Source: an optimization exercise on an open RTL-to-GDS flow (aim: small area, a short achievable clock period and few clock cycles). Production flows keep margins and buffers that such runs may drop. In this exercise RTL edits were held to simulation tests only and were not proved equivalent to the original. The series may have gaps, and a smaller design here may also do less where the tests do not look.

--- design/flow/config.mk ---
export PLATFORM = sky130hd
export DESIGN_NAME = kappa3_light_core
export DESIGN_NICKNAME = kappa3_light_core
export VERILOG_FILES = /design/flow/design.v
export SDC_FILE = /design/flow/constraint.sdc
export NUM_CORES = 8
export LEC_CHECK = 0
export CAP_MARGIN = 25
export CORE_MARGIN = 2
export CORE_UTILIZATION = 50
export CTS_BUF_LIST = sky130_fd_sc_hd__clkbuf_16
export CTS_CLUSTER_DIAMETER = 80
export CTS_CLUSTER_SIZE = 24
export SLEW_MARGIN = 25
export SYNTH_HIERARCHICAL = 1
--- design/flow/constraint.sdc ---
create_clock -name core_clock -period 10.0 [get_ports {clock}]
set_input_delay 2.0000 -clock core_clock [delete_from_list [all_inputs] [get_ports {clock}]]
set_output_delay 2.0000 -clock core_clock [all_outputs]
set_load 0.01 [all_outputs]
--- design/flow/design.v ---
module alu(input [31:0]  in1,
	   input [31:0]  in2,
	   input 	 cin,
	   input [4:0] 	 shamt,
	   input [9:0] 	 op,      
	   input 	 sra,     
	   input 	 left,    
	   input [31:0]  link,    
	   input [31:0]  stdata,  
	   output [31:0] out,
	   output 	 eq,
	   output 	 lt,
	   output 	 ltu);
   wire [31:0] 	 sum;
   wire 	 cout;
   ksadd32 add_inst(.a(in1), .b(in2), .cin(cin), .s(sum), .cout(cout));
   assign eq = &(in1 ^ in2);
   assign ltu = ~cout;
   assign lt = (in1[31] ^ ~in2[31]) ? in1[31] : sum[31];
   wire [31:0] 	 shl, shr;
   shifter shift_inst(.in(in1), .shamt(shamt), .sra(sra), .left(left), .shl(shl), .shr(shr));
   assign out = ({32{op[0]}} & sum)
     | ({32{op[1]}} & shl)
     | {31'h0, op[2] & lt}
     | {31'h0, op[3] & ltu}
     | ({32{op[4]}} & (in1 ^ in2))
     | ({32{op[5]}} & shr)
     | ({32{op[6]}} & (in1 | in2))
     | ({32{op[7]}} & (in1 & in2))
     | ({32{op[8]}} & link)
     | ({32{op[9]}} & stdata);
endmodule  
module shifter(input [31:0]  in,
	       input [4:0]   shamt,
	       input 	     sra,
	       input 	     left,
	       output [31:0] shl,
	       output [31:0] shr);
   wire [31:0] x [0:5];
   wire        sfill = sra & in[31];    
   genvar i, k;
   generate
      for (i = 0; i < 32; i = i + 1) begin : g_in
	 mux2ig m(.a0(in[i]), .a1(in[31 - i]), .s(left), .y(x[0][i]));
      end
      for (k = 0; k < 5; k = k + 1) begin : g_lvl
	 wire fill = ((k % 2) == 0) ? ~sfill : sfill;
	 for (i = 0; i < 32; i = i + 1) begin : g_bit
	    if (i + (1 << k) < 32) begin : g_m
	       mux2ig m(.a0(x[k][i]), .a1(x[k][i + (1 << k)]), .s(shamt[k]), .y(x[k+1][i]));
	    end
	    else begin : g_f
	       mux2ig m(.a0(x[k][i]), .a1(fill), .s(shamt[k]), .y(x[k+1][i]));
	    end
	 end
      end
      for (i = 0; i < 32; i = i + 1) begin : g_out
	 assign shr[i] = x[5][i];
	 assign shl[i] = x[5][31 - i];
      end
   endgenerate
endmodule  
module mux2ig(input a0, a1, s, output y);
   assign y = ~(s ? a1 : a0);
endmodule  
module and2g(input a, b, output y);
   assign y = a & b;
endmodule
module xor2g(input a, b, output y);
   assign y = a ^ b;
endmodule
module xnor2g(input a, b, output y);
   assign y = ~(a ^ b);
endmodule
module a21oig(input a1, a2, b1, output y);
   assign y = ~((a1 & a2) | b1);
endmodule
module o21aig(input a1, a2, b1, output y);
   assign y = ~((a1 | a2) & b1);
endmodule
module ksadd32(input [31:0] a, input [31:0] b, input cin, output [31:0] s, output cout);
   wire g1;
   wire p3;
   wire g5;
   wire p7;
   wire g9;
   wire p11;
   wire g13;
   wire p15;
   wire g17;
   wire p19;
   wire g21;
   wire p23;
   wire g25;
   wire p27;
   wire g29;
   wire p31;
   wire g33;
   wire p35;
   wire g37;
   wire p39;
   wire g41;
   wire p43;
   wire g45;
   wire p47;
   wire g49;
   wire p51;
   wire g53;
   wire p55;
   wire g57;
   wire p59;
   wire g61;
   wire p63;
   wire g65;
   wire p67;
   wire g69;
   wire p71;
   wire g73;
   wire p75;
   wire g77;
   wire p79;
   wire g81;
   wire p83;
   wire g85;
   wire p87;
   wire g89;
   wire p91;
   wire g93;
   wire p95;
   wire g97;
   wire p99;
   wire g101;
   wire p103;
   wire g105;
   wire p107;
   wire g109;
   wire p111;
   wire g113;
   wire p115;
   wire g117;
   wire p119;
   wire g121;
   wire p123;
   wire g125;
   wire p127;
   wire G129;
   wire G131;
   wire P133;
   wire G135;
   wire P137;
   wire G139;
   wire P141;
   wire G143;
   wire P145;
   wire G147;
   wire P149;
   wire G151;
   wire P153;
   wire G155;
   wire P157;
   wire G159;
   wire P161;
   wire G163;
   wire P165;
   wire G167;
   wire P169;
   wire G171;
   wire P173;
   wire G175;
   wire P177;
   wire G179;
   wire P181;
   wire G183;
   wire P185;
   wire G187;
   wire P189;
   wire G191;
   wire P193;
   wire G195;
   wire P197;
   wire G199;
   wire P201;
   wire G203;
   wire P205;
   wire G207;
   wire P209;
   wire G211;
   wire P213;
   wire G215;
   wire P217;
   wire G219;
   wire P221;
   wire G223;
   wire P225;
   wire G227;
   wire P229;
   wire G231;
   wire P233;
   wire G235;
   wire P237;
   wire G239;
   wire P241;
   wire G243;
   wire P245;
   wire G247;
   wire P249;
   wire G251;
   wire P253;
   wire n255;
   wire G257;
   wire G259;
   wire G261;
   wire P263;
   wire G265;
   wire P267;
   wire G269;
   wire P271;
   wire G273;
   wire P275;
   wire G277;
   wire P279;
   wire G281;
   wire P283;
   wire G285;
   wire P287;
   wire G289;
   wire P291;
   wire G293;
   wire P295;
   wire G297;
   wire P299;
   wire G301;
   wire P303;
   wire G305;
   wire P307;
   wire G309;
   wire P311;
   wire G313;
   wire P315;
   wire G317;
   wire P319;
   wire G321;
   wire P323;
   wire G325;
   wire P327;
   wire G329;
   wire P331;
   wire G333;
   wire P335;
   wire G337;
   wire P339;
   wire G341;
   wire P343;
   wire G345;
   wire P347;
   wire G349;
   wire P351;
   wire G353;
   wire P355;
   wire G357;
   wire P359;
   wire G361;
   wire P363;
   wire G365;
   wire P367;
   wire G369;
   wire P371;
   wire G373;
   wire P375;
   wire G377;
   wire n379;
   wire G381;
   wire G383;
   wire G385;
   wire G387;
   wire P389;
   wire G391;
   wire P393;
   wire G395;
   wire P397;
   wire G399;
   wire P401;
   wire G403;
   wire P405;
   wire G407;
   wire P409;
   wire G411;
   wire P413;
   wire G415;
   wire P417;
   wire G419;
   wire P421;
   wire G423;
   wire P425;
   wire G427;
   wire P429;
   wire G431;
   wire P433;
   wire G435;
   wire P437;
   wire G439;
   wire P441;
   wire G443;
   wire P445;
   wire G447;
   wire P449;
   wire G451;
   wire P453;
   wire G455;
   wire P457;
   wire G459;
   wire P461;
   wire G463;
   wire P465;
   wire G467;
   wire P469;
   wire G471;
   wire P473;
   wire G475;
   wire P477;
   wire G479;
   wire P481;
   wire G483;
   wire P485;
   wire G487;
   wire G489;
   wire n491;
   wire G493;
   wire n495;
   wire G497;
   wire G499;
   wire G501;
   wire G503;
   wire G505;
   wire G507;
   wire P509;
   wire G511;
   wire P513;
   wire G515;
   wire P517;
   wire G519;
   wire P521;
   wire G523;
   wire P525;
   wire G527;
   wire P529;
   wire G531;
   wire P533;
   wire G535;
   wire P537;
   wire G539;
   wire P541;
   wire G543;
   wire P545;
   wire G547;
   wire P549;
   wire G551;
   wire P553;
   wire G555;
   wire P557;
   wire G559;
   wire P561;
   wire G563;
   wire P565;
   wire G567;
   wire P569;
   wire G571;
   wire P573;
   wire G575;
   wire G577;
   wire G579;
   wire G581;
   wire n583;
   wire G585;
   wire n587;
   wire G589;
   wire n591;
   wire G593;
   wire n595;
   wire G597;
   wire G599;
   wire G601;
   wire G603;
   wire G605;
   wire G607;
   wire G609;
   wire G611;
   wire G613;
   wire G615;
   wire P617;
   wire G619;
   and2g u2(.a(a[0]), .b(b[0]), .y(g1));
   xor2g u4(.a(a[0]), .b(b[0]), .y(p3));
   and2g u6(.a(a[1]), .b(b[1]), .y(g5));
   xor2g u8(.a(a[1]), .b(b[1]), .y(p7));
   and2g u10(.a(a[2]), .b(b[2]), .y(g9));
   xor2g u12(.a(a[2]), .b(b[2]), .y(p11));
   and2g u14(.a(a[3]), .b(b[3]), .y(g13));
   xor2g u16(.a(a[3]), .b(b[3]), .y(p15));
   and2g u18(.a(a[4]), .b(b[4]), .y(g17));
   xor2g u20(.a(a[4]), .b(b[4]), .y(p19));
   and2g u22(.a(a[5]), .b(b[5]), .y(g21));
   xor2g u24(.a(a[5]), .b(b[5]), .y(p23));
   and2g u26(.a(a[6]), .b(b[6]), .y(g25));
   xor2g u28(.a(a[6]), .b(b[6]), .y(p27));
   and2g u30(.a(a[7]), .b(b[7]), .y(g29));
   xor2g u32(.a(a[7]), .b(b[7]), .y(p31));
   and2g u34(.a(a[8]), .b(b[8]), .y(g33));
   xor2g u36(.a(a[8]), .b(b[8]), .y(p35));
   and2g u38(.a(a[9]), .b(b[9]), .y(g37));
   xor2g u40(.a(a[9]), .b(b[9]), .y(p39));
   and2g u42(.a(a[10]), .b(b[10]), .y(g41));
   xor2g u44(.a(a[10]), .b(b[10]), .y(p43));
   and2g u46(.a(a[11]), .b(b[11]), .y(g45));
   xor2g u48(.a(a[11]), .b(b[11]), .y(p47));
   and2g u50(.a(a[12]), .b(b[12]), .y(g49));
   xor2g u52(.a(a[12]), .b(b[12]), .y(p51));
   and2g u54(.a(a[13]), .b(b[13]), .y(g53));
   xor2g u56(.a(a[13]), .b(b[13]), .y(p55));
   and2g u58(.a(a[14]), .b(b[14]), .y(g57));
   xor2g u60(.a(a[14]), .b(b[14]), .y(p59));
   and2g u62(.a(a[15]), .b(b[15]), .y(g61));
   xor2g u64(.a(a[15]), .b(b[15]), .y(p63));
   and2g u66(.a(a[16]), .b(b[16]), .y(g65));
   xor2g u68(.a(a[16]), .b(b[16]), .y(p67));
   and2g u70(.a(a[17]), .b(b[17]), .y(g69));
   xor2g u72(.a(a[17]), .b(b[17]), .y(p71));
   and2g u74(.a(a[18]), .b(b[18]), .y(g73));
   xor2g u76(.a(a[18]), .b(b[18]), .y(p75));
   and2g u78(.a(a[19]), .b(b[19]), .y(g77));
   xor2g u80(.a(a[19]), .b(b[19]), .y(p79));
   and2g u82(.a(a[20]), .b(b[20]), .y(g81));
   xor2g u84(.a(a[20]), .b(b[20]), .y(p83));
   and2g u86(.a(a[21]), .b(b[21]), .y(g85));
   xor2g u88(.a(a[21]), .b(b[21]), .y(p87));
   and2g u90(.a(a[22]), .b(b[22]), .y(g89));
   xor2g u92(.a(a[22]), .b(b[22]), .y(p91));
   and2g u94(.a(a[23]), .b(b[23]), .y(g93));
   xor2g u96(.a(a[23]), .b(b[23]), .y(p95));
   and2g u98(.a(a[24]), .b(b[24]), .y(g97));
   xor2g u100(.a(a[24]), .b(b[24]), .y(p99));
   and2g u102(.a(a[25]), .b(b[25]), .y(g101));
   xor2g u104(.a(a[25]), .b(b[25]), .y(p103));
   and2g u106(.a(a[26]), .b(b[26]), .y(g105));
   xor2g u108(.a(a[26]), .b(b[26]), .y(p107));
   and2g u110(.a(a[27]), .b(b[27]), .y(g109));
   xor2g u112(.a(a[27]), .b(b[27]), .y(p111));
   and2g u114(.a(a[28]), .b(b[28]), .y(g113));
   xor2g u116(.a(a[28]), .b(b[28]), .y(p115));
   and2g u118(.a(a[29]), .b(b[29]), .y(g117));
   xor2g u120(.a(a[29]), .b(b[29]), .y(p119));
   and2g u122(.a(a[30]), .b(b[30]), .y(g121));
   xor2g u124(.a(a[30]), .b(b[30]), .y(p123));
   and2g u126(.a(a[31]), .b(b[31]), .y(g125));
   xor2g u128(.a(a[31]), .b(b[31]), .y(p127));
   a21oig u130(.a1(p3), .a2(cin), .b1(g1), .y(G129));
   a21oig u132(.a1(p7), .a2(g1), .b1(g5), .y(G131));
   nand2g u134(.a(p7), .b(p3), .y(P133));
   a21oig u136(.a1(p11), .a2(g5), .b1(g9), .y(G135));
   nand2g u138(.a(p11), .b(p7), .y(P137));
   a21oig u140(.a1(p15), .a2(g9), .b1(g13), .y(G139));
   nand2g u142(.a(p15), .b(p11), .y(P141));
   a21oig u144(.a1(p19), .a2(g13), .b1(g17), .y(G143));
   nand2g u146(.a(p19), .b(p15), .y(P145));
   a21oig u148(.a1(p23), .a2(g17), .b1(g21), .y(G147));
   nand2g u150(.a(p23), .b(p19), .y(P149));
   a21oig u152(.a1(p27), .a2(g21), .b1(g25), .y(G151));
   nand2g u154(.a(p27), .b(p23), .y(P153));
   a21oig u156(.a1(p31), .a2(g25), .b1(g29), .y(G155));
   nand2g u158(.a(p31), .b(p27), .y(P157));
   a21oig u160(.a1(p35), .a2(g29), .b1(g33), .y(G159));
   nand2g u162(.a(p35), .b(p31), .y(P161));
   a21oig u164(.a1(p39), .a2(g33), .b1(g37), .y(G163));
   nand2g u166(.a(p39), .b(p35), .y(P165));
   a21oig u168(.a1(p43), .a2(g37), .b1(g41), .y(G167));
   nand2g u170(.a(p43), .b(p39), .y(P169));
   a21oig u172(.a1(p47), .a2(g41), .b1(g45), .y(G171));
   nand2g u174(.a(p47), .b(p43), .y(P173));
   a21oig u176(.a1(p51), .a2(g45), .b1(g49), .y(G175));
   nand2g u178(.a(p51), .b(p47), .y(P177));
   a21oig u180(.a1(p55), .a2(g49), .b1(g53), .y(G179));
   nand2g u182(.a(p55), .b(p51), .y(P181));
   a21oig u184(.a1(p59), .a2(g53), .b1(g57), .y(G183));
   nand2g u186(.a(p59), .b(p55), .y(P185));
   a21oig u188(.a1(p63), .a2(g57), .b1(g61), .y(G187));
   nand2g u190(.a(p63), .b(p59), .y(P189));
   a21oig u192(.a1(p67), .a2(g61), .b1(g65), .y(G191));
   nand2g u194(.a(p67), .b(p63), .y(P193));
   a21oig u196(.a1(p71), .a2(g65), .b1(g69), .y(G195));
   nand2g u198(.a(p71), .b(p67), .y(P197));
   a21oig u200(.a1(p75), .a2(g69), .b1(g73), .y(G199));
   nand2g u202(.a(p75), .b(p71), .y(P201));
   a21oig u204(.a1(p79), .a2(g73), .b1(g77), .y(G203));
   nand2g u206(.a(p79), .b(p75), .y(P205));
   a21oig u208(.a1(p83), .a2(g77), .b1(g81), .y(G207));
   nand2g u210(.a(p83), .b(p79), .y(P209));
   a21oig u212(.a1(p87), .a2(g81), .b1(g85), .y(G211));
   nand2g u214(.a(p87), .b(p83), .y(P213));
   a21oig u216(.a1(p91), .a2(g85), .b1(g89), .y(G215));
   nand2g u218(.a(p91), .b(p87), .y(P217));
   a21oig u220(.a1(p95), .a2(g89), .b1(g93), .y(G219));
   nand2g u222(.a(p95), .b(p91), .y(P221));
   a21oig u224(.a1(p99), .a2(g93), .b1(g97), .y(G223));
   nand2g u226(.a(p99), .b(p95), .y(P225));
   a21oig u228(.a1(p103), .a2(g97), .b1(g101), .y(G227));
   nand2g u230(.a(p103), .b(p99), .y(P229));
   a21oig u232(.a1(p107), .a2(g101), .b1(g105), .y(G231));
   nand2g u234(.a(p107), .b(p103), .y(P233));
   a21oig u236(.a1(p111), .a2(g105), .b1(g109), .y(G235));
   nand2g u238(.a(p111), .b(p107), .y(P237));
   a21oig u240(.a1(p115), .a2(g109), .b1(g113), .y(G239));
   nand2g u242(.a(p115), .b(p111), .y(P241));
   a21oig u244(.a1(p119), .a2(g113), .b1(g117), .y(G243));
   nand2g u246(.a(p119), .b(p115), .y(P245));
   a21oig u248(.a1(p123), .a2(g117), .b1(g121), .y(G247));
   nand2g u250(.a(p123), .b(p119), .y(P249));
   a21oig u252(.a1(p127), .a2(g121), .b1(g125), .y(G251));
   nand2g u254(.a(p127), .b(p123), .y(P253));
   inv1g u256(.a(cin), .y(n255));
   o21aig u258(.a1(P133), .a2(n255), .b1(G131), .y(G257));
   o21aig u260(.a1(P137), .a2(G129), .b1(G135), .y(G259));
   o21aig u262(.a1(P141), .a2(G131), .b1(G139), .y(G261));
   nor2g u264(.a(P141), .b(P133), .y(P263));
   o21aig u266(.a1(P145), .a2(G135), .b1(G143), .y(G265));
   nor2g u268(.a(P145), .b(P137), .y(P267));
   o21aig u270(.a1(P149), .a2(G139), .b1(G147), .y(G269));
   nor2g u272(.a(P149), .b(P141), .y(P271));
   o21aig u274(.a1(P153), .a2(G143), .b1(G151), .y(G273));
   nor2g u276(.a(P153), .b(P145), .y(P275));
   o21aig u278(.a1(P157), .a2(G147), .b1(G155), .y(G277));
   nor2g u280(.a(P157), .b(P149), .y(P279));
   o21aig u282(.a1(P161), .a2(G151), .b1(G159), .y(G281));
   nor2g u284(.a(P161), .b(P153), .y(P283));
   o21aig u286(.a1(P165), .a2(G155), .b1(G163), .y(G285));
   nor2g u288(.a(P165), .b(P157), .y(P287));
   o21aig u290(.a1(P169), .a2(G159), .b1(G167), .y(G289));
   nor2g u292(.a(P169), .b(P161), .y(P291));
   o21aig u294(.a1(P173), .a2(G163), .b1(G171), .y(G293));
   nor2g u296(.a(P173), .b(P165), .y(P295));
   o21aig u298(.a1(P177), .a2(G167), .b1(G175), .y(G297));
   nor2g u300(.a(P177), .b(P169), .y(P299));
   o21aig u302(.a1(P181), .a2(G171), .b1(G179), .y(G301));
   nor2g u304(.a(P181), .b(P173), .y(P303));
   o21aig u306(.a1(P185), .a2(G175), .b1(G183), .y(G305));
   nor2g u308(.a(P185), .b(P177), .y(P307));
   o21aig u310(.a1(P189), .a2(G179), .b1(G187), .y(G309));
   nor2g u312(.a(P189), .b(P181), .y(P311));
   o21aig u314(.a1(P193), .a2(G183), .b1(G191), .y(G313));
   nor2g u316(.a(P193), .b(P185), .y(P315));
   o21aig u318(.a1(P197), .a2(G187), .b1(G195), .y(G317));
   nor2g u320(.a(P197), .b(P189), .y(P319));
   o21aig u322(.a1(P201), .a2(G191), .b1(G199), .y(G321));
   nor2g u324(.a(P201), .b(P193), .y(P323));
   o21aig u326(.a1(P205), .a2(G195), .b1(G203), .y(G325));
   nor2g u328(.a(P205), .b(P197), .y(P327));
   o21aig u330(.a1(P209), .a2(G199), .b1(G207), .y(G329));
   nor2g u332(.a(P209), .b(P201), .y(P331));
   o21aig u334(.a1(P213), .a2(G203), .b1(G211), .y(G333));
   nor2g u336(.a(P213), .b(P205), .y(P335));
   o21aig u338(.a1(P217), .a2(G207), .b1(G215), .y(G337));
   nor2g u340(.a(P217), .b(P209), .y(P339));
   o21aig u342(.a1(P221), .a2(G211), .b1(G219), .y(G341));
   nor2g u344(.a(P221), .b(P213), .y(P343));
   o21aig u346(.a1(P225), .a2(G215), .b1(G223), .y(G345));
   nor2g u348(.a(P225), .b(P217), .y(P347));
   o21aig u350(.a1(P229), .a2(G219), .b1(G227), .y(G349));
   nor2g u352(.a(P229), .b(P221), .y(P351));
   o21aig u354(.a1(P233), .a2(G223), .b1(G231), .y(G353));
   nor2g u356(.a(P233), .b(P225), .y(P355));
   o21aig u358(.a1(P237), .a2(G227), .b1(G235), .y(G357));
   nor2g u360(.a(P237), .b(P229), .y(P359));
   o21aig u362(.a1(P241), .a2(G231), .b1(G239), .y(G361));
   nor2g u364(.a(P241), .b(P233), .y(P363));
   o21aig u366(.a1(P245), .a2(G235), .b1(G243), .y(G365));
   nor2g u368(.a(P245), .b(P237), .y(P367));
   o21aig u370(.a1(P249), .a2(G239), .b1(G247), .y(G369));
   nor2g u372(.a(P249), .b(P241), .y(P371));
   o21aig u374(.a1(P253), .a2(G243), .b1(G251), .y(G373));
   nor2g u376(.a(P253), .b(P245), .y(P375));
   a21oig u378(.a1(P263), .a2(cin), .b1(G261), .y(G377));
   inv1g u380(.a(G129), .y(n379));
   a21oig u382(.a1(P267), .a2(n379), .b1(G265), .y(G381));
   a21oig u384(.a1(P271), .a2(G257), .b1(G269), .y(G383));
   a21oig u386(.a1(P275), .a2(G259), .b1(G273), .y(G385));
   a21oig u388(.a1(P279), .a2(G261), .b1(G277), .y(G387));
   nand2g u390(.a(P279), .b(P263), .y(P389));
   a21oig u392(.a1(P283), .a2(G265), .b1(G281), .y(G391));
   nand2g u394(.a(P283), .b(P267), .y(P393));
   a21oig u396(.a1(P287), .a2(G269), .b1(G285), .y(G395));
   nand2g u398(.a(P287), .b(P271), .y(P397));
   a21oig u400(.a1(P291), .a2(G273), .b1(G289), .y(G399));
   nand2g u402(.a(P291), .b(P275), .y(P401));
   a21oig u404(.a1(P295), .a2(G277), .b1(G293), .y(G403));
   nand2g u406(.a(P295), .b(P279), .y(P405));
   a21oig u408(.a1(P299), .a2(G281), .b1(G297), .y(G407));
   nand2g u410(.a(P299), .b(P283), .y(P409));
   a21oig u412(.a1(P303), .a2(G285), .b1(G301), .y(G411));
   nand2g u414(.a(P303), .b(P287), .y(P413));
   a21oig u416(.a1(P307), .a2(G289), .b1(G305), .y(G415));
   nand2g u418(.a(P307), .b(P291), .y(P417));
   a21oig u420(.a1(P311), .a2(G293), .b1(G309), .y(G419));
   nand2g u422(.a(P311), .b(P295), .y(P421));
   a21oig u424(.a1(P315), .a2(G297), .b1(G313), .y(G423));
   nand2g u426(.a(P315), .b(P299), .y(P425));
   a21oig u428(.a1(P319), .a2(G301), .b1(G317), .y(G427));
   nand2g u430(.a(P319), .b(P303), .y(P429));
   a21oig u432(.a1(P323), .a2(G305), .b1(G321), .y(G431));
   nand2g u434(.a(P323), .b(P307), .y(P433));
   a21oig u436(.a1(P327), .a2(G309), .b1(G325), .y(G435));
   nand2g u438(.a(P327), .b(P311), .y(P437));
   a21oig u440(.a1(P331), .a2(G313), .b1(G329), .y(G439));
   nand2g u442(.a(P331), .b(P315), .y(P441));
   a21oig u444(.a1(P335), .a2(G317), .b1(G333), .y(G443));
   nand2g u446(.a(P335), .b(P319), .y(P445));
   a21oig u448(.a1(P339), .a2(G321), .b1(G337), .y(G447));
   nand2g u450(.a(P339), .b(P323), .y(P449));
   a21oig u452(.a1(P343), .a2(G325), .b1(G341), .y(G451));
   nand2g u454(.a(P343), .b(P327), .y(P453));
   a21oig u456(.a1(P347), .a2(G329), .b1(G345), .y(G455));
   nand2g u458(.a(P347), .b(P331), .y(P457));
   a21oig u460(.a1(P351), .a2(G333), .b1(G349), .y(G459));
   nand2g u462(.a(P351), .b(P335), .y(P461));
   a21oig u464(.a1(P355), .a2(G337), .b1(G353), .y(G463));
   nand2g u466(.a(P355), .b(P339), .y(P465));
   a21oig u468(.a1(P359), .a2(G341), .b1(G357), .y(G467));
   nand2g u470(.a(P359), .b(P343), .y(P469));
   a21oig u472(.a1(P363), .a2(G345), .b1(G361), .y(G471));
   nand2g u474(.a(P363), .b(P347), .y(P473));
   a21oig u476(.a1(P367), .a2(G349), .b1(G365), .y(G475));
   nand2g u478(.a(P367), .b(P351), .y(P477));
   a21oig u480(.a1(P371), .a2(G353), .b1(G369), .y(G479));
   nand2g u482(.a(P371), .b(P355), .y(P481));
   a21oig u484(.a1(P375), .a2(G357), .b1(G373), .y(G483));
   nand2g u486(.a(P375), .b(P359), .y(P485));
   o21aig u488(.a1(P389), .a2(n255), .b1(G387), .y(G487));
   o21aig u490(.a1(P393), .a2(G129), .b1(G391), .y(G489));
   inv1g u492(.a(G257), .y(n491));
   o21aig u494(.a1(P397), .a2(n491), .b1(G395), .y(G493));
   inv1g u496(.a(G259), .y(n495));
   o21aig u498(.a1(P401), .a2(n495), .b1(G399), .y(G497));
   o21aig u500(.a1(P405), .a2(G377), .b1(G403), .y(G499));
   o21aig u502(.a1(P409), .a2(G381), .b1(G407), .y(G501));
   o21aig u504(.a1(P413), .a2(G383), .b1(G411), .y(G503));
   o21aig u506(.a1(P417), .a2(G385), .b1(G415), .y(G505));
   o21aig u508(.a1(P421), .a2(G387), .b1(G419), .y(G507));
   nor2g u510(.a(P421), .b(P389), .y(P509));
   o21aig u512(.a1(P425), .a2(G391), .b1(G423), .y(G511));
   nor2g u514(.a(P425), .b(P393), .y(P513));
   o21aig u516(.a1(P429), .a2(G395), .b1(G427), .y(G515));
   nor2g u518(.a(P429), .b(P397), .y(P517));
   o21aig u520(.a1(P433), .a2(G399), .b1(G431), .y(G519));
   nor2g u522(.a(P433), .b(P401), .y(P521));
   o21aig u524(.a1(P437), .a2(G403), .b1(G435), .y(G523));
   nor2g u526(.a(P437), .b(P405), .y(P525));
   o21aig u528(.a1(P441), .a2(G407), .b1(G439), .y(G527));
   nor2g u530(.a(P441), .b(P409), .y(P529));
   o21aig u532(.a1(P445), .a2(G411), .b1(G443), .y(G531));
   nor2g u534(.a(P445), .b(P413), .y(P533));
   o21aig u536(.a1(P449), .a2(G415), .b1(G447), .y(G535));
   nor2g u538(.a(P449), .b(P417), .y(P537));
   o21aig u540(.a1(P453), .a2(G419), .b1(G451), .y(G539));
   nor2g u542(.a(P453), .b(P421), .y(P541));
   o21aig u544(.a1(P457), .a2(G423), .b1(G455), .y(G543));
   nor2g u546(.a(P457), .b(P425), .y(P545));
   o21aig u548(.a1(P461), .a2(G427), .b1(G459), .y(G547));
   nor2g u550(.a(P461), .b(P429), .y(P549));
   o21aig u552(.a1(P465), .a2(G431), .b1(G463), .y(G551));
   nor2g u554(.a(P465), .b(P433), .y(P553));
   o21aig u556(.a1(P469), .a2(G435), .b1(G467), .y(G555));
   nor2g u558(.a(P469), .b(P437), .y(P557));
   o21aig u560(.a1(P473), .a2(G439), .b1(G471), .y(G559));
   nor2g u562(.a(P473), .b(P441), .y(P561));
   o21aig u564(.a1(P477), .a2(G443), .b1(G475), .y(G563));
   nor2g u566(.a(P477), .b(P445), .y(P565));
   o21aig u568(.a1(P481), .a2(G447), .b1(G479), .y(G567));
   nor2g u570(.a(P481), .b(P449), .y(P569));
   o21aig u572(.a1(P485), .a2(G451), .b1(G483), .y(G571));
   nor2g u574(.a(P485), .b(P453), .y(P573));
   a21oig u576(.a1(P509), .a2(cin), .b1(G507), .y(G575));
   a21oig u578(.a1(P513), .a2(n379), .b1(G511), .y(G577));
   a21oig u580(.a1(P517), .a2(G257), .b1(G515), .y(G579));
   a21oig u582(.a1(P521), .a2(G259), .b1(G519), .y(G581));
   inv1g u584(.a(G377), .y(n583));
   a21oig u586(.a1(P525), .a2(n583), .b1(G523), .y(G585));
   inv1g u588(.a(G381), .y(n587));
   a21oig u590(.a1(P529), .a2(n587), .b1(G527), .y(G589));
   inv1g u592(.a(G383), .y(n591));
   a21oig u594(.a1(P533), .a2(n591), .b1(G531), .y(G593));
   inv1g u596(.a(G385), .y(n595));
   a21oig u598(.a1(P537), .a2(n595), .b1(G535), .y(G597));
   a21oig u600(.a1(P541), .a2(G487), .b1(G539), .y(G599));
   a21oig u602(.a1(P545), .a2(G489), .b1(G543), .y(G601));
   a21oig u604(.a1(P549), .a2(G493), .b1(G547), .y(G603));
   a21oig u606(.a1(P553), .a2(G497), .b1(G551), .y(G605));
   a21oig u608(.a1(P557), .a2(G499), .b1(G555), .y(G607));
   a21oig u610(.a1(P561), .a2(G501), .b1(G559), .y(G609));
   a21oig u612(.a1(P565), .a2(G503), .b1(G563), .y(G611));
   a21oig u614(.a1(P569), .a2(G505), .b1(G567), .y(G613));
   a21oig u616(.a1(P573), .a2(G507), .b1(G571), .y(G615));
   nand2g u618(.a(P573), .b(P509), .y(P617));
   o21aig u620(.a1(P617), .a2(n255), .b1(G615), .y(G619));
   xor2g u621(.a(p3), .b(cin), .y(s[0]));
   xnor2g u622(.a(p7), .b(G129), .y(s[1]));
   xor2g u623(.a(p11), .b(G257), .y(s[2]));
   xor2g u624(.a(p15), .b(G259), .y(s[3]));
   xnor2g u625(.a(p19), .b(G377), .y(s[4]));
   xnor2g u626(.a(p23), .b(G381), .y(s[5]));
   xnor2g u627(.a(p27), .b(G383), .y(s[6]));
   xnor2g u628(.a(p31), .b(G385), .y(s[7]));
   xor2g u629(.a(p35), .b(G487), .y(s[8]));
   xor2g u630(.a(p39), .b(G489), .y(s[9]));
   xor2g u631(.a(p43), .b(G493), .y(s[10]));
   xor2g u632(.a(p47), .b(G497), .y(s[11]));
   xor2g u633(.a(p51), .b(G499), .y(s[12]));
   xor2g u634(.a(p55), .b(G501), .y(s[13]));
   xor2g u635(.a(p59), .b(G503), .y(s[14]));
   xor2g u636(.a(p63), .b(G505), .y(s[15]));
   xnor2g u637(.a(p67), .b(G575), .y(s[16]));
   xnor2g u638(.a(p71), .b(G577), .y(s[17]));
   xnor2g u639(.a(p75), .b(G579), .y(s[18]));
   xnor2g u640(.a(p79), .b(G581), .y(s[19]));
   xnor2g u641(.a(p83), .b(G585), .y(s[20]));
   xnor2g u642(.a(p87), .b(G589), .y(s[21]));
   xnor2g u643(.a(p91), .b(G593), .y(s[22]));
   xnor2g u644(.a(p95), .b(G597), .y(s[23]));
   xnor2g u645(.a(p99), .b(G599), .y(s[24]));
   xnor2g u646(.a(p103), .b(G601), .y(s[25]));
   xnor2g u647(.a(p107), .b(G603), .y(s[26]));
   xnor2g u648(.a(p111), .b(G605), .y(s[27]));
   xnor2g u649(.a(p115), .b(G607), .y(s[28]));
   xnor2g u650(.a(p119), .b(G609), .y(s[29]));
   xnor2g u651(.a(p123), .b(G611), .y(s[30]));
   xnor2g u652(.a(p127), .b(G613), .y(s[31]));
   assign cout = G619;
endmodule  
module ksadd14(input [13:0] a, input [13:0] b, output [13:0] s);
   wire g1;
   wire p3;
   wire g5;
   wire p7;
   wire g9;
   wire p11;
   wire g13;
   wire p15;
   wire g17;
   wire p19;
   wire g21;
   wire p23;
   wire g25;
   wire p27;
   wire g29;
   wire p31;
   wire g33;
   wire p35;
   wire g37;
   wire p39;
   wire g41;
   wire p43;
   wire g45;
   wire p47;
   wire g49;
   wire p51;
   wire g53;
   wire p55;
   wire G57;
   wire G59;
   wire P61;
   wire G63;
   wire P65;
   wire G67;
   wire P69;
   wire G71;
   wire P73;
   wire G75;
   wire P77;
   wire G79;
   wire P81;
   wire G83;
   wire P85;
   wire G87;
   wire P89;
   wire G91;
   wire P93;
   wire G95;
   wire P97;
   wire G99;
   wire P101;
   wire G103;
   wire P105;
   wire n107;
   wire G109;
   wire G111;
   wire G113;
   wire P115;
   wire G117;
   wire P119;
   wire G121;
   wire P123;
   wire G125;
   wire P127;
   wire G129;
   wire P131;
   wire G133;
   wire P135;
   wire G137;
   wire P139;
   wire G141;
   wire P143;
   wire G145;
   wire P147;
   wire G149;
   wire P151;
   wire G153;
   wire n155;
   wire G157;
   wire G159;
   wire G161;
   wire G163;
   wire P165;
   wire G167;
   wire P169;
   wire G171;
   wire P173;
   wire G175;
   wire P177;
   wire G179;
   wire P181;
   wire G183;
   wire P185;
   wire G187;
   wire G189;
   wire n191;
   wire G193;
   wire n195;
   wire G197;
   wire G199;
   wire G201;
   and2g u2(.a(a[0]), .b(b[0]), .y(g1));
   xor2g u4(.a(a[0]), .b(b[0]), .y(p3));
   and2g u6(.a(a[1]), .b(b[1]), .y(g5));
   xor2g u8(.a(a[1]), .b(b[1]), .y(p7));
   and2g u10(.a(a[2]), .b(b[2]), .y(g9));
   xor2g u12(.a(a[2]), .b(b[2]), .y(p11));
   and2g u14(.a(a[3]), .b(b[3]), .y(g13));
   xor2g u16(.a(a[3]), .b(b[3]), .y(p15));
   and2g u18(.a(a[4]), .b(b[4]), .y(g17));
   xor2g u20(.a(a[4]), .b(b[4]), .y(p19));
   and2g u22(.a(a[5]), .b(b[5]), .y(g21));
   xor2g u24(.a(a[5]), .b(b[5]), .y(p23));
   and2g u26(.a(a[6]), .b(b[6]), .y(g25));
   xor2g u28(.a(a[6]), .b(b[6]), .y(p27));
   and2g u30(.a(a[7]), .b(b[7]), .y(g29));
   xor2g u32(.a(a[7]), .b(b[7]), .y(p31));
   and2g u34(.a(a[8]), .b(b[8]), .y(g33));
   xor2g u36(.a(a[8]), .b(b[8]), .y(p35));
   and2g u38(.a(a[9]), .b(b[9]), .y(g37));
   xor2g u40(.a(a[9]), .b(b[9]), .y(p39));
   and2g u42(.a(a[10]), .b(b[10]), .y(g41));
   xor2g u44(.a(a[10]), .b(b[10]), .y(p43));
   and2g u46(.a(a[11]), .b(b[11]), .y(g45));
   xor2g u48(.a(a[11]), .b(b[11]), .y(p47));
   and2g u50(.a(a[12]), .b(b[12]), .y(g49));
   xor2g u52(.a(a[12]), .b(b[12]), .y(p51));
   and2g u54(.a(a[13]), .b(b[13]), .y(g53));
   xor2g u56(.a(a[13]), .b(b[13]), .y(p55));
   a21oig u58(.a1(p7), .a2(g1), .b1(g5), .y(G57));
   a21oig u60(.a1(p11), .a2(g5), .b1(g9), .y(G59));
   nand2g u62(.a(p11), .b(p7), .y(P61));
   a21oig u64(.a1(p15), .a2(g9), .b1(g13), .y(G63));
   nand2g u66(.a(p15), .b(p11), .y(P65));
   a21oig u68(.a1(p19), .a2(g13), .b1(g17), .y(G67));
   nand2g u70(.a(p19), .b(p15), .y(P69));
   a21oig u72(.a1(p23), .a2(g17), .b1(g21), .y(G71));
   nand2g u74(.a(p23), .b(p19), .y(P73));
   a21oig u76(.a1(p27), .a2(g21), .b1(g25), .y(G75));
   nand2g u78(.a(p27), .b(p23), .y(P77));
   a21oig u80(.a1(p31), .a2(g25), .b1(g29), .y(G79));
   nand2g u82(.a(p31), .b(p27), .y(P81));
   a21oig u84(.a1(p35), .a2(g29), .b1(g33), .y(G83));
   nand2g u86(.a(p35), .b(p31), .y(P85));
   a21oig u88(.a1(p39), .a2(g33), .b1(g37), .y(G87));
   nand2g u90(.a(p39), .b(p35), .y(P89));
   a21oig u92(.a1(p43), .a2(g37), .b1(g41), .y(G91));
   nand2g u94(.a(p43), .b(p39), .y(P93));
   a21oig u96(.a1(p47), .a2(g41), .b1(g45), .y(G95));
   nand2g u98(.a(p47), .b(p43), .y(P97));
   a21oig u100(.a1(p51), .a2(g45), .b1(g49), .y(G99));
   nand2g u102(.a(p51), .b(p47), .y(P101));
   a21oig u104(.a1(p55), .a2(g49), .b1(g53), .y(G103));
   nand2g u106(.a(p55), .b(p51), .y(P105));
   inv1g u108(.a(g1), .y(n107));
   o21aig u110(.a1(P61), .a2(n107), .b1(G59), .y(G109));
   o21aig u112(.a1(P65), .a2(G57), .b1(G63), .y(G111));
   o21aig u114(.a1(P69), .a2(G59), .b1(G67), .y(G113));
   nor2g u116(.a(P69), .b(P61), .y(P115));
   o21aig u118(.a1(P73), .a2(G63), .b1(G71), .y(G117));
   nor2g u120(.a(P73), .b(P65), .y(P119));
   o21aig u122(.a1(P77), .a2(G67), .b1(G75), .y(G121));
   nor2g u124(.a(P77), .b(P69), .y(P123));
   o21aig u126(.a1(P81), .a2(G71), .b1(G79), .y(G125));
   nor2g u128(.a(P81), .b(P73), .y(P127));
   o21aig u130(.a1(P85), .a2(G75), .b1(G83), .y(G129));
   nor2g u132(.a(P85), .b(P77), .y(P131));
   o21aig u134(.a1(P89), .a2(G79), .b1(G87), .y(G133));
   nor2g u136(.a(P89), .b(P81), .y(P135));
   o21aig u138(.a1(P93), .a2(G83), .b1(G91), .y(G137));
   nor2g u140(.a(P93), .b(P85), .y(P139));
   o21aig u142(.a1(P97), .a2(G87), .b1(G95), .y(G141));
   nor2g u144(.a(P97), .b(P89), .y(P143));
   o21aig u146(.a1(P101), .a2(G91), .b1(G99), .y(G145));
   nor2g u148(.a(P101), .b(P93), .y(P147));
   o21aig u150(.a1(P105), .a2(G95), .b1(G103), .y(G149));
   nor2g u152(.a(P105), .b(P97), .y(P151));
   a21oig u154(.a1(P115), .a2(g1), .b1(G113), .y(G153));
   inv1g u156(.a(G57), .y(n155));
   a21oig u158(.a1(P119), .a2(n155), .b1(G117), .y(G157));
   a21oig u160(.a1(P123), .a2(G109), .b1(G121), .y(G159));
   a21oig u162(.a1(P127), .a2(G111), .b1(G125), .y(G161));
   a21oig u164(.a1(P131), .a2(G113), .b1(G129), .y(G163));
   nand2g u166(.a(P131), .b(P115), .y(P165));
   a21oig u168(.a1(P135), .a2(G117), .b1(G133), .y(G167));
   nand2g u170(.a(P135), .b(P119), .y(P169));
   a21oig u172(.a1(P139), .a2(G121), .b1(G137), .y(G171));
   nand2g u174(.a(P139), .b(P123), .y(P173));
   a21oig u176(.a1(P143), .a2(G125), .b1(G141), .y(G175));
   nand2g u178(.a(P143), .b(P127), .y(P177));
   a21oig u180(.a1(P147), .a2(G129), .b1(G145), .y(G179));
   nand2g u182(.a(P147), .b(P131), .y(P181));
   a21oig u184(.a1(P151), .a2(G133), .b1(G149), .y(G183));
   nand2g u186(.a(P151), .b(P135), .y(P185));
   o21aig u188(.a1(P165), .a2(n107), .b1(G163), .y(G187));
   o21aig u190(.a1(P169), .a2(G57), .b1(G167), .y(G189));
   inv1g u192(.a(G109), .y(n191));
   o21aig u194(.a1(P173), .a2(n191), .b1(G171), .y(G193));
   inv1g u196(.a(G111), .y(n195));
   o21aig u198(.a1(P177), .a2(n195), .b1(G175), .y(G197));
   o21aig u200(.a1(P181), .a2(G153), .b1(G179), .y(G199));
   o21aig u202(.a1(P185), .a2(G157), .b1(G183), .y(G201));
   assign s[0] = p3;
   xor2g u203(.a(p7), .b(g1), .y(s[1]));
   xnor2g u204(.a(p11), .b(G57), .y(s[2]));
   xor2g u205(.a(p15), .b(G109), .y(s[3]));
   xor2g u206(.a(p19), .b(G111), .y(s[4]));
   xnor2g u207(.a(p23), .b(G153), .y(s[5]));
   xnor2g u208(.a(p27), .b(G157), .y(s[6]));
   xnor2g u209(.a(p31), .b(G159), .y(s[7]));
   xnor2g u210(.a(p35), .b(G161), .y(s[8]));
   xor2g u211(.a(p39), .b(G187), .y(s[9]));
   xor2g u212(.a(p43), .b(G189), .y(s[10]));
   xor2g u213(.a(p47), .b(G193), .y(s[11]));
   xor2g u214(.a(p51), .b(G197), .y(s[12]));
   xor2g u215(.a(p55), .b(G199), .y(s[13]));
endmodule  
module controller(input [31:0]  ir,
		  output 	is_ld,      
		  output 	is_st,      
		  output 	is_br,      
		  output 	is_jal,     
		  output 	is_jalr,    
		  output 	is_auipc,   
		  output 	use_rs1,    
		  output 	use_rs2,    
		  output 	wr_rd,      
		  output [31:0] imm_b_op,   
		  output [11:0] imm_agu,    
		  output [9:0] 	alu_op,     
		  output 	inv_b,      
		  output 	sra,        
		  output [5:0] 	mis,        
		  output [13:0] br_off,     
		  output 	pred);      
   wire [4:0] op = ir[6:2];
   wire [2:0] f3 = ir[14:12];
   wire       is_r     = (op == 5'b01100);
   wire       is_i     = (op == 5'b00100);
   wire       is_lui   = (op == 5'b01101);
   assign is_ld    = (op == 5'b00000);
   assign is_st    = (op == 5'b01000);
   assign is_br    = (op == 5'b11000);
   assign is_jal   = (op == 5'b11011);
   assign is_jalr  = (op == 5'b11001);
   assign is_auipc = (op == 5'b00101);
   assign use_rs1 = is_r | is_i | is_ld | is_st | is_br | is_jalr;
   assign use_rs2 = is_r | is_st | is_br;
   assign wr_rd = (is_r | is_i | is_lui | is_auipc | is_jal | is_jalr) & (ir[11:7] != 5'd0);
   wire [31:0] imm_i = {{20{ir[31]}}, ir[31:20]};
   wire [31:0] imm_u = {ir[31:12], 12'h0};
   assign imm_b_op = (is_lui | is_auipc) ? imm_u : imm_i;
   assign imm_agu = is_st ? {ir[31:25], ir[11:7]} : ir[31:20];
   wire       alu = is_r | is_i;
   wire       sub = is_r & ir[30] & (f3 == 3'b000);
   assign inv_b = sub | is_br | (alu & f3[2:1] == 2'b01);
   assign alu_op[0] = (alu & f3 == 3'b000) | is_lui | is_auipc;
   assign alu_op[1] = alu & f3 == 3'b001;
   assign alu_op[2] = alu & f3 == 3'b010;
   assign alu_op[3] = alu & f3 == 3'b011;
   assign alu_op[4] = alu & f3 == 3'b100;
   assign alu_op[5] = alu & f3 == 3'b101;
   assign alu_op[6] = alu & f3 == 3'b110;
   assign alu_op[7] = alu & f3 == 3'b111;
   assign alu_op[8] = is_jal | is_jalr;
   assign alu_op[9] = is_st;
   assign sra = ir[30] & f3[2];
   assign pred = is_jal | (is_br & ir[31]);
   wire       bt = is_br & ir[31];     
   wire       bn = is_br & ~ir[31];    
   assign mis[0] = (f3 == 3'b000 & bn) | (f3 == 3'b001 & bt);   
   assign mis[1] = (f3 == 3'b000 & bt) | (f3 == 3'b001 & bn);   
   assign mis[2] = (f3 == 3'b100 & bn) | (f3 == 3'b101 & bt);   
   assign mis[3] = (f3 == 3'b100 & bt) | (f3 == 3'b101 & bn);   
   assign mis[4] = (f3 == 3'b110 & bn) | (f3 == 3'b111 & bt);   
   assign mis[5] = (f3 == 3'b110 & bt) | (f3 == 3'b111 & bn);   
   wire [13:0] off_b = {{4{ir[31]}}, ir[7], ir[30:25], ir[11:9]};
   wire [13:0] off_j = {ir[15:12], ir[20], ir[30:22]};
   assign br_off = ir[2] ? off_j : off_b;
endmodule  
module reg32(input             clock,
	     input 	       reset,
	     input [31:0]      in,
	     input 	       ld,
	     output reg [31:0] out);
   always @ ( posedge clock or negedge reset )
     if ( !reset )
       out <= 32'h0;
     else if ( ld )
       out <= in;
endmodule  
module regfile(input         clock,
	       input [4:0]   rs1_addr,
	       input [4:0]   rs2_addr,
	       input [4:0]   rd_addr,
	       input [31:0]  in,
	       input 	     ld,
	       input 	     clear,    
	       output [31:0] rs1_out,
	       output [31:0] rs2_out);
   wire [32*32-1:0]  q;
   wire [31:1] 	     we, sel1, sel2;
   wire [31:1] 	     wsel;
   decode5 wdec(.a(rd_addr), .en(ld), .y(wsel));
   assign we = wsel | {31{clear}};
   decode5 r1dec(.a(rs1_addr), .en(1'b1), .y(sel1));
   decode5 r2dec(.a(rs2_addr), .en(1'b1), .y(sel2));
   genvar i, b;
   generate
      for (i = 1; i < 32; i = i + 1) begin : g_reg
	 reg32e r(.clock(clock), .ld(we[i]), .in(in), .out(q[32*i +: 32]));
      end
      for (b = 0; b < 32; b = b + 1) begin : g_rd
	 wire [31:1] d;
	 for (i = 1; i < 32; i = i + 1) begin : g_d
	    assign d[i] = q[32*i + b];
	 end
	 rdmux31 m1(.d(d), .s(sel1), .y(rs1_out[b]));
	 rdmux31 m2(.d(d), .s(sel2), .y(rs2_out[b]));
      end
   endgenerate
endmodule  
module reg32e(input             clock,
	      input 		ld,
	      input [31:0] 	in,
	      output reg [31:0] out);
   always @ ( posedge clock )
     if ( ld )
       out <= in;
endmodule  
module decode5(input [4:0]   a,
	       input 	     en,
	       output [31:1] y);
   wire [3:0] lo = {a[1] & a[0], a[1] & ~a[0], ~a[1] & a[0], ~a[1] & ~a[0]};
   wire [7:0] hi = {8{en}} & (8'h01 << a[4:2]);
   genvar i;
   generate
      for (i = 1; i < 32; i = i + 1) begin : g_y
	 assign y[i] = hi[i / 4] & lo[i % 4];
      end
   endgenerate
endmodule  
module rdmux31(input [31:1] d,
	       input [31:1] s,
	       output 	    y);
   wire [10:0] t;
   genvar k;
   generate
      for (k = 0; k < 10; k = k + 1) begin : g_t
	 aoi222 g(.a0(s[3*k+1]), .b0(d[3*k+1]), .a1(s[3*k+2]), .b1(d[3*k+2]),
		  .a2(s[3*k+3]), .b2(d[3*k+3]), .y(t[k]));
      end
   endgenerate
   nand2g g10(.a(s[31]), .b(d[31]), .y(t[10]));
   wire [5:0] u;    
   wire [2:0] v;    
   genvar j;
   generate
      for (j = 0; j < 5; j = j + 1) begin : g_u
	 nand2g g(.a(t[2*j]), .b(t[2*j+1]), .y(u[j]));
      end
   endgenerate
   inv1g g15(.a(t[10]), .y(u[5]));
   nor2g g16(.a(u[0]), .b(u[1]), .y(v[0]));
   nor2g g17(.a(u[2]), .b(u[3]), .y(v[1]));
   nor2g g18(.a(u[4]), .b(u[5]), .y(v[2]));
   nand3g g19(.a(v[0]), .b(v[1]), .c(v[2]), .y(y));
endmodule  
module aoi222(input a0, b0, a1, b1, a2, b2, output y);
   assign y = ~((a0 & b0) | (a1 & b1) | (a2 & b2));
endmodule
module nand2g(input a, b, output y);
   assign y = ~(a & b);
endmodule
module nand3g(input a, b, c, output y);
   assign y = ~(a & b & c);
endmodule
module nand4g(input a, b, c, d, output y);
   assign y = ~(a & b & c & d);
endmodule
module nor2g(input a, b, output y);
   assign y = ~(a | b);
endmodule
module inv1g(input a, output y);
   assign y = ~a;
endmodule
module nor3g(input a, b, c, output y);
   assign y = ~(a | b | c);
endmodule
module ldconv(input [31:0]  in,
	      input [2:0]   f3,
	      input [1:0]   offset,
	      output [31:0] out);
   wire [7:0]  byte_v = offset[1] ? (offset[0] ? in[31:24] : in[23:16])
			          : (offset[0] ? in[15:8] : in[7:0]);
   wire [15:0] half = offset[1] ? in[31:16] : in[15:0];
   wire        bsign = byte_v[7] & ~f3[2];
   wire        hsign = half[15] & ~f3[2];
   assign out = f3[1] ? in :
		f3[0] ? {{16{hsign}}, half} :
		{{24{bsign}}, byte_v};
endmodule  
module stconv(input [31:0]  in,
	      input [1:0]   f3,
	      output [31:0] out);
   assign out = f3[1] ? in : f3[0] ? {2{in[15:0]}} : {4{in[7:0]}};
endmodule  
module stbits(input [1:0]  f3,
	      input [1:0]  offset,
	      output [3:0] bits);
   assign bits = f3[1] ? 4'b1111 :
		 f3[0] ? (offset[1] ? 4'b1100 : 4'b0011) :
		 (4'b0001 << offset);
endmodule  
module kappa3_light_core(input         clock,
			 input 	       reset,
			 output [31:0] mem_addr,
			 output        mem_read,
			 output        mem_write,
			 output [31:0] mem_wrdata,
			 output [3:0]  mem_wrbits,
			 input [31:0]  mem_rddata);
   reg 		init;           
   reg 		m_ld, m_st;     
   reg [15:2] 	fpc;            
   reg 		e_valid;        
   reg [31:0] 	e_a, e_b;
   reg [11:0] 	e_imm;
   reg [9:0] 	e_op;
   reg 		e_cin;
   reg [4:0] 	e_shamt;
   reg 		e_sra, e_left;
   reg [5:0] 	e_mis;
   reg [2:0] 	e_f3;
   reg [4:0] 	e_rd, e_rs1, e_rs2;
   reg 		e_wr, e_ld, e_st, e_jalr;
   reg [15:2] 	e_altpc;
   reg 		e_fa;           
   reg 		e_fbt, e_fbn;   
   reg [31:0] 	r_q;            
   reg [4:0] 	w_rd;
   reg 		w_valid;        
   reg [16:0] 	maddr;
   reg 		mread;
   reg [3:0] 	wbits;
   reg [2:0] 	m_f3;
   reg [4:0] 	m_rd;
   wire 	m_cyc = m_ld | m_st;
   wire 	fd_go = ~init & ~m_cyc;
   wire 	e_go = e_valid & fd_go;
   wire [31:0] 	ir = mem_rddata;
   wire 	is_ld, is_st, is_br, is_jal, is_jalr, is_auipc;
   wire 	use_rs1, use_rs2, wr_rd, sra, pred;
   wire [31:0] 	imm_b_op;
   wire [11:0] 	imm_agu;
   wire [9:0] 	alu_op;
   wire 	inv_b;
   wire [5:0] 	mis;
   wire [13:0] 	br_off;
   controller controller_inst(.ir(ir),
			      .is_ld(is_ld), .is_st(is_st), .is_br(is_br),
			      .is_jal(is_jal), .is_jalr(is_jalr), .is_auipc(is_auipc),
			      .use_rs1(use_rs1), .use_rs2(use_rs2), .wr_rd(wr_rd),
			      .imm_b_op(imm_b_op), .imm_agu(imm_agu),
			      .alu_op(alu_op), .inv_b(inv_b), .sra(sra), .mis(mis),
			      .br_off(br_off), .pred(pred));
   wire [4:0] 	rs1_addr = ir[19:15];
   wire [4:0] 	rs2_addr = ir[24:20];
   wire [31:0] 	rf_rs1, rf_rs2;
   wire [4:0] 	rf_waddr;
   wire [31:0] 	rf_wdata;
   wire 	rf_we;
   regfile regfile_inst(.clock(clock),
			.rs1_addr(rs1_addr), .rs2_addr(rs2_addr),
			.rd_addr(rf_waddr), .in(rf_wdata), .ld(rf_we), .clear(init),
			.rs1_out(rf_rs1), .rs2_out(rf_rs2));
   wire [31:0] 	e_result;
   wire [31:0] 	st_data;
   wire 	eq, lt, ltu;
   wire [31:0] 	a_in = e_fa ? r_q : e_a;
   wire [31:0] 	b_in = ({32{e_fbt}} & r_q) | ({32{e_fbn}} & ~r_q) |
		({32{~(e_fbt | e_fbn)}} & e_b);
   wire [4:0] 	sh_in = (e_fbt | e_fbn) ? r_q[4:0] : e_shamt;
   alu alu_inst(.in1(a_in), .in2(b_in), .cin(e_cin), .shamt(sh_in), .op(e_op), .sra(e_sra), .left(e_left),
		.link({16'h0, e_altpc, 2'b00}), .stdata(st_data),
		.out(e_result), .eq(eq), .lt(lt), .ltu(ltu));
   wire [16:0] 	agu;
   add17 agu_inst(.a(a_in[16:0]), .b({{5{e_imm[11]}}, e_imm}), .s(agu));
   wire 	mispredict = e_go & ((e_mis[0] & eq) | (e_mis[1] & ~eq) |
				     (e_mis[2] & lt) | (e_mis[3] & ~lt) |
				     (e_mis[4] & ltu) | (e_mis[5] & ~ltu));
   wire 	jump_reg = e_go & e_jalr;
   wire 	wbf1 = w_valid & (w_rd == rs1_addr);
   wire 	wbf2 = w_valid & (w_rd == rs2_addr);
   wire 	fwd_ok = e_go & e_wr;
   wire 	fa = fwd_ok & use_rs1 & (e_rd == rs1_addr);
   wire 	fb = fwd_ok & use_rs2 & (e_rd == rs2_addr);
   wire [15:2] 	fpc_inc = fpc + 14'd1;
   wire [15:2] 	fpc_tgt;
   ksadd14 tgt_inst(.a(fpc), .b(br_off), .s(fpc_tgt));
   wire [31:0] 	ld_data;
   ldconv ldconv_inst(.in(mem_rddata), .f3(m_f3), .offset(maddr[1:0]), .out(ld_data));
   wire 	ld_wr = m_ld & (m_rd != 5'd0);
   assign rf_we = ld_wr | w_valid;
   assign rf_waddr = m_ld ? m_rd : w_rd;
   assign rf_wdata = m_ld ? ld_data : init ? 32'h0 : r_q;
   wire 	m_next_ld = e_go & e_ld;
   wire 	m_next_st = e_go & e_st;
   wire 	s_jr = jump_reg;
   wire 	s_hold = ~jump_reg & ~fd_go;
   wire 	s_tgt = ~jump_reg & fd_go & pred;
   wire 	s_inc = ~jump_reg & fd_go & ~pred;
   wire [15:2] 	fpc_seq = ({14{s_jr}} & agu[15:2]) | ({14{s_hold}} & fpc) |
		({14{s_tgt}} & fpc_tgt) | ({14{s_inc}} & fpc_inc);
   wire 	m_next = m_next_ld | m_next_st;
   wire 	a_agu = m_next | jump_reg;
   wire [16:0] 	maddr_seq = ({17{a_agu}} & agu) |
		({17{~m_next & s_hold}} & {1'b0, fpc, 2'b00}) |
		({17{~m_next & s_tgt}} & {1'b0, fpc_tgt, 2'b00}) |
		({17{~m_next & s_inc}} & {1'b0, fpc_inc, 2'b00});
   wire [15:2] 	fpc_next = mispredict ? e_altpc : fpc_seq;
   wire [16:0] 	maddr_next = mispredict ? {1'b0, e_altpc, 2'b00} : maddr_seq;
   wire [3:0] 	st_bits;
   stconv stconv_inst(.in(b_in), .f3(e_f3[1:0]), .out(st_data));
   stbits stbits_inst(.f3(e_f3[1:0]), .offset(agu[1:0]), .bits(st_bits));
   always @ ( posedge clock or negedge reset )
     if ( !reset ) begin
	init <= 1'b1;
	m_ld <= 1'b0;
	m_st <= 1'b0;
	fpc <= 14'h0;
	e_valid <= 1'b0;
     end
     else begin
	init <= 1'b0;
	m_ld <= m_next_ld;
	m_st <= m_next_st;
	fpc <= fpc_next;
	if ( fd_go )
	  e_valid <= ~(mispredict | jump_reg);
     end
   always @ ( posedge clock ) begin
      mread <= ~m_next_st;
      maddr <= maddr_next;
   end
   always @ ( posedge clock ) begin
      r_q <= e_result;
      w_rd <= e_rd;
      w_valid <= e_go & e_wr;
   end
   wire 	fix_a = ~fd_go & ld_wr & (e_rs1 == m_rd);
   wire 	fix_b = ~fd_go & ld_wr & (e_rs2 == m_rd);
   wire 	sa_rf = fd_go & use_rs1 & ~wbf1;
   wire [31:0] 	a_other = fd_go ? (use_rs1 ? r_q : (is_auipc ? {16'h0, fpc, 2'b00} : 32'h0)) : ld_data;
   wire [31:0] 	a_next = sa_rf ? rf_rs1 : a_other;
   wire 	sb_rf = fd_go & use_rs2 & ~wbf2;
   wire 	sb_rft = sb_rf & ~inv_b;
   wire 	sb_rfn = sb_rf & inv_b;
   wire [31:0] 	b_oth0 = fd_go ? (use_rs2 ? r_q : imm_b_op) : ld_data;
   wire 	b_oth_inv = fd_go ? inv_b : e_cin;
   wire [31:0] 	b_other = b_oth0 ^ {32{b_oth_inv}};
   wire [31:0] 	b_next = ({32{sb_rft}} & rf_rs2) | ({32{sb_rfn}} & ~rf_rs2) |
		({32{~sb_rf}} & b_other);
   wire [4:0] 	sh_next = sb_rf ? rf_rs2[4:0] : b_oth0[4:0];
   always @ ( posedge clock ) begin
      if ( fd_go | fix_a )
	e_a <= a_next;
      if ( fd_go | fix_b ) begin
	 e_b <= b_next;
	 e_shamt <= sh_next;
      end
   end
   always @ ( posedge clock ) begin
      if ( fd_go ) begin
	 e_cin <= inv_b;
	 e_imm <= imm_agu;
	 e_op <= alu_op;
	 e_sra <= sra;
	 e_left <= alu_op[1];
	 e_mis <= mis;
	 e_f3 <= ir[14:12];
	 e_rd <= ir[11:7];
	 e_rs1 <= use_rs1 ? rs1_addr : 5'd0;
	 e_rs2 <= use_rs2 ? rs2_addr : 5'd0;
	 e_wr <= wr_rd;
	 e_ld <= is_ld;
	 e_st <= is_st;
	 e_jalr <= is_jalr;
	 e_altpc <= (is_br & ~ir[31]) ? fpc_tgt : fpc_inc;
	 e_fa <= fa;
	 e_fbt <= fb & ~inv_b;
	 e_fbn <= fb & inv_b;
      end
      if ( e_go ) begin
	 wbits <= st_bits;
	 m_f3 <= e_f3;
	 m_rd <= e_rd;
      end
   end
   assign mem_addr = {15'h0, maddr};
   assign mem_read = mread;
   assign mem_write = m_st;
   assign mem_wrdata = r_q;
   assign mem_wrbits = wbits;
endmodule  
module add17(input [16:0]  a,
	     input [16:0]  b,
	     output [16:0] s);
   assign s = a + b;
endmodule  
--- design/flow/flow/run.sh ---
#!/bin/bash
# Layout flow: the standard synthesis (standard.sh synth, unchanged), then
# the standard ORFS steps (standard.sh) with two changes:
#  - the port buffers are buf_4 cells instead of the cell buffer_ports picks
#    by default (a slow delay cell on this platform);
#  - timing repair aims for a larger setup margin, on the worst endpoints only.
# make's output goes to flow_synth.log and flow_layout.log, each ORFS step's
# to orfs/logs/.
set -euo pipefail
cd "$(dirname "$0")/.."
bash standard.sh synth > flow_synth.log 2>&1
bash standard.sh "BUFFER_PORTS_ARGS=-buffer_cell sky130_fd_sc_hd__buf_4" \
     SETUP_SLACK_MARGIN=6.0 TNS_END_PERCENT=5 finish > flow_layout.log 2>&1
--- design/flow/standard.sh ---
#!/bin/bash
# synth_recipe.tcl (not shown) runs the flow's synth.tcl, then flattens the netlist and writes it again
# the make line also repeats each setting of config.mk as NAME=value (left out here)
make -C /OpenROAD-flow-scripts/flow DESIGN_CONFIG=/design/flow/config.mk WORK_HOME=/design/flow/orfs CLKGATE_MAP_FILE= SYNTH_SCRIPT=/design/flow/synth_recipe.tcl "${@:-finish}"
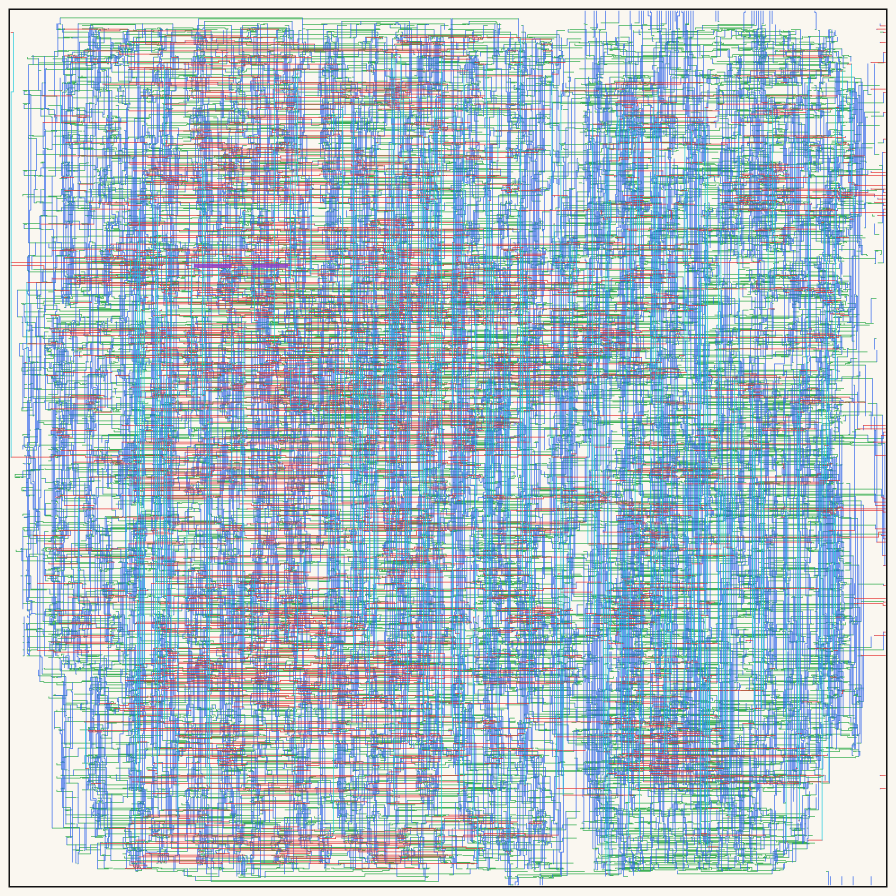
*Metal layers overlaid, run 1*
- green: met1 (wire length 94.5 mm)
- red: met3 (wire length 34.6 mm)
- purple: met5 (wire length 26.7 um)
- blue: met2 (wire length 113 mm)
- cyan: met4 (wire length 19200 um)

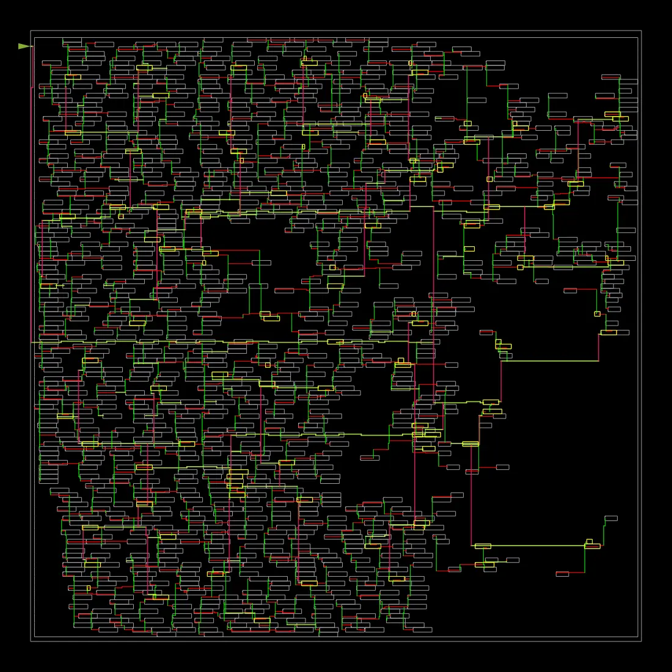
*Clock routing, run 1*
Worst-Skew Late Latency: 0.72 ns
CTS Buf Count: 71
Fin Clk Skew: 0.0571 ns
CLK BUF: 74

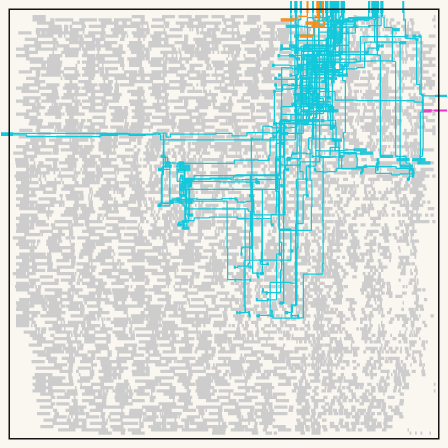
*Nets reached from selected ports, run 1*
- orange: mem_wrbits (bits 4; direction output; edge north; end cells 4; wire 64.8 um)
- cyan: mem_rddata (bits 32; direction input; edge 29 north, 2 west, 1 east; end cells 223; wire 10600 um)
- magenta: mem_read (bits 1; direction output; edge east; end cells 1; wire 4.80 um)

[run 1: critical path: stages]
cell and delay (ns):
sky130_fd_sc_hd__buf_6 0.24, sky130_fd_sc_hd__nand2b_4 0.28, sky130_fd_sc_hd__buf_12 0.13, sky130_fd_sc_hd__nor2_2 0.03
sky130_fd_sc_hd__buf_4 0.27, sky130_fd_sc_hd__a222oi_1 0.40, sky130_fd_sc_hd__nand2_1 0.21, sky130_fd_sc_hd__nor2_1 0.44
sky130_fd_sc_hd__nand3_1 0.31, sky130_fd_sc_hd__xnor2_1 0.20, sky130_fd_sc_hd__o21ai_0 0.10
[run 1: state kept, by name (all words and copies together), names as in the netlist, 6 cells and up]
name                  flops
e_a                      32
e_mis                     6
e_altpc                  14
regfile_inst.g.r.out    992
maddr                    17
e_imm                    12
fpc                      14
e_b                      32
e_op                     10
r_q                      32
[run 1: per-stage QoR]
stage | setup slack [ns] | cell area (um^2) | hold WS, ns
5_1_grt | 5.84 | 70500 | 0.443
2_1_floorplan | 5.71 | 62900 | 0.400
3_3_place_gp | 3.83 | 65400 | 0.408
4_1_cts | 5.84 | 69300 | 0.442
6_report | 5.73 | 70500 | 0.436
3_5_place_dp | 3.67 | 65400 | 0.421
[run 1: placed cells by master, fill, tap and decap left out, types with 17 or more instances in the layout]
| cell type | count |
|---|---|
| sky130_fd_sc_hd__a22oi_1 | 127 |
| sky130_fd_sc_hd__nand4_1 | 53 |
| sky130_fd_sc_hd__clkbuf_16 | 75 |
| sky130_fd_sc_hd__a222oi_1 | 641 |
| sky130_fd_sc_hd__xnor2_1 | 110 |
| sky130_fd_sc_hd__o21ai_1 | 95 |
| sky130_fd_sc_hd__nand3_2 | 27 |
| sky130_fd_sc_hd__buf_4 | 304 |
| sky130_fd_sc_hd__nor2_1 | 291 |
| sky130_fd_sc_hd__nor2_2 | 105 |
| sky130_fd_sc_hd__buf_6 | 17 |
| sky130_fd_sc_hd__conb_1 | 50 |
| sky130_fd_sc_hd__xor2_2 | 19 |
| sky130_fd_sc_hd__a21oi_2 | 121 |
| sky130_fd_sc_hd__dfxtp_1 | 57 |
| sky130_fd_sc_hd__o31ai_1 | 17 |
| sky130_fd_sc_hd__a211oi_1 | 27 |
| sky130_fd_sc_hd__ha_1 | 79 |
| sky130_fd_sc_hd__o21ai_0 | 84 |
| sky130_fd_sc_hd__a22o_1 | 43 |
| sky130_fd_sc_hd__nand2_4 | 21 |
| sky130_fd_sc_hd__a21oi_1 | 113 |
| sky130_fd_sc_hd__nand2_1 | 615 |
| sky130_fd_sc_hd__nor2_4 | 46 |
| sky130_fd_sc_hd__mux2_2 | 110 |
| sky130_fd_sc_hd__inv_1 | 191 |
| sky130_fd_sc_hd__xor2_1 | 70 |
| sky130_fd_sc_hd__edfxtp_1 | 1141 |
| sky130_fd_sc_hd__mux2i_1 | 239 |
| sky130_fd_sc_hd__and2_1 | 62 |
| sky130_fd_sc_hd__nand3_1 | 53 |
| sky130_fd_sc_hd__or2_2 | 22 |
[run 1: routing by layer]
layer | wire length, um | vias up
met2 | 113000 | 4006
li1 | - | 21000
met1 | 94500 | 25200
met4 | 19200 | 4
met5 | 26 | -
met3 | 34600 | 618
[run 1: cell type report]
class | count | area (um^2) | area share, %
sequential | 1216 | 35900 | 50.9
multi-input combinational | 3535 | 26700 | 37.9
timing repair buffer | 341 | 2910 | 4.13
tap | 1637 | 2050 | 2.91
clock buffer | 74 | 1850 | 2.63
inverter | 192 | 733 | 1.04
clock inverter | 32 | 359 | 0.510
antenna | 3 | 7.51 | 0.0107
[run 1: final timing paths]
path / end / from / cells after the start
max in group asynchronous: init / reset / 1
min reg2reg: m_f3[2] / e_f3[2] / 0
max: e_b[4] / mem_rddata[23] / 11
min: m_f3[2] / e_f3[2] / 0
max reg2reg: r_q[30] / e_fbn / 16
min in group asynchronous: fpc[8] / reset / 1
[run 1: timing repair]
action,4_1_cts,5_1_grt
gates cloned,11,3
setup endpoints to repair,116,109
endpoints found under the hold margin,0,0
pin swaps,41,46
resized for setup,215,143
buffers inserted,67,49
==> summary.txt, run 1 <==
Critical path:
- The worst setup path is launched from an input port.
- The worst reg-to-reg setup slack is 5.90 ns.
- The required arrival time at the worst endpoint is 10.41 ns.
- The element type at the critical path end is a register.
- In this run the worst path has a maximum fanout of 32.
- The worst setup path is of the input port to register kind.
- Data arrives at the worst endpoint at 4.68 ns.

Die:
- The number of ports placed on the die boundary is 104.
- The placeable core area is 124000 um^2.
- The die area is 128000 um^2.
- The number of standard-cell rows in the floorplan is 129.
- The floorplan step set the die width to 358 um.
- The initial utilization of the core area, before any placement, comes to 50.5%.
- The floorplan step set the die height to 358 um.

Cells and area:
- The total number of nets in the final design is 5473.
- The post-route netlist has 19.5% of its cells at a drive strength greater than 1.
- Cells fill 56.8% of the core in the end.
- The area growth from synthesis to layout is 12.7%.
- The count of filler cells inserted in the layout is 10300.
- The number of cells in the finished layout apart from fillers is 7030.

Timing:
- Setup repair after global routing could not meet its margin everywhere.
- The final-report max-slew violation count is 0.
- The final period demand of the worst path is 4.27 ns.
- For this run, the top clock speed supported by timing is 234 MHz.
- Setup violations remaining at the end of the flow were counted as 0.
- The setup TNS is 0 ns.
- Headroom to the max-slew limit came out at 22.5%.
- The transition at the pin with the smallest max-transition slack is 1.16 ns.
- The share of the cycle needed by the critical path after routing is 42.7%.
- The hold violation count in the final report is 0.

CTS:
- In this run the clock root is driven by a sky130_fd_sc_hd__clkbuf_16.
- CTS built an H-tree with a depth of 3.
- After clock tree synthesis, the clock-pin slew on the worst setup and hold paths is 0.09 ns.
- The clock sink total is 1216.
- The hold buffer count at cts is 0.
- The clock tree from TritonCTS is yes.
- The buffer levels on the longest clock path is 3.

Detailed routing:
- The routed wire length is 262000 um.
- The detailed-router iteration count before antenna repair is 13.
- The DRC violation count after routing is 0.
- The number of vias in the routed layout is 50900.
- The number of antenna-violating nets in the routed design is 0.
- The first routing iteration left 10100 violations.
- The average detailed-routed wire length per instance is 37.2 um.
- Using the TritonRoute via totals, the vias-per-cell ratio works out to 7.24.

GRT:
- The largest net degree at the start of global routing is 70.
- The global-route track usage on met1 is 53.0%.
- met2 is the most crowded layer.
- The global-route met3 utilization is 9.41%.
- The number of global-route vias before repair is 46400.
- The number of antenna violations at the first check in global routing was 9.
- After global routing the overflow that remains totals 0.
- The global router's overall resource usage is 39.7%.
- The met2 demand-to-capacity share in global routing is 59.4%.
- The global-route wire length before repair is 357000 um.

Placement:
- Counting tap cells, the placed design contains a total of 6788 instances.
- The global placement routability congestion is 0.983.
- Port buffering added 88 buffers.
- The final HPWL from detailed placement is 168000 um.

Yosys:
- The instance count of the mapped netlist is 5114.
- Yosys printed 9 warnings.
- The synthesized netlist occupies a cell area of 62600 um^2.
- The average footprint of a synthesized cell is 12.2 um^2.

Flow run:
- The number of violations of the max-capacitance limit is 0.

Worst hold path:
- The class of the tightest hold or removal check is register to register.

Status:
- The run finished with no timing, DRC or antenna violations.
Testbench counts for the RTL of run 1, summed over its fixed seeds: cycles 653,986.
==> run 1 -> run 2 <==
--- a/design/flow/design.v
+++ b/design/flow/design.v
@@ -1171,8 +1171,6 @@
    reg [4:0] 	e_rd, e_rs1, e_rs2;
    reg 		e_wr, e_ld, e_st, e_jalr;
    reg [15:2] 	e_altpc;
-   reg 		e_fa;           
-   reg 		e_fbt, e_fbn;   
    reg [31:0] 	r_q;            
    reg [4:0] 	w_rd;
    reg 		w_valid;        
@@ -1213,10 +1211,9 @@
    wire [31:0] 	e_result;
    wire [31:0] 	st_data;
    wire 	eq, lt, ltu;
-   wire [31:0] 	a_in = e_fa ? r_q : e_a;
-   wire [31:0] 	b_in = ({32{e_fbt}} & r_q) | ({32{e_fbn}} & ~r_q) |
-		({32{~(e_fbt | e_fbn)}} & e_b);
-   wire [4:0] 	sh_in = (e_fbt | e_fbn) ? r_q[4:0] : e_shamt;
+   wire [31:0] 	a_in = e_a;
+   wire [31:0] 	b_in = e_b;
+   wire [4:0] 	sh_in = e_shamt;
    alu alu_inst(.in1(a_in), .in2(b_in), .cin(e_cin), .shamt(sh_in), .op(e_op), .sra(e_sra), .left(e_left),
 		.link({16'h0, e_altpc, 2'b00}), .stdata(st_data),
 		.out(e_result), .eq(eq), .lt(lt), .ltu(ltu));
@@ -1229,8 +1226,8 @@
    wire 	wbf1 = w_valid & (w_rd == rs1_addr);
    wire 	wbf2 = w_valid & (w_rd == rs2_addr);
    wire 	fwd_ok = e_go & e_wr;
-   wire 	fa = fwd_ok & use_rs1 & (e_rd == rs1_addr);
-   wire 	fb = fwd_ok & use_rs2 & (e_rd == rs2_addr);
+   wire 	fa = fwd_ok & (e_rd == rs1_addr);
+   wire 	fb = fwd_ok & (e_rd == rs2_addr);
    wire [15:2] 	fpc_inc = fpc + 14'd1;
    wire [15:2] 	fpc_tgt;
    ksadd14 tgt_inst(.a(fpc), .b(br_off), .s(fpc_tgt));
@@ -1286,18 +1283,18 @@
    end
    wire 	fix_a = ~fd_go & ld_wr & (e_rs1 == m_rd);
    wire 	fix_b = ~fd_go & ld_wr & (e_rs2 == m_rd);
-   wire 	sa_rf = fd_go & use_rs1 & ~wbf1;
+   wire 	sa_ex = fd_go & use_rs1 & fa;
+   wire 	sa_rf = fd_go & use_rs1 & ~fa & ~wbf1;
    wire [31:0] 	a_other = fd_go ? (use_rs1 ? r_q : (is_auipc ? {16'h0, fpc, 2'b00} : 32'h0)) : ld_data;
-   wire [31:0] 	a_next = sa_rf ? rf_rs1 : a_other;
-   wire 	sb_rf = fd_go & use_rs2 & ~wbf2;
-   wire 	sb_rft = sb_rf & ~inv_b;
-   wire 	sb_rfn = sb_rf & inv_b;
+   wire [31:0] 	a_next = sa_rf ? rf_rs1 : sa_ex ? e_result : a_other;
+   wire 	sb_ex = fd_go & use_rs2 & fb;
+   wire 	sb_rf = fd_go & use_rs2 & ~fb & ~wbf2;
    wire [31:0] 	b_oth0 = fd_go ? (use_rs2 ? r_q : imm_b_op) : ld_data;
    wire 	b_oth_inv = fd_go ? inv_b : e_cin;
    wire [31:0] 	b_other = b_oth0 ^ {32{b_oth_inv}};
-   wire [31:0] 	b_next = ({32{sb_rft}} & rf_rs2) | ({32{sb_rfn}} & ~rf_rs2) |
-		({32{~sb_rf}} & b_other);
-   wire [4:0] 	sh_next = sb_rf ? rf_rs2[4:0] : b_oth0[4:0];
+   wire [31:0] 	b_late = sb_rf ? rf_rs2 : e_result;
+   wire [31:0] 	b_next = (sb_rf | sb_ex) ? (b_late ^ {32{inv_b}}) : b_other;
+   wire [4:0] 	sh_next = sb_rf ? rf_rs2[4:0] : sb_ex ? e_result[4:0] : b_oth0[4:0];
    always @ ( posedge clock ) begin
       if ( fd_go | fix_a )
 	e_a <= a_next;
@@ -1323,9 +1320,6 @@
 	 e_st <= is_st;
 	 e_jalr <= is_jalr;
 	 e_altpc <= (is_br & ~ir[31]) ? fpc_tgt : fpc_inc;
-	 e_fa <= fa;
-	 e_fbt <= fb & ~inv_b;
-	 e_fbn <= fb & inv_b;
       end
       if ( e_go ) begin
 	 wbits <= st_bits;
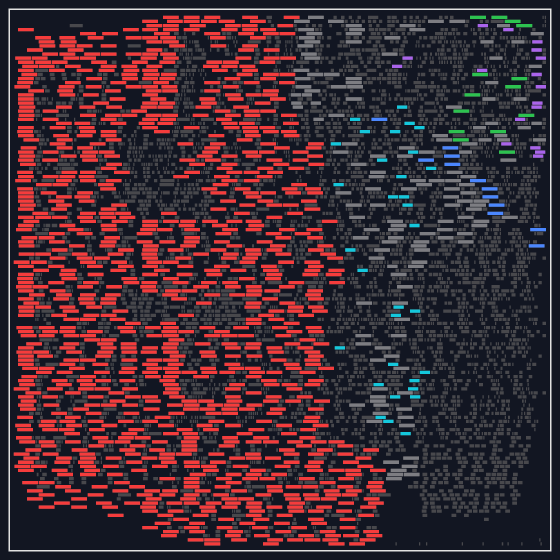
*Register map, names as in the netlist, run 2*
- purple: maddr (placed flops 17; where north-east)
- cyan: r_q (placed flops 32)
- red: regfile_inst.g_reg.r.out (placed flops 992)
- green: e_altpc (placed flops 14; where north-east)
- blue: e_imm (placed flops 12)
- not coloured: 146

==> run 2 against run 1 <==
Effect of this change: still clean; clock-buffer cell count stayed put; critical path depth is 1 lower; via count is 1.3% higher; final cell count is 1.4% higher; die area is 1.2% higher; setup slack better by 0.15 ns; final area is 0.27% higher; synthesized area is 1.2% higher.
==> summary.txt, run 2 <==
CTS:
- The hold buffer count at cts was 0 (unchanged).
- The clock insertion delay at the later pin of the skew report is 0.72 ns (about the same).
- The buffer levels on the longest clock path is 3 (unchanged).
- The number of H-tree branching levels came to 3 (unchanged).

Die:
- The placeable core area is 126000 um^2 (+1.3%).
- The number of ports placed on the die boundary was 104 (unchanged).
- The horizontal die dimension was 360 um (+0.60%).
- The vertical die dimension was 360 um (+0.60%).
- The starting density of the core came to 50.4% (about the same).

Status:
- The run finished with no timing, DRC or antenna violations.

GRT:
- The number of global-route vias before repair is 47500 (+2.3%).
- The largest net degree at the start of global routing was 103 (+47%).
- The global-route wire length before repair is 354000 um (-0.96%).

Cells and area:
- The most common cell after layout, fill and taps aside is sky130_fd_sc_hd__edfxtp_1.
- From synthesis to final layout, the design area changed by 11.6%.
- The post-route core utilization is 56.3% (-0.58 points).
- The total number of nets in the final design came to 5552 (+1.4%).
- The flip-flop count of the largest register, all copies and words added is 992 (unchanged).
- The top register by number of flip-flops is regfile_inst.g.r.out.

Timing:
- The transition at the pin with the smallest max-transition slack is 1.12 ns (-0.0385 ns).
- The share of the cycle needed by the critical path after routing is 41.2% (-1.5 points).
- The final period demand of the worst path is 4.12 ns (-0.146 ns).
- The setup TNS is 0 ns (unchanged).
- The hold violation count in the final report is 0 (unchanged).
- The highest achievable clock rate is 243 MHz (+3.5%).
- The max-slew headroom at the worst pin is 25.0% (+2.6 points).

Detailed routing:
- The number of vias in the routed layout is 51600 (+1.3%).
- The DRC violation count after routing came to 0 (unchanged).
- The routed wire length was 256000 um (-2.2%).
- The detailed-router iteration count before antenna repair is 15 (+2).

Critical path:
- The maximum single-stage delay on the critical path came to 0.42 ns (-0.02 ns).
- The signal on the critical path passes through buf_4, nand2b_4, nor2_2, buf_4, a222oi_1, nand2_1, nor2_2, nand3_1, mux2i_1, a21oi_1.
- The arrival time at the worst endpoint was 4.57 ns (-0.11 ns).
- On the critical path, the stage with the largest delay is an instance of sky130_fd_sc_hd__a222oi_1.
- STA classifies the critical path endpoint as a register.
- The maximum net fanout on the critical path is 32 (unchanged).
- The combined buffer and inverter count along the critical path is 2 (-1).
- The critical path is of the input port to register type.

Placement:
- The total of buffers placed on input and output ports came to 88 (unchanged).
- The final HPWL from detailed placement is 167000 um (-0.52%).
- The cell area after placement was 66700 um^2 (+2.0%).
- The global placement routability congestion is 1.01 (+2.5%).

Yosys:
- The average footprint of a synthesized cell is 12.1 um^2 (-0.85%).
- The number of warnings printed during yosys synthesis came to 9 (unchanged).
- The netlist area before placement is 63300 um^2 (+1.2%).

Flow run:
- The number of violations of the max-capacitance limit is 0 (unchanged).

Worst hold path:
- The min-delay analysis places its worst path in the category register to register.
Testbench counts for the RTL of run 2, summed over its fixed seeds: cycles 653,986.
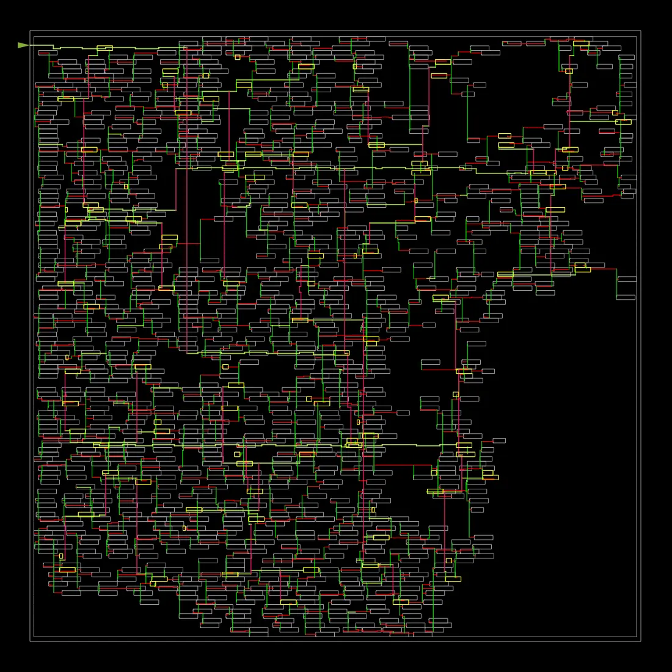
*Clock routing, run 2*
Clock Sinks: 1213
sequential cell count of the final layout: 1213
CTS Buf Count: 70
Fin Clk Skew: 0.0435 ns

run 2: area by class of cell:
cell class	instances	area, um^2
Clock inverter	36	419
Inverter	188	711
Multi-Input combinational cell	3632	27000
Tap cell	1650	2060
Antenna cell	4	10.0
Clock buffer	74	1850
Sequential cell	1213	35800
Timing Repair Buffer	331	2850
Fill cell	10500	54900
run 2: what timing repair did:
item                                    CTS  global route
setup buffers                            33            50
gates resized for setup                  97           136
endpoints found under the setup margin  101            99
cloned                                    3             1
pin swaps                                18            39
run 2: path summary, 6_finish.rpt:
kind                                     start  cells after the start  slack [ns]  endpoint
min in group asynchronous                reset                      1        1.15      m_st
max in group asynchronous                reset                      1        8.57      init
worst min register to register         e_f3[2]                      0        0.44   m_f3[2]
worst max-delay path            mem_rddata[18]                     10        5.88    e_a[9]
worst max register to register            m_ld                     10        6.06    e_a[3]
worst min-delay path                   e_f3[2]                      0        0.44   m_f3[2]
run 2: layer usage:
metal | routed length [um] | share of wire, % | vias up | global-route usage, %
li1 | - | - | 21400 | -
met1 | 90000 | 35 | 25400 | 47.9
met2 | 116000 | 45 | 4062 | 59.9
met3 | 31200 | 12 | 745 | 9.03
met4 | 18300 | 7.2 | 6 | 22.1
met5 | 45 | 0.018 | - | 0
run 2: worst reg2reg max path, delay by kind of cell, from the launching register on:
family	cells	cell delay, ns
and+or+nand+nor	3	0.73
buffers and inverters	5	2.24
AOI/OAI and AO/OA	2	0.34
DFF	1	0.33
run 2: metrics by stage:
step	hold WS, ns	cells	setup WS (ns)
after floorplan	0.400	5269	5.98
after global placement	0.410	6920	4.47
after detailed placement	0.413	6927	4.45
after CTS	0.446	7073	5.92
after global routing	0.449	7124	5.89
final	0.445	7128	5.88
==> run 2 -> run 3 <==
--- a/design/flow/design.v
+++ b/design/flow/design.v
@@ -1036,11 +1036,9 @@
 	       output [31:0] rs2_out);
    wire [32*32-1:0]  q;
    wire [31:1] 	     we, sel1, sel2;
-   wire [31:1] 	     wsel;
-   decode5 wdec(.a(rd_addr), .en(ld), .y(wsel));
-   assign we = wsel | {31{clear}};
-   decode5 r1dec(.a(rs1_addr), .en(1'b1), .y(sel1));
-   decode5 r2dec(.a(rs2_addr), .en(1'b1), .y(sel2));
+   decode5 wdec(.a(rd_addr), .en(ld), .all(clear), .y(we));
+   decode5 r1dec(.a(rs1_addr), .en(1'b1), .all(1'b0), .y(sel1));
+   decode5 r2dec(.a(rs2_addr), .en(1'b1), .all(1'b0), .y(sel2));
    genvar i, b;
    generate
       for (i = 1; i < 32; i = i + 1) begin : g_reg
@@ -1066,9 +1064,10 @@
 endmodule  
 module decode5(input [4:0]   a,
 	       input 	     en,
+	       input 	     all,
 	       output [31:1] y);
-   wire [3:0] lo = {a[1] & a[0], a[1] & ~a[0], ~a[1] & a[0], ~a[1] & ~a[0]};
-   wire [7:0] hi = {8{en}} & (8'h01 << a[4:2]);
+   wire [3:0] lo = {4{all}} | {a[1] & a[0], a[1] & ~a[0], ~a[1] & a[0], ~a[1] & ~a[0]};
+   wire [7:0] hi = {8{all}} | ({8{en}} & (8'h01 << a[4:2]));
    genvar i;
    generate
       for (i = 1; i < 32; i = i + 1) begin : g_y
@@ -1168,20 +1167,32 @@
    reg 		e_sra, e_left;
    reg [5:0] 	e_mis;
    reg [2:0] 	e_f3;
-   reg [4:0] 	e_rd, e_rs1, e_rs2;
+   reg [4:0] 	e_rd;
    reg 		e_wr, e_ld, e_st, e_jalr;
    reg [15:2] 	e_altpc;
    reg [31:0] 	r_q;            
-   reg [4:0] 	w_rd;
+   reg [4:0] 	w_rd;           
    reg 		w_valid;        
    reg [16:0] 	maddr;
    reg 		mread;
    reg [3:0] 	wbits;
    reg [2:0] 	m_f3;
-   reg [4:0] 	m_rd;
-   wire 	m_cyc = m_ld | m_st;
-   wire 	fd_go = ~init & ~m_cyc;
-   wire 	e_go = e_valid & fd_go;
+   wire 	m_next;         
+   wire 	e_go_next;
+   wire 	fix_a_next, fix_b_next, rf_we_next;
+   wire 	fd_go_e, fd_go_f, fd_go_v;
+   wire 	e_go_1, e_go_2;
+   wire 	en_a, en_b, fix_a, fix_b, rf_we;
+   ctlff c_fd_e(.clock(clock), .reset(reset), .d(~m_next), .q(fd_go_e));
+   ctlff c_fd_f(.clock(clock), .reset(reset), .d(~m_next), .q(fd_go_f));
+   ctlff c_fd_v(.clock(clock), .reset(reset), .d(~m_next), .q(fd_go_v));
+   ctlff c_eg_1(.clock(clock), .reset(reset), .d(e_go_next), .q(e_go_1));
+   ctlff c_eg_2(.clock(clock), .reset(reset), .d(e_go_next), .q(e_go_2));
+   ctlff c_en_a(.clock(clock), .reset(reset), .d(~m_next | fix_a_next), .q(en_a));
+   ctlff c_en_b(.clock(clock), .reset(reset), .d(~m_next | fix_b_next), .q(en_b));
+   ctlff c_fx_a(.clock(clock), .reset(reset), .d(fix_a_next), .q(fix_a));
+   ctlff c_fx_b(.clock(clock), .reset(reset), .d(fix_b_next), .q(fix_b));
+   ctlff c_rfwe(.clock(clock), .reset(reset), .d(rf_we_next), .q(rf_we));
    wire [31:0] 	ir = mem_rddata;
    wire 	is_ld, is_st, is_br, is_jal, is_jalr, is_auipc;
    wire 	use_rs1, use_rs2, wr_rd, sra, pred;
@@ -1201,31 +1212,26 @@
    wire [4:0] 	rs1_addr = ir[19:15];
    wire [4:0] 	rs2_addr = ir[24:20];
    wire [31:0] 	rf_rs1, rf_rs2;
-   wire [4:0] 	rf_waddr;
    wire [31:0] 	rf_wdata;
-   wire 	rf_we;
    regfile regfile_inst(.clock(clock),
 			.rs1_addr(rs1_addr), .rs2_addr(rs2_addr),
-			.rd_addr(rf_waddr), .in(rf_wdata), .ld(rf_we), .clear(init),
+			.rd_addr(w_rd), .in(rf_wdata), .ld(rf_we), .clear(init),
 			.rs1_out(rf_rs1), .rs2_out(rf_rs2));
    wire [31:0] 	e_result;
    wire [31:0] 	st_data;
    wire 	eq, lt, ltu;
-   wire [31:0] 	a_in = e_a;
-   wire [31:0] 	b_in = e_b;
-   wire [4:0] 	sh_in = e_shamt;
-   alu alu_inst(.in1(a_in), .in2(b_in), .cin(e_cin), .shamt(sh_in), .op(e_op), .sra(e_sra), .left(e_left),
+   alu alu_inst(.in1(e_a), .in2(e_b), .cin(e_cin), .shamt(e_shamt), .op(e_op), .sra(e_sra), .left(e_left),
 		.link({16'h0, e_altpc, 2'b00}), .stdata(st_data),
 		.out(e_result), .eq(eq), .lt(lt), .ltu(ltu));
    wire [16:0] 	agu;
-   add17 agu_inst(.a(a_in[16:0]), .b({{5{e_imm[11]}}, e_imm}), .s(agu));
-   wire 	mispredict = e_go & ((e_mis[0] & eq) | (e_mis[1] & ~eq) |
-				     (e_mis[2] & lt) | (e_mis[3] & ~lt) |
-				     (e_mis[4] & ltu) | (e_mis[5] & ~ltu));
-   wire 	jump_reg = e_go & e_jalr;
+   add17 agu_inst(.a(e_a[16:0]), .b({{5{e_imm[11]}}, e_imm}), .s(agu));
+   wire 	mispredict = e_go_1 & ((e_mis[0] & eq) | (e_mis[1] & ~eq) |
+				       (e_mis[2] & lt) | (e_mis[3] & ~lt) |
+				       (e_mis[4] & ltu) | (e_mis[5] & ~ltu));
+   wire 	jump_reg = e_go_1 & e_jalr;
    wire 	wbf1 = w_valid & (w_rd == rs1_addr);
    wire 	wbf2 = w_valid & (w_rd == rs2_addr);
-   wire 	fwd_ok = e_go & e_wr;
+   wire 	fwd_ok = e_go_2 & e_wr;
    wire 	fa = fwd_ok & (e_rd == rs1_addr);
    wire 	fb = fwd_ok & (e_rd == rs2_addr);
    wire [15:2] 	fpc_inc = fpc + 14'd1;
@@ -1233,19 +1239,22 @@
    ksadd14 tgt_inst(.a(fpc), .b(br_off), .s(fpc_tgt));
    wire [31:0] 	ld_data;
    ldconv ldconv_inst(.in(mem_rddata), .f3(m_f3), .offset(maddr[1:0]), .out(ld_data));
-   wire 	ld_wr = m_ld & (m_rd != 5'd0);
-   assign rf_we = ld_wr | w_valid;
-   assign rf_waddr = m_ld ? m_rd : w_rd;
-   assign rf_wdata = m_ld ? ld_data : init ? 32'h0 : r_q;
-   wire 	m_next_ld = e_go & e_ld;
-   wire 	m_next_st = e_go & e_st;
+   assign rf_wdata = m_ld ? ld_data : (r_q & {32{~init}});
+   wire 	m_next_ld = e_go_2 & e_ld;
+   wire 	m_next_st = e_go_2 & e_st;
+   assign m_next = m_next_ld | m_next_st;
+   wire 	e_valid_next = fd_go_v ? ~(mispredict | jump_reg) : e_valid;
+   assign e_go_next = e_valid_next & ~m_next;
+   wire 	ld_rd_nz = (e_rd != 5'd0);
+   assign fix_a_next = m_next_ld & ld_rd_nz & use_rs1 & (rs1_addr == e_rd);
+   assign fix_b_next = m_next_ld & ld_rd_nz & use_rs2 & (rs2_addr == e_rd);
+   assign rf_we_next = e_go_2 & (e_wr | (e_ld & ld_rd_nz));
    wire 	s_jr = jump_reg;
-   wire 	s_hold = ~jump_reg & ~fd_go;
-   wire 	s_tgt = ~jump_reg & fd_go & pred;
-   wire 	s_inc = ~jump_reg & fd_go & ~pred;
+   wire 	s_hold = ~jump_reg & ~fd_go_f;
+   wire 	s_tgt = ~jump_reg & fd_go_f & pred;
+   wire 	s_inc = ~jump_reg & fd_go_f & ~pred;
    wire [15:2] 	fpc_seq = ({14{s_jr}} & agu[15:2]) | ({14{s_hold}} & fpc) |
 		({14{s_tgt}} & fpc_tgt) | ({14{s_inc}} & fpc_inc);
-   wire 	m_next = m_next_ld | m_next_st;
    wire 	a_agu = m_next | jump_reg;
    wire [16:0] 	maddr_seq = ({17{a_agu}} & agu) |
 		({17{~m_next & s_hold}} & {1'b0, fpc, 2'b00}) |
@@ -1254,7 +1263,7 @@
    wire [15:2] 	fpc_next = mispredict ? e_altpc : fpc_seq;
    wire [16:0] 	maddr_next = mispredict ? {1'b0, e_altpc, 2'b00} : maddr_seq;
    wire [3:0] 	st_bits;
-   stconv stconv_inst(.in(b_in), .f3(e_f3[1:0]), .out(st_data));
+   stconv stconv_inst(.in(e_b), .f3(e_f3[1:0]), .out(st_data));
    stbits stbits_inst(.f3(e_f3[1:0]), .offset(agu[1:0]), .bits(st_bits));
    always @ ( posedge clock or negedge reset )
      if ( !reset ) begin
@@ -1269,8 +1278,7 @@
 	m_ld <= m_next_ld;
 	m_st <= m_next_st;
 	fpc <= fpc_next;
-	if ( fd_go )
-	  e_valid <= ~(mispredict | jump_reg);
+	e_valid <= e_valid_next;
      end
    always @ ( posedge clock ) begin
       mread <= ~m_next_st;
@@ -1279,32 +1287,31 @@
    always @ ( posedge clock ) begin
       r_q <= e_result;
       w_rd <= e_rd;
-      w_valid <= e_go & e_wr;
+      w_valid <= e_go_2 & e_wr;
    end
-   wire 	fix_a = ~fd_go & ld_wr & (e_rs1 == m_rd);
-   wire 	fix_b = ~fd_go & ld_wr & (e_rs2 == m_rd);
-   wire 	sa_ex = fd_go & use_rs1 & fa;
-   wire 	sa_rf = fd_go & use_rs1 & ~fa & ~wbf1;
-   wire [31:0] 	a_other = fd_go ? (use_rs1 ? r_q : (is_auipc ? {16'h0, fpc, 2'b00} : 32'h0)) : ld_data;
-   wire [31:0] 	a_next = sa_rf ? rf_rs1 : sa_ex ? e_result : a_other;
-   wire 	sb_ex = fd_go & use_rs2 & fb;
-   wire 	sb_rf = fd_go & use_rs2 & ~fb & ~wbf2;
-   wire [31:0] 	b_oth0 = fd_go ? (use_rs2 ? r_q : imm_b_op) : ld_data;
-   wire 	b_oth_inv = fd_go ? inv_b : e_cin;
-   wire [31:0] 	b_other = b_oth0 ^ {32{b_oth_inv}};
+   wire 	sa_ex = use_rs1 & fa;
+   wire 	sa_rf = use_rs1 & ~fa & ~wbf1;
+   wire [31:0] 	a_other = use_rs1 ? r_q : (is_auipc ? {16'h0, fpc, 2'b00} : 32'h0);
+   wire [31:0] 	a_fd = sa_rf ? rf_rs1 : sa_ex ? e_result : a_other;
+   wire [31:0] 	a_next = fix_a ? ld_data : a_fd;
+   wire 	sb_ex = use_rs2 & fb;
+   wire 	sb_rf = use_rs2 & ~fb & ~wbf2;
+   wire [31:0] 	b_oth0 = use_rs2 ? r_q : imm_b_op;
    wire [31:0] 	b_late = sb_rf ? rf_rs2 : e_result;
-   wire [31:0] 	b_next = (sb_rf | sb_ex) ? (b_late ^ {32{inv_b}}) : b_other;
-   wire [4:0] 	sh_next = sb_rf ? rf_rs2[4:0] : sb_ex ? e_result[4:0] : b_oth0[4:0];
+   wire [31:0] 	b_fd = ((sb_rf | sb_ex) ? b_late : b_oth0) ^ {32{inv_b}};
+   wire [31:0] 	b_next = fix_b ? (ld_data ^ {32{e_cin}}) : b_fd;
+   wire [4:0] 	sh_fd = sb_rf ? rf_rs2[4:0] : sb_ex ? e_result[4:0] : b_oth0[4:0];
+   wire [4:0] 	sh_next = fix_b ? ld_data[4:0] : sh_fd;
    always @ ( posedge clock ) begin
-      if ( fd_go | fix_a )
+      if ( en_a )
 	e_a <= a_next;
-      if ( fd_go | fix_b ) begin
+      if ( en_b ) begin
 	 e_b <= b_next;
 	 e_shamt <= sh_next;
       end
    end
    always @ ( posedge clock ) begin
-      if ( fd_go ) begin
+      if ( fd_go_e ) begin
 	 e_cin <= inv_b;
 	 e_imm <= imm_agu;
 	 e_op <= alu_op;
@@ -1313,18 +1320,15 @@
 	 e_mis <= mis;
 	 e_f3 <= ir[14:12];
 	 e_rd <= ir[11:7];
-	 e_rs1 <= use_rs1 ? rs1_addr : 5'd0;
-	 e_rs2 <= use_rs2 ? rs2_addr : 5'd0;
 	 e_wr <= wr_rd;
 	 e_ld <= is_ld;
 	 e_st <= is_st;
 	 e_jalr <= is_jalr;
 	 e_altpc <= (is_br & ~ir[31]) ? fpc_tgt : fpc_inc;
       end
-      if ( e_go ) begin
+      if ( e_go_2 ) begin
 	 wbits <= st_bits;
 	 m_f3 <= e_f3;
-	 m_rd <= e_rd;
       end
    end
    assign mem_addr = {15'h0, maddr};
@@ -1333,6 +1337,16 @@
    assign mem_wrdata = r_q;
    assign mem_wrbits = wbits;
 endmodule  
+module ctlff(input     clock,
+	     input     reset,
+	     input     d,
+	     output reg q);
+   always @ ( posedge clock or negedge reset )
+     if ( !reset )
+       q <= 1'b0;
+     else
+       q <= d;
+endmodule  
 module add17(input [16:0]  a,
 	     input [16:0]  b,
 	     output [16:0] s);
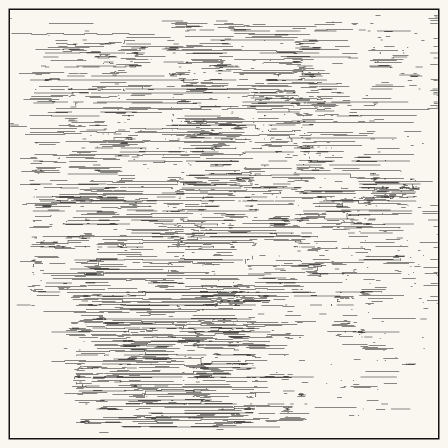
*Met3 routing, run 3*
- nets with wire on the layer: 1034
- wire length on this layer: 33.2 mm
- main direction: horizontal

==> run 3 against run 2 <==
Effect of this change: still clean; register-to-register slack worse by 0.14 ns; critical path depth rose by 2; final cell count is 2.2% lower; synthesized area down 2.3%; utilization increased by 1.8 points; final area increased by 1.1%; synthesized cell count shrank 4.1%; critical endpoint is now e_b[9]; largest cell class unchanged; highest routed layer unchanged.
==> summary.txt, run 3 <==
Status:
- The flow ran to the end and the layout has no timing, DRC or antenna violations.

Placement:
- The total of buffers placed on input and output ports is 88 (unchanged).
- The number of cells after detailed placement came to 6728 (-2.9%).
- The global placement routability congestion is 1.02 (+0.77%).
- The cell area after placement was 65900 um^2 (-1.3%).
- The final HPWL from detailed placement is 164000 um (-1.6%).

Cells and area:
- The flip-flop count of the largest register, all copies and words added is 992 (unchanged).
- Counting flops per register, the top entry is regfile_inst.g.r.out.
- The most common cell after layout, fill and taps aside is sky130_fd_sc_hd__edfxtp_1.
- The post-route core utilization is 58.0% (+1.8 points).
- The number of cells in the finished layout apart from fillers is 6972 (-2.2%).
- The total number of nets in the final design is 5400 (-2.7%).
- The synthesis-to-finish area growth is 15.5%.

Detailed routing:
- The DRC violation count after routing is 0 (unchanged).
- The detailed-router iteration count before antenna repair is 14 (-1).
- The routed length on met2 was 113000 um (-2.7%).
- The number of vias in the routed layout is 51100 (-0.91%).
- The routed wire length was 260000 um (+1.5%).
- The met3 wirelength from detailed routing is 33200 um (+6.1%).
- The post-route met1 wirelength came to 91400 um (+1.6%).
- Signal routing reaches up to met5.
- In this run, the number of DRC markers left after iteration 0 of detailed routing was 11500.

Worst hold path:
- The path with the worst hold slack has its endpoint at m_f3[2].
- The worst hold path begins at e_f3[2].
- The hold-critical path depth was 0 (unchanged).
- The class of the tightest hold or removal check is register to register.

Timing:
- The max-slew headroom at the worst pin is 23.0% (-2.0 points).
- The highest achievable clock rate came to 235 MHz (-3.1%).
- Setup violations remaining at the end of the flow were counted as 0.
- The final-report max-slew violation count was 0.
- The clock skew is 0.0449 ns (+0.00136 ns).
- The transition at the pin with the smallest max-transition slack is 1.15 ns (+0.0288 ns).
- The final period demand of the worst path was 4.25 ns (+0.131 ns).
- The hold violation count in the final report is 0 (unchanged).
- The setup TNS is 0 ns (unchanged).
- The share of the cycle needed by the critical path after routing is 42.5% (+1.3 points).

Critical path:
- In this run the critical register-to-register path is captured at e_a[14].
- The element type at the critical path end is a register.
- The arrival time at the worst endpoint came to 4.70 ns (+0.13 ns).
- The maximum single-stage delay on the critical path came to 0.44 ns (+0.02 ns).
- The worst setup path is of the input port to register kind.
- The maximum net fanout on the critical path is 16 (-50%).
- The count of cells along the worst register-to-register path is 10 (unchanged).
- The worst reg-to-reg setup slack came to 5.92 ns (-0.14 ns).
- The launch instance of the worst register-to-register path is e_a[31].
- The slowest stage of the critical path belongs to the cell sky130_fd_sc_hd__a222oi_1.
- The critical path starts at mem_rddata[24].
- Walking the worst path, the cells encountered are buf_16, nand4b_1, buf_12, buf_4, o21ai_4, a222oi_1, nand2_1, nor2_4, nand3_1, o32ai_2, a211oi_1, a211o_1.

GRT:
- The number of global-route vias before repair is 46600 (-1.9%).
- The number of antenna violations at the first check in global routing is 5.
- The global-route wire length before repair is 353000 um (-0.18%).
- The largest net degree at the start of global routing was 66 (-36%).

Die:
- The vertical die dimension came to 356 um (-1.2%).
- The number of ports placed on the die boundary was 104 (unchanged).
- The starting density of the core is 50.2% (-0.21 points).
- The placeable core area is 123000 um^2 (-1.9%).
- The horizontal die dimension came to 356 um (-1.2%).

CTS:
- The buffer levels on the longest clock path is 3 (unchanged).
- The clock insertion delay at the later pin of the skew report came to 0.70 ns (-0.02 ns).
- The clock sink total came to 1208 (-0.41%).
- The CTS buffer count is 69 (-1.4%).
- The number of H-tree branching levels was 3 (unchanged).

Yosys:
- The number of warnings printed during yosys synthesis is 10 (+1).
- The netlist area before placement is 61800 um^2 (-2.3%).
- The average footprint of a synthesized cell was 12.4 um^2 (+1.9%).

Flow run:
- The number of violations of the max-capacitance limit is 0 (unchanged).
Testbench counts for the RTL of run 3, summed over its fixed seeds: cycles 653,986.
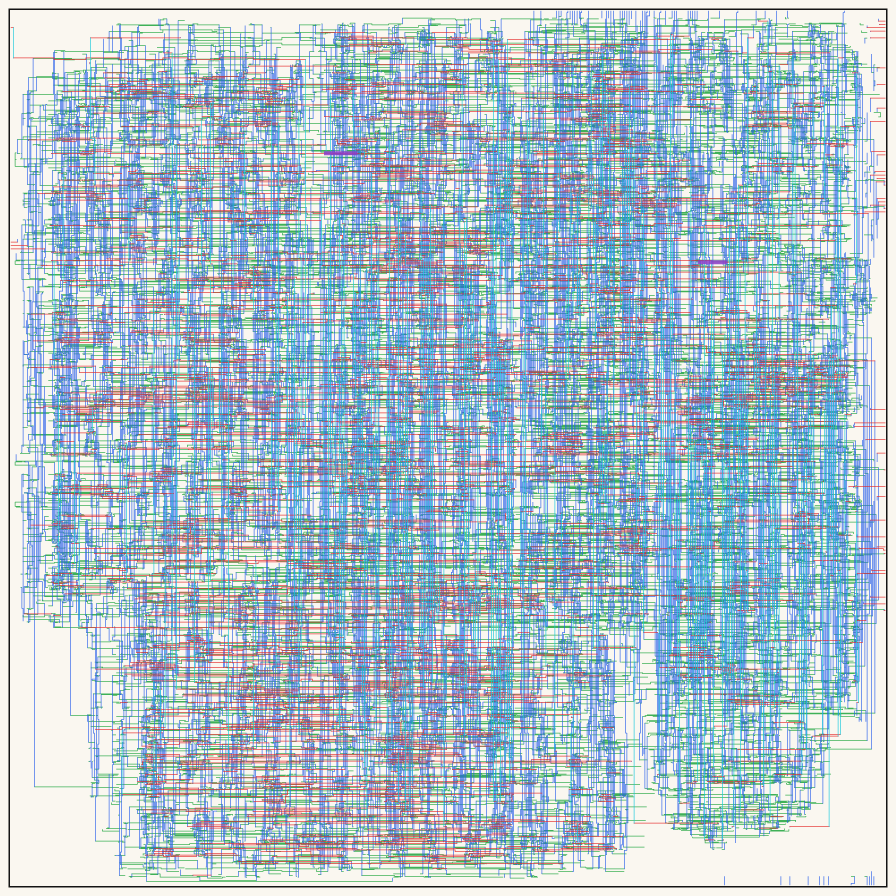
*Metal layers overlaid, run 3*
- blue: met2 (wire length 113 mm)
- purple: met5 (wire length 22.1 um)
- red: met3 (wire length 33.2 mm)
- green: met1 (wire length 91.4 mm)
- cyan: met4 (wire length 21.9 mm)

==> run 3: worst max path at each step <==
stage / slack [ns] / cells past startpoint / to
floorplan: 5.78 / 10 / e_b[4]
global placement: 4.10 / 11 / e_b[27]
detailed placement: 4.05 / 11 / e_b[24]
CTS: 5.66 / 11 / e_a[19]
global route: 5.81 / 13 / e_b[12]
finish: 5.75 / 12 / e_b[9]
==> run 3: metrics by stage <==
step           hold slack [ns]  setup WS, ns
3_3_place_gp             0.406          4.10
2_1_floorplan            0.400          5.78
4_1_cts                  0.438          5.66
5_1_grt                  0.442          5.81
6_report                 0.437          5.75
3_5_place_dp             0.412          4.05
==> run 3: worst max-delay path, delay by kind of cell <==
family | cells | cell delay [ns]
buf+inv | 3 | 0.40
compound gates | 5 | 1.37
simple gates | 4 | 0.88
==> run 3: metal layers <==
layer,GRT usage (%),vias to the layer above
met5,0,-
met3,9.21,749
met4,27.0,4
met1,50.8,25400
met2,58.8,4012
li1,-,21000
==> run 3: final cells by class <==
type / instances / area (um^2)
clock inverter: 36 / 379
inverter: 197 / 739
tap: 1637 / 2050
fill: 9981 / 51700
sequential: 1208 / 35600
timing repair buffer: 370 / 3670
multi-input combinational: 3438 / 27200
clock buffer: 71 / 1780
antenna: 15 / 37.5
==> run 3: timing repair <==
item | 4_1_cts | 5_1_grt
hold buffers | 0 | 0
pin swaps | 41 | 96
gates cloned | 8 | 7
resized for setup | 211 | 244
setup endpoints to repair | 103 | 103
setup buffers | 52 | 55
==> run 3 -> run 4 <==
==> design/flow/flow/run.sh (replaced) <==
#!/bin/bash
# Layout flow: the standard synthesis (standard.sh synth, unchanged), then
# the standard ORFS steps (standard.sh) with three changes:
#  - the port buffers are buf_4 cells instead of the cell buffer_ports picks
#    by default (a slow delay cell on this platform);
#  - timing repair aims for a larger setup margin, on the worst endpoints only;
#  - clock tree synthesis inserts no dummy loads (same buffers and clustering
#    as config.mk's CTS settings).
# make's output goes to flow_synth.log and flow_layout.log, each ORFS step's
# to orfs/logs/.
set -euo pipefail
cd "$(dirname "$0")/.."
bash standard.sh synth > flow_synth.log 2>&1
bash standard.sh "BUFFER_PORTS_ARGS=-buffer_cell sky130_fd_sc_hd__buf_4" \
     SETUP_SLACK_MARGIN=6.0 TNS_END_PERCENT=5 \
     "CTS_ARGS=-sink_clustering_enable -repair_clock_nets -buf_list sky130_fd_sc_hd__clkbuf_16 -sink_clustering_size 24 -sink_clustering_max_diameter 80 -dont_use_dummy_load" \
     finish > flow_layout.log 2>&1
--- a/design/flow/config.mk
+++ b/design/flow/config.mk
@@ -7,9 +7,10 @@
 export LEC_CHECK = 0
 export CAP_MARGIN = 25
 export CORE_MARGIN = 2
-export CORE_UTILIZATION = 50
+export CORE_UTILIZATION = 60
 export CTS_BUF_LIST = sky130_fd_sc_hd__clkbuf_16
 export CTS_CLUSTER_DIAMETER = 80
 export CTS_CLUSTER_SIZE = 24
+export PLACE_DENSITY = 0.7
 export SLEW_MARGIN = 25
 export SYNTH_HIERARCHICAL = 1
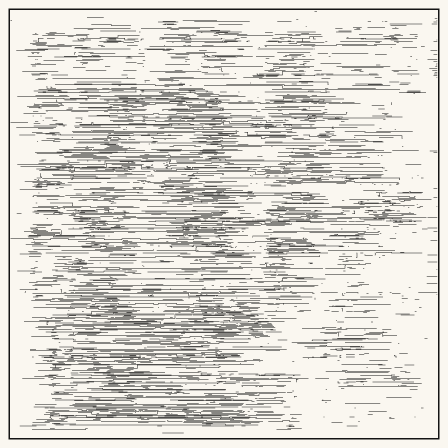
*Met3 routing, run 4*
- main direction: horizontal
- wire length on this layer: 37.2 mm
- longest straight run: 129 um

==> run 4 against run 3 <==
Effect of this change: via count up 0.60%; final area down 1.8%; critical endpoint is now e_a[5]; routed wire length down 4.1%.
==> summary.txt, run 4 <==
Critical path:
- The critical path in this run is classified as input port to register.
- The arrival time at the worst endpoint is 4.69 ns (about the same).
- The maximum net fanout on the critical path was 32 (+16).
- The worst setup path is captured at a register.
- Broken down by cell family, the worst path's largest delay share belongs to compound AO/OA/AOI/OAI gates.
- The maximum single-stage delay on the critical path is 0.58 ns (+0.14 ns).
- The critical path's slowest cell is sky130_fd_sc_hd__nor2_1.
- The combined buffer and inverter count along the critical path is 3 (unchanged).
- The logic depth of the worst setup path including buffers is 11 (-1).
- The required arrival time at the worst endpoint is 10.42 ns.
- Walking the worst path, the cells encountered are buf_4, o21ba_4, buf_4, a21oi_4, buf_4, a222oi_1, nand2_1, nor2_1, nand3_1, o21ai_0, a221oi_1.
- The count of cells along the worst register-to-register path is 12 (+2).

Cells and area:
- The count of filler cells inserted in the layout is 7322 (-27%).
- The synthesis-to-finish area growth is 13.4%.
- Ranked by flip-flop count, first place goes to regfile_inst.g.r.out.
- The total number of nets in the final design is 5377 (-0.43%).
- The flip-flop count of the largest register, all copies and words added is 992 (unchanged).
- The most common cell after layout, fill and taps aside is sky130_fd_sc_hd__edfxtp_1.
- The number of cells in the finished layout apart from fillers is 6632 (-4.9%).
- The post-route core utilization is 68.7% (+11 points).

Placement:
- The global placement routability congestion is 1.00 (-1.2%).
- The number of cells after detailed placement was 6455 (-4.1%).
- The worst slack at placement is 4.32 ns (+0.267 ns).
- The total of buffers placed on input and output ports came to 88 (unchanged).
- The cell area after placement is 65500 um^2 (-0.54%).
- The final HPWL from detailed placement is 160000 um (-3.0%).

Timing:
- The hold violation count in the final report is 0 (unchanged).
- The clock skew is 0.105 ns (+0.0601 ns).
- The final period demand of the worst path is 4.27 ns (+0.0150 ns).
- The setup TNS is 0 ns (unchanged).
- The final-report max-slew violation count was 0 (unchanged).
- The share of the cycle needed by the critical path after routing is 42.7% (+0.15 points).
- The final setup violation count was 0 (unchanged).
- The highest achievable clock rate came to 234 MHz (-0.35%).
- The transition at the pin with the smallest max-transition slack was 1.12 ns (-0.0310 ns).
- The setup slack after layout came to 5.73 ns (-0.0150 ns).
- The worst slack on hold paths is 0.419 ns (-0.0177 ns).
- The max-slew headroom at the worst pin came to 25.2% (+2.2 points).

Die:
- The placeable core area is 102000 um^2 (-17%).
- The horizontal die dimension came to 325 um (-8.6%).
- The number of ports placed on the die boundary is 104 (unchanged).
- The starting density of the core is 60.6% (+10 points).
- The vertical die dimension was 325 um (-8.6%).

CTS:
- The tree is rooted in a sky130_fd_sc_hd__clkbuf_16.
- The CTS buffer count is 60 (-13%).
- The number of H-tree branching levels is 2 (-1).

Yosys:
- The netlist area before placement is 61800 um^2 (unchanged).
- The average footprint of a synthesized cell is 12.4 um^2 (unchanged).
- The number of warnings printed during yosys synthesis is 10 (unchanged).

Worst hold path:
- The hold-critical path depth is 0 (unchanged).

GRT:
- The number of antenna violations at the first check in global routing was 4 (-1).
- The number of global-route vias before repair is 46900 (+0.63%).
- The largest net degree at the start of global routing is 66 (unchanged).
- The global-route wire length before repair is 344000 um (-2.5%).

Detailed routing:
- The DRC violation count after routing is 0 (unchanged).
- The routed wire length is 249000 um (-4.1%).
- The detailed-router iteration count before antenna repair came to 14 (unchanged).
- The number of vias in the routed layout is 51400 (+0.60%).

Flow run:
- The number of violations of the max-capacitance limit is 0 (unchanged).

Status:
- The run finished with no timing, DRC or antenna violations.
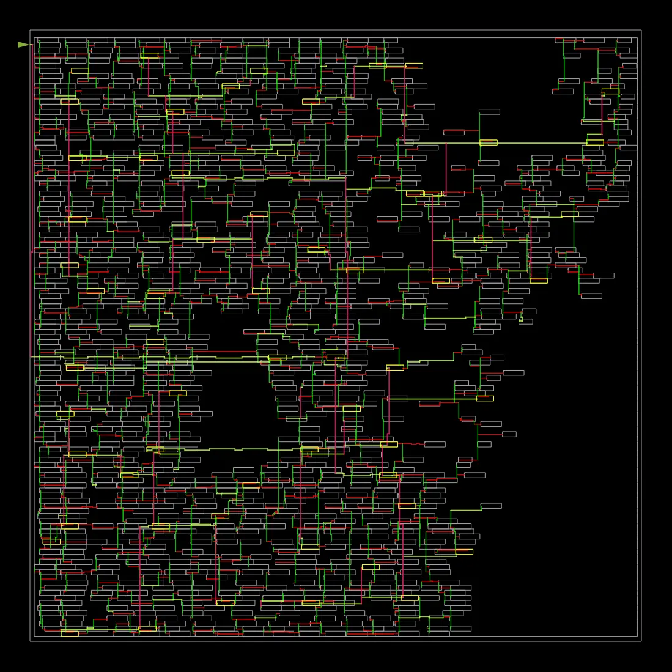
*Clock routing, run 4*
Worst-Skew Late Latency: 0.74 ns
CLK BUF: 60
Clock Sinks: 1208
sequential cell count of the final layout: 1208

## run 4: metal layers
layer  GRT usage [%]  up-vias  routed length [um]
li1                -    20800                   -
met1            58.1    24800               81900
met2            67.8     4832              107000
met3            11.6      897               37200
met4            31.3        4               22700
met5               0        -                  81
## run 4: worst paths after layout
kind	from	to	slack, ns
setup / recovery	mem_rddata[16]	e_a[5]	5.73
hold / removal	e_f3[2]	m_f3[2]	0.42
setup reg to reg	e_a[0]	e_a[14]	5.84
hold reg to reg	e_f3[2]	m_f3[2]	0.42
max in group asynchronous	reset	m_ld	8.38
min in group asynchronous	reset	fpc[7]	1.23
## run 4: area by class of cell
class	count	area [um^2]	share of cell area, %
Inverter	197	739	1.05
Sequential cell	1208	35600	50.7
Clock buffer	60	1500	2.14
Multi-Input combinational cell	3437	27100	38.6
Tap cell	1368	1710	2.44
Antenna cell	5	12.5	0.0178
Timing Repair Buffer	357	3490	4.98
## run 4: worst register-to-register path: stages, from the launching register on
cell	delay, ns
sky130_fd_sc_hd__edfxtp_1	0.50
sky130_fd_sc_hd__buf_4	0.21
sky130_fd_sc_hd__xor2_2	0.27
sky130_fd_sc_hd__nand2_1	0.12
sky130_fd_sc_hd__o21ai_1	0.49
sky130_fd_sc_hd__a21oi_2	0.20
sky130_fd_sc_hd__o21ai_1	0.35
sky130_fd_sc_hd__xor2_1	0.39
sky130_fd_sc_hd__a22oi_1	0.18
sky130_fd_sc_hd__nand4_1	0.39
sky130_fd_sc_hd__nand2b_1	0.18
sky130_fd_sc_hd__o31ai_1	0.08
sky130_fd_sc_hd__a221oi_1	0.52
## run 4: repair_timing
item / 4_1_cts / 5_1_grt
setup buffers: 42 / 62
endpoints found under the setup margin: 103 / 101
resized for setup: 265 / 176
hold endpoints to repair: 0 / 0
pin swaps: 50 / 125
gates cloned: 4 / 4
==> run 4 -> run 5 <==
--- a/design/flow/design.v
+++ b/design/flow/design.v
@@ -967,7 +967,8 @@
 		  output 	inv_b,      
 		  output 	sra,        
 		  output [5:0] 	mis,        
-		  output [13:0] br_off,     
+		  output [13:0] off_b,      
+		  output [13:0] off_j,      
 		  output 	pred);      
    wire [4:0] op = ir[6:2];
    wire [2:0] f3 = ir[14:12];
@@ -1010,9 +1011,8 @@
    assign mis[3] = (f3 == 3'b100 & bt) | (f3 == 3'b101 & bn);   
    assign mis[4] = (f3 == 3'b110 & bn) | (f3 == 3'b111 & bt);   
    assign mis[5] = (f3 == 3'b110 & bt) | (f3 == 3'b111 & bn);   
-   wire [13:0] off_b = {{4{ir[31]}}, ir[7], ir[30:25], ir[11:9]};
-   wire [13:0] off_j = {ir[15:12], ir[20], ir[30:22]};
-   assign br_off = ir[2] ? off_j : off_b;
+   assign off_b = {{4{ir[31]}}, ir[7], ir[30:25], ir[11:9]};
+   assign off_j = {ir[15:12], ir[20], ir[30:22]};
 endmodule  
 module reg32(input             clock,
 	     input 	       reset,
@@ -1159,11 +1159,11 @@
    reg 		m_ld, m_st;     
    reg [15:2] 	fpc;            
    reg 		e_valid;        
-   reg [31:0] 	e_a, e_b;
+   wire [31:0] 	e_a, e_b;       
    reg [11:0] 	e_imm;
    reg [9:0] 	e_op;
    reg 		e_cin;
-   reg [4:0] 	e_shamt;
+   wire [4:0] 	e_shamt;
    reg 		e_sra, e_left;
    reg [5:0] 	e_mis;
    reg [2:0] 	e_f3;
@@ -1201,14 +1201,14 @@
    wire [9:0] 	alu_op;
    wire 	inv_b;
    wire [5:0] 	mis;
-   wire [13:0] 	br_off;
+   wire [13:0] 	off_b, off_j;
    controller controller_inst(.ir(ir),
 			      .is_ld(is_ld), .is_st(is_st), .is_br(is_br),
 			      .is_jal(is_jal), .is_jalr(is_jalr), .is_auipc(is_auipc),
 			      .use_rs1(use_rs1), .use_rs2(use_rs2), .wr_rd(wr_rd),
 			      .imm_b_op(imm_b_op), .imm_agu(imm_agu),
 			      .alu_op(alu_op), .inv_b(inv_b), .sra(sra), .mis(mis),
-			      .br_off(br_off), .pred(pred));
+			      .off_b(off_b), .off_j(off_j), .pred(pred));
    wire [4:0] 	rs1_addr = ir[19:15];
    wire [4:0] 	rs2_addr = ir[24:20];
    wire [31:0] 	rf_rs1, rf_rs2;
@@ -1225,9 +1225,9 @@
 		.out(e_result), .eq(eq), .lt(lt), .ltu(ltu));
    wire [16:0] 	agu;
    add17 agu_inst(.a(e_a[16:0]), .b({{5{e_imm[11]}}, e_imm}), .s(agu));
-   wire 	mispredict = e_go_1 & ((e_mis[0] & eq) | (e_mis[1] & ~eq) |
-				       (e_mis[2] & lt) | (e_mis[3] & ~lt) |
-				       (e_mis[4] & ltu) | (e_mis[5] & ~ltu));
+   wire 	mispredict, mispredict_v;
+   mispred mp_f(.m(e_mis), .eq(eq), .lt(lt), .ltu(ltu), .go(e_go_1), .y(mispredict));
+   mispred mp_v(.m(e_mis), .eq(eq), .lt(lt), .ltu(ltu), .go(e_go_1), .y(mispredict_v));
    wire 	jump_reg = e_go_1 & e_jalr;
    wire 	wbf1 = w_valid & (w_rd == rs1_addr);
    wire 	wbf2 = w_valid & (w_rd == rs2_addr);
@@ -1235,15 +1235,16 @@
    wire 	fa = fwd_ok & (e_rd == rs1_addr);
    wire 	fb = fwd_ok & (e_rd == rs2_addr);
    wire [15:2] 	fpc_inc = fpc + 14'd1;
-   wire [15:2] 	fpc_tgt;
-   ksadd14 tgt_inst(.a(fpc), .b(br_off), .s(fpc_tgt));
+   wire [15:2] 	tgt_b, tgt_j;
+   ksadd14 tgt_b_inst(.a(fpc), .b(off_b), .s(tgt_b));
+   ksadd14 tgt_j_inst(.a(fpc), .b(off_j), .s(tgt_j));
    wire [31:0] 	ld_data;
    ldconv ldconv_inst(.in(mem_rddata), .f3(m_f3), .offset(maddr[1:0]), .out(ld_data));
    assign rf_wdata = m_ld ? ld_data : (r_q & {32{~init}});
    wire 	m_next_ld = e_go_2 & e_ld;
    wire 	m_next_st = e_go_2 & e_st;
    assign m_next = m_next_ld | m_next_st;
-   wire 	e_valid_next = fd_go_v ? ~(mispredict | jump_reg) : e_valid;
+   wire 	e_valid_next = fd_go_v ? ~(mispredict_v | jump_reg) : e_valid;
    assign e_go_next = e_valid_next & ~m_next;
    wire 	ld_rd_nz = (e_rd != 5'd0);
    assign fix_a_next = m_next_ld & ld_rd_nz & use_rs1 & (rs1_addr == e_rd);
@@ -1251,14 +1252,16 @@
    assign rf_we_next = e_go_2 & (e_wr | (e_ld & ld_rd_nz));
    wire 	s_jr = jump_reg;
    wire 	s_hold = ~jump_reg & ~fd_go_f;
-   wire 	s_tgt = ~jump_reg & fd_go_f & pred;
+   wire 	s_tj = ~jump_reg & fd_go_f & is_jal;
+   wire 	s_tb = ~jump_reg & fd_go_f & pred & ~is_jal;
    wire 	s_inc = ~jump_reg & fd_go_f & ~pred;
    wire [15:2] 	fpc_seq = ({14{s_jr}} & agu[15:2]) | ({14{s_hold}} & fpc) |
-		({14{s_tgt}} & fpc_tgt) | ({14{s_inc}} & fpc_inc);
+		({14{s_tj}} & tgt_j) | ({14{s_tb}} & tgt_b) | ({14{s_inc}} & fpc_inc);
    wire 	a_agu = m_next | jump_reg;
    wire [16:0] 	maddr_seq = ({17{a_agu}} & agu) |
 		({17{~m_next & s_hold}} & {1'b0, fpc, 2'b00}) |
-		({17{~m_next & s_tgt}} & {1'b0, fpc_tgt, 2'b00}) |
+		({17{~m_next & s_tj}} & {1'b0, tgt_j, 2'b00}) |
+		({17{~m_next & s_tb}} & {1'b0, tgt_b, 2'b00}) |
 		({17{~m_next & s_inc}} & {1'b0, fpc_inc, 2'b00});
    wire [15:2] 	fpc_next = mispredict ? e_altpc : fpc_seq;
    wire [16:0] 	maddr_next = mispredict ? {1'b0, e_altpc, 2'b00} : maddr_seq;
@@ -1302,14 +1305,9 @@
    wire [31:0] 	b_next = fix_b ? (ld_data ^ {32{e_cin}}) : b_fd;
    wire [4:0] 	sh_fd = sb_rf ? rf_rs2[4:0] : sb_ex ? e_result[4:0] : b_oth0[4:0];
    wire [4:0] 	sh_next = fix_b ? ld_data[4:0] : sh_fd;
-   always @ ( posedge clock ) begin
-      if ( en_a )
-	e_a <= a_next;
-      if ( en_b ) begin
-	 e_b <= b_next;
-	 e_shamt <= sh_next;
-      end
-   end
+   dffq #(32) q_a(.clock(clock), .d(en_a ? a_next : e_a), .q(e_a));
+   dffq #(32) q_b(.clock(clock), .d(en_b ? b_next : e_b), .q(e_b));
+   dffq #(5) q_sh(.clock(clock), .d(en_b ? sh_next : e_shamt), .q(e_shamt));
    always @ ( posedge clock ) begin
       if ( fd_go_e ) begin
 	 e_cin <= inv_b;
@@ -1324,7 +1322,7 @@
 	 e_ld <= is_ld;
 	 e_st <= is_st;
 	 e_jalr <= is_jalr;
-	 e_altpc <= (is_br & ~ir[31]) ? fpc_tgt : fpc_inc;
+	 e_altpc <= (is_br & ~ir[31]) ? tgt_b : fpc_inc;
       end
       if ( e_go_2 ) begin
 	 wbits <= st_bits;
@@ -1337,6 +1335,20 @@
    assign mem_wrdata = r_q;
    assign mem_wrbits = wbits;
 endmodule  
+module mispred(input [5:0] m,
+	       input 	   eq, lt, ltu,
+	       input 	   go,
+	       output 	   y);
+   assign y = go & ((m[0] & eq) | (m[1] & ~eq) | (m[2] & lt) | (m[3] & ~lt) |
+		    (m[4] & ltu) | (m[5] & ~ltu));
+endmodule  
+module dffq #(parameter W = 1)
+   (input              clock,
+    input [W-1:0]      d,
+    output reg [W-1:0] q);
+   always @ ( posedge clock )
+     q <= d;
+endmodule  
 module ctlff(input     clock,
 	     input     reset,
 	     input     d,
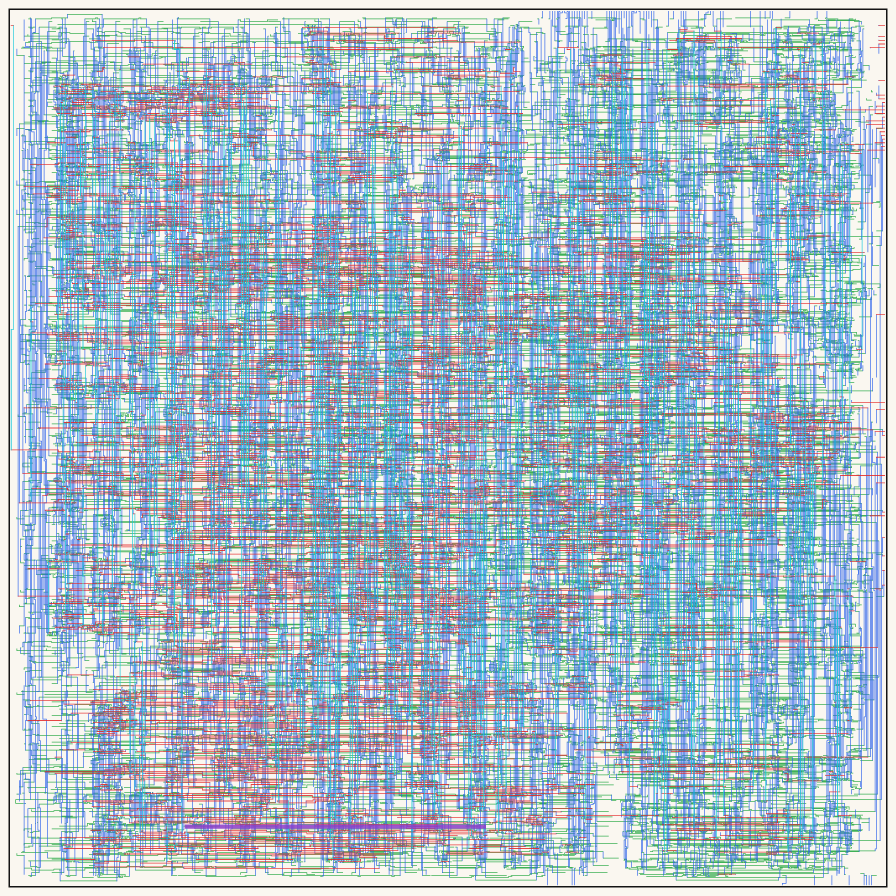
*Metal layers overlaid, run 5*
total routed wirelength: 263000 um
via count: 53400

==> run 5 against run 4 <==
Effect of this change: still clean; largest cell class unchanged; critical endpoint is now q_a.q[28]; clock skew up 0.0047 ns; final cell count up 3.8%.
==> summary.txt, run 5 <==
Yosys:
- Synthesis inferred 1208 register bits.
- The netlist area before placement is 62100 um^2 (+0.46%).
- The number of warnings printed during yosys synthesis is 12 (+2).
- The number of synthesized flops with an enable pin is 1055.
- The average footprint of a synthesized cell was 11.8 um^2 (-4.8%).

Die:
- The horizontal die dimension came to 326 um (+0.22%).
- The placeable core area came to 103000 um^2 (+1.0%).
- The vertical die dimension is 326 um (+0.22%).
- The starting density of the core was 60.3% (-0.33 points).
- The number of ports placed on the die boundary was 104 (unchanged).

Placement:
- The cell area after placement is 65900 um^2 (+0.65%).
- The worst slack at placement is 4.49 ns (+0.164 ns).
- The global placement routability congestion was 1.06 (+5.6%).
- The final HPWL from detailed placement is 172000 um (+7.5%).
- The total of buffers placed on input and output ports is 88 (unchanged).

Cells and area:
- The post-route core utilization came to 67.3% (-1.5 points).
- The top register by number of flip-flops is regfile_inst.g.r.out.
- The area growth from synthesis to layout is 11.6%.
- The total number of nets in the final design is 5611 (+4.4%).
- The flip-flop count of the largest register, all copies and words added is 992 (unchanged).

Critical path:
- The arrival time at the worst endpoint was 4.84 ns (+0.15 ns).
- The startpoint identified for the worst register-to-register timing path is e_cin.
- The worst setup path is of the input port to register kind.
- The most critical setup path has its startpoint at mem_rddata[17].
- The worst setup path is captured at a register.
- The count of cells along the worst register-to-register path is 14 (+2).
- The maximum net fanout on the critical path is 32 (unchanged).

Timing:
- The final setup violation count is 0 (unchanged).
- The setup TNS is 0 ns (unchanged).
- The worst slack on hold paths is 0.424 ns (+0.00526 ns).
- The transition at the pin with the smallest max-transition slack was 1.14 ns (+0.0222 ns).
- The highest achievable clock rate is 231 MHz (-1.3%).
- The max-slew headroom at the worst pin was 23.7% (-1.5 points).
- The share of the cycle needed by the critical path after routing is 43.3% (+0.58 points).

CTS:
- The clock insertion delay at the later pin of the skew report is 0.75 ns (about the same).
- CTS placed an instance of sky130_fd_sc_hd__clkbuf_16 at the clock tree root.
- The CTS buffer count is 58 (-3.3%).
- The clock sink total is 1208 (unchanged).

Worst hold path:
- In this run the most critical hold path is launched from e_f3[2].
- The hold-critical path depth came to 0 (unchanged).

GRT:
- The number of antenna violations at the first check in global routing is 10 (+6).
- The largest net degree at the start of global routing is 66 (unchanged).
- The number of global-route vias before repair is 48200 (+2.9%).
- The global-route wire length before repair is 361000 um (+4.9%).

Status:
- The run finished with no timing, DRC or antenna violations.

Flow run:
- The number of violations of the max-capacitance limit is 0 (unchanged).

Detailed routing:
- The detailed-router iteration count before antenna repair is 14 (unchanged).
Testbench counts for the RTL of run 5, summed over its fixed seeds: cycles 653,986.
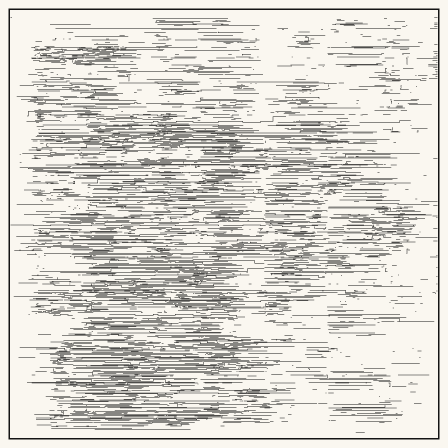
*Met3 routing, run 5*
- nets with wire on the layer: 1326
- main direction: horizontal
- share of all routed wire: 15%

## run 5: kinds of logic (layout without fill, tap and decap cells)
family                   after synthesis  count (layout)  synth area share [%]
AO/OA/AOI/OAI                       1574            1589                  20.3
XOR/XNOR                             198             198                  2.79
adder cells (fa/ha/maj)               82              82                  1.66
buffers and inverters                460             599                  3.62
flip-flops                          1208            1208                  56.1
multiplexers                         274             274                  4.54
other                                  3              69                0.0181
AND/OR/NAND/NOR                     1485            1485                  10.9
## run 5: final timing paths
path | slack (ns) | endpoint
setup / recovery | 5.67 | q_a.q[28]
hold / removal | 0.42 | m_f3[2]
setup reg to reg | 5.93 | fpc[6]
hold reg to reg | 0.42 | m_f3[2]
max in group asynchronous | 8.41 | init
min in group asynchronous | 1.22 | fpc[9]
## run 5: final cells by class
type	instances	area, um^2	area share [%]
Inverter	211	793	1.14
Tap cell	1380	1730	2.49
Multi-Input combinational cell	3686	27300	39.3
Clock buffer	58	1450	2.09
Antenna cell	11	27.5	0.0397
Timing Repair Buffer	330	3140	4.52
Sequential cell	1208	34900	50.4
## run 5: per-layer routing
| metal | GRT usage (%) | part of all wire (%) | vias to the layer above |
|---|---|---|---|
| li1 | - | - | 21600 |
| met1 | 60.2 | 33 | 25600 |
| met2 | 69.6 | 42 | 5163 |
| met3 | 13.2 | 15 | 1048 |
| met4 | 37.5 | 10 | 2 |
| met5 | 0.754 | 0.042 | - |
## run 5: modules after synthesis (local to each module, per instance), a selection
| module | times used | cells | flops+latches | cell area, um^2 |
|---|---|---|---|---|
| add17 | 1 | 100 | 0 | 762 |
| and2g | 58 | 1 | 0 | 6.26 |
| aoi222 | 640 | 1 | 0 | 10.0 |
| controller | 1 | 152 | 0 | 918 |
| inv1g | 80 | 1 | 0 | 3.75 |
| nand2g | 473 | 1 | 0 | 3.75 |
| reg32e | 31 | 32 | 32 | 961 |
| regfile | 1 | 2 | 0 | 7.51 |
| xor2g | 87 | 1 | 0 | 8.76 |
## run 5: repair_timing
action | in CTS | in global routing
pin swaps | 19 | 46
endpoints found under the setup margin | 112 | 99
hold buffers | 0 | 0
buffers inserted | 26 | 42
resized for setup | 85 | 142
cloned | 14 | 2
endpoints found under the hold margin | 0 | 0
## run 5: through the flow
step                std cells
floorplan                5339
global placement         6713
detailed placement       6729
CTS                      6827
global route             6873
finish                   6884
## run 5: worst max-delay path, stage by stage
cell and delay, ns:
sky130_fd_sc_hd__buf_4 0.29, sky130_fd_sc_hd__nand4bb_2 0.30, sky130_fd_sc_hd__a21oi_2 0.08, sky130_fd_sc_hd__buf_4 0.26
sky130_fd_sc_hd__a222oi_1 0.47, sky130_fd_sc_hd__nand2_1 0.26, sky130_fd_sc_hd__nor2_1 0.37, sky130_fd_sc_hd__nand3_1 0.25
sky130_fd_sc_hd__o21ai_0 0.35, sky130_fd_sc_hd__o21ai_0 0.15
==> run 5 -> run 6 <==
--- a/design/flow/flow/run.sh
+++ b/design/flow/flow/run.sh
@@ -12,6 +12,6 @@
 cd "$(dirname "$0")/.."
 bash standard.sh synth > flow_synth.log 2>&1
 bash standard.sh "BUFFER_PORTS_ARGS=-buffer_cell sky130_fd_sc_hd__buf_4" \
-     SETUP_SLACK_MARGIN=6.0 TNS_END_PERCENT=5 \
+     SETUP_SLACK_MARGIN=6.5 TNS_END_PERCENT=5 \
      "CTS_ARGS=-sink_clustering_enable -repair_clock_nets -buf_list sky130_fd_sc_hd__clkbuf_16 -sink_clustering_size 24 -sink_clustering_max_diameter 80 -dont_use_dummy_load" \
      finish > flow_layout.log 2>&1
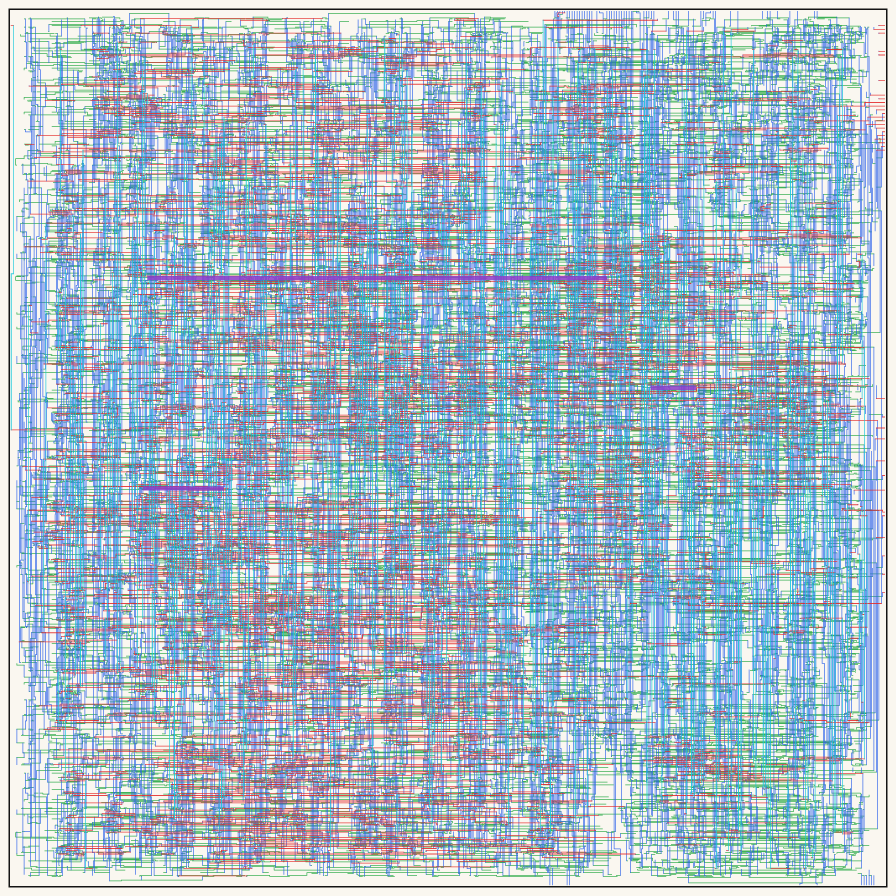
*Metal layers overlaid, run 6*
via count: 54200
wire length per cell after detailed routing: 38.4 um
total routed wirelength: 268000 um
Total Routing Usage GR: 47.9%

==> run 6 against run 5 <==
Effect of this change: setup slack improved by 0.35 ns; global-route usage rose by 0.16 points; final cell count rose by 1.3%; highest routed layer unchanged.
==> summary.txt, run 6 <==
Yosys:
- In this run the biggest area consumer among cell types represents 51.0% of the synthesized area.
- The most frequently used flop master after synthesis is sky130_fd_sc_hd__edfxtp_1.
- The netlist area before placement was 62100 um^2 (unchanged).
- The most frequently used cell type in the post-synthesis netlist is sky130_fd_sc_hd__edfxtp_1.
- The number of synthesized register bits was 1208 (unchanged).
- Counting distinct cell types in the post-synthesis netlist gives 93.
- The average footprint of a synthesized cell is 11.8 um^2 (unchanged).
- By area the synthesized netlist is led by sky130_fd_sc_hd__edfxtp_1 (51%), sky130_fd_sc_hd__a222oi_1 (10%), sky130_fd_sc_hd__dfxtp_1 (4.0%).
- The synthesized design spends more area on one cell type than any other, namely sky130_fd_sc_hd__edfxtp_1.
- The number of synthesized flops with an enable pin is 1055 (unchanged).
- The instance count of the mapped netlist is 5284.
- For this run, the register share of the synthesized area comes to 56.1%.
- The commonest cells after synthesis are sky130_fd_sc_hd__edfxtp_1 (1055), sky130_fd_sc_hd__nand2_1 (663), sky130_fd_sc_hd__a222oi_1 (650).
- The async set-reset flop share out of synthesis is 2.32%.
- The number of warnings printed during yosys synthesis is 12 (unchanged).

Critical path:
- The cell repeated most along the worst path is sky130_fd_sc_hd__buf_12.
- The worst reg-to-reg setup slack is 6.12 ns (+0.19 ns).
- The required arrival time at the worst endpoint is 10.62 ns.
- The worst setup path is launched from an input port.
- The count of cells along the worst register-to-register path is 14 (unchanged).
- Walking the worst path, the cells encountered are buf_16, nand2b_4, buf_12, o21ai_4, buf_12, buf_12, buf_12, a222oi_1, nand2_1, nor2_1, nand3_1, or3_1, a21o_1, nand3_1.
- The maximum net fanout on the critical path is 11 (-66%).
- The launch instance of the worst register-to-register path is e_op[1].
- The start-to-end type of the worst setup path is input port to register.
- The element type at the critical path end is a register.
- The beginning of the critical path is mem_rddata[21].
- The maximum single-stage delay on the critical path is 0.39 ns (-0.08 ns).
- The arrival time at the worst endpoint came to 4.59 ns (-0.25 ns).
- In this design, the largest share of critical-path delay is due to simple AND/OR/NAND/NOR gates.
- The combined buffer and inverter count along the critical path was 5 (+3).
- The reg-to-reg endpoint is q_b.q[25].
- The largest individual stage delay along the critical path comes from the cell sky130_fd_sc_hd__or3_1.

Placement:
- The global placement routability congestion came to 1.05 (-0.58%).
- The final HPWL from detailed placement is 171000 um (-0.38%).

Cells and area:
- The count of filler cells inserted in the layout is 7343.
- The total number of nets in the final design was 5707 (+1.7%).
- Leaving out fill and tap cells, the most frequent cell in the layout is sky130_fd_sc_hd__edfxtp_1.
- The register area was 34900 um^2 (about the same).
- Leaving out fill and tap cells, the most frequent cells in the layout are sky130_fd_sc_hd__edfxtp_1 (1055), sky130_fd_sc_hd__a222oi_1 (650), sky130_fd_sc_hd__nand2_1 (646), sky130_fd_sc_hd__buf_4 (294), sky130_fd_sc_hd__mux2i_1 (206).
- Ranked by flip-flop count, first place goes to regfile_inst.g.r.out.
- The post-route core utilization came to 70.3% (+3.0 points).
- The area growth from synthesis to layout is 16.6%.
- The flip-flop count of the largest register, all copies and words added is 992 (unchanged).
- The layout cell share with drive strength beyond 1 is 21.2%.
- The area of the multi-input gates is 28500 um^2 (+4.5%).

CTS:
- No sink is reached through more buffers than the 3 on the longest clock path.
- The hold buffer count at cts came to 0 (unchanged).
- The clock insertion delay at the later pin of the skew report is 0.78 ns (+0.03 ns).
- The clock sink total was 1208 (unchanged).
- After clock tree synthesis, the clock-pin slew on the worst setup and hold paths is 0.08 ns.
- TritonCTS built the clock tree.
- The CTS buffer count was 60 (+3.4%).
- CTS built an H-tree with a depth of 2.
- The clock root buffer is sky130_fd_sc_hd__clkbuf_16.

Detailed routing:
- The routed length on met2 was 113000 um (+1.5%).
- The detailed-router iteration count before antenna repair is 17 (+3).
- The via-per-instance ratio is 7.77.
- The met3 wirelength from detailed routing is 40300 um (+3.4%).
- The number of antenna-violating nets in the routed design is 0.
- The iteration-0 DRC count of the detailed router is 13600.
- The post-route met1 wirelength was 85600 um (+0.11%).
- The highest metal layer with signal wires is met5.
- The DRC violation count after routing is 0.

Timing:
- The final period demand of the worst path is 3.98 ns.
- The setup TNS came to 0 ns (unchanged).
- The hold violation count in the final report is 0.
- Setup repair after global routing could not meet its margin everywhere.
- The max-slew headroom at the worst pin is 23.4% (-0.33 points).
- The final setup violation count was 0 (unchanged).
- The highest achievable clock rate is 251 MHz (+8.8%).
- The share of the cycle needed by the critical path after routing is 39.8% (-3.5 points).
- The transition at the pin with the smallest max-transition slack is 1.12 ns (-0.0271 ns).
- The clock skew is 0.151 ns.
- The final-report max-slew violation count is 0.

Die:
- The starting density of the core is 60.3% (unchanged).
- The vertical die dimension came to 326 um (unchanged).
- The number of standard-cell rows in the floorplan is 118.
- The horizontal die dimension was 326 um (unchanged).
- The placeable core area is 103000 um^2 (unchanged).
- The die area is 106000 um^2.

GRT:
- The global-route wire length before repair came to 363000 um (+0.45%).
- The largest net degree at the start of global routing is 66 (unchanged).
- The final global-route overflow total is 0.
- The number of antenna violations at the first check in global routing is 3 (-7).
- The number of global-route vias before repair is 48900 (+1.4%).

Worst hold path:
- The class of the tightest hold or removal check is register to register.
- For hold timing, the worst endpoint is m_f3[2].
- The hold-critical path depth is 0 (unchanged).
- The worst hold path begins at e_f3[2].

Flow run:
- The number of violations of the max-capacitance limit came to 0 (unchanged).

Status:
- The run finished with no timing, DRC or antenna violations.
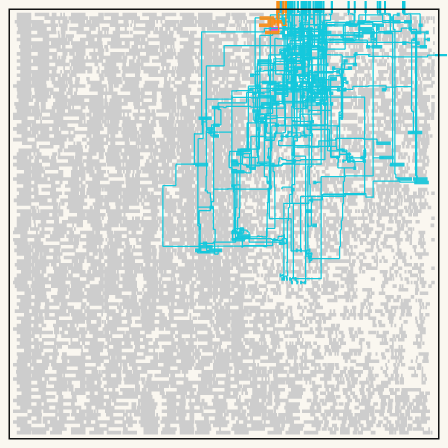
*Nets reached from selected ports, run 6*
count of buffers from port buffering: 88
I/O pin total: 104

run 6: timing repair:
item | 4_1_cts | 5_1_grt
setup endpoints to repair | 275 | 702
resized for setup | 428 | 245
cloned | 10 | 15
setup buffers | 88 | 55
pin swaps | 100 | 174
run 6: worst max path at each step:
stage	to	cells after the start
after floorplan	q_sh.q[0]	10
after CTS	q_b.q[28]	12
final	q_b.q[10]	14
after detailed placement	q_b.q[20]	12
after global routing	q_b.q[30]	11
after global placement	q_b.q[20]	12
run 6: final cells by class:
type | count | area share (%)
repair buffers | 438 | 6.86
clock buffers | 60 | 2.07
diodes | 5 | 0.0173
inverters | 211 | 1.10
multi-input cells | 3672 | 39.3
well taps | 1380 | 2.38
flip-flops and latches | 1208 | 48.2
run 6: metal layers:
metal  vias to the layer above  global-route usage (%)
li1                      21700                       -
met2                      5231                    70.1
met3                      1146                    14.2
met5                         -                    1.11
met4                         6                    37.9
met1                     26100                    59.4
run 6: through the flow:
step           setup slack, ns  area, um^2  cells  hold slack (ns)
2_1_floorplan             5.92       63100   5339            0.400
3_3_place_gp              4.77       65800   6729            0.407
3_5_place_dp              4.69       66100   6741            0.423
4_1_cts                   6.25       70600   6899            0.438
5_1_grt                   6.03       72400   6969            0.441
6_report                  6.02       72400   6974            0.441
run 6: modules after synthesis, one instance, submodules excluded, a selection:
module	area (um^2)	flip-flops and latches	cells inside	copies in the design
kappa3_light_core	9530	137	1166	1
ldconv	742	0	98	1
stbits	43.8	0	7	1
regfile	7.51	0	2	1
nand3g	5.00	0	1	64
nor2g	3.75	0	1	256
run 6: cells by family (layout without fill, tap and decap cells):
group	after synthesis	in the layout	synth area share, %
other cells	3	63	0.0181
simple gates	1485	1485	10.9
buf+inv	460	709	3.62
compound gates	1574	1575	20.3
flops	1208	1208	56.1
mux	274	274	4.54
xor+xnor	198	198	2.79
fa+ha+maj	82	82	1.66
==> run 6 -> run 7 <==
--- a/design/flow/config.mk
+++ b/design/flow/config.mk
@@ -7,10 +7,9 @@
 export LEC_CHECK = 0
 export CAP_MARGIN = 25
 export CORE_MARGIN = 2
-export CORE_UTILIZATION = 60
+export CORE_UTILIZATION = 50
 export CTS_BUF_LIST = sky130_fd_sc_hd__clkbuf_16
 export CTS_CLUSTER_DIAMETER = 80
 export CTS_CLUSTER_SIZE = 24
-export PLACE_DENSITY = 0.7
 export SLEW_MARGIN = 25
 export SYNTH_HIERARCHICAL = 1
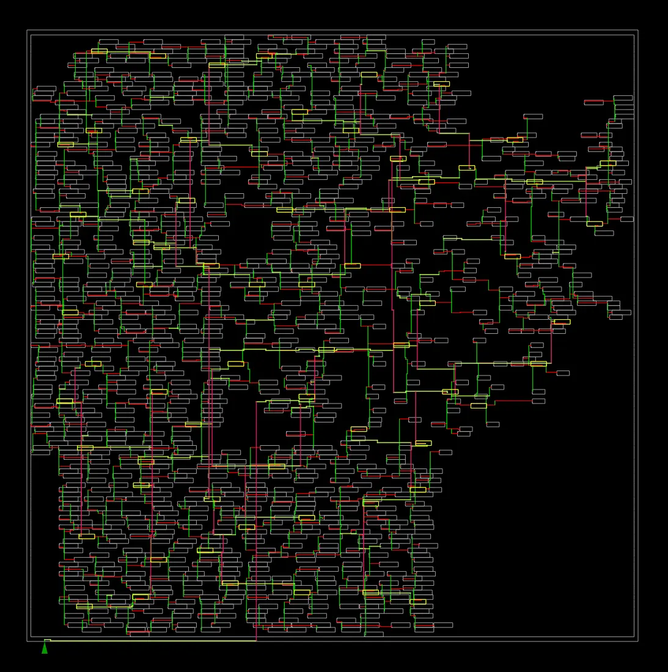
*Clock routing, run 7*
Worst-Skew Late Latency: 0.71 ns
CTS Buf Count: 67
Fin Clk Skew: 0.111 ns

==> run 7 against run 6 <==
Effect of this change: still clean on timing, DRC and antenna; worst hold slack improved by 0.0037 ns; critical path depth fell by 2; synthesized cell count unchanged; final area grew 2.0%; via count fell by 0.81%; synthesized area is the same; sequential share of layout area decreased by 0.94 points; global-route usage down 6.2 points; critical path type unchanged; critical endpoint is now q_b.q[5].
==> summary.txt, run 7 <==
GRT:
- The final global-route overflow total is 0 (unchanged).
- The number of global-route vias before repair was 48500 (-0.84%).
- The global router's overall resource usage is 41.7% (-6.2 points).
- The largest net degree at the start of global routing is 66 (unchanged).
- The global-route wire length before repair is 373000 um (+2.8%).
- The number of antenna violations at the first check in global routing came to 3 (unchanged).

Critical path:
- The critical path in this run is classified as input port to register.
- The reg-to-reg endpoint is maddr[13].
- The critical path goes through buf_16, nand4bb_4, buf_6, o21ai_4, clkbuf_16, a222oi_1, nand2_1, nor2_4, nand3_2, or3_4, a21o_1, nand3_1.
- The required arrival time at the worst endpoint came to 10.62 ns (about the same).
- The arrival time at the worst endpoint is 4.67 ns (+0.08 ns).
- STA classifies the critical path startpoint as an input port.
- In this run the critical register-to-register path is launched from q_a.q[11].
- The maximum single-stage delay on the critical path is 0.44 ns (+0.05 ns).
- The critical path's slowest cell is sky130_fd_sc_hd__a222oi_1.
- The maximum net fanout on the critical path came to 8 (-3).
- The worst setup path is captured at a register.
- The worst reg-to-reg setup slack was 6.14 ns (+0.02 ns).
- The count of cells along the worst register-to-register path is 15 (+1).

Status:
- The flow ran to the end and the layout has no timing, DRC or antenna violations.

Yosys:
- The commonest cells after synthesis are sky130_fd_sc_hd__edfxtp_1 (1055), sky130_fd_sc_hd__nand2_1 (663), sky130_fd_sc_hd__a222oi_1 (650).
- The async set-reset flop share out of synthesis was 2.32% (unchanged).
- The instance count of the mapped netlist was 5284 (unchanged).
- The register area share after synthesis is 56.1% (unchanged).
- In the synthesized netlist the dominant register cell turns out to be sky130_fd_sc_hd__edfxtp_1.
- The cell type contributing the most total cell area after synthesis is sky130_fd_sc_hd__edfxtp_1.
- The number of warnings printed during yosys synthesis is 12 (unchanged).
- The average footprint of a synthesized cell came to 11.8 um^2 (unchanged).
- The number of distinct library cell variants in the gate-level netlist after synthesis is 93 (unchanged).
- The number of synthesized register bits is 1208 (unchanged).
- The portion of synthesized cell area occupied by the leading cell type was 51.0% (unchanged).
- By area the synthesized netlist is led by sky130_fd_sc_hd__edfxtp_1 (51%), sky130_fd_sc_hd__a222oi_1 (10%), sky130_fd_sc_hd__dfxtp_1 (4.0%).
- The number of synthesized flops with an enable pin is 1055 (unchanged).
- The netlist area before placement came to 62100 um^2 (unchanged).
- By instance count, the leading cell after synthesis is sky130_fd_sc_hd__edfxtp_1.

Detailed routing:
- The number of vias in the routed layout came to 53700 (-0.81%).
- The via-per-instance ratio was 7.35 (-5.3%).
- The average detailed-routed wire length per instance is 38.5 um (+0.18%).
- The number of antenna-violating nets in the routed design is 0 (unchanged).
- The detailed-router iteration count before antenna repair is 13 (-4).
- The iteration-0 DRC count of the detailed router is 12200 (-11%).
- The routed wire length is 281000 um (+5.0%).
- The DRC violation count after routing came to 0 (unchanged).

Die:
- The die area came to 127000 um^2 (+20%).
- The vertical die dimension is 357 um (+9.4%).
- The number of standard-cell rows in the floorplan is 129 (+9.3%).
- The horizontal die dimension is 357 um (+9.4%).
- The starting density of the core is 50.3% (-10 points).
- The number of ports placed on the die boundary is 104 (unchanged).
- The placeable core area is 123000 um^2 (+20%).

Timing:
- The hold violation count in the final report came to 0 (unchanged).
- The highest achievable clock rate is 247 MHz (-1.7%).
- The worst slack on hold paths is 0.444 ns (+0.00372 ns).
- The final-report max-slew violation count is 0 (unchanged).
- Setup repair after global routing could not meet its margin everywhere.
- The setup slack after layout was 5.95 ns (-0.0685 ns).
- The final setup violation count is 0 (unchanged).
- The transition at the pin with the smallest max-transition slack is 1.00 ns (-0.117 ns).
- The max-slew headroom at the worst pin is 33.3% (+9.9 points).
- The share of the cycle needed by the critical path after routing was 40.5% (+0.68 points).
- The setup TNS is 0 ns (unchanged).
- The final period demand of the worst path was 4.05 ns (+0.0685 ns).

CTS:
- The clock sink total is 1208 (unchanged).
- The tree is rooted in a sky130_fd_sc_hd__clkbuf_16.
- The clock tree from TritonCTS is yes.
- The buffer levels on the longest clock path is 3 (unchanged).
- The number of H-tree branching levels was 3 (+1).
- The clock-pin slew reported for the worst setup and hold paths after clock tree synthesis came to 0.10 ns (+0.02 ns).

Cells and area:
- Ranked by flip-flop count, first place goes to regfile_inst.g.r.out.
- The most common cell after layout, fill and taps aside is sky130_fd_sc_hd__edfxtp_1.
- The library cells used most frequently in the layout, excluding fill and tap cells, are sky130_fd_sc_hd__edfxtp_1 (1055), sky130_fd_sc_hd__a222oi_1 (650), sky130_fd_sc_hd__nand2_1 (633), sky130_fd_sc_hd__buf_4 (323), sky130_fd_sc_hd__mux2i_1 (231).
- Compared with the post-synthesis result, the final layout area differs by 18.9%.
- The flip-flop count of the largest register, all copies and words added is 992 (unchanged).
- The layout cell share with drive strength beyond 1 is 22.3% (+1.2 points).
- The post-route core utilization was 59.8% (-10 points).
- The total number of nets in the final design was 5780 (+1.3%).

Worst hold path:
- The worst hold path terminates at mread.
- In this run the most critical hold path is launched from e_st.
- The tightest min-delay check is of the register to register type.
- The hold-critical path depth is 1 (+1).

Placement:
- The final HPWL from detailed placement is 178000 um (+4.0%).
- The global placement routability congestion is 1.00 (-5.1%).
- The total of buffers placed on input and output ports is 88 (unchanged).
- The worst slack at placement is 4.58 ns (-0.113 ns).

Flow run:
- The number of violations of the max-capacitance limit was 0 (unchanged).
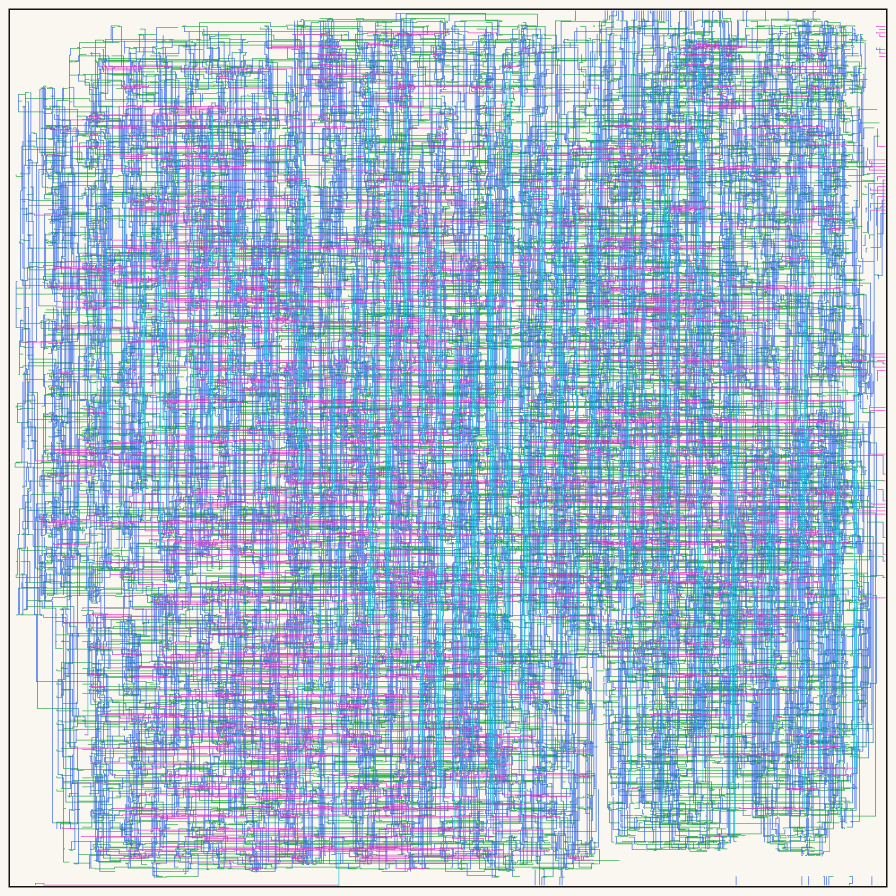
*Metal layers overlaid, run 7*
- magenta: met3 (wire length 37.0 mm)
- cyan: met4 (wire length 25.4 mm)
- green: met1 (wire length 95.9 mm)
- blue: met2 (wire length 123 mm)

==> run 7: per-module statistics from Yosys (local to each module, per instance), excerpt <==
module	copies in the design	cell area (um^2)	cells
shifter	1	250	34
a21oig	120	8.76	1
xnor2g	31	8.76	1
ldconv	1	742	98
nand3g	64	5.00	1
reg32e	31	961	32
==> run 7: cell families (layout without fill, tap and decap cells) <==
kind of cell / Yosys count / in the layout / synth area share [%]
XOR/XNOR: 198 / 198 / 2.79
AO/OA/AOI/OAI: 1574 / 1594 / 20.3
other: 3 / 67 / 0.0181
flip-flops: 1208 / 1208 / 56.1
buffers and inverters: 460 / 763 / 3.62
adder cells (fa/ha/maj): 82 / 82 / 1.66
multiplexers: 274 / 274 / 4.54
AND/OR/NAND/NOR: 1485 / 1485 / 10.9
==> run 7: final cells by class <==
type / count / area [um^2]
timing repair buffer: 485 / 5410
multi-input combinational: 3691 / 29000
inverter: 211 / 797
clock buffer: 67 / 1680
antenna: 9 / 22.5
fill: 9881 / 49600
tap: 1637 / 2050
sequential: 1208 / 34900
==> run 7: how the worst max path moves through the flow <==
stage                        start        end  depth (start not counted)
finish              mem_rddata[24]   q_b.q[5]                         12
global route        mem_rddata[24]  q_sh.q[0]                         12
CTS                 mem_rddata[17]  q_a.q[30]                         10
detailed placement  mem_rddata[22]  q_sh.q[0]                         11
global placement    mem_rddata[22]  q_sh.q[3]                         11
floorplan           mem_rddata[24]  q_sh.q[0]                         10
==> run 7: layer usage <==
metal	up-vias	GRT usage (%)	wire length [um]
met5	-	0	0
met4	0	30.1	25400
met3	903	9.45	37000
met2	4554	63.1	123000
met1	26300	52.8	95900
li1	21900	-	-
==> run 7: critical path: cells and delay by family <==
family,cells,cell delay (ns)
AND/OR/NAND/NOR,6,1.44
AO/OA/AOI/OAI,3,0.74
buffers and inverters,3,0.47
==> run 7: through the flow <==
stage               cells  instance area (um^2)
floorplan            5339                 63100
global placement     6974                 66100
detailed placement   6999                 66700
CTS                  7168                 71100
global route         7299                 73800
finish               7308                 73900
==> run 7: repair_timing <==
| item | CTS | global route |
|---|---|---|
| hold buffers | 0 | 0 |
| pin swaps | 66 | 261 |
| setup endpoints to repair | 704 | 852 |
| cloned | 14 | 30 |
| setup buffers | 88 | 100 |
| resized for setup | 353 | 318 |
==> run 7 -> run 8 <==
--- a/design/flow/flow/run.sh
+++ b/design/flow/flow/run.sh
@@ -12,6 +12,6 @@
 cd "$(dirname "$0")/.."
 bash standard.sh synth > flow_synth.log 2>&1
 bash standard.sh "BUFFER_PORTS_ARGS=-buffer_cell sky130_fd_sc_hd__buf_4" \
-     SETUP_SLACK_MARGIN=6.5 TNS_END_PERCENT=5 \
+     SETUP_SLACK_MARGIN=6.25 TNS_END_PERCENT=5 \
      "CTS_ARGS=-sink_clustering_enable -repair_clock_nets -buf_list sky130_fd_sc_hd__clkbuf_16 -sink_clustering_size 24 -sink_clustering_max_diameter 80 -dont_use_dummy_load" \
      finish > flow_layout.log 2>&1
--- a/design/flow/config.mk
+++ b/design/flow/config.mk
@@ -7,9 +7,10 @@
 export LEC_CHECK = 0
 export CAP_MARGIN = 25
 export CORE_MARGIN = 2
-export CORE_UTILIZATION = 50
+export CORE_UTILIZATION = 60
 export CTS_BUF_LIST = sky130_fd_sc_hd__clkbuf_16
 export CTS_CLUSTER_DIAMETER = 80
 export CTS_CLUSTER_SIZE = 24
+export PLACE_DENSITY = 0.7
 export SLEW_MARGIN = 25
 export SYNTH_HIERARCHICAL = 1
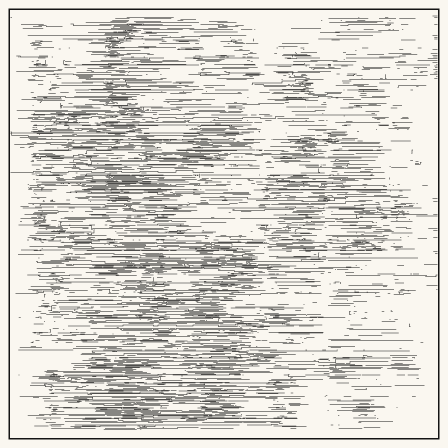
*Met3 routing, run 8*
- nets with wire on the layer: 1362
- longest straight run: 132 um

==> run 8 against run 7 <==
Effect of this change: global-route usage up 5.8 points; still clean on timing, DRC and antenna; clock-buffer cell count down 6; synthesized area unchanged; fmax down 0.39%; die area fell by 16%; routed wire length is 6.7% lower; largest cell class unchanged; sequential share of layout area up 2.2 points.
==> summary.txt, run 8 <==
Yosys:
- Sorting the synthesized cells by how often they occur yields sky130_fd_sc_hd__edfxtp_1 (1055), sky130_fd_sc_hd__nand2_1 (663), sky130_fd_sc_hd__a222oi_1 (650).
- The number of synthesized register bits is 1208 (unchanged).
- The number of warnings printed during yosys synthesis came to 12 (unchanged).
- The number of synthesized flops with an enable pin is 1055 (unchanged).
- The number of distinct library cell variants in the gate-level netlist after synthesis is 93 (unchanged).
- The portion of synthesized cell area occupied by the leading cell type is 51.0% (unchanged).
- The average footprint of a synthesized cell is 11.8 um^2 (unchanged).
- The most frequently used flop master after synthesis is sky130_fd_sc_hd__edfxtp_1.
- The netlist area before placement came to 62100 um^2 (unchanged).
- The cell type contributing the most total cell area after synthesis is sky130_fd_sc_hd__edfxtp_1.
- In the post-synthesis netlist, the biggest area contributors are sky130_fd_sc_hd__edfxtp_1 (51%), sky130_fd_sc_hd__a222oi_1 (10%), sky130_fd_sc_hd__dfxtp_1 (4.0%).
- The most frequently used cell type in the post-synthesis netlist is sky130_fd_sc_hd__edfxtp_1.

Critical path:
- The launch instance of the worst register-to-register path is e_cin.
- STA classifies the critical path startpoint as an input port.
- The maximum single-stage delay on the critical path is 0.51 ns (+0.07 ns).
- The required arrival time at the worst endpoint is 10.52 ns (-0.10 ns).
- The most critical setup path has its startpoint at mem_rddata[15].
- The signal on the critical path passes through buf_4, nand2b_4, o21ai_2, buf_4, a222oi_1, nand2_1, nor2_2, nand3_1, o21ai_0, o21ai_0.
- The arrival time at the worst endpoint is 4.59 ns (-0.08 ns).

Timing:
- The share of the cycle needed by the critical path after routing is 40.6% (+0.16 points).
- The final period demand of the worst path is 4.06 ns (+0.0157 ns).
- The max-slew headroom at the worst pin was 27.6% (-5.7 points).
- Setup repair after global routing could not meet its margin everywhere.
- The setup TNS is 0 ns (unchanged).
- The final setup violation count is 0 (unchanged).
- The clock skew is 0.0876 ns (-0.0236 ns).
- The final-report max-slew violation count came to 0 (unchanged).
- The highest achievable clock rate is 246 MHz (-0.39%).
- The transition at the pin with the smallest max-transition slack is 1.09 ns (+0.0854 ns).

GRT:
- The number of antenna violations at the first check in global routing was 11 (+8).
- The global router's overall resource usage is 47.5% (+5.8 points).
- The number of global-route vias before repair was 49100 (+1.3%).

Placement:
- The global placement routability congestion is 1.04 (+4.1%).
- The final HPWL from detailed placement is 170000 um (-4.5%).

CTS:
- TritonCTS built the clock tree.
- The buffer levels on the longest clock path came to 3 (unchanged).
- The clock root buffer is sky130_fd_sc_hd__clkbuf_16.
- The hold buffer count at cts is 0 (unchanged).
- The number of H-tree branching levels is 2 (-1).
- The clock insertion delay at the later pin of the skew report is 0.74 ns (+0.03 ns).
- The clock-pin slew reported for the worst setup and hold paths after clock tree synthesis came to 0.09 ns (about the same).
- The clock sink total is 1208 (unchanged).

Worst hold path:
- In this run the worst hold path is classified as register to register.
- The worst hold path begins at e_f3[2].

Flow run:
- The number of violations of the max-capacitance limit came to 0 (unchanged).

Cells and area:
- The total number of nets in the final design is 5659 (-2.1%).
- The library cell used most frequently in the layout, excluding fill and tap cells, is sky130_fd_sc_hd__edfxtp_1.
- The post-route core utilization is 68.5% (+8.7 points).
- Leaving out fill and tap cells, the most frequent cells in the layout are sky130_fd_sc_hd__edfxtp_1 (1055), sky130_fd_sc_hd__nand2_1 (651), sky130_fd_sc_hd__a222oi_1 (650), sky130_fd_sc_hd__buf_4 (289), sky130_fd_sc_hd__mux2i_1 (220).
- The top register by number of flip-flops is regfile_inst.g.r.out.
- The count of filler cells inserted in the layout is 7688 (-22%).
- The layout cell share with drive strength beyond 1 came to 19.1% (-3.3 points).
- The flip-flop count of the largest register, all copies and words added is 992 (unchanged).

Die:
- The die area is 106000 um^2 (-16%).
- The horizontal die dimension is 326 um (-8.6%).
- The number of standard-cell rows in the floorplan is 118 (-8.5%).
- The placeable core area was 103000 um^2 (-17%).

Detailed routing:
- The number of antenna-violating nets in the routed design is 0 (unchanged).
- The DRC violation count after routing is 0 (unchanged).
- The iteration-0 DRC count of the detailed router was 13600 (+12%).
- The detailed-router iteration count before antenna repair came to 15 (+2).
- The average detailed-routed wire length per instance is 37.9 um (-1.6%).
- The routed wire length came to 262000 um (-6.7%).

Status:
- The flow ran to the end and the layout has no timing, DRC or antenna violations.
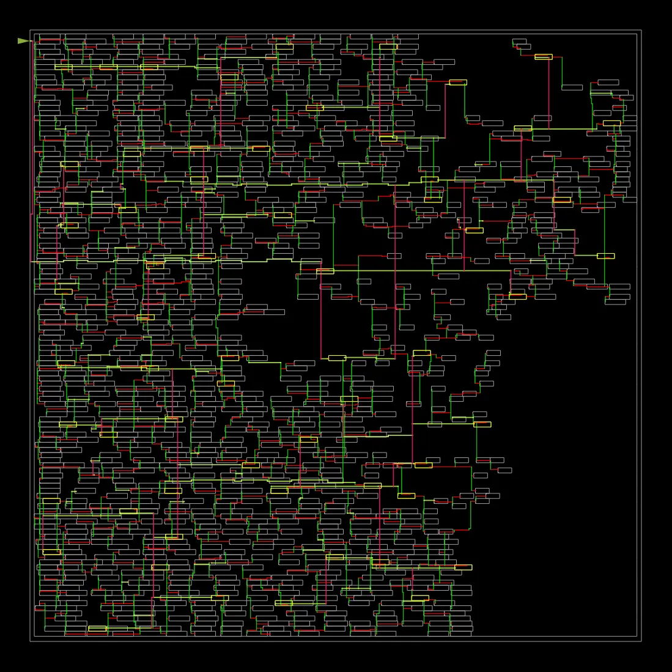
*Clock routing, run 8*
CLK BUF: 61
CTS Buf Count: 61

-- run 8: final cells by class --
type	instances	area (um^2)	area share, %
diodes	6	15.0	0.0213
well taps	1380	1730	2.45
flip-flops and latches	1208	34900	49.5
multi-input cells	3678	27700	39.3
inverters	211	797	1.13
repair buffers	383	3890	5.50
clock buffers	61	1530	2.16
-- run 8: per-module statistics from Yosys (local to each module, per instance), excerpt --
module | cells | times used
ldconv | 98 | 1
aoi222 | 1 | 640
ctlff | 1 | 10
a21oig | 1 | 120
controller | 152 | 1
nor2g | 1 | 256
shifter | 34 | 1
regfile | 2 | 1
and2g | 1 | 58
stbits | 7 | 1
-- run 8: logic make-up (layout without fill, tap and decap cells) --
kind of cell	Yosys count	in the layout	synth area share [%]
AOI/OAI and AO/OA	1574	1580	20.3
and+or+nand+nor	1485	1486	10.9
DFF	1208	1208	56.1
buffers and inverters	460	655	3.62
muxes	274	274	4.54
xor gates and xnor gates	198	198	2.79
adders and majority gates	82	82	1.66
other	3	64	0.0181
-- run 8: final timing paths --
kind	end	slack, ns	depth (start not counted)
min	m_f3[2]	0.46	0
min in group asynchronous	fpc[10]	1.21	1
max reg2reg	q_b.q[14]	6.19	12
max	q_a.q[24]	5.94	10
max in group asynchronous	c_fd_f.q	8.42	1
min reg2reg	m_f3[2]	0.46	0
-- run 8: metrics by stage --
| step | area (um^2) | setup slack, ns | std cells |
|---|---|---|---|
| 5_1_grt | 70600 | 5.96 | 6921 |
| 2_1_floorplan | 62800 | 5.91 | 5339 |
| 3_5_place_dp | 65800 | 4.81 | 6734 |
| 4_1_cts | 69600 | 6.19 | 6883 |
| 6_report | 70600 | 5.94 | 6927 |
| 3_3_place_gp | 65600 | 4.73 | 6726 |
-- run 8: worst max-delay path: cells and delay by family --
family	cells	cell delay [ns]
buf+inv	2	0.51
compound gates	4	0.91
simple gates	4	1.13
-- run 8: metal layers --
metal	track usage (%)	share of wire (%)	vias to the layer above
met1	61.0	32	25800
met4	37.9	10	4
met2	69.2	42	5414
met5	0	0.010	-
met3	11.5	15	1125
li1	-	-	21700
-- run 8: what timing repair did --
| item | 4_1_cts | 5_1_grt |
|---|---|---|
| endpoints found under the setup margin | 105 | 150 |
| gates cloned | 13 | 9 |
| setup buffers | 75 | 29 |
| gates resized for setup | 330 | 132 |
| pin swaps | 97 | 84 |
==> run 9: too many edits to list; what changed since run 8 <==
design/flow/design.v: 1366 -> 1430 lines; modules unchanged: 28
  alu: edited, 32 -> 32 lines
  ksadd32s: new, 719 lines
  kappa3_light_core: edited, 188 -> 188 lines
  removed: ksadd32
==> module kappa3_light_core as of run 9 <==
module kappa3_light_core(input         clock,
			 input 	       reset,
			 output [31:0] mem_addr,
			 output        mem_read,
			 output        mem_write,
			 output [31:0] mem_wrdata,
			 output [3:0]  mem_wrbits,
			 input [31:0]  mem_rddata);
   reg 		init;           
   reg 		m_ld, m_st;     
   reg [15:2] 	fpc;            
   reg 		e_valid;        
   wire [31:0] 	e_a, e_b;       
   reg [11:0] 	e_imm;
   reg [9:0] 	e_op;
   reg 		e_cin;
   wire [4:0] 	e_shamt;
   reg 		e_sra, e_left;
   reg [5:0] 	e_mis;
   reg [2:0] 	e_f3;
   reg [4:0] 	e_rd;
   reg 		e_wr, e_ld, e_st, e_jalr;
   reg [15:2] 	e_altpc;
   reg [31:0] 	r_q;            
   reg [4:0] 	w_rd;           
   reg 		w_valid;        
   reg [16:0] 	maddr;
   reg 		mread;
   reg [3:0] 	wbits;
   reg [2:0] 	m_f3;
   wire 	m_next;         
   wire 	e_go_next;
   wire 	fix_a_next, fix_b_next, rf_we_next;
   wire 	fd_go_e, fd_go_f, fd_go_v;
   wire 	e_go_1, e_go_2;
   wire 	en_a, en_b, fix_a, fix_b, rf_we;
   ctlff c_fd_e(.clock(clock), .reset(reset), .d(~m_next), .q(fd_go_e));
   ctlff c_fd_f(.clock(clock), .reset(reset), .d(~m_next), .q(fd_go_f));
   ctlff c_fd_v(.clock(clock), .reset(reset), .d(~m_next), .q(fd_go_v));
   ctlff c_eg_1(.clock(clock), .reset(reset), .d(e_go_next), .q(e_go_1));
   ctlff c_eg_2(.clock(clock), .reset(reset), .d(e_go_next), .q(e_go_2));
   ctlff c_en_a(.clock(clock), .reset(reset), .d(~m_next | fix_a_next), .q(en_a));
   ctlff c_en_b(.clock(clock), .reset(reset), .d(~m_next | fix_b_next), .q(en_b));
   ctlff c_fx_a(.clock(clock), .reset(reset), .d(fix_a_next), .q(fix_a));
   ctlff c_fx_b(.clock(clock), .reset(reset), .d(fix_b_next), .q(fix_b));
   ctlff c_rfwe(.clock(clock), .reset(reset), .d(rf_we_next), .q(rf_we));
   wire [31:0] 	ir = mem_rddata;
   wire 	is_ld, is_st, is_br, is_jal, is_jalr, is_auipc;
   wire 	use_rs1, use_rs2, wr_rd, sra, pred;
   wire [31:0] 	imm_b_op;
   wire [11:0] 	imm_agu;
   wire [9:0] 	alu_op;
   wire 	inv_b;
   wire [5:0] 	mis;
   wire [13:0] 	off_b, off_j;
   controller controller_inst(.ir(ir),
			      .is_ld(is_ld), .is_st(is_st), .is_br(is_br),
			      .is_jal(is_jal), .is_jalr(is_jalr), .is_auipc(is_auipc),
			      .use_rs1(use_rs1), .use_rs2(use_rs2), .wr_rd(wr_rd),
			      .imm_b_op(imm_b_op), .imm_agu(imm_agu),
			      .alu_op(alu_op), .inv_b(inv_b), .sra(sra), .mis(mis),
			      .off_b(off_b), .off_j(off_j), .pred(pred));
   wire [4:0] 	rs1_addr = ir[19:15];
   wire [4:0] 	rs2_addr = ir[24:20];
   wire [31:0] 	rf_rs1, rf_rs2;
   wire [31:0] 	rf_wdata;
   regfile regfile_inst(.clock(clock),
			.rs1_addr(rs1_addr), .rs2_addr(rs2_addr),
			.rd_addr(w_rd), .in(rf_wdata), .ld(rf_we), .clear(init),
			.rs1_out(rf_rs1), .rs2_out(rf_rs2));
   wire [31:0] 	e_result;
   wire [31:0] 	st_data;
   wire 	eq, lt, ltu;
   alu alu_inst(.in1(e_a), .in2(e_b), .cin(e_cin), .shamt(e_shamt), .op(e_op), .sra(e_sra), .left(e_left),
		.link({16'h0, e_altpc, 2'b00}), .stdata(st_data),
		.out(e_result), .eq(eq), .lt(lt), .ltu(ltu));
   wire [16:0] 	agu;
   add17 agu_inst(.a(e_a[16:0]), .b({{5{e_imm[11]}}, e_imm}), .s(agu));
   wire 	mispredict, mispredict_v;
   mispred mp_f(.m(e_mis), .eq(eq), .lt(lt), .ltu(ltu), .go(e_go_1), .y(mispredict));
   mispred mp_v(.m(e_mis), .eq(eq), .lt(lt), .ltu(ltu), .go(e_go_1), .y(mispredict_v));
   wire 	jump_reg = e_go_1 & e_jalr;
   wire 	wbf1 = w_valid & (w_rd == rs1_addr);
   wire 	wbf2 = w_valid & (w_rd == rs2_addr);
   wire 	fwd_ok = e_go_2 & e_wr;
   wire 	fa = fwd_ok & (e_rd == rs1_addr);
   wire 	fb = fwd_ok & (e_rd == rs2_addr);
   wire [15:2] 	fpc_inc = fpc + 14'd1;
   wire [15:2] 	tgt_b, tgt_j;
   ksadd14 tgt_b_inst(.a(fpc), .b(off_b), .s(tgt_b));
   ksadd14 tgt_j_inst(.a(fpc), .b(off_j), .s(tgt_j));
   wire [31:0] 	ld_data;
   ldconv ldconv_inst(.in(mem_rddata), .f3(m_f3), .offset(maddr[1:0]), .out(ld_data));
   assign rf_wdata = m_ld ? ld_data : (r_q & {32{~init}});
   wire 	m_next_ld = e_go_2 & e_ld;
   wire 	m_next_st = e_go_2 & e_st;
   assign m_next = m_next_ld | m_next_st;
   wire 	e_valid_next = fd_go_v ? ~(mispredict_v | jump_reg) : e_valid;
   assign e_go_next = e_valid_next & ~m_next;
   wire 	ld_rd_nz = (e_rd != 5'd0);
   assign fix_a_next = m_next_ld & ld_rd_nz & use_rs1 & (rs1_addr == e_rd);
   assign fix_b_next = m_next_ld & ld_rd_nz & use_rs2 & (rs2_addr == e_rd);
   assign rf_we_next = e_go_2 & (e_wr | (e_ld & ld_rd_nz));
   wire 	s_jr = jump_reg;
   wire 	s_hold = ~jump_reg & ~fd_go_f;
   wire 	s_tj = ~jump_reg & fd_go_f & is_jal;
   wire 	s_tb = ~jump_reg & fd_go_f & pred & ~is_jal;
   wire 	s_inc = ~jump_reg & fd_go_f & ~pred;
   wire [15:2] 	fpc_seq = ({14{s_jr}} & agu[15:2]) | ({14{s_hold}} & fpc) |
		({14{s_tj}} & tgt_j) | ({14{s_tb}} & tgt_b) | ({14{s_inc}} & fpc_inc);
   wire 	a_agu = m_next | jump_reg;
   wire [16:0] 	maddr_seq = ({17{a_agu}} & agu) |
		({17{~m_next & s_hold}} & {1'b0, fpc, 2'b00}) |
		({17{~m_next & s_tj}} & {1'b0, tgt_j, 2'b00}) |
		({17{~m_next & s_tb}} & {1'b0, tgt_b, 2'b00}) |
		({17{~m_next & s_inc}} & {1'b0, fpc_inc, 2'b00});
   wire [15:2] 	fpc_next = mispredict ? e_altpc : fpc_seq;
   wire [16:0] 	maddr_next = mispredict ? {1'b0, e_altpc, 2'b00} : maddr_seq;
   wire [3:0] 	st_bits;
   stconv stconv_inst(.in(e_b), .f3(e_f3[1:0]), .out(st_data));
   stbits stbits_inst(.f3(e_f3[1:0]), .offset(agu[1:0]), .bits(st_bits));
   always @ ( posedge clock or negedge reset )
     if ( !reset ) begin
	init <= 1'b1;
	m_ld <= 1'b0;
	m_st <= 1'b0;
	fpc <= 14'h0;
	e_valid <= 1'b0;
     end
     else begin
	init <= 1'b0;
	m_ld <= m_next_ld;
	m_st <= m_next_st;
	fpc <= fpc_next;
	e_valid <= e_valid_next;
     end
   always @ ( posedge clock ) begin
      mread <= ~m_next_st;
      maddr <= maddr_next;
   end
   always @ ( posedge clock ) begin
      r_q <= e_result;
      w_rd <= e_rd;
      w_valid <= e_go_2 & e_wr;
   end
   wire 	sa_ex = use_rs1 & fa;
   wire 	sa_rf = use_rs1 & ~fa & ~wbf1;
   wire [31:0] 	a_other = use_rs1 ? r_q : (is_auipc ? {16'h0, fpc, 2'b00} : 32'h0);
   wire [31:0] 	a_fd = sa_rf ? rf_rs1 : sa_ex ? e_result : a_other;
   wire [31:0] 	a_next = fix_a ? ld_data : a_fd;
   wire 	sb_ex = use_rs2 & fb;
   wire 	sb_rf = use_rs2 & ~fb & ~wbf2;
   wire [31:0] 	b_oth0 = use_rs2 ? r_q : imm_b_op;
   wire [31:0] 	b_late = sb_rf ? rf_rs2 : e_result;
   wire [31:0] 	b_fd = (sb_rf | sb_ex) ? b_late : b_oth0;
   wire [31:0] 	b_next = fix_b ? ld_data : b_fd;
   wire [4:0] 	sh_fd = sb_rf ? rf_rs2[4:0] : sb_ex ? e_result[4:0] : b_oth0[4:0];
   wire [4:0] 	sh_next = fix_b ? ld_data[4:0] : sh_fd;
   dffq #(32) q_a(.clock(clock), .d(en_a ? a_next : e_a), .q(e_a));
   dffq #(32) q_b(.clock(clock), .d(en_b ? b_next : e_b), .q(e_b));
   dffq #(5) q_sh(.clock(clock), .d(en_b ? sh_next : e_shamt), .q(e_shamt));
   always @ ( posedge clock ) begin
      if ( fd_go_e ) begin
	 e_cin <= inv_b;
	 e_imm <= imm_agu;
	 e_op <= alu_op;
	 e_sra <= sra;
	 e_left <= alu_op[1];
	 e_mis <= mis;
	 e_f3 <= ir[14:12];
	 e_rd <= ir[11:7];
	 e_wr <= wr_rd;
	 e_ld <= is_ld;
	 e_st <= is_st;
	 e_jalr <= is_jalr;
	 e_altpc <= (is_br & ~ir[31]) ? tgt_b : fpc_inc;
      end
      if ( e_go_2 ) begin
	 wbits <= st_bits;
	 m_f3 <= e_f3;
      end
   end
   assign mem_addr = {15'h0, maddr};
   assign mem_read = mread;
   assign mem_write = m_st;
   assign mem_wrdata = r_q;
   assign mem_wrbits = wbits;
endmodule  
==> module alu as of run 9 <==
module alu(input [31:0]  in1,
	   input [31:0]  in2,
	   input 	 cin,
	   input [4:0] 	 shamt,
	   input [9:0] 	 op,      
	   input 	 sra,     
	   input 	 left,    
	   input [31:0]  link,    
	   input [31:0]  stdata,  
	   output [31:0] out,
	   output 	 eq,
	   output 	 lt,
	   output 	 ltu);
   wire [31:0] 	 sum;
   wire 	 cout;
   ksadd32s add_inst(.a(in1), .b(in2), .sub(cin), .s(sum), .cout(cout));
   assign eq = (in1 == in2);
   assign ltu = ~cout;
   assign lt = (in1[31] ^ in2[31]) ? in1[31] : sum[31];
   wire [31:0] 	 shl, shr;
   shifter shift_inst(.in(in1), .shamt(shamt), .sra(sra), .left(left), .shl(shl), .shr(shr));
   assign out = ({32{op[0]}} & sum)
     | ({32{op[1]}} & shl)
     | {31'h0, op[2] & lt}
     | {31'h0, op[3] & ltu}
     | ({32{op[4]}} & (in1 ^ in2))
     | ({32{op[5]}} & shr)
     | ({32{op[6]}} & (in1 | in2))
     | ({32{op[7]}} & (in1 & in2))
     | ({32{op[8]}} & link)
     | ({32{op[9]}} & stdata);
endmodule  
--- a/design/flow/flow/run.sh
+++ b/design/flow/flow/run.sh
@@ -13,5 +13,5 @@
 bash standard.sh synth > flow_synth.log 2>&1
 bash standard.sh "BUFFER_PORTS_ARGS=-buffer_cell sky130_fd_sc_hd__buf_4" \
-     SETUP_SLACK_MARGIN=6.25 TNS_END_PERCENT=5 \
+     SETUP_SLACK_MARGIN=6.5 TNS_END_PERCENT=5 \
      "CTS_ARGS=-sink_clustering_enable -repair_clock_nets -buf_list sky130_fd_sc_hd__clkbuf_16 -sink_clustering_size 24 -sink_clustering_max_diameter 80 -dont_use_dummy_load" \
      finish > flow_layout.log 2>&1
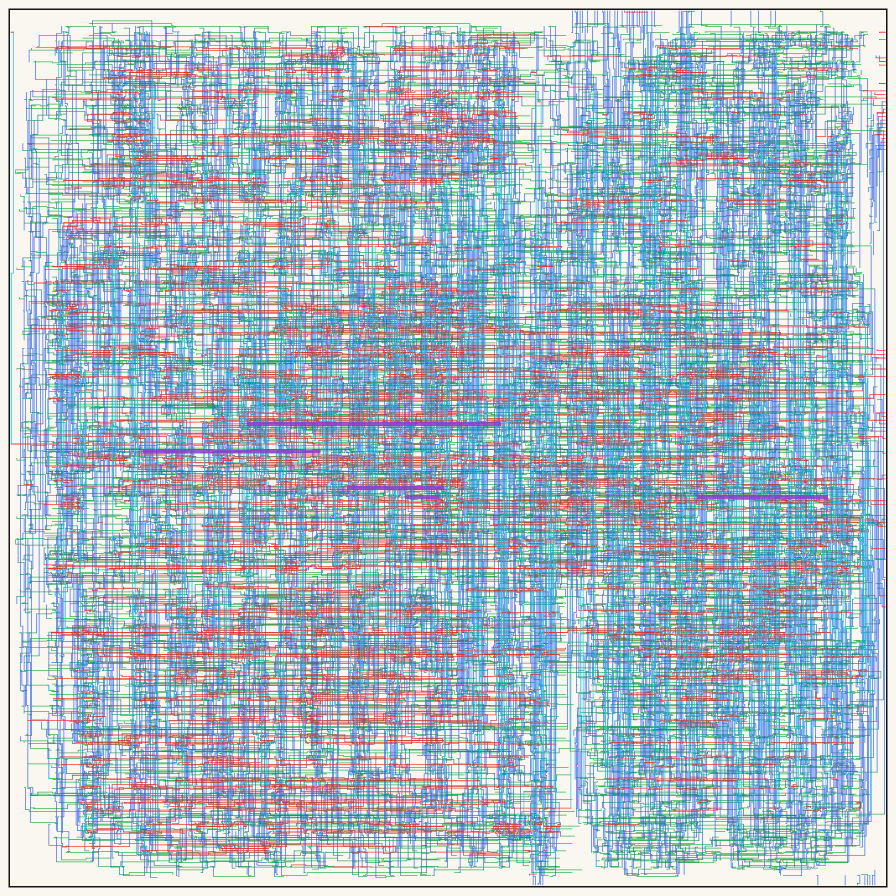
*Metal layers overlaid, run 9*
- red: met3 (wire length 43.6 mm)
- blue: met2 (wire length 107 mm)
- green: met1 (wire length 83.6 mm)
- purple: met5 (wire length 250 um)
- cyan: met4 (wire length 27.6 mm)

==> run 9 against run 8 <==
Effect of this change: routed wire length decreased by 0.21%; utilization increased by 2.4 points; global-route usage decreased by 0.35 points; die area decreased by 0.18%; non-clock buffer count increased by 59; worst hold slack got worse by 0.031 ns; synthesized area decreased by 0.19%; still clean on timing, DRC and antenna; final cell count decreased by 0.61%; sequential share of layout area decreased by 1.3 points; synthesized cell count decreased by 1.7%; clock-buffer cell count unchanged.
==> summary.txt, run 9 <==
CTS:
- The clock root buffer is sky130_fd_sc_hd__clkbuf_16.
- The hold buffer count at cts came to 0 (unchanged).
- The clock sink total is 1208 (unchanged).
- The CTS buffer count is 61 (unchanged).
- The clock-pin slew reported for the worst setup and hold paths after clock tree synthesis is 0.11 ns (+0.02 ns).
- The clock tree from TritonCTS is yes.
- The buffer levels on the longest clock path came to 3 (unchanged).
- The clock insertion delay at the later pin of the skew report is 0.75 ns (about the same).
- The number of H-tree branching levels was 2 (unchanged).

Timing:
- The setup TNS is 0 ns (unchanged).
- The max-slew headroom at the worst pin is 24.4% (-3.2 points).
- The hold violation count in the final report is 0.
- The final period demand of the worst path is 3.90 ns (-0.159 ns).
- The highest achievable clock rate is 256 MHz (+4.1%).
- The setup slack after layout was 6.10 ns (+0.159 ns).
- The transition at the pin with the smallest max-transition slack came to 1.13 ns (+0.0477 ns).
- The clock skew was 0.0771 ns (-0.0105 ns).
- The share of the cycle needed by the critical path after routing came to 39.0% (-1.6 points).
- Setup repair after global routing could not meet its margin everywhere.
- The final-report max-slew violation count was 0 (unchanged).
- The final setup violation count is 0 (unchanged).

Critical path:
- The reg-to-reg endpoint is q_sh.q[0].
- The startpoint identified for the worst register-to-register timing path is e_cin.
- The required arrival time at the worst endpoint was 10.60 ns (+0.08 ns).
- The critical path's slowest cell is sky130_fd_sc_hd__a222oi_1.
- The count of cells along the worst register-to-register path is 16 (+4).
- In this design, the critical path's most frequently occurring cell is sky130_fd_sc_hd__nand3_1.
- The element type at the critical path end is a register.
- STA classifies the critical path startpoint as an input port.
- The worst reg-to-reg setup slack came to 6.21 ns (+0.02 ns).
- In this run the worst path has a maximum fanout of 32.
- The arrival time at the worst endpoint is 4.50 ns (-0.09 ns).
- The setup path with the least slack is of type input port to register.
- The maximum single-stage delay on the critical path is 0.46 ns (-0.05 ns).
- Walking the worst path, the cells encountered are buf_8, nand2b_4, buf_12, o21ai_4, buf_6, a222oi_1, nand2_1, nor2_2, nand3_1, nand3_1, a31oi_1.

Die:
- The number of standard-cell rows in the floorplan was 117 (-0.85%).
- The placeable core area came to 102000 um^2 (-0.85%).
- The starting density of the core is 60.7%.
- The die area came to 106000 um^2 (-0.18%).
- The number of ports placed on the die boundary is 104.
- The vertical die dimension is 325 um.
- The horizontal die dimension is 325 um (about the same).

Detailed routing:
- The detailed-router iteration count before antenna repair is 14 (-1).
- The iteration-0 DRC count of the detailed router is 14000 (+2.9%).
- The DRC violation count after routing is 0 (unchanged).
- The routed wire length is 262000 um (-0.21%).
- The average detailed-routed wire length per instance was 38.0 um (+0.40%).
- In the routed layout, each cell is associated on average with a via count of 7.84.
- The number of antenna-violating nets in the routed design is 0 (unchanged).
- The number of vias in the routed layout is 54000.

Yosys:
- The netlist area before placement is 62000 um^2 (-0.19%).
- The register area share after synthesis is 56.3%.
- After synthesis, the cell types taking the most area are sky130_fd_sc_hd__edfxtp_1 (51%), sky130_fd_sc_hd__a222oi_1 (10%), sky130_fd_sc_hd__dfxtp_1 (4.0%).
- The number of distinct library cell variants in the gate-level netlist after synthesis is 104 (+12%).
- In the synthesized netlist the async set-or-reset flop fraction comes to 2.32%.
- The number of synthesized flops with an enable pin was 1055 (unchanged).
- The number of synthesized register bits came to 1208 (unchanged).
- The portion of synthesized cell area occupied by the leading cell type is 51.1% (+0.096 points).
- Synthesis produced a netlist whose cell count is 5193.
- The number of warnings printed during yosys synthesis is 12 (unchanged).
- By count the netlist is led by sky130_fd_sc_hd__edfxtp_1 (1055), sky130_fd_sc_hd__a222oi_1 (647), sky130_fd_sc_hd__nand2_1 (635).
- The cell type contributing the most total cell area after synthesis is sky130_fd_sc_hd__edfxtp_1.
- The most frequently used cell type in the post-synthesis netlist is sky130_fd_sc_hd__edfxtp_1.
- The most frequently used flop master after synthesis is sky130_fd_sc_hd__edfxtp_1.
- The average footprint of a synthesized cell came to 11.9 um^2 (+1.6%).

GRT:
- The largest net degree at the start of global routing is 67.
- The global router's overall resource usage is 47.1% (-0.35 points).
- The final global-route overflow total is 0.
- The number of antenna violations at the first check in global routing is 6 (-5).
- The number of global-route vias before repair came to 49000 (-0.22%).
- The first global-routing pass estimated 359000 um of wire.

Cells and area:
- The count of filler cells inserted in the layout is 7214 (-6.2%).
- The register area is 34900 um^2 (about the same).
- The area of the multi-input gates is 28900 um^2 (+4.1%).
- The layout cell share with drive strength beyond 1 is 22.8% (+3.8 points).
- The synthesis-to-finish area growth is 16.8%.
- The total number of nets in the final design was 5630 (-0.51%).
- The most common cell after layout, fill and taps aside is sky130_fd_sc_hd__edfxtp_1.
- The post-route core utilization was 70.9% (+2.4 points).
- More flip-flops sit in one register than any other, and that register is regfile_inst.g.r.out.
- The library cells used most frequently in the layout, excluding fill and tap cells, are sky130_fd_sc_hd__edfxtp_1 (1055), sky130_fd_sc_hd__a222oi_1 (647), sky130_fd_sc_hd__nand2_1 (605), sky130_fd_sc_hd__buf_4 (320), sky130_fd_sc_hd__mux2i_1 (228).
- The flip-flop count of the largest register, all copies and words added was 992 (unchanged).

Flow run:
- The number of violations of the max-capacitance limit is 0 (unchanged).

Placement:
- The worst slack at placement is 4.76 ns (-0.0503 ns).
- The global placement routability congestion is 1.07 (+2.6%).
- The final HPWL from detailed placement is 165000 um (-2.7%).
- During placement, the flow inserted port buffers numbering 88.

Worst hold path:
- The worst hold path terminates at m_f3[2].
- The start point of the worst min-delay path is e_f3[2].
- The hold-critical path depth is 0 (unchanged).
- The min-delay analysis places its worst path in the category register to register.

Status:
- The run finished with no timing, DRC or antenna violations.
Testbench counts for the RTL of run 9, summed over its fixed seeds: cycles 653,986.
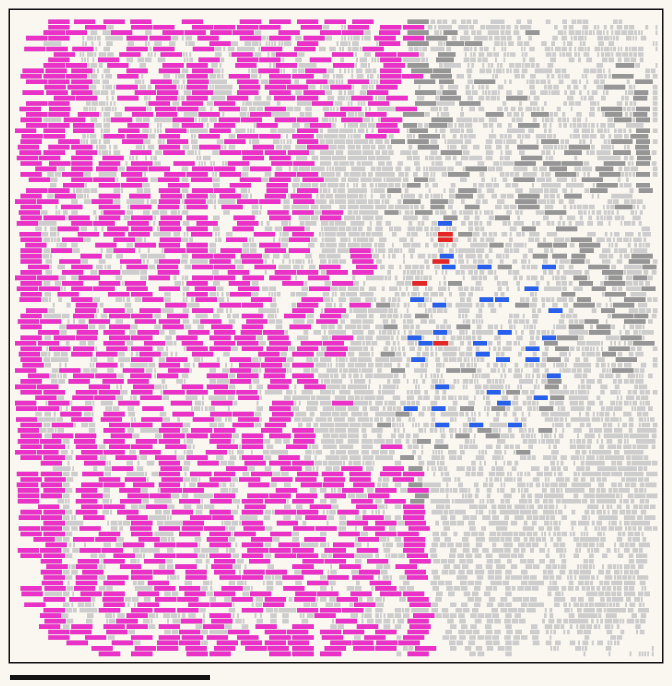
*Hierarchy map of the flops, run 9*
The bar under the picture is 100 um long.
- magenta: regfile_inst (placed flops 992)
- red: q_sh (placed flops 5)
- blue: q_b (placed flops 32; where east)
- not coloured: 179

[run 9: per-module statistics from Yosys, one instance, submodules excluded, excerpt]
module / times used / area (um^2)
a21oig: 120 / 8.76
add17: 1 / 762
and2g: 58 / 6.26
aoi222: 640 / 10.0
controller: 1 / 915
inv1g: 80 / 3.75
ksadd14: 2 / 7.51
ldconv: 1 / 742
mispred: 2 / 40.0
mux2ig: 192 / 10.0
nand3g: 64 / 5.00
nor2g: 256 / 3.75
xnor2g: 31 / 8.76
xor2g: 119 / 8.76
[run 9: per-stage QoR]
stage / area [um^2] / hold slack [ns] / cells
floorplan: 63100 / 0.400 / 5248
detailed placement: 65900 / 0.407 / 6648
CTS: 70800 / 0.429 / 6825
global route: 72400 / 0.430 / 6880
finish: 72400 / 0.430 / 6885
global placement: 65900 / 0.406 / 6646
[run 9: worst max-delay path, delay by kind of cell]
kind	cells	cell delay, ns
compound gates	3	0.62
buf+inv	3	0.50
simple gates	5	1.33
[run 9: final cells by class]
cell class                 instances  share of cell area, %
sequential                      1208                   48.2
multi-input combinational       3586                   39.8
timing repair buffer             442                   6.31
tap                             1368                   2.36
clock buffer                      61                   2.11
inverter                         214                   1.16
antenna                            5                 0.0173
timing repair inverter             1                 0.0155
[run 9: per-layer routing]
metal	wire (um)	track usage [%]	up-vias
li1	-	-	21500
met5	249	0.861	-
met1	83600	58.5	25900
met3	43600	16.7	1180
met2	107000	66.8	5386
met4	27600	37.2	10
[run 9: worst max path at each step]
| stage | from | endpoint | slack, ns |
|---|---|---|---|
| after floorplan | e_cin | maddr[10] | 6.02 |
| after global placement | mem_rddata[3] | q_b.q[17] | 4.80 |
| after detailed placement | mem_rddata[15] | q_a.q[30] | 4.76 |
| after CTS | mem_rddata[18] | q_a.q[22] | 6.32 |
| after global routing | q_b.q[12] | maddr[4] | 6.14 |
| final | mem_rddata[20] | q_b.q[28] | 6.10 |
[run 9: timing repair]
action	in CTS	in global routing
setup endpoints to repair	126	537
gates resized for setup	440	230
setup buffers	105	45
gates cloned	11	10
pin swaps	132	98
[run 9: cell families (layout without fill, tap and decap cells)]
group | count (synthesis) | in the layout | synth area share [%]
buffers and inverters | 457 | 718 | 3.71
other | 3 | 63 | 0.0182
DFF | 1208 | 1208 | 56.3
xor gates and xnor gates | 197 | 197 | 2.81
adders and majority gates | 82 | 82 | 1.67
AOI/OAI and AO/OA | 1553 | 1553 | 20.4
muxes | 280 | 280 | 4.64
and+or+nand+nor | 1413 | 1416 | 10.5
==> run 9 -> run 10 <==
--- a/design/flow/config.mk
+++ b/design/flow/config.mk
@@ -12,5 +12,5 @@
 export CTS_CLUSTER_DIAMETER = 80
 export CTS_CLUSTER_SIZE = 24
 export PLACE_DENSITY = 0.7
-export SLEW_MARGIN = 25
+export SLEW_MARGIN = 40
 export SYNTH_HIERARCHICAL = 1
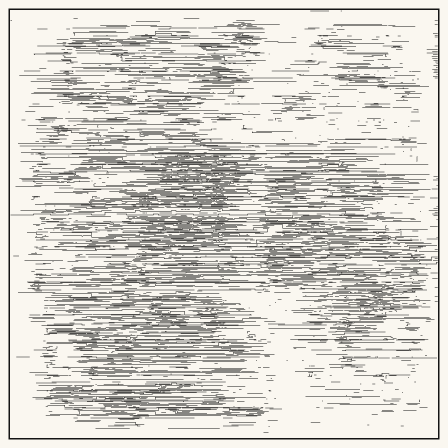
*Met3 routing, run 10*
via count: 54200
met3 routing resource usage after global routing: 15.9%
total routed wirelength: 263000 um

==> run 10 against run 9 <==
Effect of this change: clock skew up 0.025 ns; critical path depth up 1; synthesized cell count unchanged; synthesized area unchanged; worst hold slack worse by 0.0046 ns; global-route usage down 0.37 points; routed wire length up 0.45%; final cell count up 0.45%; sequential share of layout area down 0.19 points.
==> summary.txt, run 10 <==
Status:
- The run finished with no timing, DRC or antenna violations.

Critical path:
- The combined buffer and inverter count along the critical path is 4 (+1).
- The most critical setup path has its endpoint at q_b.q[22].
- The maximum net fanout on the critical path was 32 (unchanged).
- The worst setup path is launched from an input port.
- The arrival time at the worst endpoint is 4.51 ns (about the same).
- For this design, the slowest cell found on the critical path is sky130_fd_sc_hd__nor2_1.
- In this run the critical register-to-register path is captured at q_a.q[10].
- The critical path in this run is classified as input port to register.
- The signal on the critical path passes through buf_16, nand2b_4, buf_4, buf_4, o21ai_4, buf_12, a222oi_1, nand2_1, nor2_1, nand3_1, nand3_1, a31oi_1.
- The logic depth of the worst setup path including buffers came to 12 (+1).
- The kind of cell adding the most delay to the critical path is simple AND/OR/NAND/NOR gates.
- The element type at the critical path end is a register.
- The maximum single-stage delay on the critical path is 0.64 ns (+0.18 ns).
- The launch instance of the worst register-to-register path is q_a.q[0].
- The worst reg-to-reg setup slack is 6.12 ns (-0.09 ns).
- The required arrival time at the worst endpoint was 10.57 ns (-0.03 ns).
- The count of cells along the worst register-to-register path is 12 (-4).

Timing:
- The share of the cycle needed by the critical path after routing is 39.3% (+0.32 points).
- The final period demand of the worst path was 3.93 ns (+0.0317 ns).
- The final setup violation count is 0 (unchanged).
- The max-slew headroom at the worst pin is 37.1% (+13 points).
- The clock skew is 0.102 ns (+0.0247 ns).
- The hold violation count in the final report came to 0 (unchanged).
- Setup repair after global routing could not meet its margin everywhere.
- The highest achievable clock rate is 254 MHz (-0.81%).
- The setup TNS came to 0 ns (unchanged).
- The final-report max-slew violation count is 0 (unchanged).
- The worst slack on hold paths is 0.425 ns (-0.00460 ns).
- The transition at the pin with the smallest max-transition slack is 0.917 ns (-0.216 ns).
- The setup slack after layout is 6.07 ns (-0.0317 ns).

Yosys:
- The register area share after synthesis is 56.3% (unchanged).
- The average footprint of a synthesized cell was 11.9 um^2 (unchanged).
- The number of synthesized register bits was 1208 (unchanged).
- The netlist area before placement was 62000 um^2 (unchanged).
- Among all cell types in the netlist, the one instantiated most often is sky130_fd_sc_hd__edfxtp_1.
- The number of warnings printed during yosys synthesis is 12 (unchanged).
- The cell type contributing the most total cell area after synthesis is sky130_fd_sc_hd__edfxtp_1.
- The number of distinct library cell variants in the gate-level netlist after synthesis came to 104 (unchanged).
- The async set-reset flop share out of synthesis is 2.32% (unchanged).
- The instance count of the mapped netlist came to 5193 (unchanged).
- The portion of synthesized cell area occupied by the leading cell type is 51.1% (unchanged).
- The most frequently used flop master after synthesis is sky130_fd_sc_hd__edfxtp_1.
- In the synthesized netlist, the cells that appear most often are sky130_fd_sc_hd__edfxtp_1 (1055), sky130_fd_sc_hd__a222oi_1 (647), sky130_fd_sc_hd__nand2_1 (635).
- The number of synthesized flops with an enable pin is 1055 (unchanged).

GRT:
- The met2 demand-to-capacity share in global routing is 67.2% (+0.39 points).
- The number of global-route vias before repair is 48400 (-1.1%).
- The global-route wire length before repair came to 357000 um (-0.71%).
- The global-route track usage on met1 is 58.8% (+0.25 points).
- The most utilized layer in the global route result is met2.
- The global router's overall resource usage is 46.8% (-0.37 points).
- The number of antenna violations at the first check in global routing is 8 (+2).
- The final global-route overflow total is 0 (unchanged).
- The largest net degree at the start of global routing is 67 (unchanged).

Cells and area:
- Leaving out fill and tap cells, the most frequent cell in the layout is sky130_fd_sc_hd__edfxtp_1.
- The area growth from synthesis to layout is 17.2%.
- Leaving out fill and tap cells, the most frequent cells in the layout are sky130_fd_sc_hd__edfxtp_1 (1055), sky130_fd_sc_hd__a222oi_1 (647), sky130_fd_sc_hd__nand2_1 (603), sky130_fd_sc_hd__buf_4 (342), sky130_fd_sc_hd__mux2i_1 (233).
- regfile_inst.g.r.out holds more flip-flops than any other register.
- The count of filler cells inserted in the layout came to 7147 (-0.93%).
- The total number of nets in the final design is 5658 (+0.50%).
- The flip-flop count of the largest register, all copies and words added is 992 (unchanged).
- The layout cell share with drive strength beyond 1 is 22.7% (-0.19 points).

CTS:
- The clock-pin slew reported for the worst setup and hold paths after clock tree synthesis was 0.10 ns (about the same).
- The number of H-tree branching levels is 2 (unchanged).
- The CTS buffer count is 61 (unchanged).
- TritonCTS built the clock tree.
- The clock root buffer is sky130_fd_sc_hd__clkbuf_16.
- The clock sink total is 1208 (unchanged).
- The buffer levels on the longest clock path came to 3 (unchanged).
- The clock insertion delay at the later pin of the skew report was 0.77 ns (+0.02 ns).
- The hold buffer count at cts is 0 (unchanged).

Die:
- The number of ports placed on the die boundary is 104 (unchanged).
- The starting density of the core is 60.7% (unchanged).
- The horizontal die dimension is 325 um (unchanged).
- The die area is 106000 um^2 (unchanged).
- The vertical die dimension is 325 um (unchanged).
- The placeable core area is 102000 um^2 (unchanged).

Detailed routing:
- The detailed-router iteration count before antenna repair is 19 (+5).
- The number of antenna-violating nets in the routed design is 0 (unchanged).
- The DRC violation count after routing is 0 (unchanged).
- The iteration-0 DRC count of the detailed router is 14000 (-0.41%).
- The via-per-instance ratio is 7.84 (about the same).

Placement:
- The total of buffers placed on input and output ports is 88 (unchanged).
- The global placement routability congestion is 1.07 (unchanged).
- The final HPWL from detailed placement is 165000 um (about the same).
- The worst slack at placement was 4.78 ns (+0.0230 ns).

Worst hold path:
- The class of the tightest hold or removal check is register to register.

Flow run:
- The number of violations of the max-capacitance limit was 0 (unchanged).
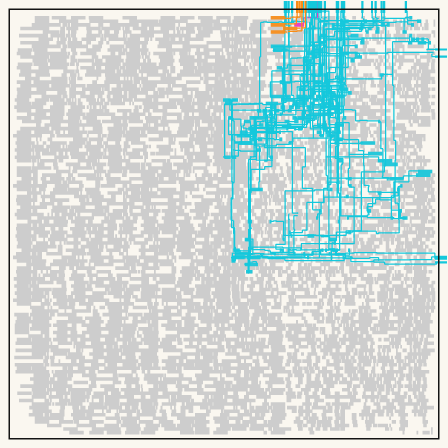
*Nets reached from selected ports, run 10*
- orange: mem_wrbits (bits 4; direction output; edge north; end cells 4; wire 82.9 um)
- magenta: mem_read (bits 1; direction output; edge north; end cells 1; wire 19.1 um)
- cyan: mem_rddata (bits 32; direction input; edge 27 north, 5 east; end cells 244; wire 9330 um)

-- run 10: cells by family (layout without fill, tap and decap cells) --
family,after synthesis,after routing,share of synthesized area (%)
xor gates and xnor gates,197,197,2.81
DFF,1208,1208,56.3
adders and majority gates,82,82,1.67
other,3,66,0.0182
muxes,280,280,4.64
buffers and inverters,457,744,3.71
and+or+nand+nor,1413,1418,10.5
AOI/OAI and AO/OA,1553,1553,20.4
-- run 10: final cells by class --
class / count / area [um^2] / share of cell area, %
diodes: 8 / 20.0 / 0.0275
clock buffers: 61 / 1530 / 2.10
inverters: 214 / 838 / 1.15
multi-input cells: 3588 / 28800 / 39.6
flip-flops and latches: 1208 / 34900 / 48.0
well taps: 1368 / 1710 / 2.35
repair buffers: 469 / 4920 / 6.77
-- run 10: how the worst min path moves through the flow --
stage / from / endpoint / slack, ns / depth (start not counted)
2_1_floorplan: e_f3[2] / m_f3[2] / 0.40 / 0
5_1_grt: e_f3[2] / m_f3[2] / 0.43 / 0
6_report: e_f3[2] / m_f3[2] / 0.43 / 0
4_1_cts: e_f3[2] / m_f3[2] / 0.43 / 0
3_3_place_gp: e_f3[2] / m_f3[2] / 0.41 / 0
3_5_place_dp: e_f3[2] / m_f3[2] / 0.41 / 0
-- run 10: per-stage QoR --
stage,utilization [%],cell area (um^2),instances
after floorplan,-,63100,5248
after global placement,64.5,65900,6646
after detailed placement,64.6,66000,6651
after CTS,69.0,70500,6822
after global routing,71.1,72700,6908
final,71.2,72700,6916
-- run 10: routing by layer --
layer	up-vias	routed length, um
met4	10	26700
met1	26100	84100
li1	21600	-
met5	-	143
met2	5452	109000
met3	1163	43400
-- run 10: Yosys stat by module, one instance, submodules excluded, a selection --
module / flops+latches / copies in the design / cell area (um^2) / cells inside
xor2g: 0 / 119 / 8.76 / 1
inv1g: 0 / 80 / 3.75 / 1
mispred: 0 / 2 / 40.0 / 5
a21oig: 0 / 120 / 8.76 / 1
mux2ig: 0 / 192 / 10.0 / 1
nand3g: 0 / 64 / 5.00 / 1
aoi222: 0 / 640 / 10.0 / 1
xnor2g: 0 / 31 / 8.76 / 1
shifter: 0 / 1 / 250 / 34
ctlff: 1 / 10 / 25.0 / 1
reg32e: 32 / 31 / 961 / 32
stconv: 0 / 1 / 449 / 53
nor2g: 0 / 256 / 3.75 / 1
regfile: 0 / 1 / 7.51 / 2
and2g: 0 / 58 / 6.26 / 1
-- run 10: what timing repair did --
action | in CTS | in global routing
endpoints found under the setup margin | 127 | 384
pin swaps | 86 | 113
gates cloned | 7 | 18
gates resized for setup | 384 | 270
buffers inserted | 103 | 68
==> run 10 -> run 11 <==
--- a/design/flow/flow/run.sh
+++ b/design/flow/flow/run.sh
@@ -12,6 +12,6 @@
 cd "$(dirname "$0")/.."
 bash standard.sh synth > flow_synth.log 2>&1
 bash standard.sh "BUFFER_PORTS_ARGS=-buffer_cell sky130_fd_sc_hd__buf_4" \
-     SETUP_SLACK_MARGIN=6.5 TNS_END_PERCENT=5 \
+     SETUP_SLACK_MARGIN=6.25 TNS_END_PERCENT=5 \
      "CTS_ARGS=-sink_clustering_enable -repair_clock_nets -buf_list sky130_fd_sc_hd__clkbuf_16 -sink_clustering_size 24 -sink_clustering_max_diameter 80 -dont_use_dummy_load" \
      finish > flow_layout.log 2>&1
--- a/design/flow/config.mk
+++ b/design/flow/config.mk
@@ -12,5 +12,5 @@
 export CTS_CLUSTER_DIAMETER = 80
 export CTS_CLUSTER_SIZE = 24
 export PLACE_DENSITY = 0.7
-export SLEW_MARGIN = 40
+export SLEW_MARGIN = 25
 export SYNTH_HIERARCHICAL = 1
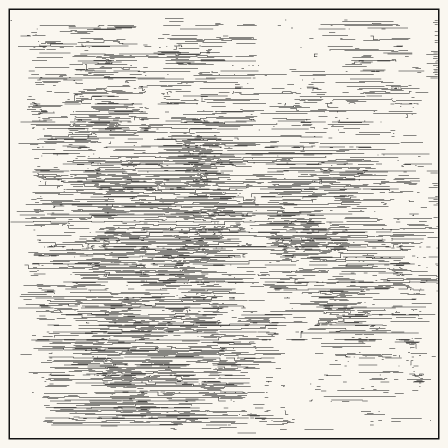
*Met3 routing, run 11*
met3 routing resource usage after global routing: 14.6%
total routed wirelength: 262000 um
via count: 53500

==> run 11 against run 10 <==
Effect of this change: sequential cell count is the same; fmax shrank 4.2%; setup slack lost 0.17 ns; final cell count shrank 0.72%; largest cell class unchanged.
==> summary.txt, run 11 <==
CTS:
- The buffer levels on the longest clock path is 3 (unchanged).
- TritonCTS built the clock tree.
- The hold buffer count at cts is 0 (unchanged).
- The clock-pin slew reported for the worst setup and hold paths after clock tree synthesis is 0.09 ns (about the same).
- The clock sink total is 1208 (unchanged).
- The clock root buffer is sky130_fd_sc_hd__clkbuf_16.
- The CTS buffer count is 59 (-3.3%).
- The number of H-tree branching levels is 2 (unchanged).

Die:
- The number of ports placed on the die boundary is 104 (unchanged).
- The placeable core area is 102000 um^2 (unchanged).
- The starting density of the core is 60.7% (unchanged).
- The horizontal die dimension came to 325 um (unchanged).
- The vertical die dimension came to 325 um (unchanged).
- The die area was 106000 um^2 (unchanged).

Yosys:
- The number of distinct library cell variants in the gate-level netlist after synthesis is 104 (unchanged).
- sky130_fd_sc_hd__edfxtp_1 takes more of the synthesized area than any other cell.
- The number of synthesized flops with an enable pin was 1055 (unchanged).
- The instance count of the mapped netlist is 5193 (unchanged).
- The most frequently used flop master after synthesis is sky130_fd_sc_hd__edfxtp_1.
- The most frequently used cell type in the post-synthesis netlist is sky130_fd_sc_hd__edfxtp_1.
- The number of synthesized register bits was 1208 (unchanged).
- The average footprint of a synthesized cell was 11.9 um^2 (unchanged).
- The number of warnings printed during yosys synthesis came to 12 (unchanged).
- The portion of synthesized cell area occupied by the leading cell type is 51.1% (unchanged).
- The async set-reset flop share out of synthesis came to 2.32% (unchanged).
- The netlist area before placement is 62000 um^2 (unchanged).

Detailed routing:
- The iteration-0 DRC count of the detailed router is 13600 (-2.6%).
- The routed length on met2 is 111000 um (+2.3%).
- The DRC violation count after routing is 0 (unchanged).
- The met3 wirelength from detailed routing is 40200 um (-7.3%).
- The post-route met1 wirelength is 84200 um (about the same).
- The average detailed-routed wire length per instance is 38.1 um.
- The number of antenna-violating nets in the routed design is 0 (unchanged).
- The detailed-router iteration count before antenna repair came to 14 (-5).
- The highest metal layer with signal wires is met5.
- The via-per-instance ratio was 7.79 (-0.67%).

Placement:
- The total of buffers placed on input and output ports is 88 (unchanged).
- The final HPWL from detailed placement is 164000 um (-0.53%).
- The global placement routability congestion is 1.02 (-4.5%).
- The cell area after placement is 65900 um^2 (about the same).

Status:
- The flow ran to the end and the layout has no timing, DRC or antenna violations.

GRT:
- The largest net degree at the start of global routing is 67 (unchanged).
- The global router's overall resource usage came to 47.5% (+0.75 points).
- The number of global-route vias before repair was 48700 (+0.54%).
- The final global-route overflow total is 0 (unchanged).
- The number of antenna violations at the first check in global routing came to 16 (+8).

Timing:
- The transition at the pin with the smallest max-transition slack is 1.09 ns (+0.176 ns).
- The final period demand of the worst path came to 4.10 ns (+0.171 ns).
- Setup repair after global routing could not meet its margin everywhere.
- The worst slack on hold paths is 0.440 ns (+0.0141 ns).
- The final-report max-slew violation count was 0 (unchanged).
- The highest achievable clock rate is 244 MHz (-4.2%).
- The setup TNS is 0 ns (unchanged).
- The max-slew headroom at the worst pin is 27.1% (-10 points).
- The final setup violation count was 0 (unchanged).
- The hold violation count in the final report was 0 (unchanged).

Critical path:
- The launching element type of the critical path is an input port.
- The required arrival time at the worst endpoint is 10.57 ns (about the same).
- The arrival time at the worst endpoint was 4.68 ns (+0.17 ns).
- By startpoint and endpoint, the worst setup path is classified as input port to register.
- The maximum net fanout on the critical path came to 13 (-59%).

Cells and area:
- The post-route core utilization is 69.5% (-1.7 points).
- From synthesis to final layout, the design area changed by 14.5%.
- The layout cell share with drive strength beyond 1 was 19.9% (-2.8 points).
- The area of all placed cells without fillers is 71000 um^2 (-2.4%).
- The number of cells in the finished layout apart from fillers is 6866 (-0.72%).
- In the layout the commonest cells are sky130_fd_sc_hd__edfxtp_1 (1055), sky130_fd_sc_hd__a222oi_1 (647), sky130_fd_sc_hd__nand2_1 (623), sky130_fd_sc_hd__buf_4 (313), sky130_fd_sc_hd__mux2i_1 (239).
- The top register by number of flip-flops is regfile_inst.g.r.out.
- The total number of nets in the final design is 5613 (-0.80%).
- The most common cell after layout, fill and taps aside is sky130_fd_sc_hd__edfxtp_1.

Flow run:
- The number of violations of the max-capacitance limit is 0 (unchanged).

Worst hold path:
- The class of the tightest hold or removal check is register to register.
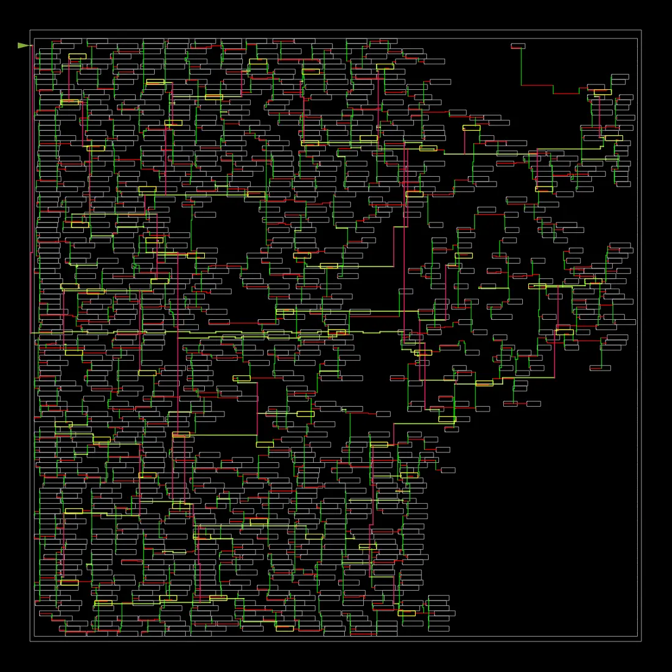
*Clock routing, run 11*
CLK BUF: 59
Worst-Skew Late Latency: 0.76 ns

[run 11: cell types whose count changed in the layout (fill, tap and decap cells not counted), sizes merged, moves of 3 or more]
cell    change
buf        -55
a21oi      +12
o21ai      +11
clkbuf      -9
diode       -5
and2        -3
[run 11: repair_timing]
item	4_1_cts	5_1_grt
buffers inserted	91	49
gates cloned	26	4
setup endpoints to repair	106	103
resized for setup	250	127
pin swaps	72	53
[run 11: final cells by class]
class	instances	area, um^2
fillers	7387	31200
repair buffers	406	3960
flip-flops and latches	1208	34900
diodes	3	7.51
clock buffers	59	1480
inverters	214	816
multi-input cells	3608	28100
well taps	1368	1710
[run 11: cell families after synthesis]
| logic type | Yosys count | synth area share, % |
|---|---|---|
| mux | 280 | 4.64 |
| other cells | 3 | 0.0182 |
| xor+xnor | 197 | 2.81 |
| fa+ha+maj | 82 | 1.67 |
| simple gates | 1413 | 10.5 |
| compound gates | 1553 | 20.4 |
| buf+inv | 457 | 3.71 |
| flops | 1208 | 56.3 |
[run 11: Yosys stat by module (local to each module, per instance), a selection]
module | times used | cells | flops+latches
alu | 1 | 358 | 0
reg32e | 31 | 32 | 32
stconv | 1 | 53 | 0
decode5 | 3 | 47 | 0
shifter | 1 | 34 | 0
stbits | 1 | 7 | 0
mispred | 2 | 5 | 0
xnor2g | 31 | 1 | 0
ksadd14 | 2 | 1 | 0
regfile | 1 | 2 | 0
nand3g | 64 | 1 | 0
nand2g | 473 | 1 | 0
[run 11: routing by layer]
layer	vias up	GRT usage, %
met5	-	1.45
met4	16	36.4
met3	1088	14.6
met2	5105	69.9
met1	25800	58.7
li1	21500	-
[run 11: path summary, 6_finish.rpt]
| path | start | to | slack (ns) | cells past startpoint |
|---|---|---|---|---|
| worst max-delay path | mem_rddata[20] | q_b.q[21] | 5.90 | 12 |
| worst min-delay path | e_f3[2] | m_f3[2] | 0.44 | 0 |
| worst max register to register | e_cin | maddr[2] | 6.09 | 18 |
| worst min register to register | e_f3[2] | m_f3[2] | 0.44 | 0 |
| max in group asynchronous | reset | m_ld | 8.36 | 1 |
| min in group asynchronous | reset | fpc[13] | 1.27 | 1 |
[run 11: worst max-delay path, cell delays in order]
cell and delay, ns:
sky130_fd_sc_hd__buf_6 0.16, sky130_fd_sc_hd__a21oi_4 0.24, sky130_fd_sc_hd__buf_8 0.17, sky130_fd_sc_hd__buf_4 0.18
sky130_fd_sc_hd__a21oi_4 0.05, sky130_fd_sc_hd__buf_12 0.16, sky130_fd_sc_hd__a222oi_1 0.33, sky130_fd_sc_hd__nand2_1 0.24
sky130_fd_sc_hd__nor2_1 0.45, sky130_fd_sc_hd__nand3_1 0.29, sky130_fd_sc_hd__nand3_1 0.23, sky130_fd_sc_hd__a31oi_1 0.15
==> run 11 -> run 12 <==
--- a/design/flow/design.v
+++ b/design/flow/design.v
@@ -1099,10 +1099,12 @@
 	       output [31:0] rs1_out,
 	       output [31:0] rs2_out);
    wire [32*32-1:0]  q;
-   wire [31:1] 	     we, sel1, sel2;
+   wire [31:1] 	     we, sel1l, sel1h, sel2l, sel2h;
    decode5 wdec(.a(rd_addr), .en(ld), .all(clear), .y(we));
-   decode5 r1dec(.a(rs1_addr), .en(1'b1), .all(1'b0), .y(sel1));
-   decode5 r2dec(.a(rs2_addr), .en(1'b1), .all(1'b0), .y(sel2));
+   decode5 r1decl(.a(rs1_addr), .en(1'b1), .all(1'b0), .y(sel1l));
+   decode5 r1dech(.a(rs1_addr), .en(1'b1), .all(1'b0), .y(sel1h));
+   decode5 r2decl(.a(rs2_addr), .en(1'b1), .all(1'b0), .y(sel2l));
+   decode5 r2dech(.a(rs2_addr), .en(1'b1), .all(1'b0), .y(sel2h));
    genvar i, b;
    generate
       for (i = 1; i < 32; i = i + 1) begin : g_reg
@@ -1113,8 +1115,10 @@
 	 for (i = 1; i < 32; i = i + 1) begin : g_d
 	    assign d[i] = q[32*i + b];
 	 end
-	 rdmux31 m1(.d(d), .s(sel1), .y(rs1_out[b]));
-	 rdmux31 m2(.d(d), .s(sel2), .y(rs2_out[b]));
+	 wire [31:1] s1 = (b < 16) ? sel1l : sel1h;
+	 wire [31:1] s2 = (b < 16) ? sel2l : sel2h;
+	 rdmux31 m1(.d(d), .s(s1), .y(rs1_out[b]));
+	 rdmux31 m2(.d(d), .s(s2), .y(rs2_out[b]));
       end
    endgenerate
 endmodule  
--- a/design/flow/flow/run.sh
+++ b/design/flow/flow/run.sh
@@ -12,6 +12,6 @@
 cd "$(dirname "$0")/.."
 bash standard.sh synth > flow_synth.log 2>&1
 bash standard.sh "BUFFER_PORTS_ARGS=-buffer_cell sky130_fd_sc_hd__buf_4" \
-     SETUP_SLACK_MARGIN=6.25 TNS_END_PERCENT=5 \
+     SETUP_SLACK_MARGIN=6.5 TNS_END_PERCENT=5 \
      "CTS_ARGS=-sink_clustering_enable -repair_clock_nets -buf_list sky130_fd_sc_hd__clkbuf_16 -sink_clustering_size 24 -sink_clustering_max_diameter 80 -dont_use_dummy_load" \
      finish > flow_layout.log 2>&1
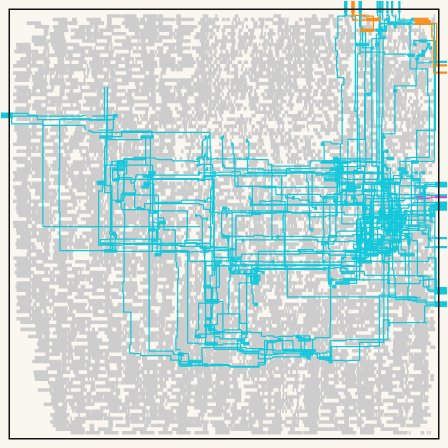
*Nets reached from selected ports, run 12*
- magenta: mem_read (bits 1; direction output; edge east; end cells 1; wire 8.80 um)
- cyan: mem_rddata (bits 32; direction input; edge 19 east, 10 north, 3 west; end cells 268; wire 15500 um)
- orange: mem_wrbits (bits 4; direction output; edge 2 east, 2 north; end cells 4; wire 141 um)

==> run 12 against run 11 <==
Effect of this change: clock skew increased by 0.026 ns; fmax is 4.8% higher; non-clock buffer count grew 100; synthesized cell count rose by 1.8%; final area increased by 3.0%; final cell count rose by 3.3%; highest routed layer unchanged.
==> summary.txt, run 12 <==
GRT:
- The number of global-route vias before repair is 50300 (+3.2%).
- The largest net degree at the start of global routing is 67 (unchanged).

CTS:
- The CTS buffer count came to 61 (+3.4%).
- The clock-pin slew reported for the worst setup and hold paths after clock tree synthesis came to 0.11 ns (+0.02 ns).
- The hold buffer count at cts is 0 (unchanged).
- The clock root buffer is sky130_fd_sc_hd__clkbuf_16.
- The buffer levels on the longest clock path was 3 (unchanged).
- The clock tree from TritonCTS is yes.

Placement:
- The total of buffers placed on input and output ports is 88 (unchanged).
- The global placement routability congestion is 1.07 (+5.2%).

Cells and area:
- In the layout the commonest cells are sky130_fd_sc_hd__edfxtp_1 (1055), sky130_fd_sc_hd__a222oi_1 (647), sky130_fd_sc_hd__nand2_1 (629), sky130_fd_sc_hd__buf_4 (429), sky130_fd_sc_hd__nor2_1 (259).
- The synthesis-to-finish area growth is 16.8%.
- The layout cell share with drive strength beyond 1 is 22.2% (+2.4 points).
- The register area is 34900 um^2 (about the same).
- The total number of nets in the final design is 5821 (+3.7%).
- The area of the multi-input gates was 29300 um^2 (+4.1%).

Yosys:
- The number of synthesized register bits is 1208 (unchanged).
- The number of distinct library cell variants in the gate-level netlist after synthesis is 104 (unchanged).
- The most frequently used cell type in the post-synthesis netlist is sky130_fd_sc_hd__edfxtp_1.
- The netlist area before placement is 62600 um^2 (+0.89%).
- The biggest area contributor in the post-synthesis netlist is sky130_fd_sc_hd__edfxtp_1.
- The average footprint of a synthesized cell is 11.8 um^2 (-0.91%).
- The instance count of the mapped netlist is 5287 (+1.8%).

Timing:
- The hold violation count in the final report was 0 (unchanged).
- The setup TNS was 0 ns (unchanged).
- The max-slew headroom at the worst pin is 28.0% (+0.86 points).
- Setup repair after global routing could not meet its margin everywhere.

Critical path:
- The critical path's slowest cell is sky130_fd_sc_hd__a222oi_1.
- The required arrival time at the worst endpoint is 10.56 ns (about the same).
- The kind of cell adding the most delay to the critical path is simple AND/OR/NAND/NOR gates.
- The launching element type of the critical path is an input port.
- The maximum single-stage delay on the critical path was 0.38 ns (-0.07 ns).
- The maximum net fanout on the critical path is 21 (+8).

Detailed routing:
- The iteration-0 DRC count of the detailed router is 14200 (+4.0%).
- The detailed-router iteration count before antenna repair came to 14 (unchanged).
- The number of vias in the routed layout came to 55300 (+3.4%).
- The average detailed-routed wire length per instance was 36.0 um (-5.5%).

Status:
- The run finished with no timing, DRC or antenna violations.

Flow run:
- The number of violations of the max-capacitance limit is 0 (unchanged).

Die:
- The die area is 107000 um^2 (+0.88%).
Testbench counts for the RTL of run 12, summed over its fixed seeds: cycles 653,986.
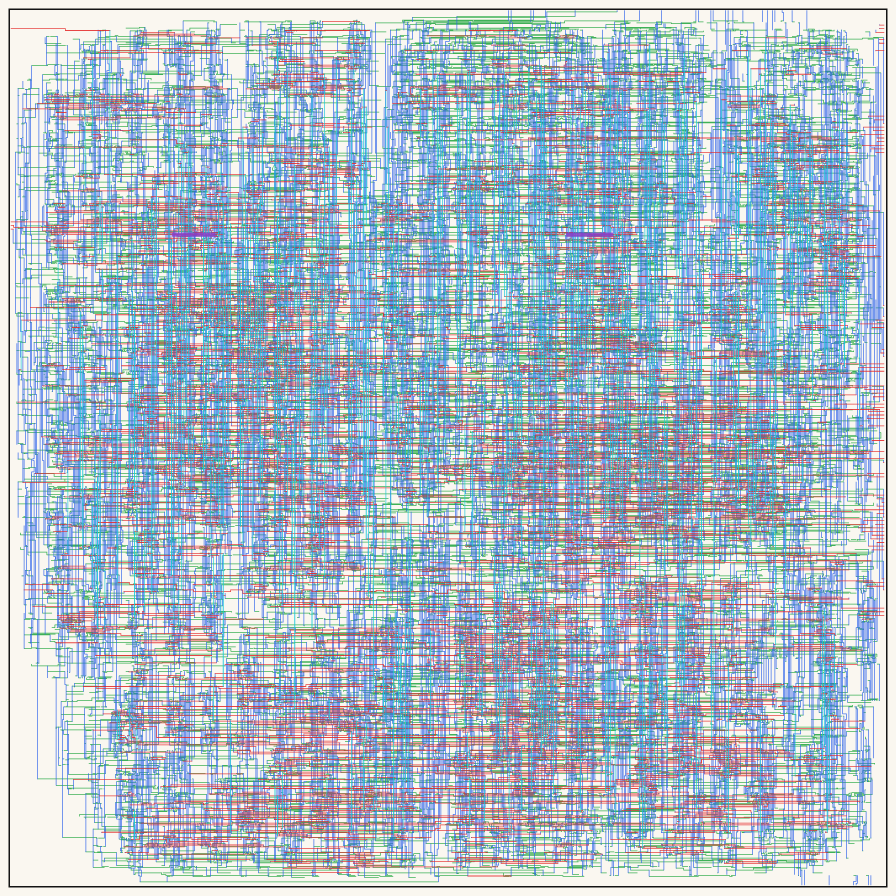
*Metal layers overlaid, run 12*
- purple: met5 (wire length 30.6 um)
- red: met3 (wire length 41.5 mm)
- green: met1 (wire length 83.7 mm)
- blue: met2 (wire length 108 mm)
- cyan: met4 (wire length 22.1 mm)

run 12: cell types whose count changed in the layout (fill, tap and decap cells not counted), sizes merged, moves of 5 or more:
cell / before / now
buf: 399 / 496
nand4bb: 9 / 15
o21ai: 258 / 283
diode: 3 / 13
nand4b: 10 / 16
clkbuf: 66 / 71
a21oi: 280 / 306
conb: 58 / 82
run 12: layout make-up:
| type | count | share of cell area (%) |
|---|---|---|
| Tap cell | 1380 | 2.36 |
| Timing Repair Buffer | 506 | 6.47 |
| Sequential cell | 1208 | 47.8 |
| Clock buffer | 61 | 2.09 |
| Timing Repair inverter | 2 | 0.0445 |
| Inverter | 216 | 1.15 |
| Antenna cell | 13 | 0.0445 |
| Multi-Input combinational cell | 3710 | 40.1 |
run 12: cells by family (layout without fill, tap and decap cells):
group	count (synthesis)	after routing	synth area share, %
other	3	95	0.0180
buffers and inverters	465	785	3.73
xor gates and xnor gates	197	197	2.78
AOI/OAI and AO/OA	1617	1631	20.8
and+or+nand+nor	1435	1438	10.7
muxes	280	280	4.60
adders and majority gates	82	82	1.65
DFF	1208	1208	55.8
run 12: worst reg2reg max path: stages (launching register included):
cell,delay [ns]
sky130_fd_sc_hd__dfxtp_1,0.82
sky130_fd_sc_hd__inv_1,0.11
sky130_fd_sc_hd__ha_1,0.34
sky130_fd_sc_hd__nor4_1,0.34
sky130_fd_sc_hd__nand4_1,0.27
sky130_fd_sc_hd__nor2_2,0.45
sky130_fd_sc_hd__mux2i_1,0.41
sky130_fd_sc_hd__a31oi_4,0.15
sky130_fd_sc_hd__buf_12,0.18
sky130_fd_sc_hd__buf_6,0.13
sky130_fd_sc_hd__a21o_1,0.18
sky130_fd_sc_hd__a211oi_2,0.19
sky130_fd_sc_hd__nor2_1,0.07
run 12: metrics by stage:
step | instance area, um^2 | utilization, % | instances | hold slack [ns]
6_report | 73100 | 70.6 | 7096 | 0.368
5_1_grt | 73100 | 70.6 | 7085 | 0.378
4_1_cts | 71000 | 68.6 | 6939 | 0.346
3_5_place_dp | 65900 | 63.7 | 6714 | 0.419
3_3_place_gp | 65900 | 63.7 | 6714 | 0.404
2_1_floorplan | 63600 | - | 5366 | 0.400
run 12: worst paths after layout:
check | cells past startpoint | slack, ns | to | start
worst max-delay path | 10 | 6.08 | q_a.q[12] | mem_rddata[18]
worst min-delay path | 0 | 0.37 | m_f3[2] | e_f3[2]
worst max register to register | 12 | 6.17 | maddr[14] | q_a.q[20]
worst min register to register | 0 | 0.37 | m_f3[2] | e_f3[2]
max in group asynchronous | 1 | 8.31 | fpc[7] | reset
min in group asynchronous | 1 | 1.24 | c_rfwe.q | reset
run 12: per-layer routing:
layer / routed length (um) / GRT usage [%] / up-vias
met5: 30 / 0 / -
met4: 22100 / 28.2 / 4
met3: 41500 / 13.1 / 1264
met2: 108000 / 66.9 / 5486
met1: 83700 / 58.1 / 26400
li1: - / - / 22100
run 12: modules after synthesis (local to each module, per instance), a selection:
| module | area (um^2) | copies in the design | cells |
|---|---|---|---|
| kappa3_light_core | 9130 | 1 | 1044 |
| controller | 915 | 1 | 151 |
| add17 | 762 | 1 | 100 |
| ldconv | 742 | 1 | 98 |
| stconv | 449 | 1 | 53 |
| decode5 | 275 | 5 | 47 |
| shifter | 250 | 1 | 34 |
| stbits | 43.8 | 1 | 7 |
| a21oig | 8.76 | 120 | 1 |
| ksadd14 | 7.51 | 2 | 1 |
| and2g | 6.26 | 58 | 1 |
| nand3g | 5.00 | 64 | 1 |
| o21aig | 5.00 | 89 | 1 |
| inv1g | 3.75 | 80 | 1 |
| nand2g | 3.75 | 473 | 1 |
run 12: repair_timing:
item	4_1_cts	5_1_grt
buffers inserted	155	124
cloned	9	20
resized for setup	353	124
pin swaps	69	87
setup endpoints to repair	451	331
==> run 12 -> run 13 <==
--- a/design/flow/design.v
+++ b/design/flow/design.v
@@ -1099,12 +1099,10 @@
 	       output [31:0] rs1_out,
 	       output [31:0] rs2_out);
    wire [32*32-1:0]  q;
-   wire [31:1] 	     we, sel1l, sel1h, sel2l, sel2h;
+   wire [31:1] 	     we, sel1, sel2;
    decode5 wdec(.a(rd_addr), .en(ld), .all(clear), .y(we));
-   decode5 r1decl(.a(rs1_addr), .en(1'b1), .all(1'b0), .y(sel1l));
-   decode5 r1dech(.a(rs1_addr), .en(1'b1), .all(1'b0), .y(sel1h));
-   decode5 r2decl(.a(rs2_addr), .en(1'b1), .all(1'b0), .y(sel2l));
-   decode5 r2dech(.a(rs2_addr), .en(1'b1), .all(1'b0), .y(sel2h));
+   decode5 r1dec(.a(rs1_addr), .en(1'b1), .all(1'b0), .y(sel1));
+   decode5 r2dec(.a(rs2_addr), .en(1'b1), .all(1'b0), .y(sel2));
    genvar i, b;
    generate
       for (i = 1; i < 32; i = i + 1) begin : g_reg
@@ -1115,10 +1113,8 @@
 	 for (i = 1; i < 32; i = i + 1) begin : g_d
 	    assign d[i] = q[32*i + b];
 	 end
-	 wire [31:1] s1 = (b < 16) ? sel1l : sel1h;
-	 wire [31:1] s2 = (b < 16) ? sel2l : sel2h;
-	 rdmux31 m1(.d(d), .s(s1), .y(rs1_out[b]));
-	 rdmux31 m2(.d(d), .s(s2), .y(rs2_out[b]));
+	 rdmux31 m1(.d(d), .s(sel1), .y(rs1_out[b]));
+	 rdmux31 m2(.d(d), .s(sel2), .y(rs2_out[b]));
       end
    endgenerate
 endmodule  
@@ -1230,7 +1226,6 @@
    wire [31:0] 	e_a, e_b;       
    reg [11:0] 	e_imm;
    reg [9:0] 	e_op;
-   reg 		e_cin;
    wire [4:0] 	e_shamt;
    reg 		e_sra, e_left;
    reg [5:0] 	e_mis;
@@ -1288,7 +1283,9 @@
    wire [31:0] 	e_result;
    wire [31:0] 	st_data;
    wire 	eq, lt, ltu;
-   alu alu_inst(.in1(e_a), .in2(e_b), .cin(e_cin), .shamt(e_shamt), .op(e_op), .sra(e_sra), .left(e_left),
+   wire 	e_sub;
+   dffe1 q_sub(.clock(clock), .en(fd_go_e), .d(inv_b), .q(e_sub));
+   alu alu_inst(.in1(e_a), .in2(e_b), .cin(e_sub), .shamt(e_shamt), .op(e_op), .sra(e_sra), .left(e_left),
 		.link({16'h0, e_altpc, 2'b00}), .stdata(st_data),
 		.out(e_result), .eq(eq), .lt(lt), .ltu(ltu));
    wire [16:0] 	agu;
@@ -1331,8 +1328,17 @@
 		({17{~m_next & s_tj}} & {1'b0, tgt_j, 2'b00}) |
 		({17{~m_next & s_tb}} & {1'b0, tgt_b, 2'b00}) |
 		({17{~m_next & s_inc}} & {1'b0, fpc_inc, 2'b00});
-   wire [15:2] 	fpc_next = mispredict ? e_altpc : fpc_seq;
-   wire [16:0] 	maddr_next = mispredict ? {1'b0, e_altpc, 2'b00} : maddr_seq;
+   wire [15:2] 	fpc_next;
+   wire [16:2] 	maddr_next_hi;
+   genvar k;
+   generate
+      for (k = 2; k < 16; k = k + 1) begin : g_npc
+	 mux2g mf(.a0(fpc_seq[k]), .a1(e_altpc[k]), .s(mispredict), .y(fpc_next[k]));
+	 mux2g mm(.a0(maddr_seq[k]), .a1(e_altpc[k]), .s(mispredict), .y(maddr_next_hi[k]));
+      end
+   endgenerate
+   assign maddr_next_hi[16] = ~mispredict & maddr_seq[16];
+   wire [16:0] 	maddr_next = {maddr_next_hi, maddr_seq[1:0] & {2{~mispredict}}};
    wire [3:0] 	st_bits;
    stconv stconv_inst(.in(e_b), .f3(e_f3[1:0]), .out(st_data));
    stbits stbits_inst(.f3(e_f3[1:0]), .offset(agu[1:0]), .bits(st_bits));
@@ -1378,7 +1384,6 @@
    dffq #(5) q_sh(.clock(clock), .d(en_b ? sh_next : e_shamt), .q(e_shamt));
    always @ ( posedge clock ) begin
       if ( fd_go_e ) begin
-	 e_cin <= inv_b;
 	 e_imm <= imm_agu;
 	 e_op <= alu_op;
 	 e_sra <= sra;
@@ -1410,6 +1415,17 @@
    assign y = go & ((m[0] & eq) | (m[1] & ~eq) | (m[2] & lt) | (m[3] & ~lt) |
 		    (m[4] & ltu) | (m[5] & ~ltu));
 endmodule  
+module mux2g(input a0, a1, s, output y);
+   assign y = s ? a1 : a0;
+endmodule  
+module dffe1(input     clock,
+	     input     en,
+	     input     d,
+	     output reg q);
+   always @ ( posedge clock )
+     if ( en )
+       q <= d;
+endmodule  
 module dffq #(parameter W = 1)
    (input              clock,
     input [W-1:0]      d,
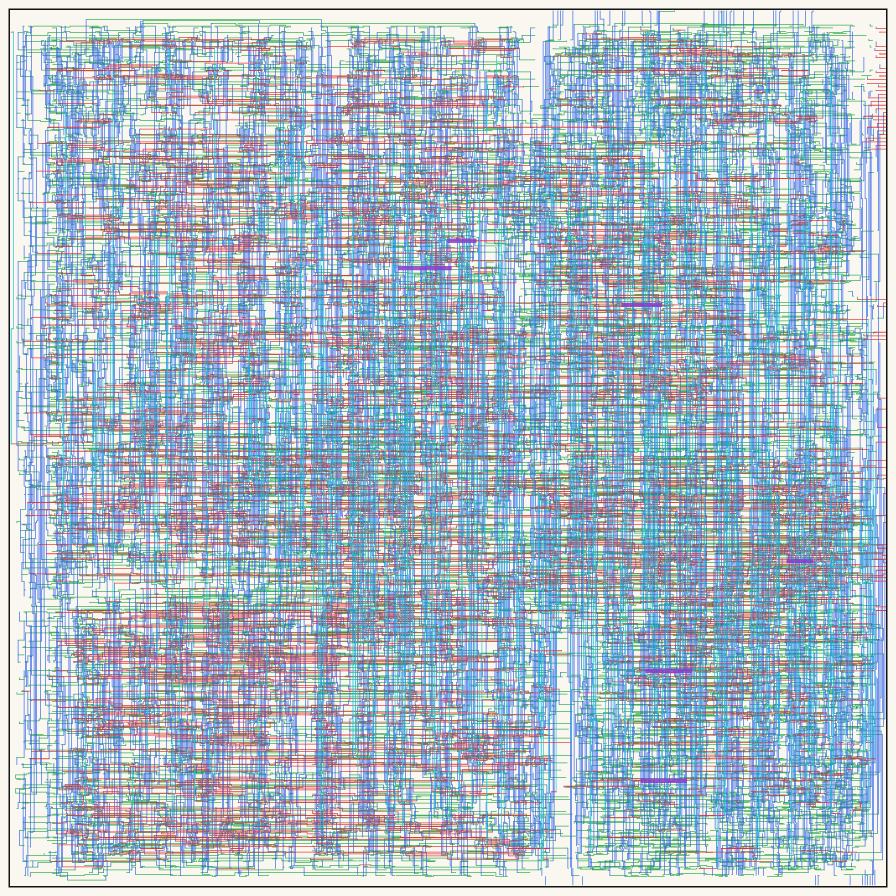
*Metal layers overlaid, run 13*
- blue: met2 (wire length 111 mm)
- purple: met5 (wire length 80.7 um)
- red: met3 (wire length 41.7 mm)
- green: met1 (wire length 85.5 mm)
- cyan: met4 (wire length 25.3 mm)

==> run 13 against run 12 <==
Effect of this change: still clean on timing, DRC and antenna; global-route usage increased by 2.2 points; final area increased by 0.69%; critical path type is now register to register; critical endpoint is now q_a.q[7]; largest cell class unchanged.
==> summary.txt, run 13 <==
Critical path:
- The arrival time at the worst endpoint is 4.54 ns.
- STA classifies the critical path endpoint as a register.
- The combined buffer and inverter count along the critical path is 3.
- The maximum single-stage delay on the critical path is 0.68 ns (+0.30 ns).
- The maximum net fanout on the critical path came to 9 (-57%).
- The launch instance of the worst register-to-register path is q_sub.q.
- The critical path's slowest cell is sky130_fd_sc_hd__nand4_1.
- The count of cells along the worst register-to-register path is 13 (+1).
- STA classifies the critical path startpoint as a register.
- The required arrival time at the worst endpoint is 10.58 ns (+0.02 ns).
- The worst reg-to-reg setup slack is 6.04 ns (-0.13 ns).
- The start-to-end type of the worst setup path is register to register.
- In this design, the largest share of critical-path delay is due to compound AO/OA/AOI/OAI gates.
- The reg-to-reg endpoint is q_a.q[7].
- The signal on the critical path passes through buf_6, buf_16, xor2_4, xor2_2, nand2_2, o21ai_4, a21oi_4, buf_4, xnor2_1, a22oi_1, nand4_1, a221oi_2, o21ai_1.

Cells and area:
- The register area was 34900 um^2 (about the same).
- Fill cells in the final layout number 7053.
- The total number of nets in the final design is 5695 (-2.2%).
- Leaving out fill and tap cells, the most frequent cell in the layout is sky130_fd_sc_hd__edfxtp_1.
- The register with the most flip-flops in the layout has 992 of them.
- Leaving out fill and tap cells, the most frequent cells in the layout are sky130_fd_sc_hd__edfxtp_1 (1055), sky130_fd_sc_hd__nand2_1 (666), sky130_fd_sc_hd__a222oi_1 (652), sky130_fd_sc_hd__buf_4 (372), sky130_fd_sc_hd__mux2i_1 (206).
- The layout cell share with drive strength beyond 1 is 23.8% (+1.5 points).
- From synthesis to final layout, the design area changed by 18.8%.
- The area of the multi-input gates was 29300 um^2 (+0.21%).

Detailed routing:
- The routed wire length is 264000 um.
- The average detailed-routed wire length per instance is 37.9 um (+5.3%).
- The detailed-router iteration count before antenna repair is 14 (unchanged).
- The number of vias in the routed layout is 54300 (-1.8%).
- The iteration-0 DRC count of the detailed router is 14000 (-1.1%).
- After detailed routing, the number of remaining DRC violations is 0.
- The number of antenna-violating nets in the routed design is 0.

Yosys:
- The average footprint of a synthesized cell is 11.9 um^2 (+0.77%).
- The largest total area in the synthesized netlist belongs to sky130_fd_sc_hd__edfxtp_1.
- The most frequently used flop master after synthesis is sky130_fd_sc_hd__edfxtp_1.
- The netlist area before placement is 62000 um^2 (-0.93%).
- The instance count of the mapped netlist came to 5198 (-1.7%).
- Counting flops with an async set or reset pin after synthesis yields a share of 2.32%.
- The number of distinct library cell variants in the gate-level netlist after synthesis came to 88 (-15%).
- The portion of synthesized cell area occupied by the leading cell type is 51.1%.
- In the post-synthesis netlist, the biggest area contributors are sky130_fd_sc_hd__edfxtp_1 (51%), sky130_fd_sc_hd__a222oi_1 (11%), sky130_fd_sc_hd__nand2_1 (4.2%).
- The number of synthesized register bits is 1208 (unchanged).
- The most common cell in the synthesized netlist is sky130_fd_sc_hd__edfxtp_1.
- In the synthesized netlist, the cells that appear most often are sky130_fd_sc_hd__edfxtp_1 (1055), sky130_fd_sc_hd__nand2_1 (696), sky130_fd_sc_hd__a222oi_1 (652).
- The number of synthesized flops with an enable pin is 1055.
- During synthesis, Yosys emitted a total of 13 warnings.

Worst hold path:
- The class of the tightest hold or removal check is register to register.
- The start point of the worst min-delay path is e_f3[2].
- The hold-critical path depth is 0 (unchanged).
- The worst hold path terminates at m_f3[2].

CTS:
- The clock root buffer is sky130_fd_sc_hd__clkbuf_16.
- The tree built by TritonCTS fans out to 1208 sinks.
- The clock-pin slew reported for the worst setup and hold paths after clock tree synthesis is 0.10 ns (about the same).
- The later pin in the worst-skew pair is clocked with a latency of 0.76 ns.
- The clock tree synthesis step divided the H-tree into 2 levels.
- TritonCTS built the clock tree.
- The hold buffer count at cts is 0 (unchanged).
- The buffer levels on the longest clock path came to 3 (unchanged).

GRT:
- The final global-route overflow total is 0.
- The number of global-route vias before repair is 49400 (-1.7%).
- The number of antenna violations at the first check in global routing is 15.
- Across every metal layer, demand over resource in global routing totals 47.1%.
- The first global-routing pass estimated 359000 um of wire.
- The largest net degree at the start of global routing is 65 (-3.0%).

Status:
- The flow ran to the end and the layout has no timing, DRC or antenna violations.

Timing:
- Setup violations remaining at the end of the flow were counted as 0.
- The final-report max-slew violation count is 0.
- The max-slew headroom at the worst pin was 18.7% (-9.3 points).
- Setup repair after global routing could not meet its margin everywhere.
- In the finished design, the share of the clock period the worst path needs comes to 39.6%.
- The setup TNS is 0 ns (unchanged).
- The hold violation count in the final report was 0 (unchanged).
- The highest achievable clock rate is 252 MHz.
- The worst slack on hold paths is 0.370 ns (+0.00252 ns).
- The transition at the pin with the smallest max-transition slack is 1.19 ns.

Placement:
- The total of buffers placed on input and output ports is 88 (unchanged).
- The global placement routability congestion is 1.05 (-2.2%).

Die:
- From left edge to right edge, the die measures 325 um.
- Row generation in the floorplan step produced 117 rows.
- The starting density of the core is 60.7%.
- The placeable core area is 102000 um^2.
- The number of ports placed on the die boundary is 104.
- From bottom edge to top edge, the die measures 325 um.
- The die area is 106000 um^2 (-0.92%).

Flow run:
- The number of violations of the max-capacitance limit was 0 (unchanged).
Testbench counts for the RTL of run 13, summed over its fixed seeds: cycles 653,986.
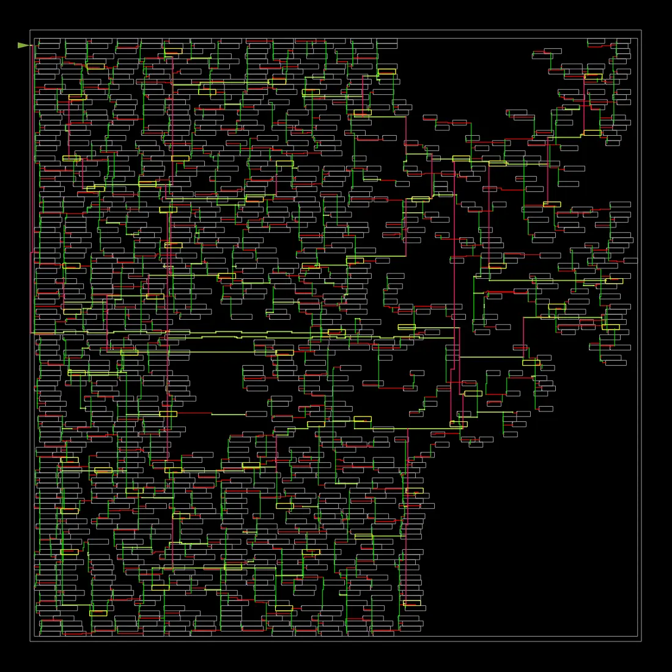
*Clock routing, run 13*
Fin Clk Skew: 0.137 ns
CLK BUF: 60
CTS Buf Count: 60

## run 13: cell types whose count changed in the layout (fill, tap and decap cells not counted), sizes merged, moves of 31 or more
cell / delta
o31ai: +38
nor2: -36
nand3: -31
nand4: +31
a31oi: -34
nand2: +60
mux2i: -32
a21oi: -72
## run 13: routing by layer
metal / GRT usage [%] / vias up / routed length, um
met1: 59.2 / 26200 / 85500
met4: 34.4 / 12 / 25300
li1: - / 21700 / -
met2: 68.5 / 5274 / 111000
met5: 0 / - / 80
met3: 15.2 / 1116 / 41700
## run 13: logic make-up (layout without fill, tap and decap cells)
group	count (synthesis)	after routing	synth area share (%)
AO/OA/AOI/OAI	1567	1571	20.5
multiplexers	277	277	4.82
AND/OR/NAND/NOR	1418	1418	10.4
flip-flops	1208	1208	56.3
XOR/XNOR	199	199	2.81
other	3	69	0.0182
buffers and inverters	444	764	3.46
adder cells (fa/ha/maj)	82	82	1.67
## run 13: Yosys stat by module (local to each module, per instance), a selection
module	cells	times used	area, um^2	flops+latches
nand3g	1	64	5.00	0
o21aig	1	89	5.00	0
mux2ig	1	192	10.0	0
xnor2g	1	31	8.76	0
stbits	7	1	43.8	0
a21oig	1	120	8.76	0
shifter	34	1	250	0
aoi222	1	640	10.0	0
inv1g	1	80	3.75	0
regfile	2	1	7.51	0
controller	151	1	915	0
and2g	1	58	6.26	0
## run 13: through the flow
step / worst slack, ns / util, % / instances / instance area (um^2)
after floorplan: 5.44 / - / 5253 / 62600
after global placement: 4.72 / 64.3 / 6651 / 65700
after detailed placement: 4.74 / 64.4 / 6656 / 65800
after CTS: 6.36 / 70.0 / 6872 / 71500
after global routing: 6.13 / 72.0 / 6945 / 73600
final: 6.04 / 72.0 / 6956 / 73600
## run 13: how the worst max path moves through the flow
stage          slack, ns           start        end  cells after the start
3_3_place_gp        4.72  mem_rddata[20]  q_b.q[12]                     10
2_1_floorplan       5.44         q_sub.q    fpc[10]                     12
5_1_grt             6.13  mem_rddata[23]   q_b.q[2]                     13
3_5_place_dp        4.74  mem_rddata[20]  q_b.q[12]                     10
6_report            6.04         q_sub.q   q_a.q[7]                     13
4_1_cts             6.36  mem_rddata[22]  q_sh.q[0]                     13
## run 13: layout make-up
| cell class | count | area share [%] |
|---|---|---|
| Antenna cell | 11 | 0.0374 |
| Clock buffer | 60 | 2.04 |
| Tap cell | 1368 | 2.33 |
| Inverter | 196 | 1.00 |
| Timing Repair Buffer | 508 | 7.32 |
| Sequential cell | 1208 | 47.4 |
| Multi-Input combinational cell | 3605 | 39.9 |
## run 13: repair_timing
action                                  in CTS  in global routing
pin swaps                                  143                142
gates cloned                                11                 22
endpoints found under the setup margin     185                260
buffers inserted                           145                 50
resized for setup                          553                213
==> run 13 -> run 14 <==
--- a/design/flow/flow/run.sh
+++ b/design/flow/flow/run.sh
@@ -12,6 +12,6 @@
 cd "$(dirname "$0")/.."
 bash standard.sh synth > flow_synth.log 2>&1
 bash standard.sh "BUFFER_PORTS_ARGS=-buffer_cell sky130_fd_sc_hd__buf_4" \
-     SETUP_SLACK_MARGIN=6.5 TNS_END_PERCENT=5 \
+     SETUP_SLACK_MARGIN=6.75 TNS_END_PERCENT=5 \
      "CTS_ARGS=-sink_clustering_enable -repair_clock_nets -buf_list sky130_fd_sc_hd__clkbuf_16 -sink_clustering_size 24 -sink_clustering_max_diameter 80 -dont_use_dummy_load" \
      finish > flow_layout.log 2>&1
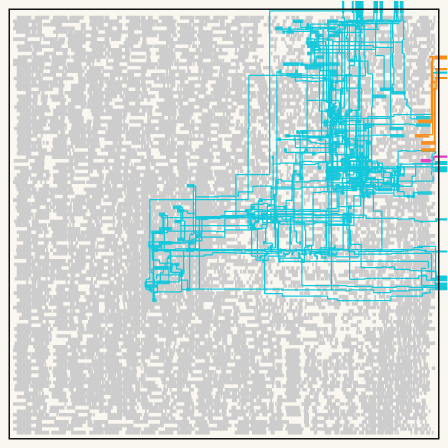
*Nets reached from selected ports, run 14*
- magenta: mem_read (bits 1; direction output; edge east; end cells 1; wire 7.90 um)
- cyan: mem_rddata (bits 32; direction input; edge 17 north, 15 east; end cells 244; wire 11800 um)
- orange: mem_wrbits (bits 4; direction output; edge east; end cells 4; wire 241 um)

==> run 14 against run 13 <==
Effect of this change: setup slack got worse by 0.053 ns; critical endpoint is now q_a.q[4]; routed wire length increased by 2.8%; synthesized area unchanged; clock skew up 0.00078 ns; first-iteration DRC count is 0.88% higher; clock-buffer cell count increased by 1.
==> summary.txt, run 14 <==
CTS:
- TritonCTS built the clock tree.
- The buffer levels on the longest clock path is 3 (unchanged).
- The hold buffer count at cts is 0 (unchanged).
- The number of H-tree branching levels is 2 (unchanged).
- The CTS buffer count is 61 (+1.7%).
- The clock root buffer is sky130_fd_sc_hd__clkbuf_16.

Detailed routing:
- The number of antenna-violating nets in the routed design is 0 (unchanged).
- The detailed-router iteration count before antenna repair is 14 (unchanged).
- The iteration-0 DRC count of the detailed router came to 14100 (+0.88%).
- The number of vias in the routed layout was 54800 (+1.0%).
- The DRC violation count after routing is 0 (unchanged).

Yosys:
- The instance count of the mapped netlist came to 5198 (unchanged).
- The async set-reset flop share out of synthesis is 2.32% (unchanged).
- The number of synthesized flops with an enable pin was 1055 (unchanged).
- The most frequently used flop master after synthesis is sky130_fd_sc_hd__edfxtp_1.
- Sorting the synthesized cells by area gives the leading types as sky130_fd_sc_hd__edfxtp_1 (51%), sky130_fd_sc_hd__a222oi_1 (11%), sky130_fd_sc_hd__nand2_1 (4.2%).
- The number of distinct library cell variants in the gate-level netlist after synthesis was 88 (unchanged).
- The number of synthesized register bits is 1208 (unchanged).
- The netlist area before placement is 62000 um^2 (unchanged).
- The average footprint of a synthesized cell is 11.9 um^2 (unchanged).
- Of all cell types, the one taking the most synthesized area is sky130_fd_sc_hd__edfxtp_1.

Timing:
- The clock skew is 0.138 ns (+0.000783 ns).
- The final-report max-slew violation count is 0 (unchanged).
- The hold violation count in the final report came to 0 (unchanged).
- The max-slew headroom at the worst pin was 18.5% (-0.16 points).
- The share of the cycle needed by the critical path after routing came to 40.2% (+0.53 points).
- The final setup violation count is 0 (unchanged).
- The transition at the pin with the smallest max-transition slack is 1.19 ns (+0.00238 ns).

Placement:
- The total of buffers placed on input and output ports is 88 (unchanged).

Die:
- The vertical die dimension is 325 um (unchanged).
- The horizontal die dimension is 325 um (unchanged).
- The die area is 106000 um^2 (unchanged).
- The starting density of the core is 60.7% (unchanged).

Cells and area:
- The layout cell share with drive strength beyond 1 is 24.3% (+0.51 points).
- The library cells used most frequently in the layout, excluding fill and tap cells, are sky130_fd_sc_hd__edfxtp_1 (1055), sky130_fd_sc_hd__nand2_1 (664), sky130_fd_sc_hd__a222oi_1 (652), sky130_fd_sc_hd__buf_4 (371), sky130_fd_sc_hd__mux2i_1 (199).
- The area of the multi-input gates is 29500 um^2 (+0.58%).
- The flip-flop count of the largest register, all copies and words added is 992 (unchanged).
- Leaving out fill and tap cells, the most frequent cell in the layout is sky130_fd_sc_hd__edfxtp_1.
- The total number of nets in the final design came to 5726 (+0.54%).

GRT:
- The number of antenna violations at the first check in global routing was 10 (-5).
- The final global-route overflow total is 0 (unchanged).
- The global router's overall resource usage was 49.2% (+2.1 points).
- The global-route wire length before repair is 373000 um (+4.1%).
- The largest net degree at the start of global routing is 65 (unchanged).

Flow run:
- The number of violations of the max-capacitance limit is 0 (unchanged).

Critical path:
- STA classifies the critical path endpoint as a register.
- STA classifies the critical path startpoint as an input port.

Status:
- The run finished with no timing, DRC or antenna violations.

Worst hold path:
- The class of the tightest hold or removal check is register to register.
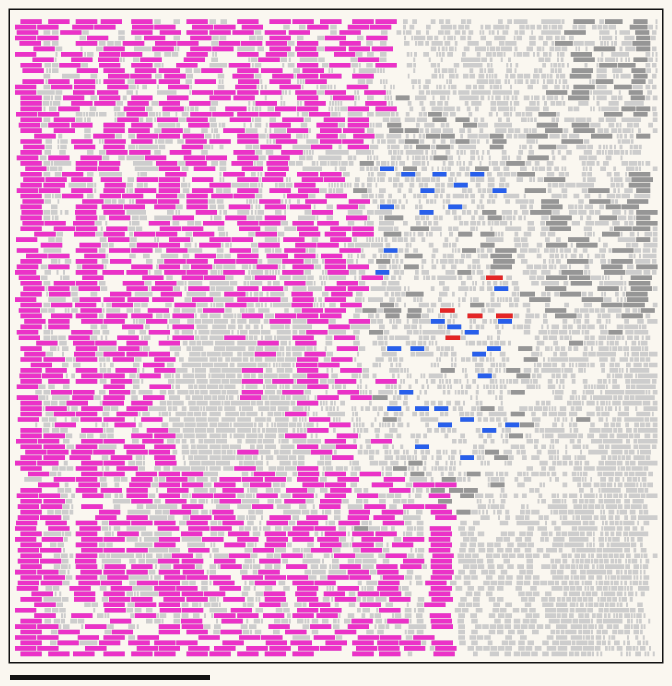
*Hierarchy map of the flops, run 14*
The bar under the picture is 100 um long.
- magenta: regfile_inst (placed flops 992)
- red: q_sh (placed flops 5)
- blue: q_b (placed flops 32)
- not coloured: 179

## run 14: cell counts after synthesis
Identical to the previous run, type by type.
## run 14: worst paths after layout
kind	endpoint	slack, ns	depth (start not counted)	from
setup / recovery	q_a.q[4]	5.98	11	mem_rddata[18]
hold / removal	m_f3[2]	0.43	0	e_f3[2]
setup reg to reg	maddr[7]	6.11	16	q_sub.q
hold reg to reg	m_f3[2]	0.43	0	e_f3[2]
max in group asynchronous	c_en_a.q	8.36	1	reset
min in group asynchronous	fpc[13]	1.24	1	reset
## run 14: logic make-up after synthesis
logic type,Yosys count,share of synthesized area (%)
compound gates,1567,20.5
xor+xnor,199,2.81
fa+ha+maj,82,1.67
buf+inv,444,3.46
flops,1208,56.3
mux,277,4.82
other cells,3,0.0182
simple gates,1418,10.4
## run 14: metrics by stage
step           worst slack, ns  std cells  utilization [%]  cell area, um^2
6_report                  5.98       6984             72.8            74400
5_1_grt                   6.05       6976             72.8            74400
4_1_cts                   6.33       6924             71.5            73100
3_5_place_dp              4.80       6645             64.6            66000
3_3_place_gp              4.83       6636             64.3            65700
2_1_floorplan             5.44       5253                -            62900
## run 14: Yosys stat by module (local to each module, per instance), excerpt
module,cell area (um^2),flip-flops and latches,cells inside,copies in the design
kappa3_light_core,8650,136,1020,1
regfile,7.51,0,2,1
dffe1,30.0,1,1,1
mux2g,15.0,0,1,28
ldconv,742,0,98,1
nor2g,3.75,0,1,256
alu,2510,0,358,1
reg32e,961,32,32,31
o21aig,5.00,0,1,89
## run 14: repair_timing
action / in CTS / in global routing
endpoints found under the hold margin: 0 / 0
pin swaps: 172 / 141
buffers inserted: 177 / 46
gates resized for setup: 584 / 159
cloned: 41 / 6
endpoints found under the setup margin: 939 / 923
## run 14: layer usage
layer | vias up | GRT usage (%) | share of wire [%]
li1 | 21800 | - | -
met2 | 5498 | 71.8 | 42
met4 | 8 | 36.9 | 10
met5 | - | 0.408 | 0.057
met3 | 1307 | 16.5 | 16
met1 | 26300 | 60.8 | 32
## run 14: final cells by class
cell class,instances,share of cell area (%)
diodes,8,0.0269
well taps,1368,2.30
flip-flops and latches,1208,46.9
repair buffers,529,8.03
multi-input cells,3614,39.7
clock buffers,61,2.05
inverters,196,0.994
## run 14: worst max-delay path, stage by stage
cell and delay [ns]:
sky130_fd_sc_hd__buf_12 0.14, sky130_fd_sc_hd__nand4b_1 0.19, sky130_fd_sc_hd__buf_12 0.15, sky130_fd_sc_hd__o21ai_4 0.10
sky130_fd_sc_hd__buf_12 0.18, sky130_fd_sc_hd__a222oi_1 0.51, sky130_fd_sc_hd__nand2_1 0.25, sky130_fd_sc_hd__nor2_4 0.47
sky130_fd_sc_hd__nand3_4 0.17, sky130_fd_sc_hd__o31ai_4 0.25, sky130_fd_sc_hd__o21ai_1 0.10

==> notes/layouts.md <==
Pictures saved along the way, in no particular order.

Metal layers overlaid.
panel A
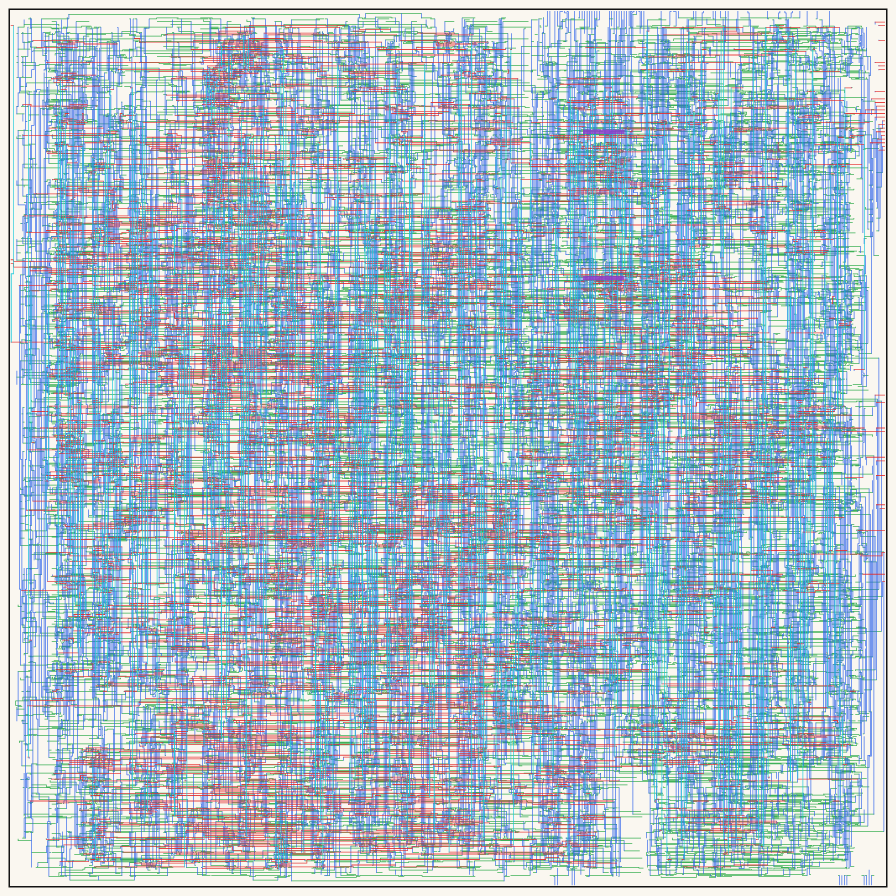
panel B
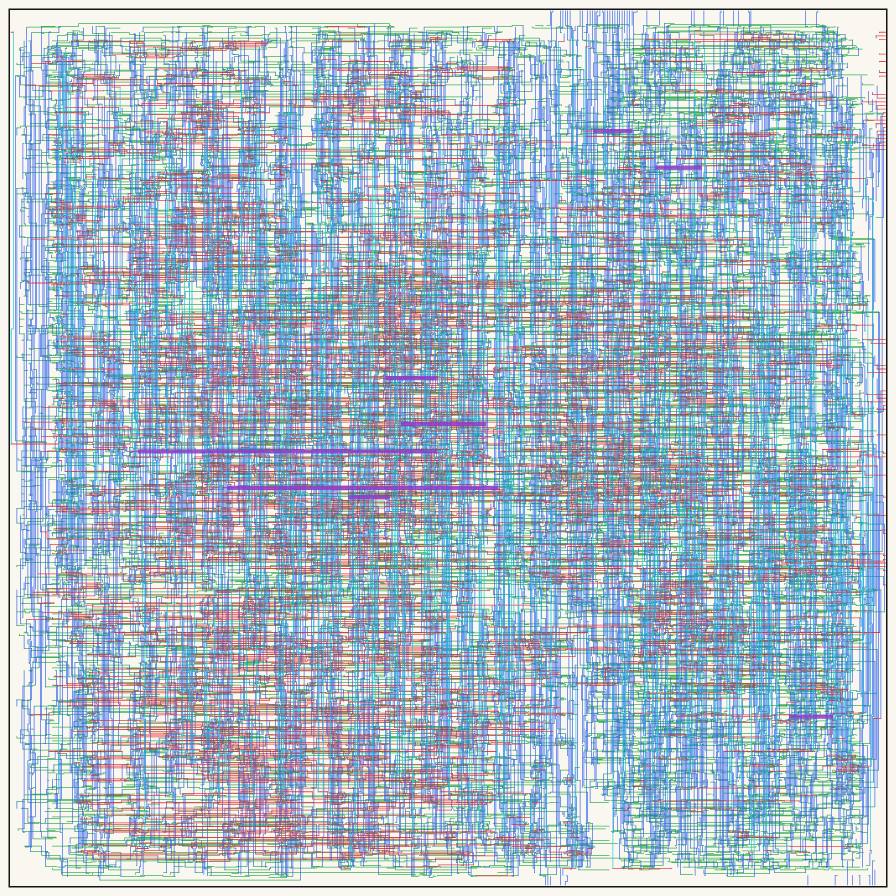
panel C
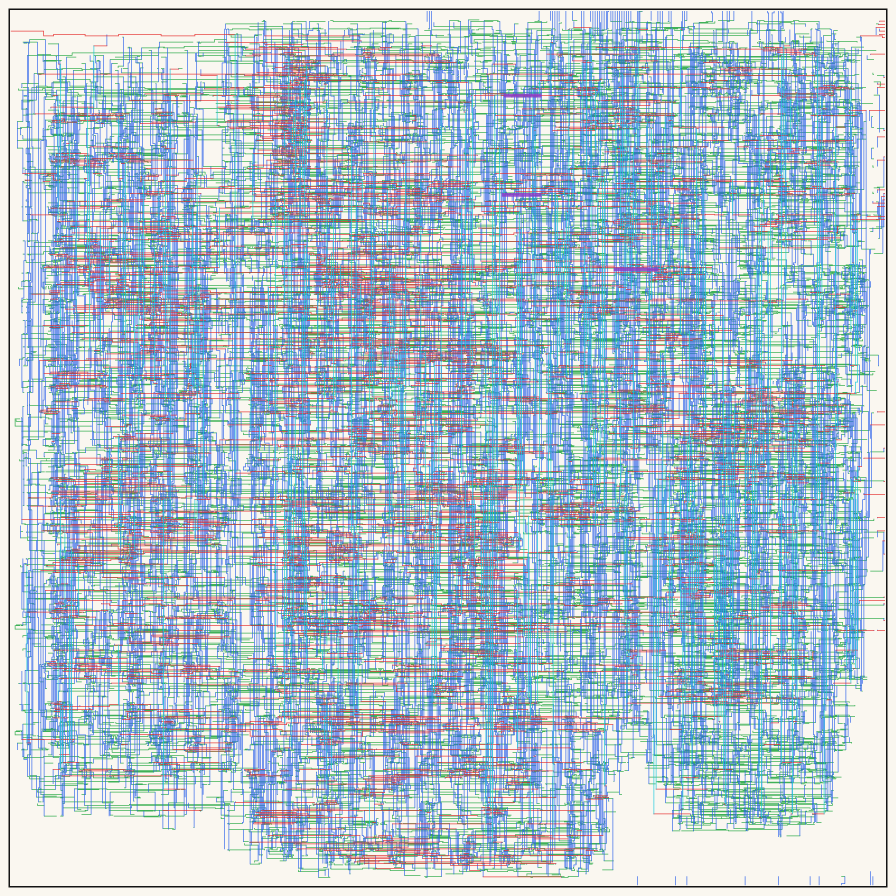
panel D
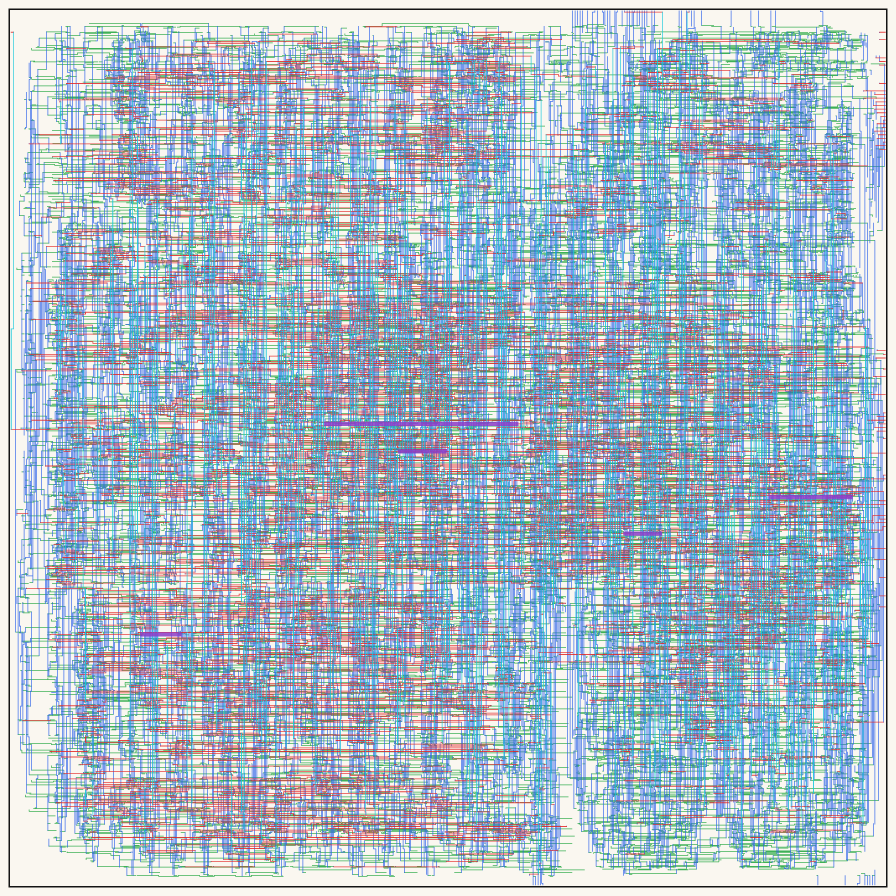
panel E
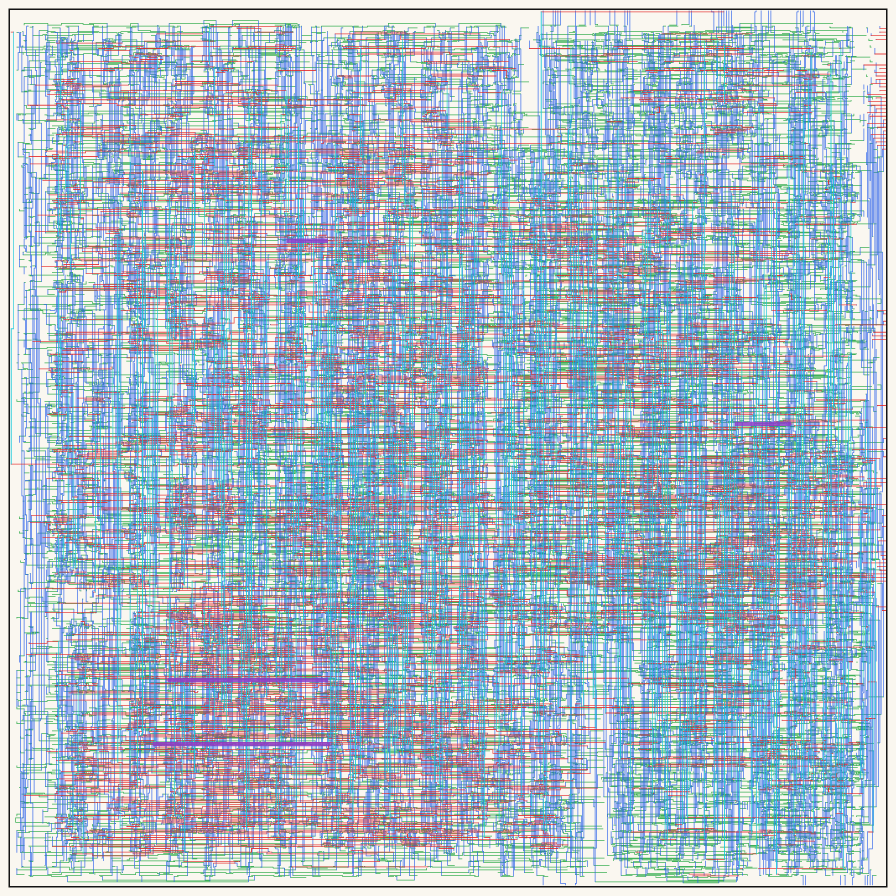
panel F
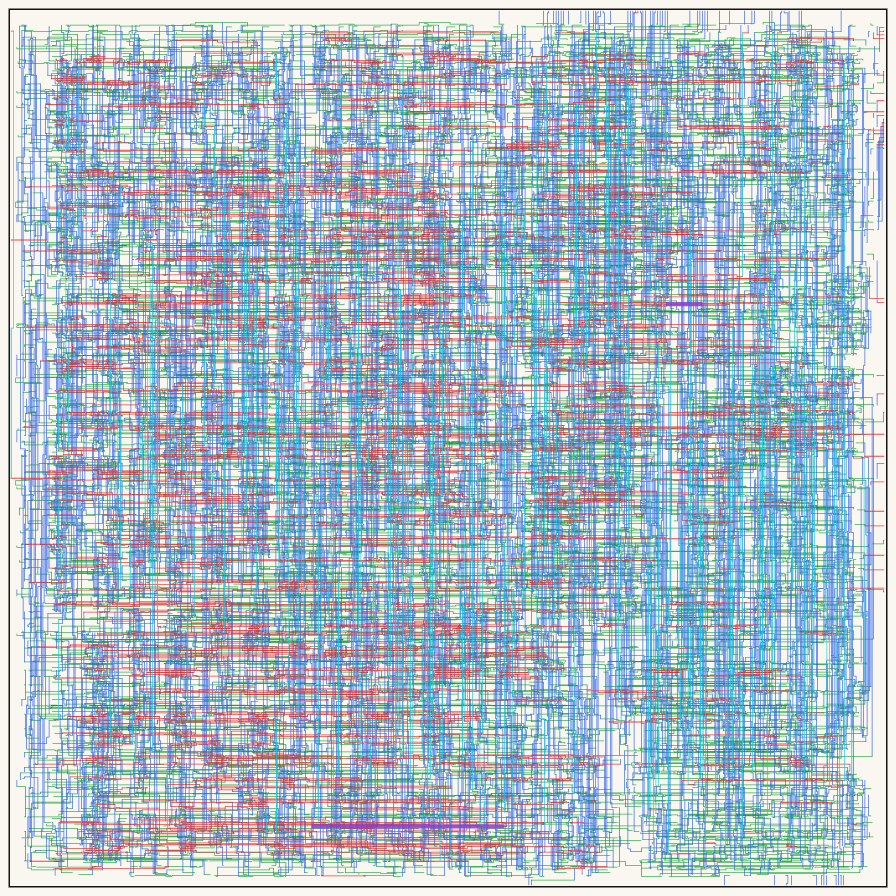
panel D -> run 10
panel F -> run 4
panel C -> run 2
panel B -> run 11
panel E -> run 14
panel A -> run 8

Key to panel E:
- cyan: met4 (wire length 27.9 mm)
- green: met1 (wire length 86.1 mm)
- purple: met5 (wire length 156 um)
- red: met3 (wire length 43.8 mm)
- blue: met2 (wire length 113 mm)

-- static timing again, ports no longer ideal --
In the flow no input, the clock included, has a driving cell. The finished layouts below were timed again as built, in two steps. Step 1 (the two cells are an assumption about what drives the block):
set clk [get_ports {clock}]
set_driving_cell -lib_cell sky130_fd_sc_hd__clkbuf_16 $clk
set_driving_cell -lib_cell sky130_fd_sc_hd__buf_2 [delete_from_list [all_inputs] $clk]
Step 2 adds t to the input delays and takes it off the output delays; t is the mean of the earliest and latest rising clock arrival at the registers after step 1. Input paths then give back, and output paths get back, about the clock's delay inside the block. Three values: ideal ports, drivers, drivers and shift; two values: the first two.
run	t, ns	setup slack, ns	clock arrival spread, ns
run 1	0.760	5.731 / 5.683 / 4.924	0.059 / 0.059
run 2	0.787	5.877 / 5.905 / 5.118	0.044 / 0.044
run 3	0.760	5.746 / 5.529 / 4.769	0.048 / 0.048
run 4	0.762	5.731 / 5.744 / 4.982	0.109 / 0.109
run 5	0.766	5.673 / 5.718 / 4.952	0.110 / 0.110
run 6	0.776	6.023 / 5.876 / 5.100	0.151 / 0.151
run 7	0.727	5.954 / 5.845 / 5.118	0.112 / 0.112
run 8	0.776	5.939 / 5.902 / 5.126	0.088 / 0.088
run 9	0.767	6.098 / 6.098 / 5.331	0.109 / 0.108
run 10	0.786	6.066 / 5.947 / 5.161	0.106 / 0.105
run 11	0.770	5.895 / 5.886 / 5.116	0.123 / 0.124
run 12	0.792	6.084 / 5.797 / 5.005	0.131 / 0.131
run 13	0.758	6.037 / 5.912 / 5.154	0.161 / 0.161
run 14	0.775	5.983 / 5.808 / 5.032	0.141 / 0.141
After both steps every run listed still meets setup and hold. The setup slack of run 12, which loses most, moves by -0.287 ns with the drivers and by -1.079 ns with both steps.
